Context: an optimization exercise on an open-source flow, tuned for small area. The choices shown serve that exercise and are no tape-out recipe. At most, simulation tests tie the RTL to the original design; equivalence was not proved. Some runs may be left out. An edit can pass the tests and still lose a function that they never use. No functional check of the RTL was part of runs 2 and 3.

Run 1, clock distribution:
Scale bar: 100 um.
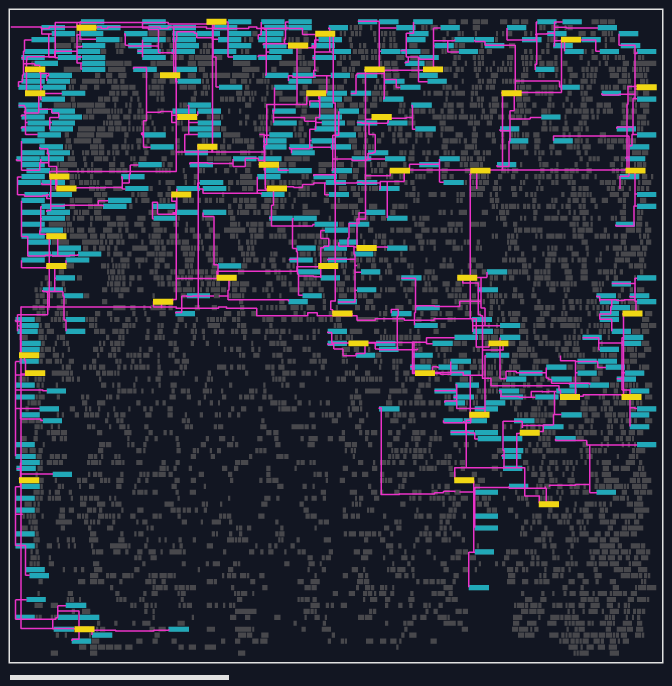
Run 1, layout detail:
Region (49, 198) to (99, 248) um. Cells in grey, sequential cells in the stronger grey; small squares are vias.
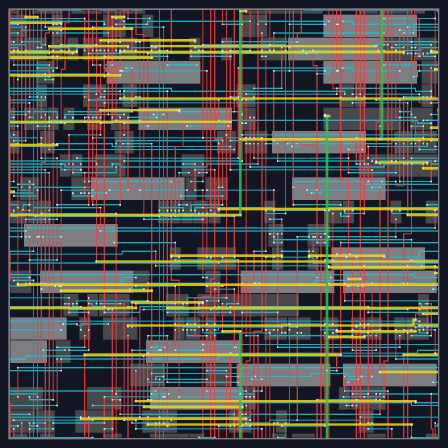
Run 1, pin placement:
Scale bar: 100 um. Pins as bars across the die edge, other pins in grey.
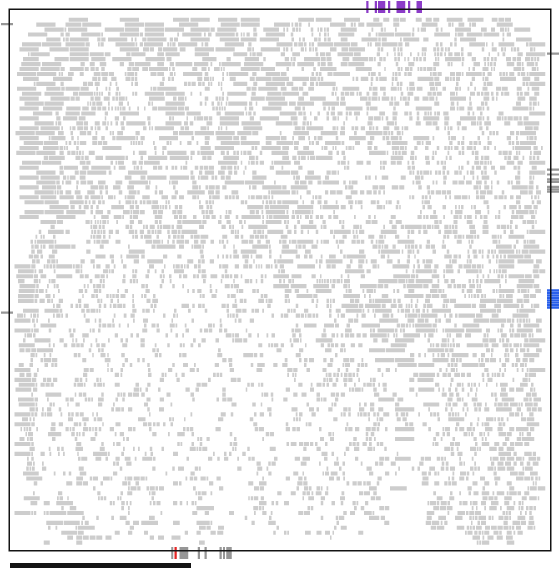
==> flow/design.v <==
module tv80_alu ( 
  Q, F_Out,
  Arith16, Z16, ALU_Op, IR, ISet, BusA, BusB, F_In
  );
  parameter		Mode   = 0;
  parameter		Flag_C = 0;
  parameter		Flag_N = 1;
  parameter		Flag_P = 2;
  parameter		Flag_X = 3;
  parameter		Flag_H = 4;
  parameter		Flag_Y = 5;
  parameter		Flag_Z = 6;
  parameter		Flag_S = 7;
  input 		Arith16;
  input 		Z16;
  input [3:0]           ALU_Op ;
  input [5:0]           IR;
  input [1:0]           ISet;
  input [7:0]           BusA;
  input [7:0]           BusB;
  input [7:0]           F_In;
  output [7:0]          Q;
  output [7:0]          F_Out;
  reg [7:0]             Q;
  reg [7:0]             F_Out;
  function [4:0] AddSub4;
    input [3:0] A;
    input [3:0] B;
    input Sub;
    input Carry_In;
    begin
      AddSub4 = { 1'b0, A } + { 1'b0, (Sub)?~B:B } + {4'h0,Carry_In};
    end
  endfunction  
  function [3:0] AddSub3;
    input [2:0] A;
    input [2:0] B;
    input Sub;
    input Carry_In;
    begin
      AddSub3 = { 1'b0, A } + { 1'b0, (Sub)?~B:B } + {3'h0,Carry_In};
    end
  endfunction  
  function [1:0] AddSub1;
    input A;
    input B;
    input Sub;
    input Carry_In;
    begin
      AddSub1 = { 1'b0, A } + { 1'b0, (Sub)?~B:B } + {1'h0,Carry_In};
    end
  endfunction  
  reg UseCarry;
  reg Carry7_v;
  reg OverFlow_v;
  reg HalfCarry_v;
  reg Carry_v;
  reg [7:0] Q_v;
  reg [7:0] BitMask;
  always @( ALU_Op or BusA or BusB or F_In or IR)
    begin
      case (IR[5:3])
        3'b000 : BitMask = 8'b00000001;
        3'b001 : BitMask = 8'b00000010;
        3'b010 : BitMask = 8'b00000100;
        3'b011 : BitMask = 8'b00001000;
        3'b100 : BitMask = 8'b00010000;
        3'b101 : BitMask = 8'b00100000;
        3'b110 : BitMask = 8'b01000000;
        default: BitMask = 8'b10000000;
      endcase  
      UseCarry = ~ ALU_Op[2] && ALU_Op[0];
      { HalfCarry_v, Q_v[3:0] } = AddSub4(BusA[3:0], BusB[3:0], ALU_Op[1], ALU_Op[1] ^ (UseCarry && F_In[Flag_C]) );
      { Carry7_v, Q_v[6:4]  } = AddSub3(BusA[6:4], BusB[6:4], ALU_Op[1], HalfCarry_v);
      { Carry_v, Q_v[7] } = AddSub1(BusA[7], BusB[7], ALU_Op[1], Carry7_v);
      OverFlow_v = Carry_v ^ Carry7_v;
    end  
  reg [7:0] Q_t;
  reg [8:0] DAA_Q;
  always @ ( ALU_Op or Arith16 or BitMask or BusA or BusB
	    or Carry_v or F_In or HalfCarry_v or IR or ISet
	    or OverFlow_v or Q_v or Z16)
    begin
      Q_t = 8'hxx;
      DAA_Q = {9{1'bx}};
      F_Out = F_In;
      case (ALU_Op)
	4'b0000, 4'b0001,  4'b0010, 4'b0011, 4'b0100, 4'b0101, 4'b0110, 4'b0111 :
          begin
	    F_Out[Flag_N] = 1'b0;
	    F_Out[Flag_C] = 1'b0;
	    case (ALU_Op[2:0])
	      3'b000, 3'b001 :  
                begin
		  Q_t = Q_v;
		  F_Out[Flag_C] = Carry_v;
		  F_Out[Flag_H] = HalfCarry_v;
		  F_Out[Flag_P] = OverFlow_v;
                end
	      3'b010, 3'b011, 3'b111 :  
                begin
		  Q_t = Q_v;
		  F_Out[Flag_N] = 1'b1;
		  F_Out[Flag_C] = ~ Carry_v;
		  F_Out[Flag_H] = ~ HalfCarry_v;
		  F_Out[Flag_P] = OverFlow_v;
                end
	      3'b100 :  
                begin
		  Q_t[7:0] = BusA & BusB;
		  F_Out[Flag_H] = 1'b1;
                end
	      3'b101 :  
                begin
		  Q_t[7:0] = BusA ^ BusB;
		  F_Out[Flag_H] = 1'b0;
                end
	      default :  
                begin
		  Q_t[7:0] = BusA | BusB;
		  F_Out[Flag_H] = 1'b0;
                end
	    endcase  
	    if (ALU_Op[2:0] == 3'b111 )
              begin  
		F_Out[Flag_X] = BusB[3];
		F_Out[Flag_Y] = BusB[5];
	      end
            else
              begin
		F_Out[Flag_X] = Q_t[3];
		F_Out[Flag_Y] = Q_t[5];
	      end
	    if (Q_t[7:0] == 8'b00000000 )
              begin
		F_Out[Flag_Z] = 1'b1;
		if (Z16 == 1'b1 )
                  begin
		    F_Out[Flag_Z] = F_In[Flag_Z];	 
		  end
	      end
            else
              begin
		F_Out[Flag_Z] = 1'b0;
	      end  
	    F_Out[Flag_S] = Q_t[7];
	    case (ALU_Op[2:0])
	      3'b000, 3'b001, 3'b010, 3'b011, 3'b111 :  
                ;
	      default :
	        F_Out[Flag_P] = ~(^Q_t);
	    endcase  
	    if (Arith16 == 1'b1 )
              begin
		F_Out[Flag_S] = F_In[Flag_S];
		F_Out[Flag_Z] = F_In[Flag_Z];
		F_Out[Flag_P] = F_In[Flag_P];
	      end
          end  
	4'b1100 :
          begin
	    F_Out[Flag_H] = F_In[Flag_H];
	    F_Out[Flag_C] = F_In[Flag_C];
	    DAA_Q[7:0] = BusA;
	    DAA_Q[8] = 1'b0;
	    if (F_In[Flag_N] == 1'b0 )
              begin
		if (DAA_Q[3:0] > 9 || F_In[Flag_H] == 1'b1 )
                  begin
		    if ((DAA_Q[3:0] > 9) )
                      begin
			F_Out[Flag_H] = 1'b1;
		      end
                    else
                      begin
			F_Out[Flag_H] = 1'b0;
		      end
		    DAA_Q = DAA_Q + 6;
		  end  
		if (DAA_Q[8:4] > 9 || F_In[Flag_C] == 1'b1 )
                  begin
		    DAA_Q = DAA_Q + 96;  
		  end
	      end
            else
              begin
		if (DAA_Q[3:0] > 9 || F_In[Flag_H] == 1'b1 )
                  begin
		    if (DAA_Q[3:0] > 5 )
                      begin
			F_Out[Flag_H] = 1'b0;
		      end
		    DAA_Q[7:0] = DAA_Q[7:0] - 6;
		  end
		if (BusA > 153 || F_In[Flag_C] == 1'b1 )
                  begin
		    DAA_Q = DAA_Q - 352;  
		  end
	      end  
	    F_Out[Flag_X] = DAA_Q[3];
	    F_Out[Flag_Y] = DAA_Q[5];
	    F_Out[Flag_C] = F_In[Flag_C] || DAA_Q[8];
	    Q_t = DAA_Q[7:0];
	    if (DAA_Q[7:0] == 8'b00000000 )
              begin
		F_Out[Flag_Z] = 1'b1;
	      end
            else
              begin
		F_Out[Flag_Z] = 1'b0;
	      end
	    F_Out[Flag_S] = DAA_Q[7];
	    F_Out[Flag_P] = ~ (^DAA_Q);
          end  
	4'b1101, 4'b1110 :
          begin
	    Q_t[7:4] = BusA[7:4];
	    if (ALU_Op[0] == 1'b1 )
              begin
		Q_t[3:0] = BusB[7:4];
	      end
            else
              begin
		Q_t[3:0] = BusB[3:0];
	      end
	    F_Out[Flag_H] = 1'b0;
	    F_Out[Flag_N] = 1'b0;
	    F_Out[Flag_X] = Q_t[3];
	    F_Out[Flag_Y] = Q_t[5];
	    if (Q_t[7:0] == 8'b00000000 )
              begin
		F_Out[Flag_Z] = 1'b1;
	      end
            else
              begin
		F_Out[Flag_Z] = 1'b0;
	      end
	    F_Out[Flag_S] = Q_t[7];
            F_Out[Flag_P] = ~(^Q_t);
          end  
	4'b1001 :
          begin
	    Q_t[7:0] = BusB & BitMask;
	    F_Out[Flag_S] = Q_t[7];
	    if (Q_t[7:0] == 8'b00000000 )
              begin
		F_Out[Flag_Z] = 1'b1;
		F_Out[Flag_P] = 1'b1;
	      end
            else
              begin
		F_Out[Flag_Z] = 1'b0;
		F_Out[Flag_P] = 1'b0;
	      end
	    F_Out[Flag_H] = 1'b1;
	    F_Out[Flag_N] = 1'b0;
	    F_Out[Flag_X] = 1'b0;
	    F_Out[Flag_Y] = 1'b0;
	    if (IR[2:0] != 3'b110 )
              begin
		F_Out[Flag_X] = BusB[3];
		F_Out[Flag_Y] = BusB[5];
	      end
          end  
	4'b1010 :
	  Q_t[7:0] = BusB | BitMask;
	4'b1011 :
	  Q_t[7:0] = BusB & ~ BitMask;
	4'b1000 :
          begin
	    case (IR[5:3])
	      3'b000 :  
                begin
		  Q_t[7:1] = BusA[6:0];
		  Q_t[0] = BusA[7];
		  F_Out[Flag_C] = BusA[7];
                end
	      3'b010 :  
                begin
		  Q_t[7:1] = BusA[6:0];
		  Q_t[0] = F_In[Flag_C];
		  F_Out[Flag_C] = BusA[7];
                end
	      3'b001 :  
                begin
		  Q_t[6:0] = BusA[7:1];
		  Q_t[7] = BusA[0];
		  F_Out[Flag_C] = BusA[0];
                end
	      3'b011 :  
                begin
		  Q_t[6:0] = BusA[7:1];
		  Q_t[7] = F_In[Flag_C];
		  F_Out[Flag_C] = BusA[0];
                end
	      3'b100 :  
                begin
		  Q_t[7:1] = BusA[6:0];
		  Q_t[0] = 1'b0;
		  F_Out[Flag_C] = BusA[7];
                end
	      3'b110 :  
                begin
		  if (Mode == 3 )
                    begin
		      Q_t[7:4] = BusA[3:0];
		      Q_t[3:0] = BusA[7:4];
		      F_Out[Flag_C] = 1'b0;
		    end
                  else
                    begin
		      Q_t[7:1] = BusA[6:0];
		      Q_t[0] = 1'b1;
		      F_Out[Flag_C] = BusA[7];
		    end  
                end  
	      3'b101 :  
                begin
		  Q_t[6:0] = BusA[7:1];
		  Q_t[7] = BusA[7];
		  F_Out[Flag_C] = BusA[0];
                end
	      default :  
                begin
		  Q_t[6:0] = BusA[7:1];
		  Q_t[7] = 1'b0;
		  F_Out[Flag_C] = BusA[0];
                end
	    endcase  
	    F_Out[Flag_H] = 1'b0;
	    F_Out[Flag_N] = 1'b0;
	    F_Out[Flag_X] = Q_t[3];
	    F_Out[Flag_Y] = Q_t[5];
	    F_Out[Flag_S] = Q_t[7];
	    if (Q_t[7:0] == 8'b00000000 )
              begin
		F_Out[Flag_Z] = 1'b1;
	      end
            else
              begin
		F_Out[Flag_Z] = 1'b0;
	      end
            F_Out[Flag_P] = ~(^Q_t);
	    if (ISet == 2'b00 )
              begin
		F_Out[Flag_P] = F_In[Flag_P];
		F_Out[Flag_S] = F_In[Flag_S];
		F_Out[Flag_Z] = F_In[Flag_Z];
	      end
          end  
	default :
	  ;
      endcase  
      Q = Q_t;
    end  
endmodule  
module tv80_reg ( 
  DOBH, DOAL, DOCL, DOBL, DOCH, DOAH,
  AddrC, AddrA, AddrB, DIH, DIL, clk, CEN, WEH, WEL
  );
    input  [2:0] AddrC;
    output [7:0] DOBH;
    input  [2:0] AddrA;
    input  [2:0] AddrB;
    input  [7:0] DIH;
    output [7:0] DOAL;
    output [7:0] DOCL;
    input  [7:0] DIL;
    output [7:0] DOBL;
    output [7:0] DOCH;
    output [7:0] DOAH;
    input  clk, CEN, WEH, WEL;
  reg [7:0] RegsH [0:7];
  reg [7:0] RegsL [0:7];
  always @(posedge clk)
    begin
      if (CEN)
        begin
          if (WEH) RegsH[AddrA] <= DIH;
          if (WEL) RegsL[AddrA] <= DIL;
        end
    end
  assign DOAH = RegsH[AddrA];
  assign DOAL = RegsL[AddrA];
  assign DOBH = RegsH[AddrB];
  assign DOBL = RegsL[AddrB];
  assign DOCH = RegsH[AddrC];
  assign DOCL = RegsL[AddrC];
  wire [7:0] B = RegsH[0];
  wire [7:0] C = RegsL[0];
  wire [7:0] D = RegsH[1];
  wire [7:0] E = RegsL[1];
  wire [7:0] H = RegsH[2];
  wire [7:0] L = RegsL[2];
  wire [15:0] IX = { RegsH[3], RegsL[3] };
  wire [15:0] IY = { RegsH[7], RegsL[7] };
endmodule
module tv80_mcode
  ( 
  MCycles, TStates, Prefix, Inc_PC, Inc_WZ, IncDec_16, Read_To_Reg,
  Read_To_Acc, Set_BusA_To, Set_BusB_To, ALU_Op, Save_ALU, PreserveC,
  Arith16, Set_Addr_To, IORQ, Jump, JumpE, JumpXY, Call, RstP, LDZ,
  LDW, LDSPHL, Special_LD, ExchangeDH, ExchangeRp, ExchangeAF,
  ExchangeRS, I_DJNZ, I_CPL, I_CCF, I_SCF, I_RETN, I_BT, I_BC, I_BTR,
  I_RLD, I_RRD, I_INRC, SetDI, SetEI, IMode, Halt, NoRead, Write,
  IR, ISet, MCycle, F, NMICycle, IntCycle
  );
  parameter             Mode   = 0;
  parameter             Flag_C = 0;
  parameter             Flag_N = 1;
  parameter             Flag_P = 2;
  parameter             Flag_X = 3;
  parameter             Flag_H = 4;
  parameter             Flag_Y = 5;
  parameter             Flag_Z = 6;
  parameter             Flag_S = 7;
  input [7:0]           IR;
  input [1:0]           ISet                    ;
  input [6:0]           MCycle                  ;
  input [7:0]           F                       ;
  input                 NMICycle                ;
  input                 IntCycle                ;
  output [2:0]          MCycles                 ;
  output [2:0]          TStates                 ;
  output [1:0]          Prefix                  ;  
  output                Inc_PC                  ;
  output                Inc_WZ                  ;
  output [3:0]          IncDec_16               ;  
  output                Read_To_Reg             ;
  output                Read_To_Acc             ;
  output [3:0]          Set_BusA_To     ;  
  output [3:0]          Set_BusB_To     ;  
  output [3:0]          ALU_Op                  ;
  output                Save_ALU                ;
  output                PreserveC               ;
  output                Arith16                 ;
  output [2:0]          Set_Addr_To             ;  
  output                IORQ                    ;
  output                Jump                    ;
  output                JumpE                   ;
  output                JumpXY                  ;
  output                Call                    ;
  output                RstP                    ;
  output                LDZ                     ;
  output                LDW                     ;
  output                LDSPHL                  ;
  output [2:0]          Special_LD              ;  
  output                ExchangeDH              ;
  output                ExchangeRp              ;
  output                ExchangeAF              ;
  output                ExchangeRS              ;
  output                I_DJNZ                  ;
  output                I_CPL                   ;
  output                I_CCF                   ;
  output                I_SCF                   ;
  output                I_RETN                  ;
  output                I_BT                    ;
  output                I_BC                    ;
  output                I_BTR                   ;
  output                I_RLD                   ;
  output                I_RRD                   ;
  output                I_INRC                  ;
  output                SetDI                   ;
  output                SetEI                   ;
  output [1:0]          IMode                   ;
  output                Halt                    ;
  output                NoRead                  ;
  output                Write   ;
  reg [2:0]             MCycles                 ;
  reg [2:0]             TStates                 ;
  reg [1:0]             Prefix                  ;  
  reg                   Inc_PC                  ;
  reg                   Inc_WZ                  ;
  reg [3:0]             IncDec_16               ;  
  reg                   Read_To_Reg             ;
  reg                   Read_To_Acc             ;
  reg [3:0]             Set_BusA_To     ;  
  reg [3:0]             Set_BusB_To     ;  
  reg [3:0]             ALU_Op                  ;
  reg                   Save_ALU                ;
  reg                   PreserveC               ;
  reg                   Arith16                 ;
  reg [2:0]             Set_Addr_To             ;  
  reg                   IORQ                    ;
  reg                   Jump                    ;
  reg                   JumpE                   ;
  reg                   JumpXY                  ;
  reg                   Call                    ;
  reg                   RstP                    ;
  reg                   LDZ                     ;
  reg                   LDW                     ;
  reg                   LDSPHL                  ;
  reg [2:0]             Special_LD              ;  
  reg                   ExchangeDH              ;
  reg                   ExchangeRp              ;
  reg                   ExchangeAF              ;
  reg                   ExchangeRS              ;
  reg                   I_DJNZ                  ;
  reg                   I_CPL                   ;
  reg                   I_CCF                   ;
  reg                   I_SCF                   ;
  reg                   I_RETN                  ;
  reg                   I_BT                    ;
  reg                   I_BC                    ;
  reg                   I_BTR                   ;
  reg                   I_RLD                   ;
  reg                   I_RRD                   ;
  reg                   I_INRC                  ;
  reg                   SetDI                   ;
  reg                   SetEI                   ;
  reg [1:0]             IMode                   ;
  reg                   Halt                    ;
  reg                   NoRead                  ;
  reg                   Write   ;
  parameter             aNone   = 3'b111;
  parameter             aBC     = 3'b000;
  parameter             aDE     = 3'b001;
  parameter             aXY     = 3'b010;
  parameter             aIOA    = 3'b100;
  parameter             aSP     = 3'b101;
  parameter             aZI     = 3'b110;
  function is_cc_true;
    input [7:0] FF;
    input [2:0] cc;
    begin
      if (Mode == 3 )
        begin
          case (cc)
            3'b000  : is_cc_true = FF[7] == 1'b0;  
            3'b001  : is_cc_true = FF[7] == 1'b1;  
            3'b010  : is_cc_true = FF[4] == 1'b0;  
            3'b011  : is_cc_true = FF[4] == 1'b1;  
            3'b100  : is_cc_true = 0;
            3'b101  : is_cc_true = 0;
            3'b110  : is_cc_true = 0;
            3'b111  : is_cc_true = 0;
          endcase
        end
      else
        begin
          case (cc)
            3'b000  : is_cc_true = FF[6] == 1'b0;  
            3'b001  : is_cc_true = FF[6] == 1'b1;  
            3'b010  : is_cc_true = FF[0] == 1'b0;  
            3'b011  : is_cc_true = FF[0] == 1'b1;  
            3'b100  : is_cc_true = FF[2] == 1'b0;  
            3'b101  : is_cc_true = FF[2] == 1'b1;  
            3'b110  : is_cc_true = FF[7] == 1'b0;  
            3'b111  : is_cc_true = FF[7] == 1'b1;  
          endcase
        end
    end
  endfunction  
  reg [2:0] DDD;
  reg [2:0] SSS;
  reg [1:0] DPAIR;
  always @ ( F or IR or ISet or IntCycle or MCycle
            or NMICycle)
    begin
      DDD = IR[5:3];
      SSS = IR[2:0];
      DPAIR = IR[5:4];
      MCycles = 3'b001;
      if (MCycle[0] )
        begin
          TStates = 3'b100;
        end
      else
        begin
          TStates = 3'b011;
        end
      Prefix = 2'b00;
      Inc_PC = 1'b0;
      Inc_WZ = 1'b0;
      IncDec_16 = 4'b0000;
      Read_To_Acc = 1'b0;
      Read_To_Reg = 1'b0;
      Set_BusB_To = 4'b0000;
      Set_BusA_To = 4'b0000;
      ALU_Op = { 1'b0, IR[5:3] };
      Save_ALU = 1'b0;
      PreserveC = 1'b0;
      Arith16 = 1'b0;
      IORQ = 1'b0;
      Set_Addr_To = aNone;
      Jump = 1'b0;
      JumpE = 1'b0;
      JumpXY = 1'b0;
      Call = 1'b0;
      RstP = 1'b0;
      LDZ = 1'b0;
      LDW = 1'b0;
      LDSPHL = 1'b0;
      Special_LD = 3'b000;
      ExchangeDH = 1'b0;
      ExchangeRp = 1'b0;
      ExchangeAF = 1'b0;
      ExchangeRS = 1'b0;
      I_DJNZ = 1'b0;
      I_CPL = 1'b0;
      I_CCF = 1'b0;
      I_SCF = 1'b0;
      I_RETN = 1'b0;
      I_BT = 1'b0;
      I_BC = 1'b0;
      I_BTR = 1'b0;
      I_RLD = 1'b0;
      I_RRD = 1'b0;
      I_INRC = 1'b0;
      SetDI = 1'b0;
      SetEI = 1'b0;
      IMode = 2'b11;
      Halt = 1'b0;
      NoRead = 1'b0;
      Write = 1'b0;
      case (ISet)
        2'b00  :
          begin
            casez (IR)
              8'b01zzzzzz :
                begin
                  if (IR[5:0] == 6'b110110)
                    Halt = 1'b1;
                  else if (IR[2:0] == 3'b110)
                    begin
                      MCycles = 3'b010;
                      if (MCycle[0])
                        Set_Addr_To = aXY;
                      if (MCycle[1])
                        begin
                          Set_BusA_To[2:0] = DDD;
                          Read_To_Reg = 1'b1;
                        end
                    end  
                  else if (IR[5:3] == 3'b110)
                    begin
                      MCycles = 3'b010;
                      if (MCycle[0])
                        begin
                          Set_Addr_To = aXY;
                          Set_BusB_To[2:0] = SSS;
                          Set_BusB_To[3] = 1'b0;
                        end
                      if (MCycle[1])
                        Write = 1'b1;
                    end  
                  else
                    begin
                      Set_BusB_To[2:0] = SSS;
                      ExchangeRp = 1'b1;
                      Set_BusA_To[2:0] = DDD;
                      Read_To_Reg = 1'b1;
                    end  
                end  
              8'b00zzz110 :
                begin
                  if (IR[5:3] == 3'b110)
                    begin
                      MCycles = 3'b011;
                      if (MCycle[1])
                        begin
                          Inc_PC = 1'b1;
                          Set_Addr_To = aXY;
                          Set_BusB_To[2:0] = SSS;
                          Set_BusB_To[3] = 1'b0;
                        end
                      if (MCycle[2])
                        Write = 1'b1;
                    end  
                  else
                    begin
                      MCycles = 3'b010;
                      if (MCycle[1])
                        begin
                          Inc_PC = 1'b1;
                          Set_BusA_To[2:0] = DDD;
                          Read_To_Reg = 1'b1;
                        end
                    end
                end
              8'b00001010  :
                begin
                  MCycles = 3'b010;
                  if (MCycle[0])
                    Set_Addr_To = aBC;
                  if (MCycle[1])
                    Read_To_Acc = 1'b1;
                end  
              8'b00011010  :
                begin
                  MCycles = 3'b010;
                  if (MCycle[0])
                    Set_Addr_To = aDE;
                  if (MCycle[1])
                    Read_To_Acc = 1'b1;
                end  
              8'b00111010  :
                begin
                  if (Mode == 3 )
                    begin
                      MCycles = 3'b010;
                      if (MCycle[0])
                        Set_Addr_To = aXY;
                      if (MCycle[1])
                        begin
                          Read_To_Acc = 1'b1;
                          IncDec_16 = 4'b1110;
                        end
                    end
                  else
                    begin
                      MCycles = 3'b100;
                      if (MCycle[1])
                        begin
                          Inc_PC = 1'b1;
                          LDZ = 1'b1;
                        end
                      if (MCycle[2])
                        begin
                          Set_Addr_To = aZI;
                          Inc_PC = 1'b1;
                        end
                      if (MCycle[3])
                        begin
                          Read_To_Acc = 1'b1;
                        end
                    end  
                end  
              8'b00000010  :
                begin
                  MCycles = 3'b010;
                  if (MCycle[0])
                    begin
                      Set_Addr_To = aBC;
                      Set_BusB_To = 4'b0111;
                    end
                  if (MCycle[1])
                    begin
                      Write = 1'b1;
                    end
                end  
              8'b00010010  :
                begin
                  MCycles = 3'b010;
                  case (1'b1)  
                    MCycle[0] :
                      begin
                        Set_Addr_To = aDE;
                        Set_BusB_To = 4'b0111;
                      end
                    MCycle[1] :
                      Write = 1'b1;
                    default :;
                  endcase  
                end  
              8'b00110010  :
                begin
                  if (Mode == 3 )
                    begin
                      MCycles = 3'b010;
                      case (1'b1)  
                        MCycle[0] :
                          begin
                            Set_Addr_To = aXY;
                            Set_BusB_To = 4'b0111;
                          end
                        MCycle[1] :
                          begin
                            Write = 1'b1;
                            IncDec_16 = 4'b1110;
                          end
                        default :;
                      endcase  
                    end
                  else
                    begin
                      MCycles = 3'b100;
                      case (1'b1)  
                        MCycle[1] :
                          begin
                            Inc_PC = 1'b1;
                            LDZ = 1'b1;
                          end
                        MCycle[2] :
                          begin
                            Set_Addr_To = aZI;
                            Inc_PC = 1'b1;
                            Set_BusB_To = 4'b0111;
                          end
                        MCycle[3] :
                          begin
                            Write = 1'b1;
                          end
                        default :;
                      endcase
                    end  
                end  
              8'b00000001,8'b00010001,8'b00100001,8'b00110001  :
                begin
                  MCycles = 3'b011;
                  case (1'b1)  
                    MCycle[1] :
                      begin
                        Inc_PC = 1'b1;
                        Read_To_Reg = 1'b1;
                        if (DPAIR == 2'b11 )
                          begin
                            Set_BusA_To[3:0] = 4'b1000;
                          end
                        else
                          begin
                            Set_BusA_To[2:1] = DPAIR;
                            Set_BusA_To[0] = 1'b1;
                          end
                      end  
                    MCycle[2] :
                      begin
                        Inc_PC = 1'b1;
                        Read_To_Reg = 1'b1;
                        if (DPAIR == 2'b11 )
                          begin
                            Set_BusA_To[3:0] = 4'b1001;
                          end
                        else
                          begin
                            Set_BusA_To[2:1] = DPAIR;
                            Set_BusA_To[0] = 1'b0;
                          end
                      end  
                    default :;
                  endcase  
                end  
              8'b00101010  :
                begin
                  if (Mode == 3 )
                    begin
                      MCycles = 3'b010;
                      case (1'b1)  
                        MCycle[0] :
                          Set_Addr_To = aXY;
                        MCycle[1] :
                          begin
                            Read_To_Acc = 1'b1;
                            IncDec_16 = 4'b0110;
                          end
                        default :;
                      endcase
                    end
                  else
                    begin
                      MCycles = 3'b101;
                      case (1'b1)  
                        MCycle[1] :
                          begin
                            Inc_PC = 1'b1;
                            LDZ = 1'b1;
                          end
                        MCycle[2] :
                          begin
                            Set_Addr_To = aZI;
                            Inc_PC = 1'b1;
                            LDW = 1'b1;
                          end
                        MCycle[3] :
                          begin
                            Set_BusA_To[2:0] = 3'b101;  
                            Read_To_Reg = 1'b1;
                            Inc_WZ = 1'b1;
                            Set_Addr_To = aZI;
                          end
                        MCycle[4] :
                          begin
                            Set_BusA_To[2:0] = 3'b100;  
                            Read_To_Reg = 1'b1;
                          end
                        default :;
                      endcase
                    end  
                end  
              8'b00100010  :
                begin
                  if (Mode == 3 )
                    begin
                      MCycles = 3'b010;
                      case (1'b1)  
                        MCycle[0] :
                          begin
                            Set_Addr_To = aXY;
                            Set_BusB_To = 4'b0111;
                          end
                        MCycle[1] :
                          begin
                            Write = 1'b1;
                            IncDec_16 = 4'b0110;
                          end
                        default :;
                      endcase
                    end
                  else
                    begin
                      MCycles = 3'b101;
                      case (1'b1)  
                        MCycle[1] :
                          begin
                            Inc_PC = 1'b1;
                            LDZ = 1'b1;
                          end
                        MCycle[2] :
                          begin
                            Set_Addr_To = aZI;
                            Inc_PC = 1'b1;
                            LDW = 1'b1;
                            Set_BusB_To = 4'b0101;  
                          end
                        MCycle[3] :
                          begin
                            Inc_WZ = 1'b1;
                            Set_Addr_To = aZI;
                            Write = 1'b1;
                            Set_BusB_To = 4'b0100;  
                          end
                        MCycle[4] :
                          Write = 1'b1;
                        default :;
                      endcase
                    end  
                end  
              8'b11111001  :
                begin
                  TStates = 3'b110;
                  LDSPHL = 1'b1;
                end
              8'b11zz0101 :
                begin
                  MCycles = 3'b011;
                  case (1'b1)  
                    MCycle[0] :
                      begin
                        TStates = 3'b101;
                        IncDec_16 = 4'b1111;
                        Set_Addr_To = aSP;
                        if (DPAIR == 2'b11 )
                          begin
                            Set_BusB_To = 4'b0111;
                          end
                        else
                          begin
                            Set_BusB_To[2:1] = DPAIR;
                            Set_BusB_To[0] = 1'b0;
                            Set_BusB_To[3] = 1'b0;
                          end
                      end  
                    MCycle[1] :
                      begin
                        IncDec_16 = 4'b1111;
                        Set_Addr_To = aSP;
                        if (DPAIR == 2'b11 )
                          begin
                            Set_BusB_To = 4'b1011;
                          end
                        else
                          begin
                            Set_BusB_To[2:1] = DPAIR;
                            Set_BusB_To[0] = 1'b1;
                            Set_BusB_To[3] = 1'b0;
                          end
                        Write = 1'b1;
                      end  
                    MCycle[2] :
                      Write = 1'b1;
                    default :;
                  endcase  
                end  
              8'b11zz0001 :
                begin
                  MCycles = 3'b011;
                  case (1'b1)  
                    MCycle[0] :
                      Set_Addr_To = aSP;
                    MCycle[1] :
                      begin
                        IncDec_16 = 4'b0111;
                        Set_Addr_To = aSP;
                        Read_To_Reg = 1'b1;
                        if (DPAIR == 2'b11 )
                          begin
                            Set_BusA_To[3:0] = 4'b1011;
                          end
                        else
                          begin
                            Set_BusA_To[2:1] = DPAIR;
                            Set_BusA_To[0] = 1'b1;
                          end
                      end  
                    MCycle[2] :
                      begin
                        IncDec_16 = 4'b0111;
                        Read_To_Reg = 1'b1;
                        if (DPAIR == 2'b11 )
                          begin
                            Set_BusA_To[3:0] = 4'b0111;
                          end
                        else
                          begin
                            Set_BusA_To[2:1] = DPAIR;
                            Set_BusA_To[0] = 1'b0;
                          end
                      end  
                    default :;
                  endcase  
                end  
              8'b11101011  :
                begin
                  if (Mode != 3 )
                    begin
                      ExchangeDH = 1'b1;
                    end
                end
              8'b00001000  :
                begin
                  if (Mode == 3 )
                    begin
                      MCycles = 3'b101;
                      case (1'b1)  
                        MCycle[1] :
                          begin
                            Inc_PC = 1'b1;
                            LDZ = 1'b1;
                          end
                        MCycle[2] :
                          begin
                            Set_Addr_To = aZI;
                            Inc_PC = 1'b1;
                            LDW = 1'b1;
                            Set_BusB_To = 4'b1000;
                          end
                        MCycle[3] :
                          begin
                            Inc_WZ = 1'b1;
                            Set_Addr_To = aZI;
                            Write = 1'b1;
                            Set_BusB_To = 4'b1001;
                          end
                        MCycle[4] :
                          Write = 1'b1;
                        default :;
                      endcase
                    end
                  else if (Mode < 2 )
                    begin
                      ExchangeAF = 1'b1;
                    end
                end  
              8'b11011001  :
                begin
                  if (Mode == 3 )
                    begin
                      MCycles = 3'b011;
                      case (1'b1)  
                        MCycle[0] :
                          Set_Addr_To = aSP;
                        MCycle[1] :
                          begin
                            IncDec_16 = 4'b0111;
                            Set_Addr_To = aSP;
                            LDZ = 1'b1;
                          end
                        MCycle[2] :
                          begin
                            Jump = 1'b1;
                            IncDec_16 = 4'b0111;
                            I_RETN = 1'b1;
                            SetEI = 1'b1;
                          end
                        default :;
                      endcase
                    end
                  else if (Mode < 2 )
                    begin
                      ExchangeRS = 1'b1;
                    end
                end  
              8'b11100011  :
                begin
                  if (Mode != 3 )
                    begin
                      MCycles = 3'b101;
                      case (1'b1)  
                        MCycle[0] :
                          Set_Addr_To = aSP;
                        MCycle[1] :
                          begin
                            Read_To_Reg = 1'b1;
                            Set_BusA_To = 4'b0101;
                            Set_BusB_To = 4'b0101;
                            Set_Addr_To = aSP;
                          end
                        MCycle[2] :
                          begin
                            IncDec_16 = 4'b0111;
                            Set_Addr_To = aSP;
                            TStates = 3'b100;
                            Write = 1'b1;
                          end
                        MCycle[3] :
                          begin
                            Read_To_Reg = 1'b1;
                            Set_BusA_To = 4'b0100;
                            Set_BusB_To = 4'b0100;
                            Set_Addr_To = aSP;
                          end
                        MCycle[4] :
                          begin
                            IncDec_16 = 4'b1111;
                            TStates = 3'b101;
                            Write = 1'b1;
                          end
                        default :;
                      endcase
                    end  
                end  
              8'b10zzzzzz :
                begin
                  if (IR[2:0] == 3'b110)
                    begin
                      MCycles = 3'b010;
                      case (1'b1)  
                        MCycle[0] :
                          Set_Addr_To = aXY;
                        MCycle[1] :
                          begin
                            Read_To_Reg = 1'b1;
                            Save_ALU = 1'b1;
                            Set_BusB_To[2:0] = SSS;
                            Set_BusA_To[2:0] = 3'b111;
                          end
                        default :;
                      endcase  
                    end  
                  else
                    begin
                      Set_BusB_To[2:0] = SSS;
                      Set_BusA_To[2:0] = 3'b111;
                      Read_To_Reg = 1'b1;
                      Save_ALU = 1'b1;
                    end  
                end  
              8'b11zzz110 :
                begin
                  MCycles = 3'b010;
                  if (MCycle[1] )
                    begin
                      Inc_PC = 1'b1;
                      Read_To_Reg = 1'b1;
                      Save_ALU = 1'b1;
                      Set_BusB_To[2:0] = SSS;
                      Set_BusA_To[2:0] = 3'b111;
                    end
                end
              8'b00zzz100 :
                begin
                  if (IR[5:3] == 3'b110)
                    begin
                      MCycles = 3'b011;
                      case (1'b1)  
                        MCycle[0] :
                          Set_Addr_To = aXY;
                        MCycle[1] :
                          begin
                            TStates = 3'b100;
                            Set_Addr_To = aXY;
                            Read_To_Reg = 1'b1;
                            Save_ALU = 1'b1;
                            PreserveC = 1'b1;
                            ALU_Op = 4'b0000;
                            Set_BusB_To = 4'b1010;
                            Set_BusA_To[2:0] = DDD;
                          end  
                        MCycle[2] :
                          Write = 1'b1;
                        default :;
                      endcase  
                    end  
                  else
                    begin
                      Set_BusB_To = 4'b1010;
                      Set_BusA_To[2:0] = DDD;
                      Read_To_Reg = 1'b1;
                      Save_ALU = 1'b1;
                      PreserveC = 1'b1;
                      ALU_Op = 4'b0000;
                    end
                end
              8'b00zzz101 :
                begin
                  if (IR[5:3] == 3'b110)
                    begin
                      MCycles = 3'b011;
                      case (1'b1)  
                        MCycle[0] :
                          Set_Addr_To = aXY;
                        MCycle[1] :
                          begin
                            TStates = 3'b100;
                            Set_Addr_To = aXY;
                            ALU_Op = 4'b0010;
                            Read_To_Reg = 1'b1;
                            Save_ALU = 1'b1;
                            PreserveC = 1'b1;
                            Set_BusB_To = 4'b1010;
                            Set_BusA_To[2:0] = DDD;
                          end  
                        MCycle[2] :
                          Write = 1'b1;
                        default :;
                      endcase  
                    end
                  else
                    begin
                      Set_BusB_To = 4'b1010;
                      Set_BusA_To[2:0] = DDD;
                      Read_To_Reg = 1'b1;
                      Save_ALU = 1'b1;
                      PreserveC = 1'b1;
                      ALU_Op = 4'b0010;
                    end
                end
              8'b00100111  :
                begin
                  Set_BusA_To[2:0] = 3'b111;
                  Read_To_Reg = 1'b1;
                  ALU_Op = 4'b1100;
                  Save_ALU = 1'b1;
                end
              8'b00101111  :
                I_CPL = 1'b1;
              8'b00111111  :
                I_CCF = 1'b1;
              8'b00110111  :
                I_SCF = 1'b1;
              8'b00000000  :
                begin
                  if (NMICycle == 1'b1 )
                    begin
                      MCycles = 3'b011;
                      case (1'b1)  
                        MCycle[0] :
                          begin
                            TStates = 3'b101;
                            IncDec_16 = 4'b1111;
                            Set_Addr_To = aSP;
                            Set_BusB_To = 4'b1101;
                          end
                        MCycle[1] :
                          begin
                            TStates = 3'b100;
                            Write = 1'b1;
                            IncDec_16 = 4'b1111;
                            Set_Addr_To = aSP;
                            Set_BusB_To = 4'b1100;
                          end
                        MCycle[2] :
                          begin
                            TStates = 3'b100;
                            Write = 1'b1;
                          end
                        default :;
                      endcase  
                    end
                  else if (IntCycle == 1'b1 )
                    begin
                      MCycles = 3'b101;
                      case (1'b1)  
                        MCycle[0] :
                          begin
                            LDZ = 1'b1;
                            TStates = 3'b101;
                            IncDec_16 = 4'b1111;
                            Set_Addr_To = aSP;
                            Set_BusB_To = 4'b1101;
                          end
                        MCycle[1] :
                          begin
                            TStates = 3'b100;
                            Write = 1'b1;
                            IncDec_16 = 4'b1111;
                            Set_Addr_To = aSP;
                            Set_BusB_To = 4'b1100;
                          end
                        MCycle[2] :
                          begin
                            TStates = 3'b100;
                            Write = 1'b1;
                          end
                        MCycle[3] :
                          begin
                            Inc_PC = 1'b1;
                            LDZ = 1'b1;
                          end
                        MCycle[4] :
                          Jump = 1'b1;
                        default :;
                      endcase
                    end
                end  
              8'b11110011  :
                SetDI = 1'b1;
              8'b11111011  :
                SetEI = 1'b1;
              8'b00zz1001  :
                begin
                  MCycles = 3'b011;
                  case (1'b1)  
                    MCycle[1] :
                      begin
                        NoRead = 1'b1;
                        ALU_Op = 4'b0000;
                        Read_To_Reg = 1'b1;
                        Save_ALU = 1'b1;
                        Set_BusA_To[2:0] = 3'b101;
                        case (IR[5:4])
                          0,1,2  :
                            begin
                              Set_BusB_To[2:1] = IR[5:4];
                              Set_BusB_To[0] = 1'b1;
                            end
                          default :
                            Set_BusB_To = 4'b1000;
                        endcase  
                        TStates = 3'b100;
                        Arith16 = 1'b1;
                      end  
                    MCycle[2] :
                      begin
                        NoRead = 1'b1;
                        Read_To_Reg = 1'b1;
                        Save_ALU = 1'b1;
                        ALU_Op = 4'b0001;
                        Set_BusA_To[2:0] = 3'b100;
                        case (IR[5:4])
                          0,1,2  :
                            Set_BusB_To[2:1] = IR[5:4];
                          default :
                            Set_BusB_To = 4'b1001;
                        endcase
                        Arith16 = 1'b1;
                      end  
                    default :;
                  endcase  
                end  
              8'b00zz0011 :
                begin
                  TStates = 3'b110;
                  IncDec_16[3:2] = 2'b01;
                  IncDec_16[1:0] = DPAIR;
                end
              8'b00zz1011 :
                begin
                  TStates = 3'b110;
                  IncDec_16[3:2] = 2'b11;
                  IncDec_16[1:0] = DPAIR;
                end
              8'b00000111,
                  8'b00010111,
                  8'b00001111,
                  8'b00011111 :
                    begin
                      Set_BusA_To[2:0] = 3'b111;
                      ALU_Op = 4'b1000;
                      Read_To_Reg = 1'b1;
                      Save_ALU = 1'b1;
                    end  
              8'b11000011  :
                begin
                  MCycles = 3'b011;
                  if (MCycle[1])
                    begin
                      Inc_PC = 1'b1;
                      LDZ = 1'b1;
                    end
                  if (MCycle[2])
                    begin
                      Inc_PC = 1'b1;
                      Jump = 1'b1;
                    end
                end  
              8'b11zzz010  :
                begin
                  if (IR[5] == 1'b1 && Mode == 3 )
                    begin
                      case (IR[4:3])
                        2'b00  :
                          begin
                            MCycles = 3'b010;
                            case (1'b1)  
                              MCycle[0] :
                                begin
                                  Set_Addr_To = aBC;
                                  Set_BusB_To   = 4'b0111;
                                end
                              MCycle[1] :
                                begin
                                  Write = 1'b1;
                                  IORQ = 1'b1;
                                end
                              default :;
                            endcase  
                          end  
                        2'b01  :
                          begin
                            MCycles = 3'b100;
                            case (1'b1)  
                              MCycle[1] :
                                begin
                                  Inc_PC = 1'b1;
                                  LDZ = 1'b1;
                                end
                              MCycle[2] :
                                begin
                                  Set_Addr_To = aZI;
                                  Inc_PC = 1'b1;
                                  Set_BusB_To = 4'b0111;
                                end
                              MCycle[3] :
                                Write = 1'b1;
                              default :;
                            endcase  
                          end  
                        2'b10  :
                          begin
                            MCycles = 3'b010;
                            case (1'b1)  
                              MCycle[0] :
                                Set_Addr_To = aBC;
                              MCycle[1] :
                                begin
                                  Read_To_Acc = 1'b1;
                                  IORQ = 1'b1;
                                end
                              default :;
                            endcase  
                          end  
                        2'b11  :
                          begin
                            MCycles = 3'b100;
                            case (1'b1)  
                              MCycle[1] :
                                begin
                                  Inc_PC = 1'b1;
                                  LDZ = 1'b1;
                                end
                              MCycle[2] :
                                begin
                                  Set_Addr_To = aZI;
                                  Inc_PC = 1'b1;
                                end
                              MCycle[3] :
                                Read_To_Acc = 1'b1;
                              default :;
                            endcase  
                          end
                      endcase
                    end
                  else
                    begin
                      MCycles = 3'b011;
                      case (1'b1)  
                        MCycle[1] :
                          begin
                            Inc_PC = 1'b1;
                            LDZ = 1'b1;
                          end
                        MCycle[2] :
                          begin
                            Inc_PC = 1'b1;
                            if (is_cc_true(F, IR[5:3]) )
                              begin
                                Jump = 1'b1;
                              end
                          end
                        default :;
                      endcase
                    end  
                end  
              8'b00011000  :
                begin
                  if (Mode != 2 )
                    begin
                      MCycles = 3'b011;
                      case (1'b1)  
                        MCycle[1] :
                          Inc_PC = 1'b1;
                        MCycle[2] :
                          begin
                            NoRead = 1'b1;
                            JumpE = 1'b1;
                            TStates = 3'b101;
                          end
                        default :;
                      endcase
                    end  
                end  
              8'b001zz000  :
                begin
                  if (Mode != 2 )
                    begin
                      MCycles = 3'd3;
                      case (1'b1)  
                        MCycle[1] :
                          begin
                            Inc_PC = 1'b1;
                            case (IR[4:3])
                              0 : MCycles = (F[Flag_Z]) ? 3'd2 : 3'd3;
                              1 : MCycles = (!F[Flag_Z]) ? 3'd2 : 3'd3;
                              2 : MCycles = (F[Flag_C]) ? 3'd2 : 3'd3;
                              3 : MCycles = (!F[Flag_C]) ? 3'd2 : 3'd3;
                            endcase
                          end
                        MCycle[2] :
                          begin
                            NoRead = 1'b1;
                            JumpE = 1'b1;
                            TStates = 3'd5;
                          end
                        default :;
                      endcase
                    end  
                end  
              8'b11101001  :
                JumpXY = 1'b1;
              8'b00010000  :
                begin
                  if (Mode == 3 )
                    begin
                      I_DJNZ = 1'b1;
                    end
                  else if (Mode < 2 )
                    begin
                      MCycles = 3'b011;
                      case (1'b1)  
                        MCycle[0] :
                          begin
                            TStates = 3'b101;
                            I_DJNZ = 1'b1;
                            Set_BusB_To = 4'b1010;
                            Set_BusA_To[2:0] = 3'b000;
                            Read_To_Reg = 1'b1;
                            Save_ALU = 1'b1;
                            ALU_Op = 4'b0010;
                          end
                        MCycle[1] :
                          begin
                            I_DJNZ = 1'b1;
                            Inc_PC = 1'b1;
                          end
                        MCycle[2] :
                          begin
                            NoRead = 1'b1;
                            JumpE = 1'b1;
                            TStates = 3'b101;
                          end
                        default :;
                      endcase
                    end  
                end  
              8'b11001101  :
                begin
                  MCycles = 3'b101;
                  case (1'b1)  
                    MCycle[1] :
                      begin
                        Inc_PC = 1'b1;
                        LDZ = 1'b1;
                      end
                    MCycle[2] :
                      begin
                        IncDec_16 = 4'b1111;
                        Inc_PC = 1'b1;
                        TStates = 3'b100;
                        Set_Addr_To = aSP;
                        LDW = 1'b1;
                        Set_BusB_To = 4'b1101;
                      end
                    MCycle[3] :
                      begin
                        Write = 1'b1;
                        IncDec_16 = 4'b1111;
                        Set_Addr_To = aSP;
                        Set_BusB_To = 4'b1100;
                      end
                    MCycle[4] :
                      begin
                        Write = 1'b1;
                        Call = 1'b1;
                      end
                    default :;
                  endcase  
                end  
              8'b11zzz100  :
                begin
                  if (IR[5] == 1'b0 || Mode != 3 )
                    begin
                      MCycles = 3'b101;
                      case (1'b1)  
                        MCycle[1] :
                          begin
                            Inc_PC = 1'b1;
                            LDZ = 1'b1;
                          end
                        MCycle[2] :
                          begin
                            Inc_PC = 1'b1;
                            LDW = 1'b1;
                            if (is_cc_true(F, IR[5:3]) )
                              begin
                                IncDec_16 = 4'b1111;
                                Set_Addr_To = aSP;
                                TStates = 3'b100;
                                Set_BusB_To = 4'b1101;
                              end
                            else
                              begin
                                MCycles = 3'b011;
                              end  
                          end  
                        MCycle[3] :
                          begin
                            Write = 1'b1;
                            IncDec_16 = 4'b1111;
                            Set_Addr_To = aSP;
                            Set_BusB_To = 4'b1100;
                          end
                        MCycle[4] :
                          begin
                            Write = 1'b1;
                            Call = 1'b1;
                          end
                        default :;
                      endcase
                    end  
                end  
              8'b11001001  :
                begin
                  MCycles = 3'b011;
                  case (1'b1)  
                    MCycle[0] :
                      begin
                        TStates = 3'b101;
                        Set_Addr_To = aSP;
                      end
                    MCycle[1] :
                      begin
                        IncDec_16 = 4'b0111;
                        Set_Addr_To = aSP;
                        LDZ = 1'b1;
                      end
                    MCycle[2] :
                      begin
                        Jump = 1'b1;
                        IncDec_16 = 4'b0111;
                      end
                    default :;
                  endcase  
                end  
              8'b11000000,8'b11001000,8'b11010000,8'b11011000,8'b11100000,8'b11101000,8'b11110000,8'b11111000  :
                begin
                  if (IR[5] == 1'b1 && Mode == 3 )
                    begin
                      case (IR[4:3])
                        2'b00  :
                          begin
                            MCycles = 3'b011;
                            case (1'b1)  
                              MCycle[1] :
                                begin
                                  Inc_PC = 1'b1;
                                  Set_Addr_To = aIOA;
                                  Set_BusB_To   = 4'b0111;
                                end
                              MCycle[2] :
                                Write = 1'b1;
                              default :;
                            endcase  
                          end  
                        2'b01  :
                          begin
                            MCycles = 3'b011;
                            case (1'b1)  
                              MCycle[1] :
                                begin
                                  ALU_Op = 4'b0000;
                                  Inc_PC = 1'b1;
                                  Read_To_Reg = 1'b1;
                                  Save_ALU = 1'b1;
                                  Set_BusA_To = 4'b1000;
                                  Set_BusB_To = 4'b0110;
                                end
                              MCycle[2] :
                                begin
                                  NoRead = 1'b1;
                                  Read_To_Reg = 1'b1;
                                  Save_ALU = 1'b1;
                                  ALU_Op = 4'b0001;
                                  Set_BusA_To = 4'b1001;
                                  Set_BusB_To = 4'b1110;         
                                end
                              default :;
                            endcase  
                          end  
                        2'b10  :
                          begin
                            MCycles = 3'b011;
                            case (1'b1)  
                              MCycle[1] :
                                begin
                                  Inc_PC = 1'b1;
                                  Set_Addr_To = aIOA;
                                end
                              MCycle[2] :
                                Read_To_Acc = 1'b1;
                              default :;
                            endcase  
                          end  
                        2'b11  :
                          begin
                            MCycles = 3'b101;
                            case (1'b1)  
                              MCycle[1] :
                                begin
                                  Inc_PC = 1'b1;
                                  LDZ = 1'b1;
                                end
                              MCycle[2] :
                                begin
                                  Set_Addr_To = aZI;
                                  Inc_PC = 1'b1;
                                  LDW = 1'b1;
                                end
                              MCycle[3] :
                                begin
                                  Set_BusA_To[2:0] = 3'b101;  
                                  Read_To_Reg = 1'b1;
                                  Inc_WZ = 1'b1;
                                  Set_Addr_To = aZI;
                                end
                              MCycle[4] :
                                begin
                                  Set_BusA_To[2:0] = 3'b100;  
                                  Read_To_Reg = 1'b1;
                                end
                              default :;
                            endcase  
                          end  
                      endcase  
                    end
                  else
                    begin
                      MCycles = 3'b011;
                      case (1'b1)  
                        MCycle[0] :
                          begin
                            if (is_cc_true(F, IR[5:3]) )
                              begin
                                Set_Addr_To = aSP;
                              end
                            else
                              begin
                                MCycles = 3'b001;
                              end
                            TStates = 3'b101;
                          end  
                        MCycle[1] :
                          begin
                            IncDec_16 = 4'b0111;
                            Set_Addr_To = aSP;
                            LDZ = 1'b1;
                          end
                        MCycle[2] :
                          begin
                            Jump = 1'b1;
                            IncDec_16 = 4'b0111;
                          end
                        default :;
                      endcase
                    end  
                end  
              8'b11000111,8'b11001111,8'b11010111,8'b11011111,8'b11100111,8'b11101111,8'b11110111,8'b11111111  :
                begin
                  MCycles = 3'b011;
                  case (1'b1)  
                    MCycle[0] :
                      begin
                        TStates = 3'b101;
                        IncDec_16 = 4'b1111;
                        Set_Addr_To = aSP;
                        Set_BusB_To = 4'b1101;
                      end
                    MCycle[1] :
                      begin
                        Write = 1'b1;
                        IncDec_16 = 4'b1111;
                        Set_Addr_To = aSP;
                        Set_BusB_To = 4'b1100;
                      end
                    MCycle[2] :
                      begin
                        Write = 1'b1;
                        RstP = 1'b1;
                      end
                    default :;
                  endcase  
                end  
              8'b11011011  :
                begin
                  if (Mode != 3 )
                    begin
                      MCycles = 3'b011;
                      case (1'b1)  
                        MCycle[1] :
                          begin
                            Inc_PC = 1'b1;
                            Set_Addr_To = aIOA;
                          end
                        MCycle[2] :
                          begin
                            Read_To_Acc = 1'b1;
                            IORQ = 1'b1;
                          end
                        default :;
                      endcase
                    end  
                end  
              8'b11010011  :
                begin
                  if (Mode != 3 )
                    begin
                      MCycles = 3'b011;
                      case (1'b1)  
                        MCycle[1] :
                          begin
                            Inc_PC = 1'b1;
                            Set_Addr_To = aIOA;
                            Set_BusB_To = 4'b0111;
                          end
                        MCycle[2] :
                          begin
                            Write = 1'b1;
                            IORQ = 1'b1;
                          end
                        default :;
                      endcase
                    end  
                end  
              8'b11001011  :
                begin
                  if (Mode != 2 )
                    begin
                      Prefix = 2'b01;
                    end
                end
              8'b11101101  :
                begin
                  if (Mode < 2 )
                    begin
                      Prefix = 2'b10;
                    end
                end
              8'b11011101,8'b11111101  :
                begin
                  if (Mode < 2 )
                    begin
                      Prefix = 2'b11;
                    end
                end
            endcase  
          end  
        2'b01  :
          begin
            Set_BusA_To[2:0] = IR[2:0];
            Set_BusB_To[2:0] = IR[2:0];
            casez (IR)
              8'b00000000,8'b00000001,8'b00000010,8'b00000011,8'b00000100,8'b00000101,8'b00000111,
              8'b00010000,8'b00010001,8'b00010010,8'b00010011,8'b00010100,8'b00010101,8'b00010111,
              8'b00001000,8'b00001001,8'b00001010,8'b00001011,8'b00001100,8'b00001101,8'b00001111,
              8'b00011000,8'b00011001,8'b00011010,8'b00011011,8'b00011100,8'b00011101,8'b00011111,
              8'b00100000,8'b00100001,8'b00100010,8'b00100011,8'b00100100,8'b00100101,8'b00100111,
              8'b00101000,8'b00101001,8'b00101010,8'b00101011,8'b00101100,8'b00101101,8'b00101111,
              8'b00110000,8'b00110001,8'b00110010,8'b00110011,8'b00110100,8'b00110101,8'b00110111,
              8'b00111000,8'b00111001,8'b00111010,8'b00111011,8'b00111100,8'b00111101,8'b00111111 :
                begin
                  if (MCycle[0] ) begin
                    ALU_Op = 4'b1000;
                    Read_To_Reg = 1'b1;
                    Save_ALU = 1'b1;
                  end
                end  
              8'b00zzz110  :
                begin
                  MCycles = 3'b011;
                  case (1'b1)  
                    MCycle[0], MCycle[6] :
                      Set_Addr_To = aXY;
                    MCycle[1] :
                      begin
                        ALU_Op = 4'b1000;
                        Read_To_Reg = 1'b1;
                        Save_ALU = 1'b1;
                        Set_Addr_To = aXY;
                        TStates = 3'b100;
                      end
                    MCycle[2] :
                      Write = 1'b1;
                    default :;
                  endcase  
                end  
              8'b01000000,8'b01000001,8'b01000010,8'b01000011,8'b01000100,8'b01000101,8'b01000111,
                  8'b01001000,8'b01001001,8'b01001010,8'b01001011,8'b01001100,8'b01001101,8'b01001111,
                  8'b01010000,8'b01010001,8'b01010010,8'b01010011,8'b01010100,8'b01010101,8'b01010111,
                  8'b01011000,8'b01011001,8'b01011010,8'b01011011,8'b01011100,8'b01011101,8'b01011111,
                  8'b01100000,8'b01100001,8'b01100010,8'b01100011,8'b01100100,8'b01100101,8'b01100111,
                  8'b01101000,8'b01101001,8'b01101010,8'b01101011,8'b01101100,8'b01101101,8'b01101111,
                  8'b01110000,8'b01110001,8'b01110010,8'b01110011,8'b01110100,8'b01110101,8'b01110111,
                  8'b01111000,8'b01111001,8'b01111010,8'b01111011,8'b01111100,8'b01111101,8'b01111111 :
                    begin
                      if (MCycle[0] )
                        begin
                          Set_BusB_To[2:0] = IR[2:0];
                          ALU_Op = 4'b1001;
                        end
                    end  
              8'b01000110,8'b01001110,8'b01010110,8'b01011110,8'b01100110,8'b01101110,8'b01110110,8'b01111110  :
                begin
                  MCycles = 3'b010;
                  case (1'b1)  
                    MCycle[0], MCycle[6] :
                      Set_Addr_To = aXY;
                    MCycle[1] :
                      begin
                        ALU_Op = 4'b1001;
                        TStates = 3'b100;
                      end
                    default :;
                  endcase  
                end  
              8'b11000000,8'b11000001,8'b11000010,8'b11000011,8'b11000100,8'b11000101,8'b11000111,
                  8'b11001000,8'b11001001,8'b11001010,8'b11001011,8'b11001100,8'b11001101,8'b11001111,
                  8'b11010000,8'b11010001,8'b11010010,8'b11010011,8'b11010100,8'b11010101,8'b11010111,
                  8'b11011000,8'b11011001,8'b11011010,8'b11011011,8'b11011100,8'b11011101,8'b11011111,
                  8'b11100000,8'b11100001,8'b11100010,8'b11100011,8'b11100100,8'b11100101,8'b11100111,
                  8'b11101000,8'b11101001,8'b11101010,8'b11101011,8'b11101100,8'b11101101,8'b11101111,
                  8'b11110000,8'b11110001,8'b11110010,8'b11110011,8'b11110100,8'b11110101,8'b11110111,
                  8'b11111000,8'b11111001,8'b11111010,8'b11111011,8'b11111100,8'b11111101,8'b11111111 :
                    begin
                      if (MCycle[0] )
                        begin
                          ALU_Op = 4'b1010;
                          Read_To_Reg = 1'b1;
                          Save_ALU = 1'b1;
                        end
                    end  
              8'b11000110,8'b11001110,8'b11010110,8'b11011110,8'b11100110,8'b11101110,8'b11110110,8'b11111110  :
                begin
                  MCycles = 3'b011;
                  case (1'b1)  
                    MCycle[0], MCycle[6] :
                      Set_Addr_To = aXY;
                    MCycle[1] :
                      begin
                        ALU_Op = 4'b1010;
                        Read_To_Reg = 1'b1;
                        Save_ALU = 1'b1;
                        Set_Addr_To = aXY;
                        TStates = 3'b100;
                      end
                    MCycle[2] :
                      Write = 1'b1;
                    default :;
                  endcase  
                end  
              8'b10000000,8'b10000001,8'b10000010,8'b10000011,8'b10000100,8'b10000101,8'b10000111,
                  8'b10001000,8'b10001001,8'b10001010,8'b10001011,8'b10001100,8'b10001101,8'b10001111,
                  8'b10010000,8'b10010001,8'b10010010,8'b10010011,8'b10010100,8'b10010101,8'b10010111,
                  8'b10011000,8'b10011001,8'b10011010,8'b10011011,8'b10011100,8'b10011101,8'b10011111,
                  8'b10100000,8'b10100001,8'b10100010,8'b10100011,8'b10100100,8'b10100101,8'b10100111,
                  8'b10101000,8'b10101001,8'b10101010,8'b10101011,8'b10101100,8'b10101101,8'b10101111,
                  8'b10110000,8'b10110001,8'b10110010,8'b10110011,8'b10110100,8'b10110101,8'b10110111,
                  8'b10111000,8'b10111001,8'b10111010,8'b10111011,8'b10111100,8'b10111101,8'b10111111 :
                    begin
                      if (MCycle[0] )
                        begin
                          ALU_Op = 4'b1011;
                          Read_To_Reg = 1'b1;
                          Save_ALU = 1'b1;
                        end
                    end  
              8'b10000110,8'b10001110,8'b10010110,8'b10011110,8'b10100110,8'b10101110,8'b10110110,8'b10111110  :
                begin
                  MCycles = 3'b011;
                  case (1'b1)  
                    MCycle[0], MCycle[6] :
                      Set_Addr_To = aXY;
                    MCycle[1] :
                      begin
                        ALU_Op = 4'b1011;
                        Read_To_Reg = 1'b1;
                        Save_ALU = 1'b1;
                        Set_Addr_To = aXY;
                        TStates = 3'b100;
                      end
                    MCycle[2] :
                      Write = 1'b1;
                    default :;
                  endcase  
                end  
            endcase  
          end  
        default :
          begin : default_ed_block
            casez (IR)
              8'b01010111  :
                begin
                  Special_LD = 3'b100;
                  TStates = 3'b101;
                end
              8'b01011111  :
                begin
                  Special_LD = 3'b101;
                  TStates = 3'b101;
                end
              8'b01000111  :
                begin
                  Special_LD = 3'b110;
                  TStates = 3'b101;
                end
              8'b01001111  :
                begin
                  Special_LD = 3'b111;
                  TStates = 3'b101;
                end
              8'b01001011,8'b01011011,8'b01101011,8'b01111011  :
                begin
                  MCycles = 3'b101;
                  case (1'b1)  
                    MCycle[1] :
                      begin
                        Inc_PC = 1'b1;
                        LDZ = 1'b1;
                      end
                    MCycle[2] :
                      begin
                        Set_Addr_To = aZI;
                        Inc_PC = 1'b1;
                        LDW = 1'b1;
                      end
                    MCycle[3] :
                      begin
                        Read_To_Reg = 1'b1;
                        if (IR[5:4] == 2'b11 )
                          begin
                            Set_BusA_To = 4'b1000;
                          end
                        else
                          begin
                            Set_BusA_To[2:1] = IR[5:4];
                            Set_BusA_To[0] = 1'b1;
                          end
                        Inc_WZ = 1'b1;
                        Set_Addr_To = aZI;
                      end  
                    MCycle[4] :
                      begin
                        Read_To_Reg = 1'b1;
                        if (IR[5:4] == 2'b11 )
                          begin
                            Set_BusA_To = 4'b1001;
                          end
                        else
                          begin
                            Set_BusA_To[2:1] = IR[5:4];
                            Set_BusA_To[0] = 1'b0;
                          end
                      end  
                    default :;
                  endcase  
                end  
              8'b01000011,8'b01010011,8'b01100011,8'b01110011  :
                begin
                  MCycles = 3'b101;
                  case (1'b1)  
                    MCycle[1] :
                      begin
                        Inc_PC = 1'b1;
                        LDZ = 1'b1;
                      end
                    MCycle[2] :
                      begin
                        Set_Addr_To = aZI;
                        Inc_PC = 1'b1;
                        LDW = 1'b1;
                        if (IR[5:4] == 2'b11 )
                          begin
                            Set_BusB_To = 4'b1000;
                          end
                        else
                          begin
                            Set_BusB_To[2:1] = IR[5:4];
                            Set_BusB_To[0] = 1'b1;
                            Set_BusB_To[3] = 1'b0;
                          end
                      end  
                    MCycle[3] :
                      begin
                        Inc_WZ = 1'b1;
                        Set_Addr_To = aZI;
                        Write = 1'b1;
                        if (IR[5:4] == 2'b11 )
                          begin
                            Set_BusB_To = 4'b1001;
                          end
                        else
                          begin
                            Set_BusB_To[2:1] = IR[5:4];
                            Set_BusB_To[0] = 1'b0;
                            Set_BusB_To[3] = 1'b0;
                          end
                      end  
                    MCycle[4] :
                      begin
                        Write = 1'b1;
                      end
                    default :;
                  endcase  
                end  
              8'b10100000 , 8'b10101000 , 8'b10110000 , 8'b10111000  :
                begin
                  MCycles = 3'b100;
                  case (1'b1)  
                    MCycle[0] :
                      begin
                        Set_Addr_To = aXY;
                        IncDec_16 = 4'b1100;  
                      end
                    MCycle[1] :
                      begin
                        Set_BusB_To = 4'b0110;
                        Set_BusA_To[2:0] = 3'b111;
                        ALU_Op = 4'b0000;
                        Set_Addr_To = aDE;
                        if (IR[3] == 1'b0 )
                          begin
                            IncDec_16 = 4'b0110;  
                          end
                        else
                          begin
                            IncDec_16 = 4'b1110;
                          end
                      end  
                    MCycle[2] :
                      begin
                        I_BT = 1'b1;
                        TStates = 3'b101;
                        Write = 1'b1;
                        if (IR[3] == 1'b0 )
                          begin
                            IncDec_16 = 4'b0101;  
                          end
                        else
                          begin
                            IncDec_16 = 4'b1101;
                          end
                      end  
                    MCycle[3] :
                      begin
                        NoRead = 1'b1;
                        TStates = 3'b101;
                      end
                    default :;
                  endcase  
                end  
              8'b10100001 , 8'b10101001 , 8'b10110001 , 8'b10111001  :
                begin
                  MCycles = 3'b100;
                  case (1'b1)  
                    MCycle[0] :
                      begin
                        Set_Addr_To = aXY;
                        IncDec_16 = 4'b1100;  
                      end
                    MCycle[1] :
                      begin
                        Set_BusB_To = 4'b0110;
                        Set_BusA_To[2:0] = 3'b111;
                        ALU_Op = 4'b0111;
                        Save_ALU = 1'b1;
                        PreserveC = 1'b1;
                        if (IR[3] == 1'b0 )
                          begin
                            IncDec_16 = 4'b0110;
                          end
                        else
                          begin
                            IncDec_16 = 4'b1110;
                          end
                      end  
                    MCycle[2] :
                      begin
                        NoRead = 1'b1;
                        I_BC = 1'b1;
                        TStates = 3'b101;
                      end
                    MCycle[3] :
                      begin
                        NoRead = 1'b1;
                        TStates = 3'b101;
                      end
                    default :;
                  endcase  
                end  
              8'b01000100,8'b01001100,8'b01010100,8'b01011100,8'b01100100,8'b01101100,8'b01110100,8'b01111100  :
                begin
                  ALU_Op = 4'b0010;
                  Set_BusB_To = 4'b0111;
                  Set_BusA_To = 4'b1010;
                  Read_To_Acc = 1'b1;
                  Save_ALU = 1'b1;
                end
              8'b01000110,8'b01001110,8'b01100110,8'b01101110  :
                begin
                  IMode = 2'b00;
                end
              8'b01010110,8'b01110110  :
                IMode = 2'b01;
              8'b01011110,8'b01110111  :
                IMode = 2'b10;
              8'b01001010,8'b01011010,8'b01101010,8'b01111010  :
                begin
                  MCycles = 3'b011;
                  case (1'b1)  
                    MCycle[1] :
                      begin
                        NoRead = 1'b1;
                        ALU_Op = 4'b0001;
                        Read_To_Reg = 1'b1;
                        Save_ALU = 1'b1;
                        Set_BusA_To[2:0] = 3'b101;
                        case (IR[5:4])
                          0,1,2  :
                            begin
                              Set_BusB_To[2:1] = IR[5:4];
                              Set_BusB_To[0] = 1'b1;
                            end
                          default :
                            Set_BusB_To = 4'b1000;
                        endcase
                        TStates = 3'b100;
                      end  
                    MCycle[2] :
                      begin
                        NoRead = 1'b1;
                        Read_To_Reg = 1'b1;
                        Save_ALU = 1'b1;
                        ALU_Op = 4'b0001;
                        Set_BusA_To[2:0] = 3'b100;
                        case (IR[5:4])
                          0,1,2  :
                            begin
                              Set_BusB_To[2:1] = IR[5:4];
                              Set_BusB_To[0] = 1'b0;
                            end
                          default :
                            Set_BusB_To = 4'b1001;
                        endcase  
                      end  
                    default :;
                  endcase  
                end  
              8'b01000010,8'b01010010,8'b01100010,8'b01110010  :
                begin
                  MCycles = 3'b011;
                  case (1'b1)  
                    MCycle[1] :
                      begin
                        NoRead = 1'b1;
                        ALU_Op = 4'b0011;
                        Read_To_Reg = 1'b1;
                        Save_ALU = 1'b1;
                        Set_BusA_To[2:0] = 3'b101;
                        case (IR[5:4])
                          0,1,2  :
                            begin
                              Set_BusB_To[2:1] = IR[5:4];
                              Set_BusB_To[0] = 1'b1;
                            end
                          default :
                            Set_BusB_To = 4'b1000;
                        endcase
                        TStates = 3'b100;
                      end  
                    MCycle[2] :
                      begin
                        NoRead = 1'b1;
                        ALU_Op = 4'b0011;
                        Read_To_Reg = 1'b1;
                        Save_ALU = 1'b1;
                        Set_BusA_To[2:0] = 3'b100;
                        case (IR[5:4])
                          0,1,2  :
                            Set_BusB_To[2:1] = IR[5:4];
                          default :
                            Set_BusB_To = 4'b1001;
                        endcase
                      end  
                    default :;
                  endcase  
                end  
              8'b01101111  :
                begin
                  MCycles = 3'b100;
                  case (1'b1)  
                    MCycle[1] :
                      begin
                        NoRead = 1'b1;
                        Set_Addr_To = aXY;
                      end
                    MCycle[2] :
                      begin
                        Read_To_Reg = 1'b1;
                        Set_BusB_To[2:0] = 3'b110;
                        Set_BusA_To[2:0] = 3'b111;
                        ALU_Op = 4'b1101;
                        TStates = 3'b100;
                        Set_Addr_To = aXY;
                        Save_ALU = 1'b1;
                      end
                    MCycle[3] :
                      begin
                        I_RLD = 1'b1;
                        Write = 1'b1;
                      end
                    default :;
                  endcase  
                end  
              8'b01100111  :
                begin
                  MCycles = 3'b100;
                  case (1'b1)  
                    MCycle[1] :
                      Set_Addr_To = aXY;
                    MCycle[2] :
                      begin
                        Read_To_Reg = 1'b1;
                        Set_BusB_To[2:0] = 3'b110;
                        Set_BusA_To[2:0] = 3'b111;
                        ALU_Op = 4'b1110;
                        TStates = 3'b100;
                        Set_Addr_To = aXY;
                        Save_ALU = 1'b1;
                      end
                    MCycle[3] :
                      begin
                        I_RRD = 1'b1;
                        Write = 1'b1;
                      end
                    default :;
                  endcase  
                end  
              8'b01000101,8'b01001101,8'b01010101,8'b01011101,8'b01100101,8'b01101101,8'b01110101,8'b01111101  :
                begin
                  MCycles = 3'b011;
                  case (1'b1)  
                    MCycle[0] :
                      Set_Addr_To = aSP;
                    MCycle[1] :
                      begin
                        IncDec_16 = 4'b0111;
                        Set_Addr_To = aSP;
                        LDZ = 1'b1;
                      end
                    MCycle[2] :
                      begin
                        Jump = 1'b1;
                        IncDec_16 = 4'b0111;
                        I_RETN = 1'b1;
                      end
                    default :;
                  endcase  
                end  
              8'b01000000,8'b01001000,8'b01010000,8'b01011000,8'b01100000,8'b01101000,8'b01110000,8'b01111000  :
                begin
                  MCycles = 3'b010;
                  case (1'b1)  
                    MCycle[0] :
                      Set_Addr_To = aBC;
                    MCycle[1] :
                      begin
                        IORQ = 1'b1;
                        if (IR[5:3] != 3'b110 )
                          begin
                            Read_To_Reg = 1'b1;
                            Set_BusA_To[2:0] = IR[5:3];
                          end
                        I_INRC = 1'b1;
                      end
                    default :;
                  endcase  
                end  
              8'b01000001,8'b01001001,8'b01010001,8'b01011001,8'b01100001,8'b01101001,8'b01110001,8'b01111001  :
                begin
                  MCycles = 3'b010;
                  case (1'b1)  
                    MCycle[0] :
                      begin
                        Set_Addr_To = aBC;
                        Set_BusB_To[2:0]        = IR[5:3];
                        if (IR[5:3] == 3'b110 )
                          begin
                            Set_BusB_To[3] = 1'b1;
                          end
                      end
                    MCycle[1] :
                      begin
                        Write = 1'b1;
                        IORQ = 1'b1;
                      end
                    default :;
                  endcase  
                end  
              8'b10100010 , 8'b10101010 , 8'b10110010 , 8'b10111010  :
                begin
                  MCycles = 3'b100;
                  case (1'b1)  
                    MCycle[0] :
                      begin
                        Set_Addr_To = aBC;
                        Set_BusB_To = 4'b1010;
                        Set_BusA_To = 4'b0000;
                        Read_To_Reg = 1'b1;
                        Save_ALU = 1'b1;
                        ALU_Op = 4'b0010;
                      end
                    MCycle[1] :
                      begin
                        IORQ = 1'b1;
                        Set_BusB_To = 4'b0110;
                        Set_Addr_To = aXY;
                      end
                    MCycle[2] :
                      begin
                        if (IR[3] == 1'b0 )
                          begin
			    IncDec_16 = 4'b0110;
                          end
                        else
                          begin
			    IncDec_16 = 4'b1110;
                          end
                        TStates = 3'b100;
                        Write = 1'b1;
                        I_BTR = 1'b1;
                      end  
                    MCycle[3] :
                      begin
                        NoRead = 1'b1;
                        TStates = 3'b101;
                      end
                    default :;
                  endcase  
                end  
              8'b10100011 , 8'b10101011 , 8'b10110011 , 8'b10111011  :
                begin
                  MCycles = 3'b100;
                  case (1'b1)  
                    MCycle[0] :
                      begin
                        TStates = 3'b101;
                        Set_Addr_To = aXY;
                        Set_BusB_To = 4'b1010;
                        Set_BusA_To = 4'b0000;
                        Read_To_Reg = 1'b1;
                        Save_ALU = 1'b1;
                        ALU_Op = 4'b0010;
                      end
                    MCycle[1] :
                      begin
                        Set_BusB_To = 4'b0110;
                        Set_Addr_To = aBC;
                        if (IR[3] == 1'b0 )
                          begin
                            IncDec_16 = 4'b0110;
                          end
                        else
                          begin
                            IncDec_16 = 4'b1110;
                          end
                      end
                    MCycle[2] :
                      begin
                        if (IR[3] == 1'b0 )
                          begin
                            IncDec_16 = 4'b0010;
                          end
                        else
                          begin
                            IncDec_16 = 4'b1010;
                          end
                        IORQ = 1'b1;
                        Write = 1'b1;
                        I_BTR = 1'b1;
                      end  
                    MCycle[3] :
                      begin
                        NoRead = 1'b1;
                        TStates = 3'b101;
                      end
                    default :;
                  endcase  
                end  
              default : ;
            endcase  
          end  
      endcase  
      if (Mode == 1 )
        begin
          if (MCycle[0] )
            begin
            end
          else
            begin
              TStates = 3'b011;
            end
        end
      if (Mode == 3 )
        begin
          if (MCycle[0] )
            begin
            end
          else
            begin
              TStates = 3'b100;
            end
        end
      if (Mode < 2 )
        begin
          if (MCycle[5] )
            begin
              Inc_PC = 1'b1;
              if (Mode == 1 )
                begin
                  Set_Addr_To = aXY;
                  TStates = 3'b100;
                  Set_BusB_To[2:0] = SSS;
                  Set_BusB_To[3] = 1'b0;
                end
              if (IR == 8'b00110110 || IR == 8'b11001011 )
                begin
                  Set_Addr_To = aNone;
                end
            end
          if (MCycle[6] )
            begin
              if (Mode == 0 )
                begin
                  TStates = 3'b101;
                end
              if (ISet != 2'b01 )
                begin
                  Set_Addr_To = aXY;
                end
              Set_BusB_To[2:0] = SSS;
              Set_BusB_To[3] = 1'b0;
              if (IR == 8'b00110110 || ISet == 2'b01 )
                begin
                  Inc_PC = 1'b1;
                end
              else
                begin
                  NoRead = 1'b1;
                end
            end
        end  
    end  
endmodule  
module tv80_core ( 
  m1_n, iorq, no_read, write, rfsh_n, halt_n, busak_n, A, dout, mc,
  ts, intcycle_n, IntE, stop,
  reset_n, clk, cen, wait_n, int_n, nmi_n, busrq_n, dinst, di
  );
  parameter Mode = 1;    
  parameter IOWait = 1;  
  parameter Flag_C = 0;
  parameter Flag_N = 1;
  parameter Flag_P = 2;
  parameter Flag_X = 3;
  parameter Flag_H = 4;
  parameter Flag_Y = 5;
  parameter Flag_Z = 6;
  parameter Flag_S = 7;
  input     reset_n;
  input     clk;
  input     cen;
  input     wait_n;
  input     int_n;
  input     nmi_n;
  input     busrq_n;
  output    m1_n;
  output    iorq;
  output    no_read;
  output    write;
  output    rfsh_n;
  output    halt_n;
  output    busak_n;
  output [15:0] A;
  input [7:0]   dinst;
  input [7:0]   di;
  output [7:0]  dout;
  output [6:0]  mc;
  output [6:0]  ts;
  output        intcycle_n;
  output        IntE;
  output        stop;
  reg    m1_n;
  reg    iorq;
  reg    rfsh_n;
  reg    halt_n;
  reg    busak_n;
  reg [15:0] A;
  reg [7:0]  dout;
  reg [6:0]  mc;
  reg [6:0]  ts;
  reg   intcycle_n;
  reg   IntE;
  reg   stop;
  parameter     aNone    = 3'b111;
  parameter     aBC      = 3'b000;
  parameter     aDE      = 3'b001;
  parameter     aXY      = 3'b010;
  parameter     aIOA     = 3'b100;
  parameter     aSP      = 3'b101;
  parameter     aZI      = 3'b110;
  reg [7:0]     ACC, F;
  reg [7:0]     Ap, Fp;
  reg [7:0]     I;
  reg [7:0]     R;
  reg [15:0]    SP, PC;
  reg [7:0]     RegDIH;
  reg [7:0]     RegDIL;
  wire [15:0]   RegBusA;
  wire [15:0]   RegBusB;
  wire [15:0]   RegBusC;
  reg [2:0]     RegAddrA_r;
  reg [2:0]     RegAddrA;
  reg [2:0]     RegAddrB_r;
  reg [2:0]     RegAddrB;
  reg [2:0]     RegAddrC;
  reg           RegWEH;
  reg           RegWEL;
  reg           Alternate;
  reg [15:0]    TmpAddr;         
  reg [7:0]     IR;              
  reg [1:0]     ISet;            
  reg [15:0]    RegBusA_r;
  reg [15:0]    ID16;
  reg [7:0]     Save_Mux;
  reg [6:0]     tstate;
  reg [6:0]     mcycle;
  reg           last_mcycle, last_tstate;
  reg           IntE_FF1;
  reg           IntE_FF2;
  reg           Halt_FF;
  reg           BusReq_s;
  reg           BusAck;
  reg           ClkEn;
  reg           NMI_s;
  reg           INT_s;
  reg [1:0]     IStatus;
  reg [7:0]     DI_Reg;
  reg           T_Res;
  reg [1:0]     XY_State;
  reg [2:0]     Pre_XY_F_M;
  reg           NextIs_XY_Fetch;
  reg           XY_Ind;
  reg           No_BTR;
  reg           BTR_r;
  reg           Auto_Wait;
  reg           Auto_Wait_t1;
  reg           Auto_Wait_t2;
  reg           IncDecZ;
  reg [7:0]     BusB;
  reg [7:0]     BusA;
  wire [7:0]    ALU_Q;
  wire [7:0]    F_Out;
  reg [4:0]     Read_To_Reg_r;
  reg           Arith16_r;
  reg           Z16_r;
  reg [3:0]     ALU_Op_r;
  reg           Save_ALU_r;
  reg           PreserveC_r;
  reg [2:0]     mcycles;
  wire [2:0]    mcycles_d;
  wire [2:0]    tstates;
  reg           IntCycle;
  reg           NMICycle;
  wire          Inc_PC;
  wire          Inc_WZ;
  wire [3:0]    IncDec_16;
  wire [1:0]    Prefix;
  wire          Read_To_Acc;
  wire          Read_To_Reg;
  wire [3:0]     Set_BusB_To;
  wire [3:0]     Set_BusA_To;
  wire [3:0]     ALU_Op;
  wire           Save_ALU;
  wire           PreserveC;
  wire           Arith16;
  wire [2:0]     Set_Addr_To;
  wire           Jump;
  wire           JumpE;
  wire           JumpXY;
  wire           Call;
  wire           RstP;
  wire           LDZ;
  wire           LDW;
  wire           LDSPHL;
  wire           iorq_i;
  wire [2:0]     Special_LD;
  wire           ExchangeDH;
  wire           ExchangeRp;
  wire           ExchangeAF;
  wire           ExchangeRS;
  wire           I_DJNZ;
  wire           I_CPL;
  wire           I_CCF;
  wire           I_SCF;
  wire           I_RETN;
  wire           I_BT;
  wire           I_BC;
  wire           I_BTR;
  wire           I_RLD;
  wire           I_RRD;
  wire           I_INRC;
  wire           SetDI;
  wire           SetEI;
  wire [1:0]     IMode;
  wire           Halt;
  reg [15:0]     PC16;
  reg [15:0]     PC16_B;
  reg [15:0]     SP16, SP16_A, SP16_B;
  reg [15:0]     ID16_B;
  reg            Oldnmi_n;
  tv80_mcode #(Mode, Flag_C, Flag_N, Flag_P, Flag_X, Flag_H, Flag_Y, Flag_Z, Flag_S) i_mcode
    (
     .IR                   (IR),
     .ISet                 (ISet),
     .MCycle               (mcycle),
     .F                    (F),
     .NMICycle             (NMICycle),
     .IntCycle             (IntCycle),
     .MCycles              (mcycles_d),
     .TStates              (tstates),
     .Prefix               (Prefix),
     .Inc_PC               (Inc_PC),
     .Inc_WZ               (Inc_WZ),
     .IncDec_16            (IncDec_16),
     .Read_To_Acc          (Read_To_Acc),
     .Read_To_Reg          (Read_To_Reg),
     .Set_BusB_To          (Set_BusB_To),
     .Set_BusA_To          (Set_BusA_To),
     .ALU_Op               (ALU_Op),
     .Save_ALU             (Save_ALU),
     .PreserveC            (PreserveC),
     .Arith16              (Arith16),
     .Set_Addr_To          (Set_Addr_To),
     .IORQ                 (iorq_i),
     .Jump                 (Jump),
     .JumpE                (JumpE),
     .JumpXY               (JumpXY),
     .Call                 (Call),
     .RstP                 (RstP),
     .LDZ                  (LDZ),
     .LDW                  (LDW),
     .LDSPHL               (LDSPHL),
     .Special_LD           (Special_LD),
     .ExchangeDH           (ExchangeDH),
     .ExchangeRp           (ExchangeRp),
     .ExchangeAF           (ExchangeAF),
     .ExchangeRS           (ExchangeRS),
     .I_DJNZ               (I_DJNZ),
     .I_CPL                (I_CPL),
     .I_CCF                (I_CCF),
     .I_SCF                (I_SCF),
     .I_RETN               (I_RETN),
     .I_BT                 (I_BT),
     .I_BC                 (I_BC),
     .I_BTR                (I_BTR),
     .I_RLD                (I_RLD),
     .I_RRD                (I_RRD),
     .I_INRC               (I_INRC),
     .SetDI                (SetDI),
     .SetEI                (SetEI),
     .IMode                (IMode),
     .Halt                 (Halt),
     .NoRead               (no_read),
     .Write                (write)
     );
  tv80_alu #(Mode, Flag_C, Flag_N, Flag_P, Flag_X, Flag_H, Flag_Y, Flag_Z, Flag_S) i_alu
    (
     .Arith16              (Arith16_r),
     .Z16                  (Z16_r),
     .ALU_Op               (ALU_Op_r),
     .IR                   (IR[5:0]),
     .ISet                 (ISet),
     .BusA                 (BusA),
     .BusB                 (BusB),
     .F_In                 (F),
     .Q                    (ALU_Q),
     .F_Out                (F_Out)
     );
  function [6:0] number_to_bitvec;
    input [2:0] num;
    begin
      case (num)
        1 : number_to_bitvec = 7'b0000001;
        2 : number_to_bitvec = 7'b0000010;
        3 : number_to_bitvec = 7'b0000100;
        4 : number_to_bitvec = 7'b0001000;
        5 : number_to_bitvec = 7'b0010000;
        6 : number_to_bitvec = 7'b0100000;
        7 : number_to_bitvec = 7'b1000000;
        default : number_to_bitvec = 7'bx;
      endcase  
    end
  endfunction  
  function [2:0] mcyc_to_number;
    input [6:0] mcyc;
    begin
      casez (mcyc)
        7'b1zzzzzz : mcyc_to_number = 3'h7;
        7'b01zzzzz : mcyc_to_number = 3'h6;
        7'b001zzzz : mcyc_to_number = 3'h5;
        7'b0001zzz : mcyc_to_number = 3'h4;
        7'b00001zz : mcyc_to_number = 3'h3;
        7'b000001z : mcyc_to_number = 3'h2;
        7'b0000001 : mcyc_to_number = 3'h1;
        default : mcyc_to_number = 3'h1;
      endcase
    end
  endfunction
  always @( mcycle or mcycles or tstate or tstates)
    begin
      case (mcycles)
        1 : last_mcycle = mcycle[0];
        2 : last_mcycle = mcycle[1];
        3 : last_mcycle = mcycle[2];
        4 : last_mcycle = mcycle[3];
        5 : last_mcycle = mcycle[4];
        6 : last_mcycle = mcycle[5];
        7 : last_mcycle = mcycle[6];
        default : last_mcycle = 1'bx;
      endcase  
      case (tstates)
        0 : last_tstate = tstate[0];
        1 : last_tstate = tstate[1];
        2 : last_tstate = tstate[2];
        3 : last_tstate = tstate[3];
        4 : last_tstate = tstate[4];
        5 : last_tstate = tstate[5];
        6 : last_tstate = tstate[6];
        default : last_tstate = 1'bx;
      endcase
    end  
  always @( ALU_Q or BusAck or BusB or DI_Reg
	   or ExchangeRp or IR or Save_ALU_r or Set_Addr_To or XY_Ind
	   or XY_State or cen or last_tstate or mcycle)
    begin
      ClkEn = cen && ~ BusAck;
      if (last_tstate)
        T_Res = 1'b1;
      else T_Res = 1'b0;
      if (XY_State != 2'b00 && XY_Ind == 1'b0 &&
          ((Set_Addr_To == aXY) ||
           (mcycle[0] && IR == 8'b11001011) ||
           (mcycle[0] && IR == 8'b00110110)))
        NextIs_XY_Fetch = 1'b1;
      else
        NextIs_XY_Fetch = 1'b0;
      if (ExchangeRp)
        Save_Mux = BusB;
      else if (!Save_ALU_r)
        Save_Mux = DI_Reg;
      else
        Save_Mux = ALU_Q;
    end  
  always @ (posedge clk or negedge reset_n)
    begin
      if (reset_n == 1'b0 )
        begin
          PC <= 0;   
          A <= 0;
          TmpAddr <= 0;
          IR <= 8'b00000000;
          ISet <= 2'b00;
          XY_State <= 2'b00;
          IStatus <= 2'b00;
          mcycles <= 3'b000;
          dout <= 8'b00000000;
          ACC <= 8'hFF;
          F <= 8'hFF;
          Ap <= 8'hFF;
          Fp <= 8'hFF;
          I <= 0;
          R <= 0;
          SP <= 16'hFFFF;
          Alternate <= 1'b0;
          Read_To_Reg_r <= 5'b00000;
          Arith16_r <= 1'b0;
          BTR_r <= 1'b0;
          Z16_r <= 1'b0;
          ALU_Op_r <= 4'b0000;
          Save_ALU_r <= 1'b0;
          PreserveC_r <= 1'b0;
          XY_Ind <= 1'b0;
        end
      else
        begin
          if (ClkEn == 1'b1 )
            begin
              ALU_Op_r <= 4'b0000;
              Save_ALU_r <= 1'b0;
              Read_To_Reg_r <= 5'b00000;
              mcycles <= mcycles_d;
              if (IMode != 2'b11 )
                begin
                  IStatus <= IMode;
                end
              Arith16_r <= Arith16;
              PreserveC_r <= PreserveC;
              if (ISet == 2'b10 && ALU_Op[2] == 1'b0 && ALU_Op[0] == 1'b1 && mcycle[2] )
                begin
                  Z16_r <= 1'b1;
                end
              else
                begin
                  Z16_r <= 1'b0;
                end
              if (mcycle[0] && (tstate[1] | tstate[2] | tstate[3] ))
                begin
                  if (tstate[2] && wait_n == 1'b1 )
                    begin
                      if (Mode < 2 )
                        begin
                          A[7:0] <= R;
                          A[15:8] <= I;
                          R[6:0] <= R[6:0] + 1;
                        end
                      if (Jump == 1'b0 && Call == 1'b0 && NMICycle == 1'b0 && IntCycle == 1'b0 && ~ (Halt_FF == 1'b1 || Halt == 1'b1) )
                        begin
                          PC <= PC16;
                        end
                      if (IntCycle == 1'b1 && IStatus == 2'b01 )
                        begin
                          IR <= 8'b11111111;
                        end
                      else if (Halt_FF == 1'b1 || (IntCycle == 1'b1 && IStatus == 2'b10) || NMICycle == 1'b1 )
                        begin
                          IR <= 8'b00000000;
			  TmpAddr[7:0] <= dinst;  
                        end
                      else
                        begin
                          IR <= dinst;
                        end
                      ISet <= 2'b00;
                      if (Prefix != 2'b00 )
                        begin
                          if (Prefix == 2'b11 )
                            begin
                              if (IR[5] == 1'b1 )
                                begin
                                  XY_State <= 2'b10;
                                end
                              else
                                begin
                                  XY_State <= 2'b01;
                                end
                            end
                          else
                            begin
                              if (Prefix == 2'b10 )
                                begin
                                  XY_State <= 2'b00;
                                  XY_Ind <= 1'b0;
                                end
                              ISet <= Prefix;
                            end
                        end
                      else
                        begin
                          XY_State <= 2'b00;
                          XY_Ind <= 1'b0;
                        end
                    end  
                end
              else
                begin
                  if (mcycle[5] )
                    begin
                      XY_Ind <= 1'b1;
                      if (Prefix == 2'b01 )
                        begin
                          ISet <= 2'b01;
                        end
                    end
                  if (T_Res == 1'b1 )
                    begin
                      BTR_r <= (I_BT || I_BC || I_BTR) && ~ No_BTR;
                      if (Jump == 1'b1 )
                        begin
                          A[15:8] <= DI_Reg;
                          A[7:0] <= TmpAddr[7:0];
                          PC[15:8] <= DI_Reg;
                          PC[7:0] <= TmpAddr[7:0];
                        end
                      else if (JumpXY == 1'b1 )
                        begin
                          A <= RegBusC;
                          PC <= RegBusC;
                        end else if (Call == 1'b1 || RstP == 1'b1 )
                          begin
                            A <= TmpAddr;
                            PC <= TmpAddr;
                          end
                        else if (last_mcycle && NMICycle == 1'b1 )
                          begin
                            A <= 16'b0000000001100110;
                            PC <= 16'b0000000001100110;
                          end
                        else if (mcycle[2] && IntCycle == 1'b1 && IStatus == 2'b10 )
                          begin
                            A[15:8] <= I;
                            A[7:0] <= TmpAddr[7:0];
                            PC[15:8] <= I;
                            PC[7:0] <= TmpAddr[7:0];
                          end
                        else
                          begin
                            case (Set_Addr_To)
                              aXY :
                                begin
                                  if (XY_State == 2'b00 )
                                    begin
                                      A <= RegBusC;
                                    end
                                  else
                                    begin
                                      if (NextIs_XY_Fetch == 1'b1 )
                                        begin
                                          A <= PC;
                                        end
                                      else
                                        begin
                                          A <= TmpAddr;
                                        end
                                    end  
                                end  
                              aIOA :
                                begin
                                  if (Mode == 3 )
                                    begin
                                      A[15:8] <= 8'hFF;
                                    end
                                  else if (Mode == 2 )
                                    begin
                                      A[15:8] <= DI_Reg;
                                    end
                                  else
                                    begin
                                      A[15:8] <= ACC;
                                    end
                                  A[7:0] <= DI_Reg;
                                end  
                              aSP :
                                begin
                                  A <= SP;
                                end
                              aBC :
                                begin
                                  if (Mode == 3 && iorq_i == 1'b1 )
                                    begin
                                      A[15:8] <= 8'hFF;
                                      A[7:0] <= RegBusC[7:0];
                                    end
                                  else
                                    begin
                                      A <= RegBusC;
                                    end
                                end  
                              aDE :
                                begin
                                  A <= RegBusC;
                                end
                              aZI :
                                begin
                                  if (Inc_WZ == 1'b1 )
                                    begin
                                      A <= TmpAddr + 1;
                                    end
                                  else
                                    begin
                                      A[15:8] <= DI_Reg;
                                      A[7:0] <= TmpAddr[7:0];
                                    end
                                end  
                              default   :
                                begin
                                  A <= PC;
                                end
                            endcase  
                          end  
                      Save_ALU_r <= Save_ALU;
                      ALU_Op_r <= ALU_Op;
                      if (I_CPL == 1'b1 )
                        begin
                          ACC <= ~ ACC;
                          F[Flag_Y] <= ~ ACC[5];
                          F[Flag_H] <= 1'b1;
                          F[Flag_X] <= ~ ACC[3];
                          F[Flag_N] <= 1'b1;
                        end
                      if (I_CCF == 1'b1 )
                        begin
                          F[Flag_C] <= ~ F[Flag_C];
                          F[Flag_Y] <= ACC[5];
                          F[Flag_H] <= F[Flag_C];
                          F[Flag_X] <= ACC[3];
                          F[Flag_N] <= 1'b0;
                        end
                      if (I_SCF == 1'b1 )
                        begin
                          F[Flag_C] <= 1'b1;
                          F[Flag_Y] <= ACC[5];
                          F[Flag_H] <= 1'b0;
                          F[Flag_X] <= ACC[3];
                          F[Flag_N] <= 1'b0;
                        end
                    end  
                  if (tstate[2] && wait_n == 1'b1 )
                    begin
                      if (ISet == 2'b01 && mcycle[6] )
                        begin
                          IR <= dinst;
                        end
                      if (JumpE == 1'b1 )
                        begin
                          PC <= PC16;
                        end
                      else if (Inc_PC == 1'b1 )
                        begin
                          PC <= PC16;
                        end
                      if (BTR_r == 1'b1 )
                        begin
                          PC <= PC16;
                        end
                      if (RstP == 1'b1 )
                        begin
                          TmpAddr <= { 10'h0, IR[5:3], 3'h0 };
                        end
                    end
                  if (tstate[3] && mcycle[5] )
                    begin
                      TmpAddr <= SP16;
                    end
                  if ((tstate[2] && wait_n == 1'b1) || (tstate[4] && mcycle[0]) )
                    begin
                      if (IncDec_16[2:0] == 3'b111 )
                        begin
                          SP <= SP16;
                        end
                    end
                  if (LDSPHL == 1'b1 )
                    begin
                      SP <= RegBusC;
                    end
                  if (ExchangeAF == 1'b1 )
                    begin
                      Ap <= ACC;
                      ACC <= Ap;
                      Fp <= F;
                      F <= Fp;
                    end
                  if (ExchangeRS == 1'b1 )
                    begin
                      Alternate <= ~ Alternate;
                    end
                end  
              if (tstate[3] )
                begin
                  if (LDZ == 1'b1 )
                    begin
                      TmpAddr[7:0] <= DI_Reg;
                    end
                  if (LDW == 1'b1 )
                    begin
                      TmpAddr[15:8] <= DI_Reg;
                    end
                  if (Special_LD[2] == 1'b1 )
                    begin
                      case (Special_LD[1:0])
                        2'b00 :
                          begin
                            ACC <= I;
                            F[Flag_P] <= IntE_FF2;
			    F[Flag_Z] <= (I == 0);
			    F[Flag_S] <= I[7];
			    F[Flag_H] <= 0;
			    F[Flag_N] <= 0;
                          end
                        2'b01 :
                          begin
                            ACC <= R;
                            F[Flag_P] <= IntE_FF2;
			    F[Flag_Z] <= (I == 0);
			    F[Flag_S] <= I[7];
			    F[Flag_H] <= 0;
			    F[Flag_N] <= 0;
                          end
                        2'b10 :
                          I <= ACC;
                        default :
                          R <= ACC;
                      endcase
                    end
                end  
              if ((I_DJNZ == 1'b0 && Save_ALU_r == 1'b1) || ALU_Op_r == 4'b1001 )
                begin
                  if (Mode == 3 )
                    begin
                      F[6] <= F_Out[6];
                      F[5] <= F_Out[5];
                      F[7] <= F_Out[7];
                      if (PreserveC_r == 1'b0 )
                        begin
                          F[4] <= F_Out[4];
                        end
                    end
                  else
                    begin
                      F[7:1] <= F_Out[7:1];
                      if (PreserveC_r == 1'b0 )
                        begin
                          F[Flag_C] <= F_Out[0];
                        end
                    end
                end  
              if (T_Res == 1'b1 && I_INRC == 1'b1 )
                begin
                  F[Flag_H] <= 1'b0;
                  F[Flag_N] <= 1'b0;
                  if (DI_Reg[7:0] == 8'b00000000 )
                    begin
                      F[Flag_Z] <= 1'b1;
                    end
                  else
                    begin
                      F[Flag_Z] <= 1'b0;
                    end
                  F[Flag_S] <= DI_Reg[7];
                  F[Flag_P] <= ~ (^DI_Reg[7:0]);
                end  
              if (tstate[1] && Auto_Wait_t1 == 1'b0 )
                begin
                  dout <= BusB;
                  if (I_RLD == 1'b1 )
                    begin
                      dout[3:0] <= BusA[3:0];
                      dout[7:4] <= BusB[3:0];
                    end
                  if (I_RRD == 1'b1 )
                    begin
                      dout[3:0] <= BusB[7:4];
                      dout[7:4] <= BusA[3:0];
                    end
                end
              if (T_Res == 1'b1 )
                begin
                  Read_To_Reg_r[3:0] <= Set_BusA_To;
                  Read_To_Reg_r[4] <= Read_To_Reg;
                  if (Read_To_Acc == 1'b1 )
                    begin
                      Read_To_Reg_r[3:0] <= 4'b0111;
                      Read_To_Reg_r[4] <= 1'b1;
                    end
                end
              if (tstate[1] && I_BT == 1'b1 )
                begin
                  F[Flag_X] <= ALU_Q[3];
                  F[Flag_Y] <= ALU_Q[1];
                  F[Flag_H] <= 1'b0;
                  F[Flag_N] <= 1'b0;
                end
              if (I_BC == 1'b1 || I_BT == 1'b1 )
                begin
                  F[Flag_P] <= IncDecZ;
                end
              if ((tstate[1] && Save_ALU_r == 1'b0 && Auto_Wait_t1 == 1'b0) ||
                  (Save_ALU_r == 1'b1 && ALU_Op_r != 4'b0111) )
                begin
                  case (Read_To_Reg_r)
                    5'b10111 :
                      ACC <= Save_Mux;
                    5'b10110 :
                      dout <= Save_Mux;
                    5'b11000 :
                      SP[7:0] <= Save_Mux;
                    5'b11001 :
                      SP[15:8] <= Save_Mux;
                    5'b11011 :
                      F <= Save_Mux;
                    default : ;
                  endcase
                end  
            end  
        end  
    end
  always @ (posedge clk)
    begin
      if (ClkEn == 1'b1 )
        begin
          RegAddrA_r <=  { Alternate, Set_BusA_To[2:1] };
          if (XY_Ind == 1'b0 && XY_State != 2'b00 && Set_BusA_To[2:1] == 2'b10 )
            begin
              RegAddrA_r <= { XY_State[1],  2'b11 };
            end
          RegAddrB_r <= { Alternate, Set_BusB_To[2:1] };
          if (XY_Ind == 1'b0 && XY_State != 2'b00 && Set_BusB_To[2:1] == 2'b10 )
            begin
              RegAddrB_r <= { XY_State[1],  2'b11 };
            end
          RegAddrC <= { Alternate,  Set_Addr_To[1:0] };
          if ((JumpXY == 1'b1 || LDSPHL == 1'b1) )
            begin
              RegAddrC <= { Alternate, 2'b10 };
            end
          if (((JumpXY == 1'b1 || LDSPHL == 1'b1) && XY_State != 2'b00) || (mcycle[5]) )
            begin
              RegAddrC <= { XY_State[1],  2'b11 };
            end
          if (I_DJNZ == 1'b1 && Save_ALU_r == 1'b1 && Mode < 2 )
            begin
              IncDecZ <= F_Out[Flag_Z];
            end
          if ((tstate[2] || (tstate[3] && mcycle[0])) && IncDec_16[2:0] == 3'b100 )
            begin
              if (ID16 == 0 )
                begin
                  IncDecZ <= 1'b0;
                end
              else
                begin
                  IncDecZ <= 1'b1;
                end
            end
          RegBusA_r <= RegBusA;
        end
    end  
  always @( Alternate or ExchangeDH or IncDec_16
	   or RegAddrA_r or RegAddrB_r or XY_State or mcycle or tstate)
    begin
      if ((tstate[2] || (tstate[3] && mcycle[0] && IncDec_16[2] == 1'b1)) && XY_State == 2'b00)
        RegAddrA = { Alternate, IncDec_16[1:0] };
      else if ((tstate[2] || (tstate[3] && mcycle[0] && IncDec_16[2] == 1'b1)) && IncDec_16[1:0] == 2'b10)
        RegAddrA = { XY_State[1], 2'b11 };
      else if (ExchangeDH == 1'b1 && tstate[3])
        RegAddrA = { Alternate, 2'b10 };
      else if (ExchangeDH == 1'b1 && tstate[4])
        RegAddrA = { Alternate, 2'b01 };
      else
        RegAddrA = RegAddrA_r;
      if (ExchangeDH == 1'b1 && tstate[3])
        RegAddrB = { Alternate, 2'b01 };
      else
        RegAddrB = RegAddrB_r;
    end  
  always @( ALU_Op_r or Auto_Wait_t1 or ExchangeDH
	   or IncDec_16 or Read_To_Reg_r or Save_ALU_r or mcycle
	   or tstate or wait_n)
    begin
      RegWEH = 1'b0;
      RegWEL = 1'b0;
      if ((tstate[1] && ~Save_ALU_r && ~Auto_Wait_t1) ||
          (Save_ALU_r && (ALU_Op_r != 4'b0111)) )
        begin
          case (Read_To_Reg_r)
            5'b10000 , 5'b10001 , 5'b10010 , 5'b10011 , 5'b10100 , 5'b10101 :
              begin
                RegWEH = ~ Read_To_Reg_r[0];
                RegWEL = Read_To_Reg_r[0];
              end  
            default : ;
          endcase  
        end  
      if (ExchangeDH && (tstate[3] || tstate[4]) )
        begin
          RegWEH = 1'b1;
          RegWEL = 1'b1;
        end
      if (IncDec_16[2] && ((tstate[2] && wait_n && ~mcycle[0]) || (tstate[3] && mcycle[0])) )
        begin
          case (IncDec_16[1:0])
            2'b00 , 2'b01 , 2'b10 :
              begin
                RegWEH = 1'b1;
                RegWEL = 1'b1;
              end  
            default : ;
          endcase
        end
    end  
  always @( ExchangeDH or ID16 or IncDec_16 or RegBusA_r
	   or RegBusB or Save_Mux or mcycle or tstate)
    begin
      RegDIH = Save_Mux;
      RegDIL = Save_Mux;
      if (ExchangeDH == 1'b1 && tstate[3] )
        begin
          RegDIH = RegBusB[15:8];
          RegDIL = RegBusB[7:0];
        end
      else if (ExchangeDH == 1'b1 && tstate[4] )
        begin
          RegDIH = RegBusA_r[15:8];
          RegDIL = RegBusA_r[7:0];
        end
      else if (IncDec_16[2] == 1'b1 && ((tstate[2] && ~mcycle[0]) || (tstate[3] && mcycle[0])) )
        begin
          RegDIH = ID16[15:8];
          RegDIL = ID16[7:0];
        end
    end
  tv80_reg i_reg
    (
     .clk                  (clk),
     .CEN                  (ClkEn),
     .WEH                  (RegWEH),
     .WEL                  (RegWEL),
     .AddrA                (RegAddrA),
     .AddrB                (RegAddrB),
     .AddrC                (RegAddrC),
     .DIH                  (RegDIH),
     .DIL                  (RegDIL),
     .DOAH                 (RegBusA[15:8]),
     .DOAL                 (RegBusA[7:0]),
     .DOBH                 (RegBusB[15:8]),
     .DOBL                 (RegBusB[7:0]),
     .DOCH                 (RegBusC[15:8]),
     .DOCL                 (RegBusC[7:0])
     );
  always @ (posedge clk)
    begin
      if (ClkEn == 1'b1 )
        begin
          case (Set_BusB_To)
            4'b0111 :
              BusB <= ACC;
            4'b0000 , 4'b0001 , 4'b0010 , 4'b0011 , 4'b0100 , 4'b0101 :
              begin
                if (Set_BusB_To[0] == 1'b1 )
                  begin
                    BusB <= RegBusB[7:0];
                  end
                else
                  begin
                    BusB <= RegBusB[15:8];
                  end
              end
            4'b0110 :
              BusB <= DI_Reg;
            4'b1000 :
              BusB <= SP[7:0];
            4'b1001 :
              BusB <= SP[15:8];
            4'b1010 :
              BusB <= 8'b00000001;
            4'b1011 :
              BusB <= F;
            4'b1100 :
              BusB <= PC[7:0];
            4'b1101 :
              BusB <= PC[15:8];
            4'b1110 :
              BusB <= 8'b00000000;
            default :
              BusB <= 8'h0;
          endcase
          case (Set_BusA_To)
            4'b0111 :
              BusA <= ACC;
            4'b0000 , 4'b0001 , 4'b0010 , 4'b0011 , 4'b0100 , 4'b0101 :
              begin
                if (Set_BusA_To[0] == 1'b1 )
                  begin
                    BusA <= RegBusA[7:0];
                  end
                else
                  begin
                    BusA <= RegBusA[15:8];
                  end
              end
            4'b0110 :
              BusA <= DI_Reg;
            4'b1000 :
              BusA <= SP[7:0];
            4'b1001 :
              BusA <= SP[15:8];
            4'b1010 :
              BusA <= 8'b00000000;
            default :
              BusA <=  8'h0;
          endcase
        end
    end
  always @ (posedge clk or negedge reset_n)
    begin
      if (reset_n == 1'b0 )
        begin
          rfsh_n <= 1'b1;
        end
      else
        begin
          if (cen == 1'b1 )
            begin
              if (mcycle[0] && ((tstate[2]  && wait_n == 1'b1) || tstate[3]) )
                begin
                  rfsh_n <= 1'b0;
                end
              else
                begin
                  rfsh_n <= 1'b1;
                end
            end
        end
    end  
  always @( BusAck or Halt_FF or I_DJNZ or IntCycle
	   or IntE_FF1 or di or iorq_i or mcycle or tstate)
    begin
      mc = mcycle;
      ts = tstate;
      DI_Reg = di;
      halt_n = ~ Halt_FF;
      busak_n = ~ BusAck;
      intcycle_n = ~ IntCycle;
      IntE = IntE_FF1;
      iorq = iorq_i;
      stop = I_DJNZ;
    end
  always @ (posedge clk or negedge reset_n)
    begin : sync_inputs
      if (~reset_n)
        begin
          BusReq_s <= 1'b0;
          INT_s <= 1'b0;
          NMI_s <= 1'b0;
          Oldnmi_n <= 1'b0;
        end
      else
        begin
          if (cen == 1'b1 )
            begin
              BusReq_s <= ~ busrq_n;
              INT_s <= ~ int_n;
              if (NMICycle == 1'b1 )
                begin
                  NMI_s <= 1'b0;
                end
              else if (nmi_n == 1'b0 && Oldnmi_n == 1'b1 )
                begin
                  NMI_s <= 1'b1;
                end
              Oldnmi_n <= nmi_n;
            end
        end
    end
  always @ (posedge clk or negedge reset_n)
    begin
      if (reset_n == 1'b0 )
        begin
          mcycle <= 7'b0000001;
          tstate <= 7'b0000001;
          Pre_XY_F_M <= 3'b000;
          Halt_FF <= 1'b0;
          BusAck <= 1'b0;
          NMICycle <= 1'b0;
          IntCycle <= 1'b0;
          IntE_FF1 <= 1'b0;
          IntE_FF2 <= 1'b0;
          No_BTR <= 1'b0;
          Auto_Wait_t1 <= 1'b0;
          Auto_Wait_t2 <= 1'b0;
          m1_n <= 1'b1;
        end
      else
        begin
          if (cen == 1'b1 )
            begin
              if (T_Res == 1'b1 )
                begin
                  Auto_Wait_t1 <= 1'b0;
                end
              else
                begin
		  Auto_Wait_t1 <= Auto_Wait || (iorq_i & ~Auto_Wait_t2);
                end
              Auto_Wait_t2 <= Auto_Wait_t1 & !T_Res;
              No_BTR <= (I_BT && (~ IR[4] || ~ F[Flag_P])) ||
                        (I_BC && (~ IR[4] || F[Flag_Z] || ~ F[Flag_P])) ||
                        (I_BTR && (~ IR[4] || F[Flag_Z]));
              if (tstate[2] )
                begin
                  if (SetEI == 1'b1 )
                    begin
                      if (!NMICycle)
                        IntE_FF1 <= 1'b1;
                      IntE_FF2 <= 1'b1;
                    end
                  if (I_RETN == 1'b1 )
                    begin
                      IntE_FF1 <= IntE_FF2;
                    end
                end
              if (tstate[3] )
                begin
                  if (SetDI == 1'b1 )
                    begin
                      IntE_FF1 <= 1'b0;
                      IntE_FF2 <= 1'b0;
                    end
                end
              if (IntCycle == 1'b1 || NMICycle == 1'b1 )
                begin
                  Halt_FF <= 1'b0;
                end
              if (mcycle[0] && tstate[2] && wait_n == 1'b1 )
                begin
                  m1_n <= 1'b1;
                end
              if (BusReq_s == 1'b1 && BusAck == 1'b1 )
                begin
                end
              else
                begin
                  BusAck <= 1'b0;
                  if (tstate[2] && wait_n == 1'b0 )
                    begin
                    end
                  else if (T_Res == 1'b1 )
                    begin
                      if (Halt == 1'b1 )
                        begin
                          Halt_FF <= 1'b1;
                        end
                      if (BusReq_s == 1'b1 )
                        begin
                          BusAck <= 1'b1;
                        end
                      else
                        begin
                          tstate <= 7'b0000010;
                          if (NextIs_XY_Fetch == 1'b1 )
                            begin
                              mcycle <= 7'b0100000;
                              Pre_XY_F_M <= mcyc_to_number(mcycle);
                              if (IR == 8'b00110110 && Mode == 0 )
                                begin
                                  Pre_XY_F_M <= 3'b010;
                                end
                            end
                          else if ((mcycle[6]) || (mcycle[5] && Mode == 1 && ISet != 2'b01) )
                            begin
                              mcycle <= number_to_bitvec(Pre_XY_F_M + 1);
                            end
                          else if ((last_mcycle) ||
                                   No_BTR == 1'b1 ||
                                   (mcycle[1] && I_DJNZ == 1'b1 && IncDecZ == 1'b1) )
                            begin
                              m1_n <= 1'b0;
                              mcycle <= 7'b0000001;
                              IntCycle <= 1'b0;
                              NMICycle <= 1'b0;
                              if (NMI_s == 1'b1 && Prefix == 2'b00 )
                                begin
                                  NMICycle <= 1'b1;
                                  IntE_FF1 <= 1'b0;
                                end
                              else if ((IntE_FF1 == 1'b1 && INT_s == 1'b1) && Prefix == 2'b00 && SetEI == 1'b0 )
                                begin
                                  IntCycle <= 1'b1;
                                  IntE_FF1 <= 1'b0;
                                  IntE_FF2 <= 1'b0;
                                end
                            end
                          else
                            begin
                              mcycle <= { mcycle[5:0], mcycle[6] };
                            end
                        end
                    end
                  else
                    begin    
                      if ( ~(Auto_Wait == 1'b1 && Auto_Wait_t2 == 1'b0) &&
                           ~(IOWait == 1 && iorq_i == 1'b1 && Auto_Wait_t1 == 1'b0) )
                        begin
                          tstate <= { tstate[5:0], tstate[6] };
                        end
                    end
                end
              if (tstate[0])
                begin
                  m1_n <= 1'b0;
                end
            end
        end
    end
  always @( BTR_r or DI_Reg or IncDec_16 or JumpE or PC
	   or RegBusA or RegBusC or SP or tstate)
    begin
      if (JumpE == 1'b1 )
        begin
          PC16_B = { {8{DI_Reg[7]}}, DI_Reg };
        end
      else if (BTR_r == 1'b1 )
        begin
          PC16_B = -2;
        end
      else
        begin
          PC16_B = 1;
        end
      if (tstate[3])
        begin
          SP16_A = RegBusC;
          SP16_B = { {8{DI_Reg[7]}}, DI_Reg };
        end
      else
        begin
          SP16_A = SP;
          if (IncDec_16[3] == 1'b1)
            SP16_B = -1;
          else
            SP16_B = 1;
        end
      if (IncDec_16[3])
        ID16_B = -1;
      else
        ID16_B = 1;
      ID16 = RegBusA + ID16_B;
      PC16 = PC + PC16_B;
      SP16 = SP16_A + SP16_B;
    end  
  always @( IntCycle or NMICycle or mcycle)
    begin
      Auto_Wait = 1'b0;
      if (IntCycle == 1'b1 || NMICycle == 1'b1 )
        begin
          if (mcycle[0] )
            begin
              Auto_Wait = 1'b1;
            end
        end
    end  
endmodule  
module tv80s ( 
  m1_n, mreq_n, iorq_n, rd_n, wr_n, rfsh_n, halt_n, busak_n, A, dout, write,
  reset_n, clk, wait_n, int_n, nmi_n, busrq_n, di, cen
  );
  parameter Mode = 0;     
  parameter T2Write = 1;  
  parameter IOWait  = 1;  
  input         reset_n;
  input         clk;
  input         cen;
  input         wait_n;
  input         int_n;
  input         nmi_n;
  input         busrq_n;
  output        m1_n;
  output        mreq_n;
  output        iorq_n;
  output        rd_n;
  output        wr_n;
  output        rfsh_n;
  output        halt_n;
  output        busak_n;
  output [15:0] A;
  input [7:0]   di;
  output [7:0]  dout;
  reg           mreq_n;
  reg           iorq_n;
  reg           rd_n;
  reg           wr_n;
  wire          intcycle_n;
  wire          no_read;
  output wire   write;
  wire          iorq;
  reg [7:0]     di_reg;
  wire [6:0]    mcycle;
  wire [6:0]    tstate;
  tv80_core #(Mode, IOWait) i_tv80_core
    (
     .cen (cen),
     .m1_n (m1_n),
     .iorq (iorq),
     .no_read (no_read),
     .write (write),
     .rfsh_n (rfsh_n),
     .halt_n (halt_n),
     .wait_n (wait_n),
     .int_n (int_n),
     .nmi_n (nmi_n),
     .reset_n (reset_n),
     .busrq_n (busrq_n),
     .busak_n (busak_n),
     .clk (clk),
     .IntE (),
     .stop (),
     .A (A),
     .dinst (di),
     .di (di_reg),
     .dout (dout),
     .mc (mcycle),
     .ts (tstate),
     .intcycle_n (intcycle_n)
     );
  always @(posedge clk or negedge reset_n)
    begin
      if (!reset_n)
        begin
          rd_n   <= 1'b1;
          wr_n   <= 1'b1;
          iorq_n <= 1'b1;
          mreq_n <= 1'b1;
          di_reg <= 0;
        end
      else if(cen)
        begin
          rd_n <= 1'b1;
          wr_n <= 1'b1;
          iorq_n <= 1'b1;
          mreq_n <= 1'b1;
          if (mcycle[0])
            begin
              if (tstate[1] || (tstate[2] && wait_n == 1'b0))
                begin
                  rd_n <= ~ intcycle_n;
                  mreq_n <= ~ intcycle_n;
                  iorq_n <= intcycle_n;
                end
              if (tstate[3])
            mreq_n <= 1'b0;
            end  
          else
            begin
              if ((tstate[1] || (tstate[2] && wait_n == 1'b0)) && no_read == 1'b0 && write == 1'b0)
                begin
                  rd_n <= 1'b0;
                  iorq_n <= ~ iorq;
                  mreq_n <= iorq;
                end
              if (T2Write == 0)
                begin
                  if (tstate[2] && write == 1'b1)
                    begin
                      wr_n <= 1'b0;
                      iorq_n <= ~ iorq;
                      mreq_n <= iorq;
                    end
                end
              else
                begin
                  if ((tstate[1] || (tstate[2] && wait_n == 1'b0)) && write == 1'b1)
                    begin
                      wr_n <= 1'b0;
                      iorq_n <= ~ iorq;
                      mreq_n <= iorq;
                  end
                end  
            end  
          if (tstate[2] && wait_n == 1'b1)
            di_reg <= di;
        end  
    end  
endmodule  
module z80 (
    input  wire         clk,
    input  wire         cen,
    input  wire         reset_n,
    input  wire         wait_n,
    input  wire         int_n,
    input  wire         nmi_n,
    input  wire         busrq_n,
    input  wire [7:0]   di,
    output wire [7:0]   dout,
    output wire         doe,
    output wire [15:0]  A,
    output wire         m1_n,
    output wire         mreq_n,
    output wire         iorq_n,
    output wire         rd_n,
    output wire         wr_n,
    output wire         rfsh_n,
    output wire         halt_n,
    output wire         busak_n
);
    tv80s #(
        .Mode(0),    
        .T2Write(1), 
        .IOWait(1)   
    ) tv80s (
        .reset_n (reset_n),
        .clk (clk),
        .cen (cen),
        .wait_n (wait_n),
        .int_n (int_n),
        .nmi_n (nmi_n),
        .busrq_n (busrq_n),
        .m1_n (m1_n),
        .mreq_n (mreq_n),
        .iorq_n (iorq_n),
        .rd_n (rd_n),
        .wr_n (wr_n),
        .rfsh_n (rfsh_n),
        .halt_n (halt_n),
        .busak_n (busak_n),
        .A (A),
        .di (di),
        .dout (dout),
        .write (doe) 
    );
endmodule
==> flow/run.sh <==
#!/bin/bash
# synth_recipe.tcl (not shown) runs the flow's synth.tcl, then flattens the netlist and writes it again
# the make line also repeats each setting of config.mk as NAME=value (left out here)
make -C /OpenROAD-flow-scripts/flow DESIGN_CONFIG=/design/flow/config.mk WORK_HOME=/design/flow/orfs CLKGATE_MAP_FILE= SYNTH_SCRIPT=/design/flow/synth_recipe.tcl finish
==> flow/config.mk <==
export PLATFORM = sky130hd
export DESIGN_NAME = z80
export DESIGN_NICKNAME = z80
export VERILOG_FILES = /design/flow/design.v
export SDC_FILE = /design/flow/constraint.sdc
export NUM_CORES = 4
export LEC_CHECK = 0
export CAP_MARGIN = 20
export CORE_MARGIN = 2
export CORE_UTILIZATION = 40
export SLEW_MARGIN = 20
==> flow/constraint.sdc <==
create_clock -name core_clock -period 12.0 [get_ports {clk}]
set_input_delay 2.4000 -clock core_clock [delete_from_list [all_inputs] [get_ports {clk}]]
set_output_delay 2.4000 -clock core_clock [all_outputs]
set_load 0.01 [all_outputs]
==> flow_summary.toml, run 1 <==
[sta]
slew-limit-headroom = 0.1495
hold_viol_final = 0
tightest_slew_ns = 1.240
whs_ns = 0.4744
period_needed_ns = 9.924
rsz0062_at_grt = "false"
maxSlewViolCount = 0
max_freq_ghz = 0.1008
fin_setup_tns_ns = 0
setup_viol = 0
fin_crit_sh = 0.8270

[floorplan]
ioPinCount = 48
start_util = 0.4048
design.core.area_mm2 = 0.08528
die_area_mm2 = 0.08866
rows = 107

[critical_path]
worstSetupPathType = "flip-flop to flip-flop"
path_depth = 29
r2r-start = "tv80s.i_tv80_core.IR[2]$_DFFE_PN0P_"
crit_required_ns = 12.37
cp-start-kind = "flip-flop"
cp_slowest_stage_delay_ns = 0.96
endpoint = "tv80s.i_tv80_core.IncDecZ$_DFFE_PP_"
cp_top_family = "simple AND/OR/NAND/NOR gates"
crit_arrival_ns = 10.29
crit_fanout = 38
r2r_slack_ns = 2.08
crit_path_top_delay_cell = "dfrtp_2"
worst-path-buf-inv = 4
r2r-end = "tv80s.i_tv80_core.IncDecZ$_DFFE_PP_"
crit_path_end_kind = "flip-flop"
startpoint = "tv80s.i_tv80_core.IR[2]$_DFFE_PN0P_"
r2r_cells = 29

[flow_run]
maxCapViolCount = 0

[routing]
drt_pre_antenna_iters = 6
vias = 38764
drt_wl_total_um = 202200
drtIter0Drc = 6269
wl_per_cell_um = 37.36
routed_via_density = 7.163
drc = 0
ant_nets = 0

[synth]
synth_cells = 4293
yosysMostFrequentCell = "nand2_1"
ys_types = 120
synth_commonest_cells = "nand2_1, nor2_1, a21oi_1"
synthTopCellsByArea = "edfxtp_1, dfrtp_1, a21oi_1, nand2_1, o21ai_0"
synth_top_area_frac = 0.1479
yosysSeqAreaShare = 0.2927
yosys_most_used_dff = "edfxtp_1"
ys_async_sr_fraction = 0.5368
synth_top_area_cell = "edfxtp_1"
netlist_area_mm2 = 0.03452
syn-num-nets = 4414
yosysWarnings = 5
syn_area_per_cell_um2 = 8.041
synth.ff_latch_count = 367
synth-edff-count = 170

[global_route]
grt_usage = 0.4400
antenna_found_initial = 13
grt_overflow_total = 0
grt_max_degree = 93
grt_pass1_vias = 35740
grt_pass1_wl_um = 281800

[clocking]
cts.repair.resized = 0
hold_buffers = 0
clk_pin_slew_worst_paths_ns = 0.07
cts-root-buf = "clkbuf_16"
cts_setup_buffers = 0
clockBufferDepth = 3
numCtsBuffers = 46
cts.sinks = 367
cts_tree = "built"
cts_max_level = 2

[cells_and_area]
drive_above_1_share = 0.1268
final_common_cell = "nand2_1"
reg.largest.list = "tv80s.i_tv80_core.i_reg.RegsH (64), tv80s.i_tv80_core.i_reg.RegsL (64)"
final_cell_mix = "nand2_1, nor2_1, a21oi_1"
fin_nets = 4341
syn2layout_area_growth_pct = 10.25
fin_util = 0.4463

[placed_design]
dp_hpwl_um = 152000
place.gp.congestion = 1.082

[worst_hold_path]
min_path_type = "flip-flop to flip-flop"

[outcome]
status = "finished clean"
About 'clock distribution':
- magenta: clock wires (length 6160 um)
- cyan: flip-flops (count 367)
- yellow: clock drivers (count 46)
- routed clock nets: 47
Setup Skew: 0.02584 ns
later-pin clock latency in the skew report: 0.63 ns

About 'layout detail':
- green: metal 4
- yellow: metal 3
- red: metal 2
- cyan: metal 1
- cells with their middle in the window: 126
- most frequent: nor2_1 (22), edfxtp_1 (18), nand2_1 (16)
- sequential cells in the window: 18
- netlist names of flops here include: tv80s.i_tv80_core.RegBusA_r (12), tv80s.i_tv80_core.i_reg.RegsH (5)

About 'pin placement':
- blue: di (pins 8; direction input; edge right)
- red: mreq_n (pins 1; direction output; edge bottom)
- purple: A (pins 16; direction output; edge top)
die width: 297.8 um
PortBufs: 47
Die Y: 297.8 um

==> run 1: per-layer routing <==
| metal | part of all wire | global-route usage | vias up |
|---|---|---|---|
| met3 | 0.14 | 0.1473 | 635 |
| met4 | 0.059 | 0.2110 | 4 |
| met5 | 0.00099 | 0 | - |
| li1 | - | - | 16110 |
| met2 | 0.40 | 0.6242 | 2980 |
| met1 | 0.39 | 0.5968 | 19035 |
==> run 1: worst min path at each step <==
stage / from / end / slack [ns] / depth (start not counted)
finish: tv80s.mreq_n$_DFFE_PN1P_ / tv80s.mreq_n$_DFFE_PN1P_ / 0.47 / 2
floorplan: tv80s.i_tv80_core.Read_To_Reg_r[4]$_DFFE_PN0P_ / tv80s.i_tv80_core.Read_To_Reg_r[4]$_DFFE_PN0P_ / 0.45 / 2
global placement: tv80s.mreq_n$_DFFE_PN1P_ / tv80s.mreq_n$_DFFE_PN1P_ / 0.46 / 2
detailed placement: tv80s.i_tv80_core.A[1]$_DFFE_PN0P_ / tv80s.i_tv80_core.A[1]$_DFFE_PN0P_ / 0.47 / 1
CTS: tv80s.iorq_n$_DFFE_PN1P_ / tv80s.iorq_n$_DFFE_PN1P_ / 0.48 / 2
global route: tv80s.i_tv80_core.A[13]$_DFFE_PN0P_ / tv80s.i_tv80_core.A[13]$_DFFE_PN0P_ / 0.51 / 1
==> run 1: area by class of cell <==
type	instances	area, um^2
clock inverter	35	324.1
fill	8664	47220
tap	1144	1431
inverter	117	441.7
sequential	367	10120
timing repair buffer	231	1869
clock buffer	51	1170
multi-input combinational	3457	22680
antenna	10	25.02
==> run 1: kinds of logic after synthesis <==
logic type	Yosys count	synth area share
DFF	367	0.2927
and+or+nand+nor	1423	0.1941
AOI/OAI and AO/OA	1553	0.2945
muxes	273	0.09656
adders and majority gates	106	0.04016
buffers and inverters	469	0.05604
xor gates and xnor gates	102	0.02588
==> run 1: through the flow <==
stage / worst slack [ns] / instance area, um^2 / instances
4_1_cts: 2.481 / 38020 / 5402
2_1_floorplan: 4.777 / 34520 / 4293
3_5_place_dp: 2.529 / 36520 / 5316
3_3_place_gp: 2.713 / 36520 / 5316
6_report: 2.076 / 38060 / 5412
5_1_grt: 1.658 / 38030 / 5402
--- run 2 (diff from run 1) ---
--- a/flow/design.v
+++ b/flow/design.v
@@ -356,7 +356,7 @@
 endmodule  
 module tv80_reg ( 
   DOBH, DOAL, DOCL, DOBL, DOCH, DOAH,
-  AddrC, AddrA, AddrB, DIH, DIL, clk, CEN, WEH, WEL
+  AddrC, AddrA, AddrB, DIH, DIL, clk, CEN, WEH, WEL, SwapDH
   );
     input  [2:0] AddrC;
     output [7:0] DOBH;
@@ -370,22 +370,33 @@
     output [7:0] DOCH;
     output [7:0] DOAH;
     input  clk, CEN, WEH, WEL;
+    input  [1:0] SwapDH;    
+  function [2:0] phys;
+    input [2:0] a;
+    input [1:0] sw;
+    begin
+      phys = { a[2], a[1:0] ^ {2{sw[a[2]] & (a[1] ^ a[0])}} };
+    end
+  endfunction
+  wire [2:0] PA = phys(AddrA, SwapDH);
+  wire [2:0] PB = phys(AddrB, SwapDH);
+  wire [2:0] PC = phys(AddrC, SwapDH);
   reg [7:0] RegsH [0:7];
   reg [7:0] RegsL [0:7];
   always @(posedge clk)
     begin
       if (CEN)
         begin
-          if (WEH) RegsH[AddrA] <= DIH;
-          if (WEL) RegsL[AddrA] <= DIL;
+          if (WEH) RegsH[PA] <= DIH;
+          if (WEL) RegsL[PA] <= DIL;
         end
     end
-  assign DOAH = RegsH[AddrA];
-  assign DOAL = RegsL[AddrA];
-  assign DOBH = RegsH[AddrB];
-  assign DOBL = RegsL[AddrB];
-  assign DOCH = RegsH[AddrC];
-  assign DOCL = RegsL[AddrC];
+  assign DOAH = RegsH[PA];
+  assign DOAL = RegsL[PA];
+  assign DOBH = RegsH[PB];
+  assign DOBL = RegsL[PB];
+  assign DOCH = RegsH[PC];
+  assign DOCL = RegsL[PC];
   wire [7:0] B = RegsH[0];
   wire [7:0] C = RegsL[0];
   wire [7:0] D = RegsH[1];
@@ -2658,11 +2669,13 @@
   reg [15:0]    TmpAddr;         
   reg [7:0]     IR;              
   reg [1:0]     ISet;            
-  reg [15:0]    RegBusA_r;
+  reg [1:0]     SwapDH;          
   reg [15:0]    ID16;
   reg [7:0]     Save_Mux;
-  reg [6:0]     tstate;
-  reg [6:0]     mcycle;
+  reg [2:0]     tnum;            
+  reg [2:0]     mnum;            
+  wire [6:0]    tstate = 7'b0000001 << tnum;
+  wire [6:0]    mcycle = 7'b0000001 << (mnum - 3'd1);
   reg           last_mcycle, last_tstate;
   reg           IntE_FF1;
   reg           IntE_FF2;
@@ -2815,58 +2828,10 @@
      .Q                    (ALU_Q),
      .F_Out                (F_Out)
      );
-  function [6:0] number_to_bitvec;
-    input [2:0] num;
-    begin
-      case (num)
-        1 : number_to_bitvec = 7'b0000001;
-        2 : number_to_bitvec = 7'b0000010;
-        3 : number_to_bitvec = 7'b0000100;
-        4 : number_to_bitvec = 7'b0001000;
-        5 : number_to_bitvec = 7'b0010000;
-        6 : number_to_bitvec = 7'b0100000;
-        7 : number_to_bitvec = 7'b1000000;
-        default : number_to_bitvec = 7'bx;
-      endcase  
-    end
-  endfunction  
-  function [2:0] mcyc_to_number;
-    input [6:0] mcyc;
-    begin
-      casez (mcyc)
-        7'b1zzzzzz : mcyc_to_number = 3'h7;
-        7'b01zzzzz : mcyc_to_number = 3'h6;
-        7'b001zzzz : mcyc_to_number = 3'h5;
-        7'b0001zzz : mcyc_to_number = 3'h4;
-        7'b00001zz : mcyc_to_number = 3'h3;
-        7'b000001z : mcyc_to_number = 3'h2;
-        7'b0000001 : mcyc_to_number = 3'h1;
-        default : mcyc_to_number = 3'h1;
-      endcase
-    end
-  endfunction
-  always @( mcycle or mcycles or tstate or tstates)
+  always @( mnum or mcycles or tnum or tstates)
     begin
-      case (mcycles)
-        1 : last_mcycle = mcycle[0];
-        2 : last_mcycle = mcycle[1];
-        3 : last_mcycle = mcycle[2];
-        4 : last_mcycle = mcycle[3];
-        5 : last_mcycle = mcycle[4];
-        6 : last_mcycle = mcycle[5];
-        7 : last_mcycle = mcycle[6];
-        default : last_mcycle = 1'bx;
-      endcase  
-      case (tstates)
-        0 : last_tstate = tstate[0];
-        1 : last_tstate = tstate[1];
-        2 : last_tstate = tstate[2];
-        3 : last_tstate = tstate[3];
-        4 : last_tstate = tstate[4];
-        5 : last_tstate = tstate[5];
-        6 : last_tstate = tstate[6];
-        default : last_tstate = 1'bx;
-      endcase
+      last_mcycle = (mnum == mcycles);
+      last_tstate = (tnum == tstates);
     end  
   always @( ALU_Q or BusAck or BusB or DI_Reg
 	   or ExchangeRp or IR or Save_ALU_r or Set_Addr_To or XY_Ind
@@ -3360,7 +3325,8 @@
                   IncDecZ <= 1'b1;
                 end
             end
-          RegBusA_r <= RegBusA;
+          if (ExchangeDH == 1'b1 && tstate[3])
+            SwapDH[Alternate] <= ~SwapDH[Alternate];
         end
     end  
   always @( Alternate or ExchangeDH or IncDec_16
@@ -3370,16 +3336,9 @@
         RegAddrA = { Alternate, IncDec_16[1:0] };
       else if ((tstate[2] || (tstate[3] && mcycle[0] && IncDec_16[2] == 1'b1)) && IncDec_16[1:0] == 2'b10)
         RegAddrA = { XY_State[1], 2'b11 };
-      else if (ExchangeDH == 1'b1 && tstate[3])
-        RegAddrA = { Alternate, 2'b10 };
-      else if (ExchangeDH == 1'b1 && tstate[4])
-        RegAddrA = { Alternate, 2'b01 };
       else
         RegAddrA = RegAddrA_r;
-      if (ExchangeDH == 1'b1 && tstate[3])
-        RegAddrB = { Alternate, 2'b01 };
-      else
-        RegAddrB = RegAddrB_r;
+      RegAddrB = RegAddrB_r;
     end  
   always @( ALU_Op_r or Auto_Wait_t1 or ExchangeDH
 	   or IncDec_16 or Read_To_Reg_r or Save_ALU_r or mcycle
@@ -3399,11 +3358,6 @@
             default : ;
           endcase  
         end  
-      if (ExchangeDH && (tstate[3] || tstate[4]) )
-        begin
-          RegWEH = 1'b1;
-          RegWEL = 1'b1;
-        end
       if (IncDec_16[2] && ((tstate[2] && wait_n && ~mcycle[0]) || (tstate[3] && mcycle[0])) )
         begin
           case (IncDec_16[1:0])
@@ -3416,22 +3370,12 @@
           endcase
         end
     end  
-  always @( ExchangeDH or ID16 or IncDec_16 or RegBusA_r
+  always @( ID16 or IncDec_16
 	   or RegBusB or Save_Mux or mcycle or tstate)
     begin
       RegDIH = Save_Mux;
       RegDIL = Save_Mux;
-      if (ExchangeDH == 1'b1 && tstate[3] )
-        begin
-          RegDIH = RegBusB[15:8];
-          RegDIL = RegBusB[7:0];
-        end
-      else if (ExchangeDH == 1'b1 && tstate[4] )
-        begin
-          RegDIH = RegBusA_r[15:8];
-          RegDIL = RegBusA_r[7:0];
-        end
-      else if (IncDec_16[2] == 1'b1 && ((tstate[2] && ~mcycle[0]) || (tstate[3] && mcycle[0])) )
+      if (IncDec_16[2] == 1'b1 && ((tstate[2] && ~mcycle[0]) || (tstate[3] && mcycle[0])) )
         begin
           RegDIH = ID16[15:8];
           RegDIL = ID16[7:0];
@@ -3440,6 +3384,7 @@
   tv80_reg i_reg
     (
      .clk                  (clk),
+     .SwapDH               (SwapDH),
      .CEN                  (ClkEn),
      .WEH                  (RegWEH),
      .WEL                  (RegWEL),
@@ -3584,8 +3529,8 @@
     begin
       if (reset_n == 1'b0 )
         begin
-          mcycle <= 7'b0000001;
-          tstate <= 7'b0000001;
+          mnum <= 3'd1;
+          tnum <= 3'd0;
           Pre_XY_F_M <= 3'b000;
           Halt_FF <= 1'b0;
           BusAck <= 1'b0;
@@ -3664,11 +3609,11 @@
                         end
                       else
                         begin
-                          tstate <= 7'b0000010;
+                          tnum <= 3'd1;
                           if (NextIs_XY_Fetch == 1'b1 )
                             begin
-                              mcycle <= 7'b0100000;
-                              Pre_XY_F_M <= mcyc_to_number(mcycle);
+                              mnum <= 3'd6;
+                              Pre_XY_F_M <= mnum;
                               if (IR == 8'b00110110 && Mode == 0 )
                                 begin
                                   Pre_XY_F_M <= 3'b010;
@@ -3676,14 +3621,14 @@
                             end
                           else if ((mcycle[6]) || (mcycle[5] && Mode == 1 && ISet != 2'b01) )
                             begin
-                              mcycle <= number_to_bitvec(Pre_XY_F_M + 1);
+                              mnum <= Pre_XY_F_M + 3'd1;
                             end
                           else if ((last_mcycle) ||
                                    No_BTR == 1'b1 ||
                                    (mcycle[1] && I_DJNZ == 1'b1 && IncDecZ == 1'b1) )
                             begin
                               m1_n <= 1'b0;
-                              mcycle <= 7'b0000001;
+                              mnum <= 3'd1;
                               IntCycle <= 1'b0;
                               NMICycle <= 1'b0;
                               if (NMI_s == 1'b1 && Prefix == 2'b00 )
@@ -3700,7 +3645,7 @@
                             end
                           else
                             begin
-                              mcycle <= { mcycle[5:0], mcycle[6] };
+                              mnum <= (mnum == 3'd7) ? 3'd1 : mnum + 3'd1;
                             end
                         end
                     end
@@ -3709,7 +3654,7 @@
                       if ( ~(Auto_Wait == 1'b1 && Auto_Wait_t2 == 1'b0) &&
                            ~(IOWait == 1 && iorq_i == 1'b1 && Auto_Wait_t1 == 1'b0) )
                         begin
-                          tstate <= { tstate[5:0], tstate[6] };
+                          tnum <= (tnum == 3'd6) ? 3'd0 : tnum + 3'd1;
                         end
                     end
                 end
==> flow/flow/run.sh (new file) <==
#!/bin/bash
set -euo pipefail
HERE=$(pwd)
FLOWDIR=$HERE/flow
sed 's#^source \$::env(SCRIPTS_DIR)/synth_preamble.tcl#source $::env(SCRIPTS_DIR)/synth_preamble.tcl\nset abc_args [lreplace $abc_args 1 1 '"$FLOWDIR"'/area.abc]#' \
  "$FLOW_HOME/scripts/synth.tcl" > "$HERE/my_synth.tcl"
grep -q "area.abc" "$HERE/my_synth.tcl"
sed 's#source \$::env(SCRIPTS_DIR)/synth.tcl#source '"$HERE"'/my_synth.tcl#' synth_recipe.tcl > "$HERE/my_synth_recipe.tcl"
grep -q "my_synth.tcl" "$HERE/my_synth_recipe.tcl"
sed -e 's#SYNTH_SCRIPT=[^ ]*#SYNTH_SCRIPT='"$HERE"'/my_synth_recipe.tcl#' standard.sh > "$HERE/my_standard.sh"
EXTRA=()
if [[ -f $FLOWDIR/extra.mk ]]; then
  while IFS= read -r line; do
    [[ -z "$line" || "$line" == \#* ]] && continue
    EXTRA+=("$line")
  done < "$FLOWDIR/extra.mk"
fi
printf '%s\n' "${EXTRA[@]}" > "$HERE/extra_args.log"
bash "$HERE/my_standard.sh" "${EXTRA[@]}" finish > "$HERE/flow_make.log" 2>&1
==> flow/flow/area.abc (new file) <==
&get -n
&st
&syn2
&dch -f
&nf -p
&st
&syn2
&dch -f
&nf -p
&st
&syn2
&dch -f
&nf -p
&st
&syn2
&dch -f
&nf -p
&put
topo
==> flow/flow/extra.mk (new file) <==
BUFFER_PORTS_ARGS=-buffer_cell sky130_fd_sc_hd__buf_1
CTS_ARGS=-sink_clustering_enable -repair_clock_nets -dont_use_dummy_load -buf_list sky130_fd_sc_hd__clkbuf_8
==> flow/standard.sh (new file) <==
#!/bin/bash
# synth_recipe.tcl (not shown) runs the flow's synth.tcl, then flattens the netlist and writes it again
# the make line also repeats each setting of config.mk as NAME=value (left out here)
make -C /OpenROAD-flow-scripts/flow DESIGN_CONFIG=/design/flow/config.mk WORK_HOME=/design/flow/orfs CLKGATE_MAP_FILE= SYNTH_SCRIPT=/design/flow/synth_recipe.tcl "${@:-finish}"
--- a/flow/config.mk
+++ b/flow/config.mk
@@ -7,5 +7,5 @@
 export LEC_CHECK = 0
 export CAP_MARGIN = 20
 export CORE_MARGIN = 2
-export CORE_UTILIZATION = 40
+export CORE_UTILIZATION = 45
 export SLEW_MARGIN = 20
removed: flow/run.sh
Run 2, pin placement:
Scale bar: 100 um. Pins as bars across the die edge, other pins in grey.
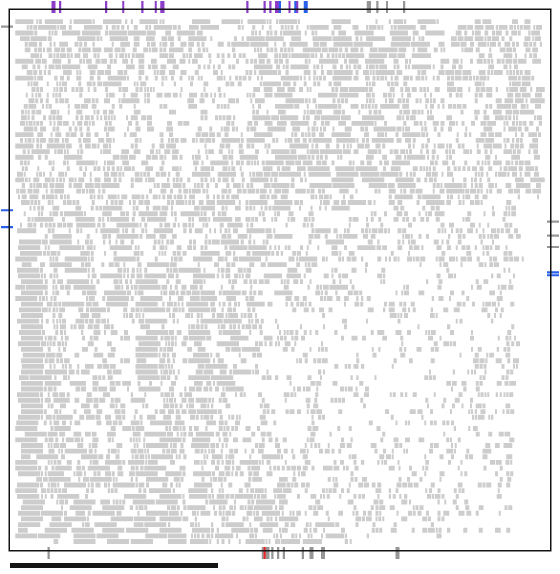
- red: mreq_n (pins 1; direction output; edge bottom)
- blue: di (pins 8; direction input; edge 4 top, 2 right, 2 left)
- purple: A (pins 16; direction output; edge top)
die width: 259.9 um
Die Y: 259.9 um

Run 2, clock distribution:
Scale bar: 100 um.
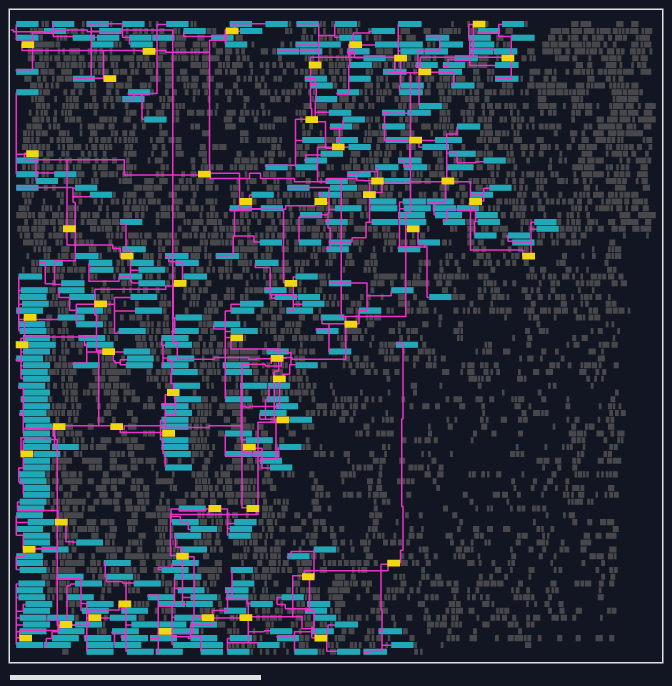
- yellow: clock drivers (count 57)
- magenta: clock wires (length 5080 um)
- cyan: flip-flops (count 345)
- routed clock nets: 58
- flops lie: widely spread
later-pin clock latency in the skew report: 0.69 ns
Setup Skew: 0.04685 ns

Run 2, cells coloured by class:
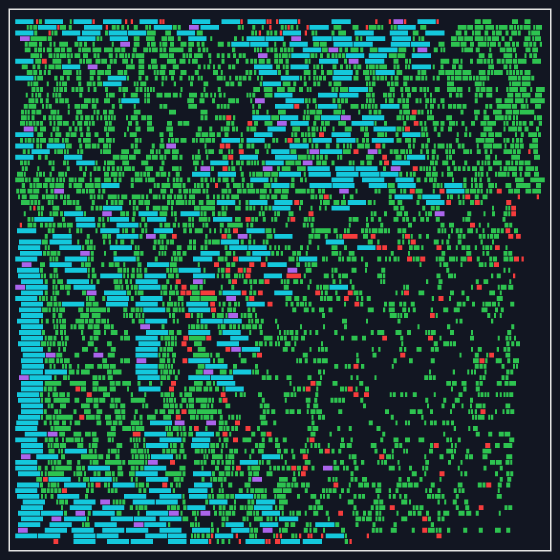
- green: combinational and other logic (cells 3370; share of their area 63%)
- cyan: sequential cells (cells 345; share of their area 30%)
- purple: clock drivers (cells 57; share of their area 2.5%)
- red: remaining buffers and delay cells (cells 193; share of their area 4.1%)
core area: 0.06458 mm^2
Util after Layout: 0.5082
Seq area share: 0.2890

==> run 2 against run 1 <==
Global-route usage increased by 4.1 points; register-to-register slack got worse by 0.75 ns; largest cell class unchanged; highest routed layer unchanged; first-iteration DRC count decreased by 8.5%; worst setup slack got worse by 0.75 ns; cell count decreased by 11%.
==> flow_summary.toml, run 2 <==
[synth]
yosysSeqAreaShare = 0.3217
syn_area_per_cell_um2 = 7.934
synth_top_family_by_area = "compound AO/OA/AOI/OAI gates"
syn-num-nets = 3846
yosysWarnings = 5
yosys.area_share.simple = 0.2213
synth-compound-area-share = 0.3160
synth-edff-count = 156
synthMuxAreaShare = 0.04567
synth_top_area_cell = "edfxtp_1"
yosysMostFrequentCell = "a21oi_1"
yosys_most_used_dff = "edfxtp_1"
ys_async_sr_fraction = 0.5478
netlist_area_mm2 = 0.02948
synth_cells = 3715
synth_commonest_cells = "a21oi_1, nand2_1, nor2_1"
synth_fa_ha_area_frac = 0.05128

[clocking]
cts.sinks = 345
cts_setup_buffers = 0
cts_tree = "built"
cts_max_level = 2
cts-root-buf = "clkbuf_8"

[critical_path]
cp_slowest_stage_delay_ns = 0.75
cp_top_family = "simple AND/OR/NAND/NOR gates"
crit_path_top_delay_cell = "nor2b_1"
crit_arrival_ns = 11.09
r2r-start = "tv80s.i_tv80_core.mnum[0]$_DFFE_PN1P_"
crit_required_ns = 12.42
cp-start-kind = "flip-flop"
crit_fanout = 34
r2r-end = "tv80s.i_tv80_core.IncDecZ$_DFFE_PP_"

[sta]
rsz0062_at_grt = "false"
maxSlewViolCount = 0
slew-limit-headroom = 0.1651
hold_viol_final = 0
tightest_slew_ns = 1.221
fin_setup_tns_ns = 0

[cells_and_area]
fillers = 6491
multi_input_comb_area_mm2 = 0.01983
register_area_mm2 = 0.009484
reg.largest.list = "tv80s.i_tv80_core.i_reg.RegsH (64), tv80s.i_tv80_core.i_reg.RegsL (64)"
fin_nets = 4098
drive_above_1_share = 0.07541
final_common_cell = "a21oi_1"

[floorplan]
start_util = 0.4564
ioPinCount = 48
rows = 93
die_area_mm2 = 0.06757

[global_route]
antenna_found_initial = 10
grt_pass1_vias = 32648
grt_max_degree = 154

[routing]
drtIter0Drc = 5735
drc = 0
wl_per_cell_um = 34.30
routed_via_density = 7.295
drt_pre_antenna_iters = 8

[worst_hold_path]
min_to = "tv80s.iorq_n$_DFFE_PN1P_"
min_path_cells = 2

[outcome]
status = "finished clean"

[placed_design]
dp_hpwl_um = 124200
portBuffers = 47
place.gp.congestion = 1.107

[flow_run]
maxCapViolCount = 0
-- run 2: area by class of cell --
type / count / share of cell area
clock buffers: 57 / 0.02390
flip-flops and latches: 345 / 0.2890
well taps: 855 / 0.03260
multi-input cells: 3285 / 0.6043
diodes: 6 / 0.0004575
inverters: 85 / 0.009721
repair buffers: 193 / 0.04007
-- run 2: kinds of logic (layout without fill, tap and decap cells) --
group | count (synthesis) | count (layout)
other | 0 | 6
adders and majority gates | 116 | 116
and+or+nand+nor | 1454 | 1454
buffers and inverters | 85 | 335
muxes | 114 | 114
DFF | 345 | 345
xor gates and xnor gates | 110 | 110
AOI/OAI and AO/OA | 1491 | 1491
-- run 2: how the worst max path moves through the flow --
stage | from | endpoint | cells after the start
2_1_floorplan | tv80s.i_tv80_core.IR[3]$_DFFE_PN0P_ | tv80s.i_tv80_core.IncDecZ$_DFFE_PP_ | 31
4_1_cts | tv80s.i_tv80_core.mnum[0]$_DFFE_PN1P_ | tv80s.i_tv80_core.IncDecZ$_DFFE_PP_ | 34
3_5_place_dp | tv80s.i_tv80_core.mnum[0]$_DFFE_PN1P_ | tv80s.i_tv80_core.IncDecZ$_DFFE_PP_ | 34
5_1_grt | tv80s.i_tv80_core.mnum[0]$_DFFE_PN1P_ | tv80s.i_tv80_core.IncDecZ$_DFFE_PP_ | 34
3_3_place_gp | tv80s.i_tv80_core.mnum[0]$_DFFE_PN1P_ | tv80s.i_tv80_core.IncDecZ$_DFFE_PP_ | 34
6_report | tv80s.i_tv80_core.mnum[0]$_DFFE_PN1P_ | tv80s.i_tv80_core.IncDecZ$_DFFE_PP_ | 34
-- run 2: through the flow --
| step | cells | area (um^2) |
|---|---|---|
| 3_3_place_gp | 4758 | 31950 |
| 4_1_cts | 4817 | 32760 |
| 5_1_grt | 4822 | 32810 |
| 6_report | 4826 | 32820 |
| 2_1_floorplan | 3715 | 29480 |
| 3_5_place_dp | 4760 | 31970 |
-- run 2: routing by layer --
layer  track usage  vias to the layer above  share of wire
met5      0.007123                        -        0.00024
met4        0.3605                        6          0.095
met3        0.1607                      809           0.13
met2        0.7096                     2919           0.42
met1        0.5794                    16598           0.36
li1              -                    14875              -
--- run 3 (diff from run 2) ---
--- a/flow/design.v
+++ b/flow/design.v
@@ -391,12 +391,27 @@
           if (WEL) RegsL[PA] <= DIL;
         end
     end
-  assign DOAH = RegsH[PA];
-  assign DOAL = RegsL[PA];
-  assign DOBH = RegsH[PB];
-  assign DOBL = RegsL[PB];
-  assign DOCH = RegsH[PC];
-  assign DOCL = RegsL[PC];
+  wire [7:0] selA = 8'b00000001 << PA;
+  wire [7:0] selB = 8'b00000001 << PB;
+  wire [7:0] selC = 8'b00000001 << PC;
+  function [7:0] rd;
+    input [7:0] sel;
+    input [63:0] regs;
+    integer i;
+    begin
+      rd = 8'h00;
+      for (i = 0; i < 8; i = i + 1)
+        rd = rd | ({8{sel[i]}} & regs[i*8 +: 8]);
+    end
+  endfunction
+  wire [63:0] allH = { RegsH[7], RegsH[6], RegsH[5], RegsH[4], RegsH[3], RegsH[2], RegsH[1], RegsH[0] };
+  wire [63:0] allL = { RegsL[7], RegsL[6], RegsL[5], RegsL[4], RegsL[3], RegsL[2], RegsL[1], RegsL[0] };
+  assign DOAH = rd(selA, allH);
+  assign DOAL = rd(selA, allL);
+  assign DOBH = rd(selB, allH);
+  assign DOBL = rd(selB, allL);
+  assign DOCH = rd(selC, allH);
+  assign DOCL = rd(selC, allL);
   wire [7:0] B = RegsH[0];
   wire [7:0] C = RegsL[0];
   wire [7:0] D = RegsH[1];
==> flow/flow/area.abc (replaced) <==
&get -n
&st
&deepsyn -T 60
&dch -f
&nf -p
&put
topo
==> flow/flow/extra.mk (replaced) <==
BUFFER_PORTS_ARGS=-buffer_cell sky130_fd_sc_hd__buf_1
CTS_ARGS=-sink_clustering_enable -repair_clock_nets -dont_use_dummy_load -buf_list sky130_fd_sc_hd__clkbuf_8 -sink_clustering_size 12 -sink_clustering_max_diameter 80
RECOVER_POWER=100
Run 3, pin placement:
Scale bar: 50 um. Pins as bars across the die edge, other pins in grey.
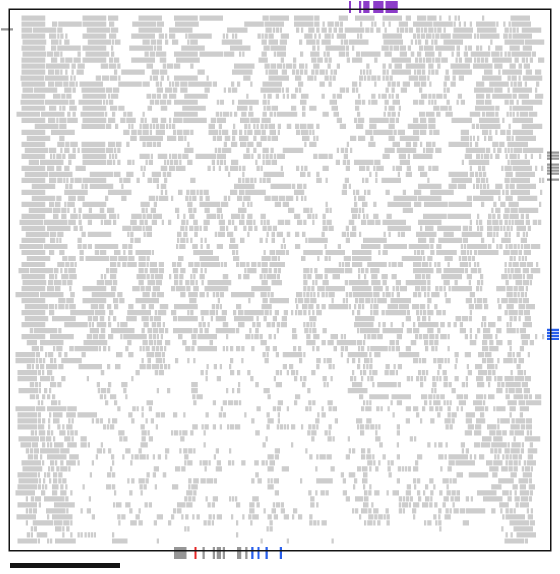
- purple: A (pins 16; direction output; edge top)
- blue: di (pins 8; direction input; edge 4 right, 4 bottom)
- red: mreq_n (pins 1; direction output; edge bottom)
- all pins by edge: 19 bottom, 16 top, 12 right, 1 left
Die Y: 244.4 um
die width: 244.4 um

Run 3, clock distribution:
Scale bar: 50 um.
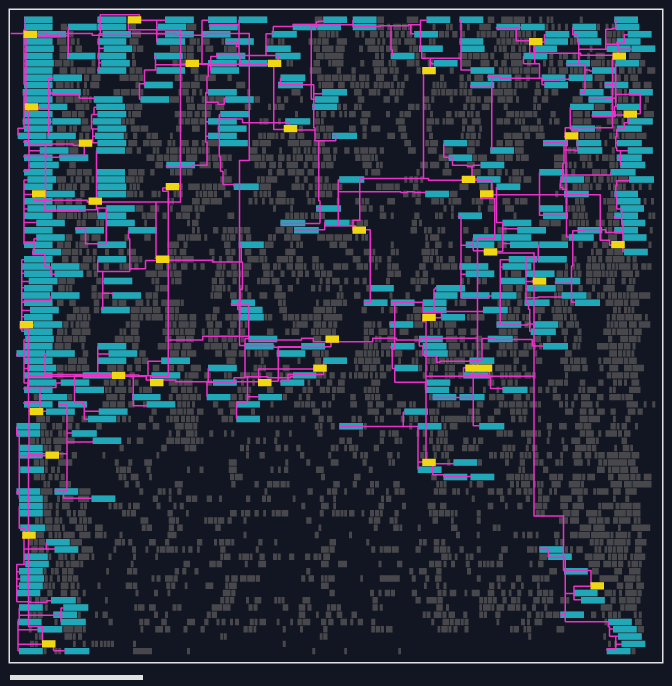
- cyan: flip-flops (count 345)
- yellow: clock drivers (count 37)
- magenta: clock wires (length 4740 um)
- routed clock nets: 38
later-pin clock latency in the skew report: 0.66 ns
Setup Skew: 0.09964 ns

Run 3, layout detail:
Region (36, 158) to (86, 208) um. Cells in grey, sequential cells in the stronger grey; small squares are vias.
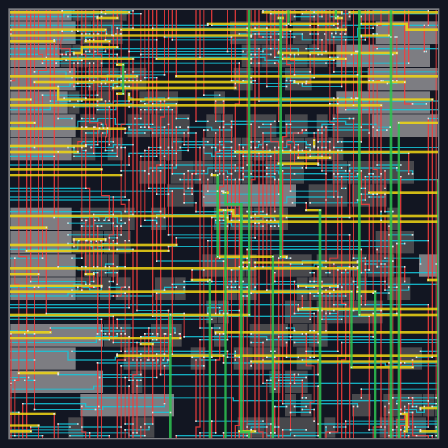
- cyan: metal 1
- yellow: metal 3
- red: metal 2
- green: metal 4
- cells with their middle in the window: 150
- most frequent: nand2_1 (27), edfxtp_1 (20), a21oi_1 (11)
- netlist names of flops here include: tv80s.i_tv80_core.i_reg.RegsH (11), tv80s.i_tv80_core.i_reg.RegsL (8)
- sequential cells in the window: 20

==> run 3 against run 2 <==
Now fails the layout checks on capacitance limit, slew limit; worst setup slack better by 0.14 ns; non-clock buffer count decreased by 40; die area is 12% lower; first-iteration DRC count increased by 0.17%; via count down 14%; register-to-register slack better by 0.14 ns; global-route usage is 0.22 points lower; core utilization shrank 1.1 points; largest cell class unchanged.
==> flow_summary.toml, run 3 <==
[outcome]
status = "complete, but fails checks"
check.faults = "capacitance limit, slew limit"

[critical_path]
crit_path_top_delay_cell = "dfstp_1"
crit_fanout = 18
crit_path_end_kind = "flip-flop"
cp_slowest_stage_delay_ns = 0.70
crit_arrival_ns = 10.87
cp-start-kind = "flip-flop"
worstSetupPathType = "flip-flop to flip-flop"
crit_required_ns = 12.34

[placed_design]
placed_area_mm2 = 0.02807
portBuffers = 47
dp_hpwl_um = 110600
dp.cells = 3959
pre_cts_slack_ns = 2.348
place.gp.congestion = 1.139

[synth]
synth_cells = 3041
syn_area_per_cell_um2 = 8.551
yosysWarnings = 5
synth.ff_latch_count = 345
ys_types = 70
synthTopCellsByArea = "edfxtp_1, dfrtp_1, a21oi_1, dfstp_2, nand2_1"
syn-num-nets = 3172
synth_top_area_cell = "edfxtp_1"
yosysSeqAreaShare = 0.3647
ys_async_sr_fraction = 0.5478
yosysMostFrequentCell = "nand2_1"
synth_top_area_frac = 0.1801
synth_commonest_cells = "nand2_1, nor2_1, a21oi_1"
netlist_area_mm2 = 0.02600
yosys_most_used_dff = "edfxtp_1"
synth-edff-count = 156

[sta]
tightest_slew_ns = 3.053
rsz0062_at_grt = "false"
max_freq_ghz = 0.09491
slew-limit-headroom = -1.035
fin_setup_tns_ns = 0
fin_crit_sh = 0.8780
hold_viol_final = 0
layout_setup_ws_ns = 1.464
setup_viol = 0
maxSlewViolCount = 153
whs_ns = 0.4850
period_needed_ns = 10.54

[routing]
drt_wl_total_um = 145900
drt_pre_antenna_iters = 10
ant_nets = 0
drtIter0Drc = 5745
drc = 0
routed_via_density = 7.585
vias = 30338
wl_per_cell_um = 36.47

[global_route]
grt_usage = 0.4784
antenna_found_initial = 6
grt_max_degree = 160
grt_pass1_wl_um = 206000
grt_overflow_total = 0
grt_pass1_vias = 28400

[cells_and_area]
fin_util = 0.4973
reg.largest.list = "tv80s.i_tv80_core.i_reg.RegsH (64), tv80s.i_tv80_core.i_reg.RegsL (64)"
fin_area_mm2 = 0.02853
syn2layout_area_growth_pct = 9.700
fillers = 5536
stdcell_count = 4000
final_cell_mix = "nand2_1, nor2_1, a21oi_1"
final_common_cell = "nand2_1"
drive_above_1_share = 0.06283
fin_nets = 3364

[flow_run]
maxCapViolCount = 5

[worst_hold_path]
min_path_type = "flip-flop to flip-flop"

[clocking]
cts_max_level = 2
numCtsBuffers = 37
hold_buffers = 0
clockBufferDepth = 3
cts_setup_buffers = 0
cts.sinks = 345
cts.repair.resized = 0
clk_pin_slew_worst_paths_ns = 0.09
cts_tree = "built"
cts-root-buf = "clkbuf_8"

[floorplan]
die_area_mm2 = 0.05972
start_util = 0.4533
design.core.area_mm2 = 0.05737
ioPinCount = 48
rows = 88
[run 3: kinds of logic (layout without fill, tap and decap cells)]
kind of cell / after synthesis / in the layout / synth area share
AO/OA/AOI/OAI: 1124 / 1124 / 0.2927
XOR/XNOR: 104 / 104 / 0.03503
adder cells (fa/ha/maj): 116 / 116 / 0.05812
buffers and inverters: 98 / 288 / 0.01415
flip-flops: 345 / 345 / 0.3647
multiplexers: 50 / 50 / 0.02107
other: 0 / 4 / 0
AND/OR/NAND/NOR: 1204 / 1204 / 0.2142
[run 3: critical path: cells and delay by family, from the launching register on]
family,cells,cell delay [ns]
xor+xnor,1,0.13
flops,1,0.70
buf+inv,4,1.37
fa+ha+maj,2,0.59
simple gates,6,2.27
mux,1,0.50
compound gates,20,4.70
[run 3: layer usage]
metal | GRT usage | share of wire
met2 | 0.6735 | 0.40
met5 | 0.01552 | 0.00076
met3 | 0.1858 | 0.16
met1 | 0.6184 | 0.37
met4 | 0.2812 | 0.076
[run 3: final cells by class]
class / count / area, um^2 / share of cell area
inverter: 98 / 367.9 / 0.01290
clock buffer: 37 / 509.2 / 0.01785
multi-input combinational: 2598 / 16250 / 0.5698
tap: 765 / 957.2 / 0.03355
sequential: 345 / 9484 / 0.3325
timing repair buffer: 153 / 943.4 / 0.03307
antenna: 4 / 10.01 / 0.0003509
[run 3: final timing paths]
kind                            depth (start not counted)                                             to  slack (ns)                             startpoint
worst max register to register                         34  tv80s.i_tv80_core.i_reg.RegsH[7][7]$_DFFE_PP_        1.46  tv80s.i_tv80_core.mnum[0]$_DFFE_PN1P_
max in group asynchronous                               2      tv80s.i_tv80_core.TmpAddr[11]$_DFFE_PN0P_        7.90                                reset_n
min in group asynchronous                               1          tv80s.i_tv80_core.mnum[2]$_DFFE_PN0P_        2.25                                reset_n
worst min-delay path                                    2            tv80s.i_tv80_core.BTR_r$_DFFE_PN0P_        0.49    tv80s.i_tv80_core.BTR_r$_DFFE_PN0P_
worst min register to register                          2            tv80s.i_tv80_core.BTR_r$_DFFE_PN0P_        0.49    tv80s.i_tv80_core.BTR_r$_DFFE_PN0P_
worst max-delay path                                   34  tv80s.i_tv80_core.i_reg.RegsH[7][7]$_DFFE_PP_        1.46  tv80s.i_tv80_core.mnum[0]$_DFFE_PN1P_
--- run 4 (diff from run 3) ---
--- a/flow/design.v
+++ b/flow/design.v
@@ -3341,7 +3341,7 @@
                 end
             end
           if (ExchangeDH == 1'b1 && tstate[3])
-            SwapDH[Alternate] <= ~SwapDH[Alternate];
+            SwapDH <= SwapDH ^ { Alternate, ~Alternate };
         end
     end  
   always @( Alternate or ExchangeDH or IncDec_16
==> flow/flow/area.abc (replaced) <==
&get -n
&st
&deepsyn -T 60
&dch -f
&nf -p -R 1000
&put
topo
==> flow/flow/extra.mk (replaced) <==
BUFFER_PORTS_ARGS=-buffer_cell sky130_fd_sc_hd__buf_1
CTS_ARGS=-sink_clustering_enable -repair_clock_nets -dont_use_dummy_load -buf_list sky130_fd_sc_hd__clkbuf_8 -sink_clustering_size 12 -sink_clustering_max_diameter 80
Run 4, pin placement:
Scale bar: 50 um. Pins as bars across the die edge, other pins in grey.
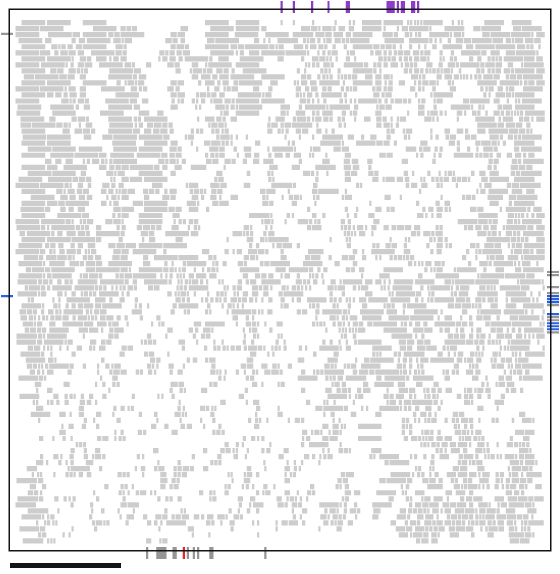
- red: mreq_n (pins 1; direction output; edge bottom)
- purple: A (pins 16; direction output; edge top)
- blue: di (pins 8; direction input; edge 7 right, 1 left)
- all pins by edge: 16 top, 15 bottom, 15 right, 2 left
die width: 243.7 um
Die Y: 243.7 um

Run 4, clock distribution:
Scale bar: 50 um.
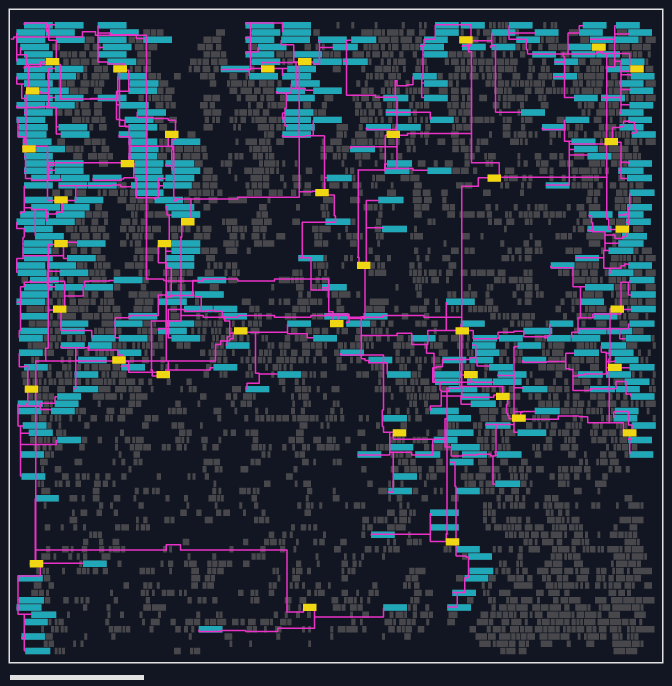
- yellow: clock drivers (count 38)
- magenta: clock wires (length 4930 um)
- cyan: flip-flops (count 345)
- flops lie: widely spread
Setup Skew: 0.1052 ns

Run 4, cells coloured by class:
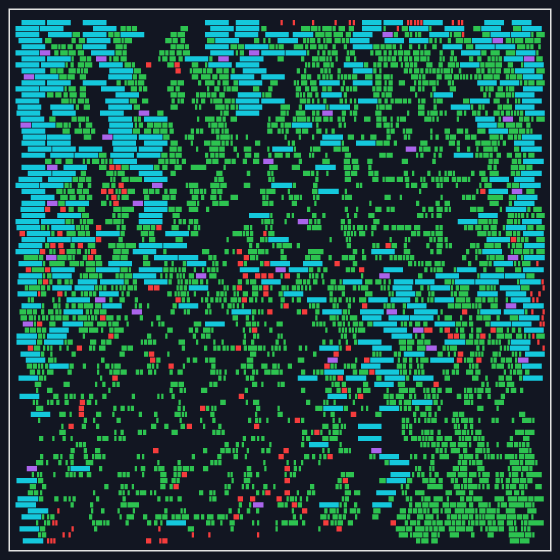
- cyan: sequential cells (cells 345; share of their area 34%)
- purple: clock drivers (cells 38; share of their area 1.9%)
- green: combinational and other logic (cells 2635; share of their area 60%)
- red: remaining buffers and delay cells (cells 164; share of their area 3.8%)
core area: 0.05660 mm^2
Seq area share: 0.3313
Final Instance Area: 0.02863 mm^2

==> run 4 against run 3 <==
Now clean on timing, DRC and antenna; via count rose by 2.1%; fmax fell by 3.9%; cell count fell by 1.4%; largest cell class unchanged; clock skew rose by 0.0055 ns; critical endpoint is now tv80s.i_tv80_core.i_reg.RegsH[1][6]$_DFFE_PP_; die area fell by 0.55%; area after synthesis fell by 0.56%.
==> flow_summary.toml, run 4 <==
[outcome]
status = "finished clean"

[synth]
synth_top_area_frac = 0.1812
yosysMostFrequentCell = "nand2_1"
syn_area_per_cell_um2 = 8.677
ys_async_sr_fraction = 0.5478
yosysSeqAreaShare = 0.3667
synth_commonest_cells = "nand2_1, nor2_1, a21oi_1"
syn-num-nets = 3111
yosys_most_used_dff = "edfxtp_1"
synth.ff_latch_count = 345
synth_cells = 2980
synthTopCellsByArea = "edfxtp_1, dfrtp_1, dfstp_2, ha_1, a21oi_1"
synth-edff-count = 156
yosysWarnings = 5
netlist_area_mm2 = 0.02586
synth_top_area_cell = "edfxtp_1"
ys_types = 66

[floorplan]
start_util = 0.4568
die_area_mm2 = 0.05939
ioPinCount = 48
rows = 87

[clocking]
cts.sinks = 345
cts_setup_buffers = 0
clk_latency_ns = 0.68
cts.repair.resized = 0
numCtsBuffers = 38
cts_tree = "built"
cts_max_level = 2
cts-root-buf = "clkbuf_8"
clockBufferDepth = 3
clk_pin_slew_worst_paths_ns = 0.09
hold_buffers = 0

[routing]
ant_nets = 0
drc = 0
routed_via_density = 7.850
drt_pre_antenna_iters = 14
wl_per_cell_um = 38.50
drtIter0Drc = 6886
vias = 30975
drt_wl_total_um = 151900

[placed_design]
placed_area_mm2 = 0.02806
dp_hpwl_um = 114300
pre_cts_slack_ns = 1.315
portBuffers = 47
place.gp.congestion = 1.107

[critical_path]
crit_path_top_delay_cell = "mux2i_2"
crit_fanout = 15
startpoint = "tv80s.i_tv80_core.mnum[0]$_DFFE_PN1P_"
crit_required_ns = 12.29
crit_arrival_ns = 11.26
cp_slowest_stage_delay_ns = 0.79
r2r-start = "tv80s.i_tv80_core.mnum[0]$_DFFE_PN1P_"
worstSetupPathType = "flip-flop to flip-flop"
critPathMostFrequentCell = "a21o_1"
crit_path_end_kind = "flip-flop"
cp-start-kind = "flip-flop"
cp_top_family = "compound AO/OA/AOI/OAI gates"
worst-path-buf-inv = 3

[worst_hold_path]
min-delay-start = "tv80s.i_tv80_core.Read_To_Reg_r[4]$_DFFE_PN0P_"
min_path_type = "flip-flop to flip-flop"

[sta]
layout_setup_ws_ns = 1.034
fin_setup_tns_ns = 0
fin_crit_sh = 0.9138
max_freq_ghz = 0.09119
period_needed_ns = 10.97
maxSlewViolCount = 0
hold_viol_final = 0
setup_viol = 0
rsz0062_at_grt = "false"
tightest_slew_ns = 1.345
slew-limit-headroom = 0.09619

[global_route]
grt_pass1_vias = 28866
grt_pass1_wl_um = 212700
grt_usage = 0.4938
grt_max_degree = 84
grt_overflow_total = 0
antenna_found_initial = 7

[cells_and_area]
reg.largest.list = "tv80s.i_tv80_core.i_reg.RegsH (64), tv80s.i_tv80_core.i_reg.RegsL (64)"
fin_nets = 3315
final_cell_mix = "nand2_1, nor2_1, a21oi_1"
final_common_cell = "nand2_1"
syn2layout_area_growth_pct = 10.72
drive_above_1_share = 0.07920
fillers = 5346

[flow_run]
maxCapViolCount = 0
run 4: changes by cell type in the layout (fill, tap and decap cells not counted), sizes merged, moves of 19 or more:
cell / delta
a221oi: +37
nor2b: -29
a22o: +27
a21oi: -26
nand2: -23
a222oi: -21
buf: +21
nor3: +21
o221ai: +19
run 4: per-stage QoR:
stage / utilization / hold slack, ns / std cells
2_1_floorplan: - / 0.4436 / 2980
3_3_place_gp: 0.4957 / 0.4644 / 3899
3_5_place_dp: 0.4957 / 0.4663 / 3899
4_1_cts: 0.5050 / 0.4884 / 3937
5_1_grt: 0.5054 / 0.5264 / 3938
6_report: 0.5058 / 0.4847 / 3946
run 4: cell families (layout without fill, tap and decap cells):
kind of cell    count (synthesis)  in the layout  share of synthesized area
buf+inv                        98            300                    0.01423
xor+xnor                       99             99                    0.03353
flops                         345            345                     0.3667
fa+ha+maj                     116            116                    0.05845
compound gates               1142           1142                     0.3067
mux                            47             47                    0.01945
other cells                     0              8                          0
simple gates                 1133           1133                     0.2009
run 4: layer usage:
layer,up-vias,global-route usage,share of wire
met3,791,0.1999,0.16
met4,8,0.2688,0.072
li1,12221,-,-
met2,3111,0.6989,0.40
met1,14844,0.6391,0.36
met5,-,0,0.00038
run 4: layout make-up:
class / instances / area, um^2 / area share
Antenna cell: 8 / 20.02 / 0.0006993
Sequential cell: 345 / 9484 / 0.3313
Timing Repair Buffer: 164 / 1060 / 0.03702
Multi-Input combinational cell: 2537 / 16230 / 0.5668
Clock buffer: 38 / 523.0 / 0.01827
Tap cell: 756 / 945.9 / 0.03304
Inverter: 98 / 367.9 / 0.01285
run 4: path summary, 6_finish.rpt:
kind	slack (ns)	endpoint	cells past startpoint
hold / removal	0.48	tv80s.i_tv80_core.Read_To_Reg_r[4]$_DFFE_PN0P_	2
setup reg to reg	1.03	tv80s.i_tv80_core.i_reg.RegsH[1][6]$_DFFE_PP_	40
hold reg to reg	0.48	tv80s.i_tv80_core.Read_To_Reg_r[4]$_DFFE_PN0P_	2
min in group asynchronous	1.82	tv80s.i_tv80_core.NMI_s$_DFFE_PN0P_	1
max in group asynchronous	8.68	tv80s.i_tv80_core.Read_To_Reg_r[0]$_DFFE_PN0P_	2
setup / recovery	1.03	tv80s.i_tv80_core.i_reg.RegsH[1][6]$_DFFE_PP_	40
--- run 5 (diff from run 4) ---
==> flow/config.mk (replaced) <==
export PLATFORM = sky130hd
export DESIGN_NAME = z80
export DESIGN_NICKNAME = z80
export VERILOG_FILES = /design/flow/design.v
export SDC_FILE = /design/flow/constraint.sdc
export NUM_CORES = 4
export LEC_CHECK = 0
export CAP_MARGIN = 10
export CORE_MARGIN = 2
export CORE_UTILIZATION = 52
export SLEW_MARGIN = 10
Run 5, clock distribution:
Scale bar: 50 um.
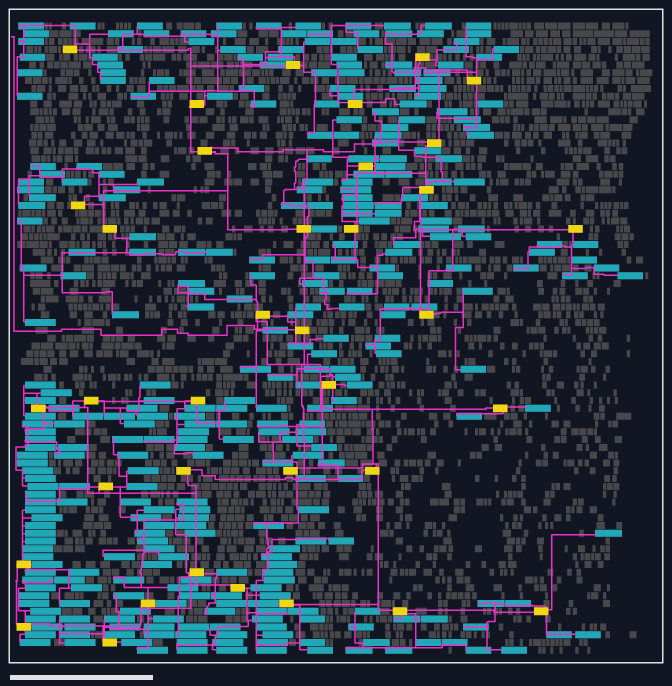
- cyan: flip-flops (count 345)
- magenta: clock wires (length 4670 um)
- yellow: clock drivers (count 36)
- routed clock nets: 37
later-pin clock latency in the skew report: 0.65 ns
Setup Skew: 0.05352 ns

Run 5, layout detail:
Region (32, 145) to (82, 195) um. Cells in grey, sequential cells in the stronger grey; small squares are vias.
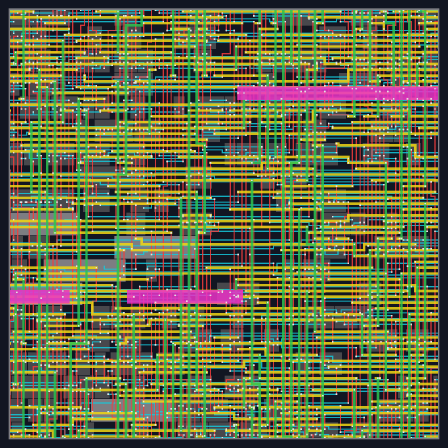
- magenta: metal 5
- yellow: metal 3
- green: metal 4
- red: metal 2
- cyan: metal 1
- cells with their middle in the window: 169
- netlist names of flops here include: tv80s.i_tv80_core.SP (4), tv80s.i_tv80_core.TmpAddr (1)
- most frequent: a21oi_1 (21), nand2_1 (21), a221oi_1 (19)
- sequential cells in the window: 5

Run 5, routing congestion map:
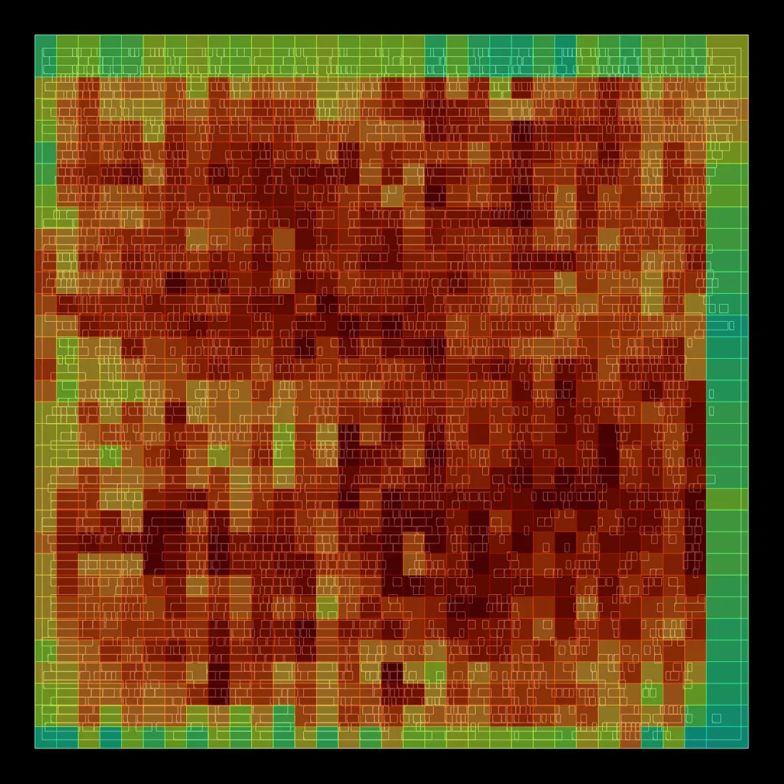
Wirelength per Cell: 36.51 um
GR Util met2: 0.7468

==> run 5 against run 4 <==
Clock-buffer cell count is 2 lower; flip-flop and latch count did not move; global-route usage grew 4.8 points; worst hold slack gained 0.011 ns; still clean; register-to-register slack lost 0.17 ns; first-iteration DRC count grew 4.4%; area after synthesis increased by 0.23%; critical path depth grew 5; wire length down 6.5%; largest cell class unchanged; clock skew is 0.052 ns lower.
==> flow_summary.toml, run 5 <==
[synth]
synth.ff_latch_count = 345
syn_area_per_cell_um2 = 8.625
synth_top_area_frac = 0.1807
yosysSeqAreaShare = 0.3659
synth_top_area_cell = "edfxtp_1"
ys_async_sr_fraction = 0.5478
synth_commonest_cells = "nand2_1, nor2_1, a21oi_1"
synth-edff-count = 156
yosysWarnings = 5
synthTopCellsByArea = "edfxtp_1, dfrtp_1, dfstp_2, ha_1, nand2_1"
yosysMostFrequentCell = "nand2_1"

[global_route]
grt_pass1_vias = 29369
grt_max_degree = 165
grt_pass1_wl_um = 201800
grt_usage = 0.5414
grt_overflow_total = 0

[clocking]
cts_max_level = 2
cts.sinks = 345
hold_buffers = 0
cts_setup_buffers = 0
clockBufferDepth = 3
clk_pin_slew_worst_paths_ns = 0.10

[outcome]
status = "finished clean"

[cells_and_area]
fin_util = 0.5824
final_common_cell = "nand2_1"
syn2layout_area_growth_pct = 10.23
reg.largest.list = "tv80s.i_tv80_core.i_reg.RegsH (64), tv80s.i_tv80_core.i_reg.RegsL (64)"
drive_above_1_share = 0.07785
final_cell_mix = "nand2_1, nor2_1, a21oi_1"
fillers = 4408

[sta]
rsz0062_at_grt = "false"
whs_ns = 0.4953
tightest_slew_ns = 1.339
maxSlewViolCount = 0
layout_setup_ws_ns = 0.8619
hold_viol_final = 0
max_freq_ghz = 0.08978
setup_viol = 0
fin_crit_sh = 0.9282

[floorplan]
rows = 81
ioPinCount = 48
die_area_mm2 = 0.05164
start_util = 0.5284
die_h_um = 227.3
design.core.area_mm2 = 0.04905
die_w_um = 227.3

[critical_path]
crit_required_ns = 12.34
crit_path_end_kind = "flip-flop"
worstSetupPathType = "flip-flop to flip-flop"
critPathMostFrequentCell = "a21o_1"
cp-start-kind = "flip-flop"
crit_path_top_delay_cell = "dfrtp_1"
crit_arrival_ns = 11.47
cp_slowest_stage_delay_ns = 0.74
r2r-start = "tv80s.i_tv80_core.IR[4]$_DFFE_PN0P_"

[routing]
ant_nets = 0
routed_via_density = 8.061
drtIter0Drc = 7188
drt_pre_antenna_iters = 22
drt_wl_total_um = 142100
drc = 0
vias = 31380

[placed_design]
dp_hpwl_um = 104600
pre_cts_slack_ns = 0.9695
place.gp.congestion = 1.150
portBuffers = 47

[worst_hold_path]
min-delay-start = "tv80s.i_tv80_core.A[2]$_DFFE_PN0P_"

[flow_run]
maxCapViolCount = 0
run 5: cell types whose count changed in the layout (fill, tap and decap cells not counted), sizes merged, moves of 9 or more:
cell / delta
and3: -18
o32ai: -10
a22oi: +21
buf: +20
nand3b: +11
nor2b: +12
a22o: -24
o22ai: +13
nand3: +24
a21oi: -13
o21ai: +10
nor3: -9
run 5: cells by family (layout without fill, tap and decap cells):
| family | Yosys count | count (layout) | synth area share |
|---|---|---|---|
| compound gates | 1133 | 1133 | 0.2998 |
| xor+xnor | 105 | 105 | 0.03548 |
| simple gates | 1172 | 1172 | 0.2094 |
| fa+ha+maj | 116 | 116 | 0.05832 |
| flops | 345 | 345 | 0.3659 |
| buf+inv | 90 | 309 | 0.01303 |
| other cells | 0 | 5 | 0 |
| mux | 44 | 44 | 0.01806 |
run 5: path summary, 6_finish.rpt:
check	endpoint	cells after the start	slack, ns
min	tv80s.i_tv80_core.A[2]$_DFFE_PN0P_	2	0.50
max in group asynchronous	tv80s.i_tv80_core.A[13]$_DFFE_PN0P_	2	8.85
min in group asynchronous	tv80s.i_tv80_core.mnum[1]$_DFFE_PN0P_	1	1.74
max reg2reg	tv80s.i_tv80_core.i_reg.RegsH[1][7]$_DFFE_PP_	45	0.86
max	tv80s.i_tv80_core.i_reg.RegsH[1][7]$_DFFE_PP_	45	0.86
min reg2reg	tv80s.i_tv80_core.A[2]$_DFFE_PN0P_	2	0.50
run 5: per-stage QoR:
stage,instances,area [um^2]
floorplan,3005,25920
global placement,3852,28060
detailed placement,3852,28060
CTS,3888,28550
global route,3889,28560
finish,3893,28570
run 5: per-layer routing:
metal  part of all wire  up-vias  track usage
met1               0.33    14519       0.6530
met4               0.11       10       0.4210
met2               0.39     3393       0.7468
li1                   -    12299            -
met5            0.00089        -     0.006641
met3               0.17     1159       0.2451
run 5: final cells by class:
cell class,count,area (um^2),share of cell area
inverters,90,337.8,0.01182
diodes,5,12.51,0.0004379
flip-flops and latches,345,9484,0.3320
multi-input cells,2570,16200,0.5669
well taps,664,830.8,0.02908
repair buffers,183,1214,0.04248
clock buffers,36,495.5,0.01734
--- run 6 (diff from run 5) ---
==> flow/run.sh (new file) <==
#!/bin/bash
# synth_recipe.tcl (not shown) runs the flow's synth.tcl, then flattens the netlist and writes it again
# the make line also repeats each setting of config.mk as NAME=value (left out here)
make -C /OpenROAD-flow-scripts/flow DESIGN_CONFIG=/design/flow/config.mk WORK_HOME=/design/flow/orfs CLKGATE_MAP_FILE= SYNTH_SCRIPT=/design/flow/synth_recipe.tcl finish
==> flow/config.mk (replaced) <==
export PLATFORM = sky130hd
export DESIGN_NAME = z80
export DESIGN_NICKNAME = z80
export VERILOG_FILES = /design/flow/design.v
export SDC_FILE = /design/flow/constraint.sdc
export NUM_CORES = 4
export LEC_CHECK = 0
export CAP_MARGIN = 20
export CORE_MARGIN = 2
export CORE_UTILIZATION = 45
export CTS_BUF_LIST = sky130_fd_sc_hd__clkbuf_8
export CTS_CLUSTER_DIAMETER = 80
export CTS_CLUSTER_SIZE = 12
export SLEW_MARGIN = 20
removed: flow/flow/run.sh
removed: flow/flow/area.abc
removed: flow/flow/extra.mk
removed: flow/standard.sh
Run 6, layout detail:
Region (44, 183) to (94, 233) um. Cells in grey, sequential cells in the stronger grey; small squares are vias.
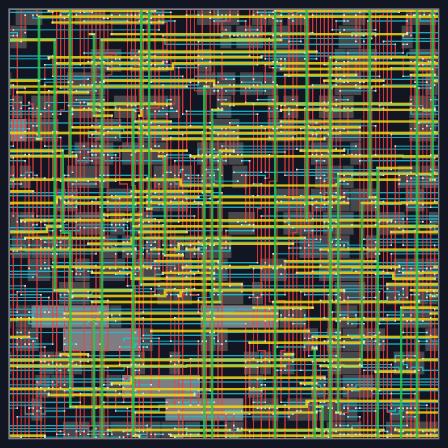
- yellow: metal 3
- cyan: metal 1
- red: metal 2
- green: metal 4
- most frequent: nand2_1 (24), o21ai_0 (23), mux2i_1 (22)
- cells with their middle in the window: 184
- sequential cells in the window: 5
- netlist names of flops here include: tv80s.i_tv80_core.TmpAddr (5)

Run 6, routing congestion map:
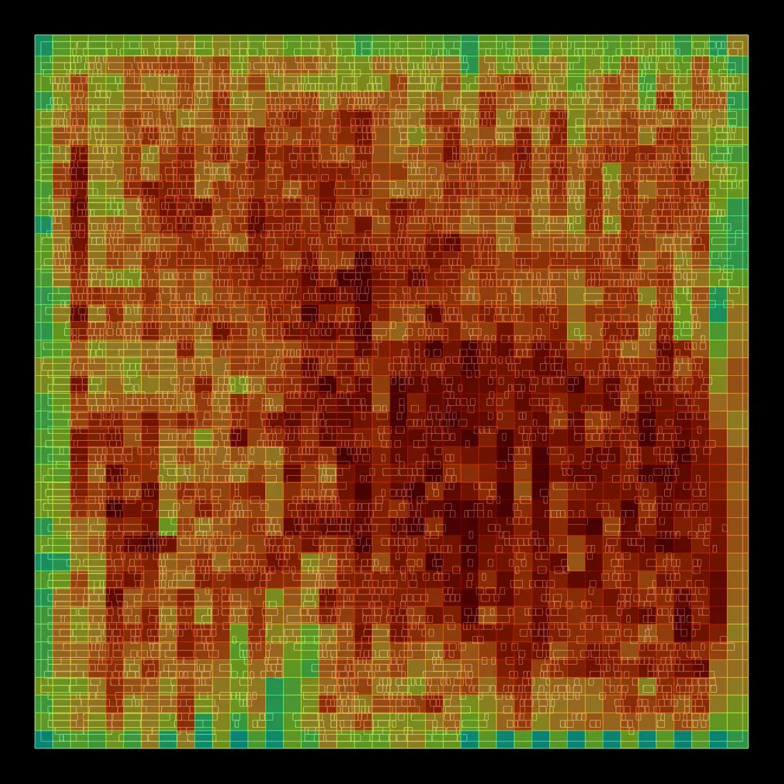
GR Util met2: 0.7025
Top Usage Layer GRT: met2
Util after Layout: 0.4845
met3 track demand over resource: 0.1506

Run 6, clock distribution:
Scale bar: 100 um.
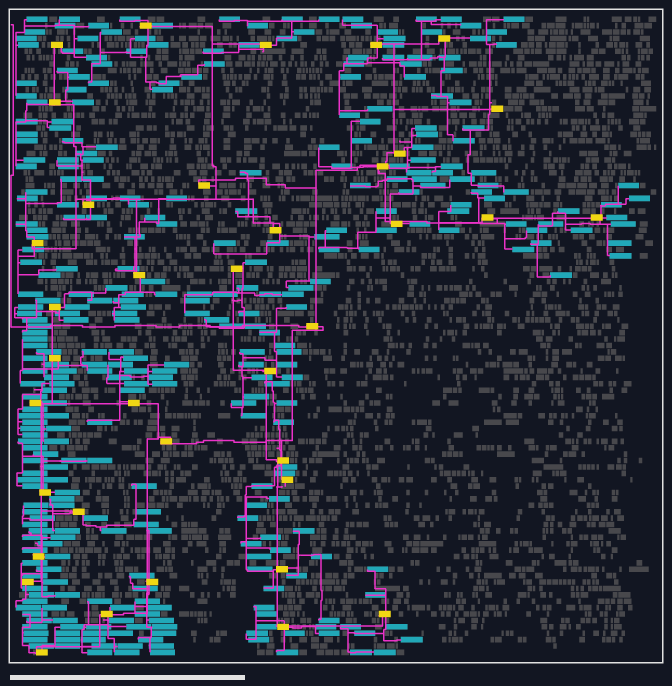
- yellow: clock drivers (count 37)
- magenta: clock wires (length 5050 um)
- cyan: flip-flops (count 345)
- routed clock nets: 38
- flops lie: widely spread
Setup Skew: 0.07749 ns
later-pin clock latency in the skew report: 0.69 ns

==> run 6 against run 5 <==
Critical endpoint is now tv80s.i_tv80_core.IncDecZ$_DFFE_PP_; cell count up 34%; via count up 25%; highest routed layer unchanged; critical path type unchanged; still clean; clock-buffer cell count up 1.
==> flow_summary.toml, run 6 <==
[global_route]
grt_max_degree = 93
grt_util_met1 = 0.6073
grt_usage = 0.4831
grt_pass1_vias = 35437
grt_pass1_wl_um = 269800
antenna_found_initial = 15
grt_overflow_total = 0

[cells_and_area]
fin_nets = 4343
drive_above_1_share = 0.1054
reg.largest.list = "tv80s.i_tv80_core.i_reg.RegsH (64), tv80s.i_tv80_core.i_reg.RegsL (64)"
syn2layout_area_growth_pct = 6.938
final_common_cell = "nand2_1"
final_cell_mix = "nand2_1, a21oi_1, nor2_1"

[clocking]
cts_tree = "built"
clockBufferDepth = 3
cts.repair.resized = 0
clk_pin_slew_worst_paths_ns = 0.09
hold_buffers = 0
cts.sinks = 345
cts_setup_buffers = 0
cts_max_level = 2
cts-root-buf = "clkbuf_8"
numCtsBuffers = 37

[synth]
synthTopCellsByArea = "edfxtp_1, dfrtp_1, a21oi_1, nand2_1, mux2i_1"
synth_fa_ha_area_frac = 0.04497
synth_xor_area_frac = 0.02918
synth-edff-count = 156
synth_commonest_cells = "nand2_1, a21oi_1, nor2_1"
yosys.area_share.simple = 0.2059
yosysMostFrequentCell = "nand2_1"
yosys_most_used_dff = "edfxtp_1"
yosysSeqAreaShare = 0.2821
yosysWarnings = 5
syn_area_per_cell_um2 = 7.777
synth_top_family_by_area = "compound AO/OA/AOI/OAI gates"
syn-num-nets = 4453
ys_types = 127
ys_async_sr_fraction = 0.5478
synth-compound-area-share = 0.3146
synth_cells = 4322
synth_top_area_frac = 0.1394
synth_top_area_cell = "edfxtp_1"
synthMuxAreaShare = 0.06276
synth.ff_latch_count = 345
netlist_area_mm2 = 0.03361

[routing]
ant_nets = 0
drtIter0Drc = 7601
drt_wl_total_um = 192200
topRoutingLayerUsed = "met5"
wl_per_cell_um = 36.85
met1Wirelength_um = 69450
drc = 0
vias = 39133
dr_wl_met3_um = 26200
met2RoutedLength_um = 78400
drt_pre_antenna_iters = 10
routed_via_density = 7.504

[outcome]
status = "finished clean"

[floorplan]
die_h_um = 277.3
ioPinCount = 48
die_area_mm2 = 0.07690
design.core.area_mm2 = 0.07420
start_util = 0.4530
die_w_um = 277.3
rows = 100

[placed_design]
portBuffers = 47
dp_hpwl_um = 142500
place.gp.congestion = 1.092
pre_cts_slack_ns = 2.588

[sta]
fin_setup_tns_ns = 0
slew-limit-headroom = 0.1648
fin_crit_sh = 0.8164
setup_viol = 0
maxSlewViolCount = 0
max_freq_ghz = 0.1021
hold_viol_final = 0
period_needed_ns = 9.797
tightest_slew_ns = 1.246
rsz0062_at_grt = "false"
layout_setup_ws_ns = 2.203

[critical_path]
cp-start-kind = "flip-flop"
critPathMostFrequentCell = "o21ai_0"
crit_path_end_kind = "flip-flop"
crit_path_top_delay_cell = "nor3_2"
crit_required_ns = 12.48
crit_arrival_ns = 10.27
crit_fanout = 41
worstSetupPathType = "flip-flop to flip-flop"
cp_slowest_stage_delay_ns = 1.08

[worst_hold_path]
min_path_type = "flip-flop to flip-flop"

[flow_run]
maxCapViolCount = 0
[run 6: layout make-up]
class / count / area, um^2
diodes: 5 / 12.51
clock buffers: 37 / 509.2
clock inverters: 31 / 237.7
fillers: 7352 / 38250
inverters: 128 / 481.7
multi-input cells: 3493 / 22320
flip-flops and latches: 345 / 9493
well taps: 969 / 1212
repair buffers: 207 / 1675
[run 6: worst paths after layout]
check	from	endpoint	slack [ns]	cells past startpoint
hold / removal	tv80s.iorq_n$_DFFE_PN1P_	tv80s.iorq_n$_DFFE_PN1P_	0.48	2
max in group asynchronous	reset_n	tv80s.i_tv80_core.R[1]$_DFFE_PN0P_	8.79	2
hold reg to reg	tv80s.iorq_n$_DFFE_PN1P_	tv80s.iorq_n$_DFFE_PN1P_	0.48	2
setup / recovery	tv80s.i_tv80_core.IR[2]$_DFFE_PN0P_	tv80s.i_tv80_core.IncDecZ$_DFFE_PP_	2.20	32
min in group asynchronous	reset_n	tv80s.i_tv80_core.dout[4]$_DFFE_PN0P_	1.78	1
setup reg to reg	tv80s.i_tv80_core.IR[2]$_DFFE_PN0P_	tv80s.i_tv80_core.IncDecZ$_DFFE_PP_	2.20	32
[run 6: metrics by stage]
| stage | hold slack, ns | utilization | area [um^2] | instances |
|---|---|---|---|---|
| 2_1_floorplan | 0.4523 | - | 33610 | 4322 |
| 3_3_place_gp | 0.4569 | 0.4735 | 35130 | 5141 |
| 3_5_place_dp | 0.4712 | 0.4735 | 35130 | 5141 |
| 4_1_cts | 0.4750 | 0.4836 | 35880 | 5209 |
| 5_1_grt | 0.4964 | 0.4843 | 35940 | 5211 |
| 6_report | 0.4752 | 0.4845 | 35950 | 5215 |
[run 6: worst max-delay path: cells and delay by family, from the launching register on]
family / cells / cell delay [ns]
DFF: 1 / 0.60
buffers and inverters: 3 / 1.07
adders and majority gates: 1 / 0.38
and+or+nand+nor: 10 / 3.53
AOI/OAI and AO/OA: 18 / 3.96

==> gallery <==
Cells coloured by class.
Plate I
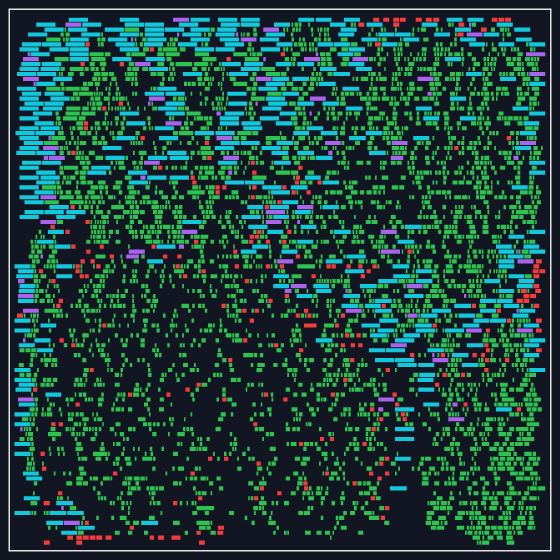
Plate II
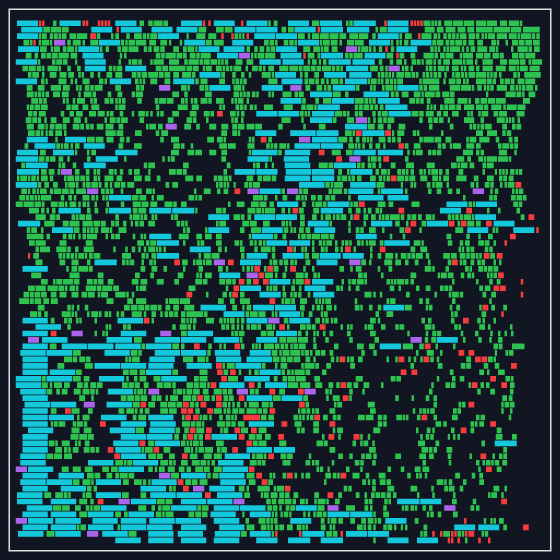
Plate III
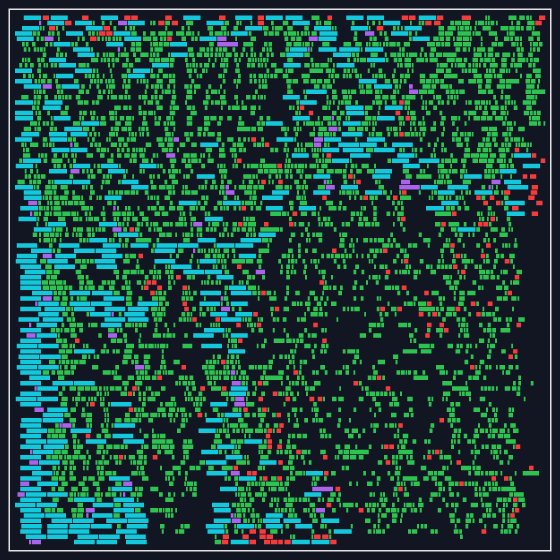
Plate IV
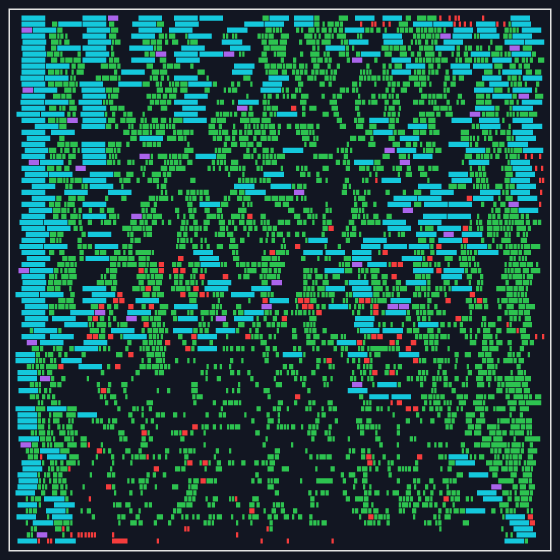
Of these, highest utilization: Plate II
Plate I comes from run 1.
Plate II comes from run 5.
Plate IV comes from run 3.
Plate III comes from run 6.

Key to Plate IV:
- cyan: sequential cells (cells 345; share of their area 34%)
- purple: clock drivers (cells 37; share of their area 1.8%)
- red: remaining buffers and delay cells (cells 153; share of their area 3.4%)
- green: combinational and other logic (cells 2696; share of their area 60%)


==> notes/layouts.md <==
Pictures saved along the way, in no particular order.

Routing congestion map.
image #1
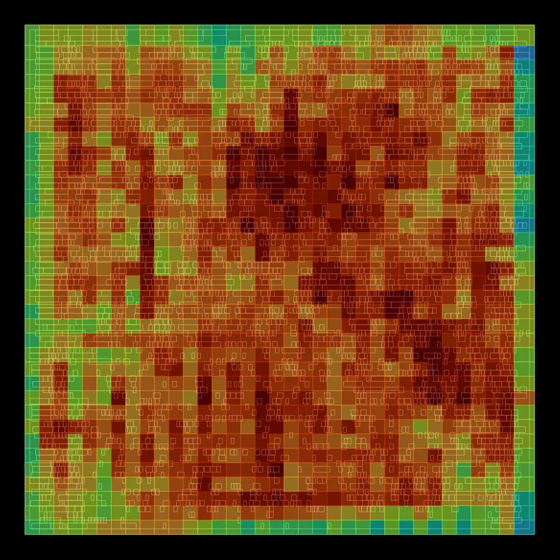
image #2
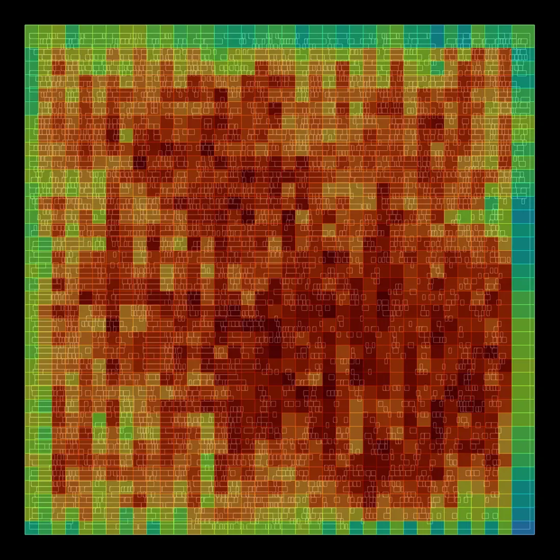
image #3
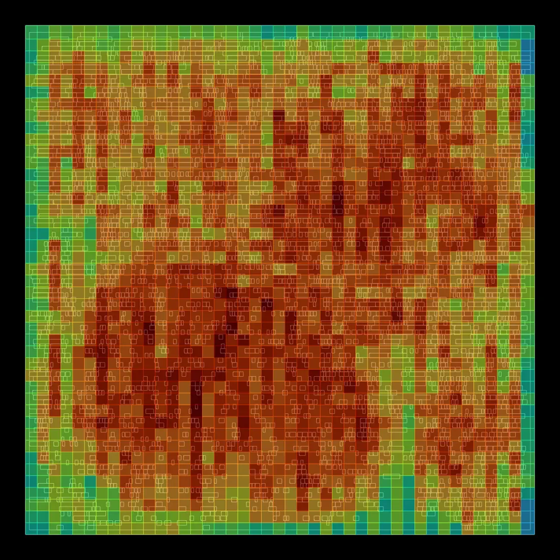
image #4
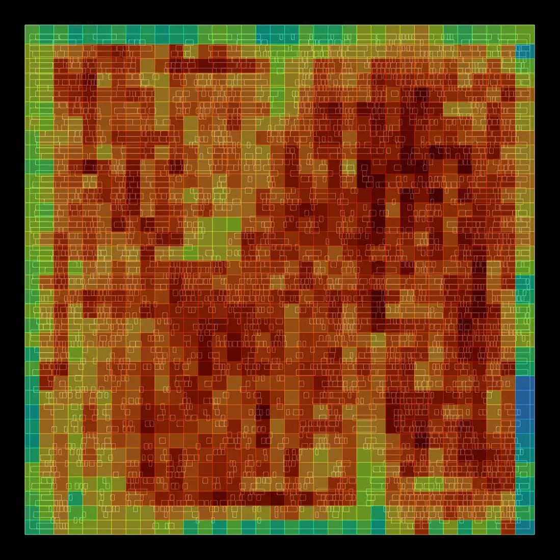
image #4 -> run 4
image #2 -> run 2
image #1 -> run 3
image #3 -> run 1

static timing again, ports no longer ideal:
How much do the figures lean on ideal ports? The routed layouts below were timed once more, with nothing changed but the port constraints. Step 1, drivers: a clkbuf_16 drives clk and a buf_2 each remaining input, both assumed. Step 2 times the ports against the registers' clock, not the clock port: input delays grow and output delays shrink by t, the midpoint of the rising clock arrivals with the driver on. Three values: ideal ports, drivers, drivers and shift; two values: the first two.
run	t (ns)	setup WS [ns]	hold WS [ns]	clock arrival spread, ns
run 1	0.688	2.076 / 2.076 / 2.076	0.474 / 0.474 / 0.474	0.026 / 0.026
run 2	0.733	1.326 / 1.326 / 1.326	0.466 / 0.466 / 0.466	0.048 / 0.048
run 3	0.674	1.464 / 1.464 / 1.464	0.485 / 0.485 / 0.485	0.100 / 0.099
run 4	0.690	1.034 / 1.034 / 1.034	0.485 / 0.485 / 0.485	0.106 / 0.106
run 5	0.678	0.862 / 0.862 / 0.862	0.495 / 0.495 / 0.495	0.053 / 0.053
run 6	0.716	2.203 / 2.203 / 2.203	0.475 / 0.475 / 0.475	0.077 / 0.077
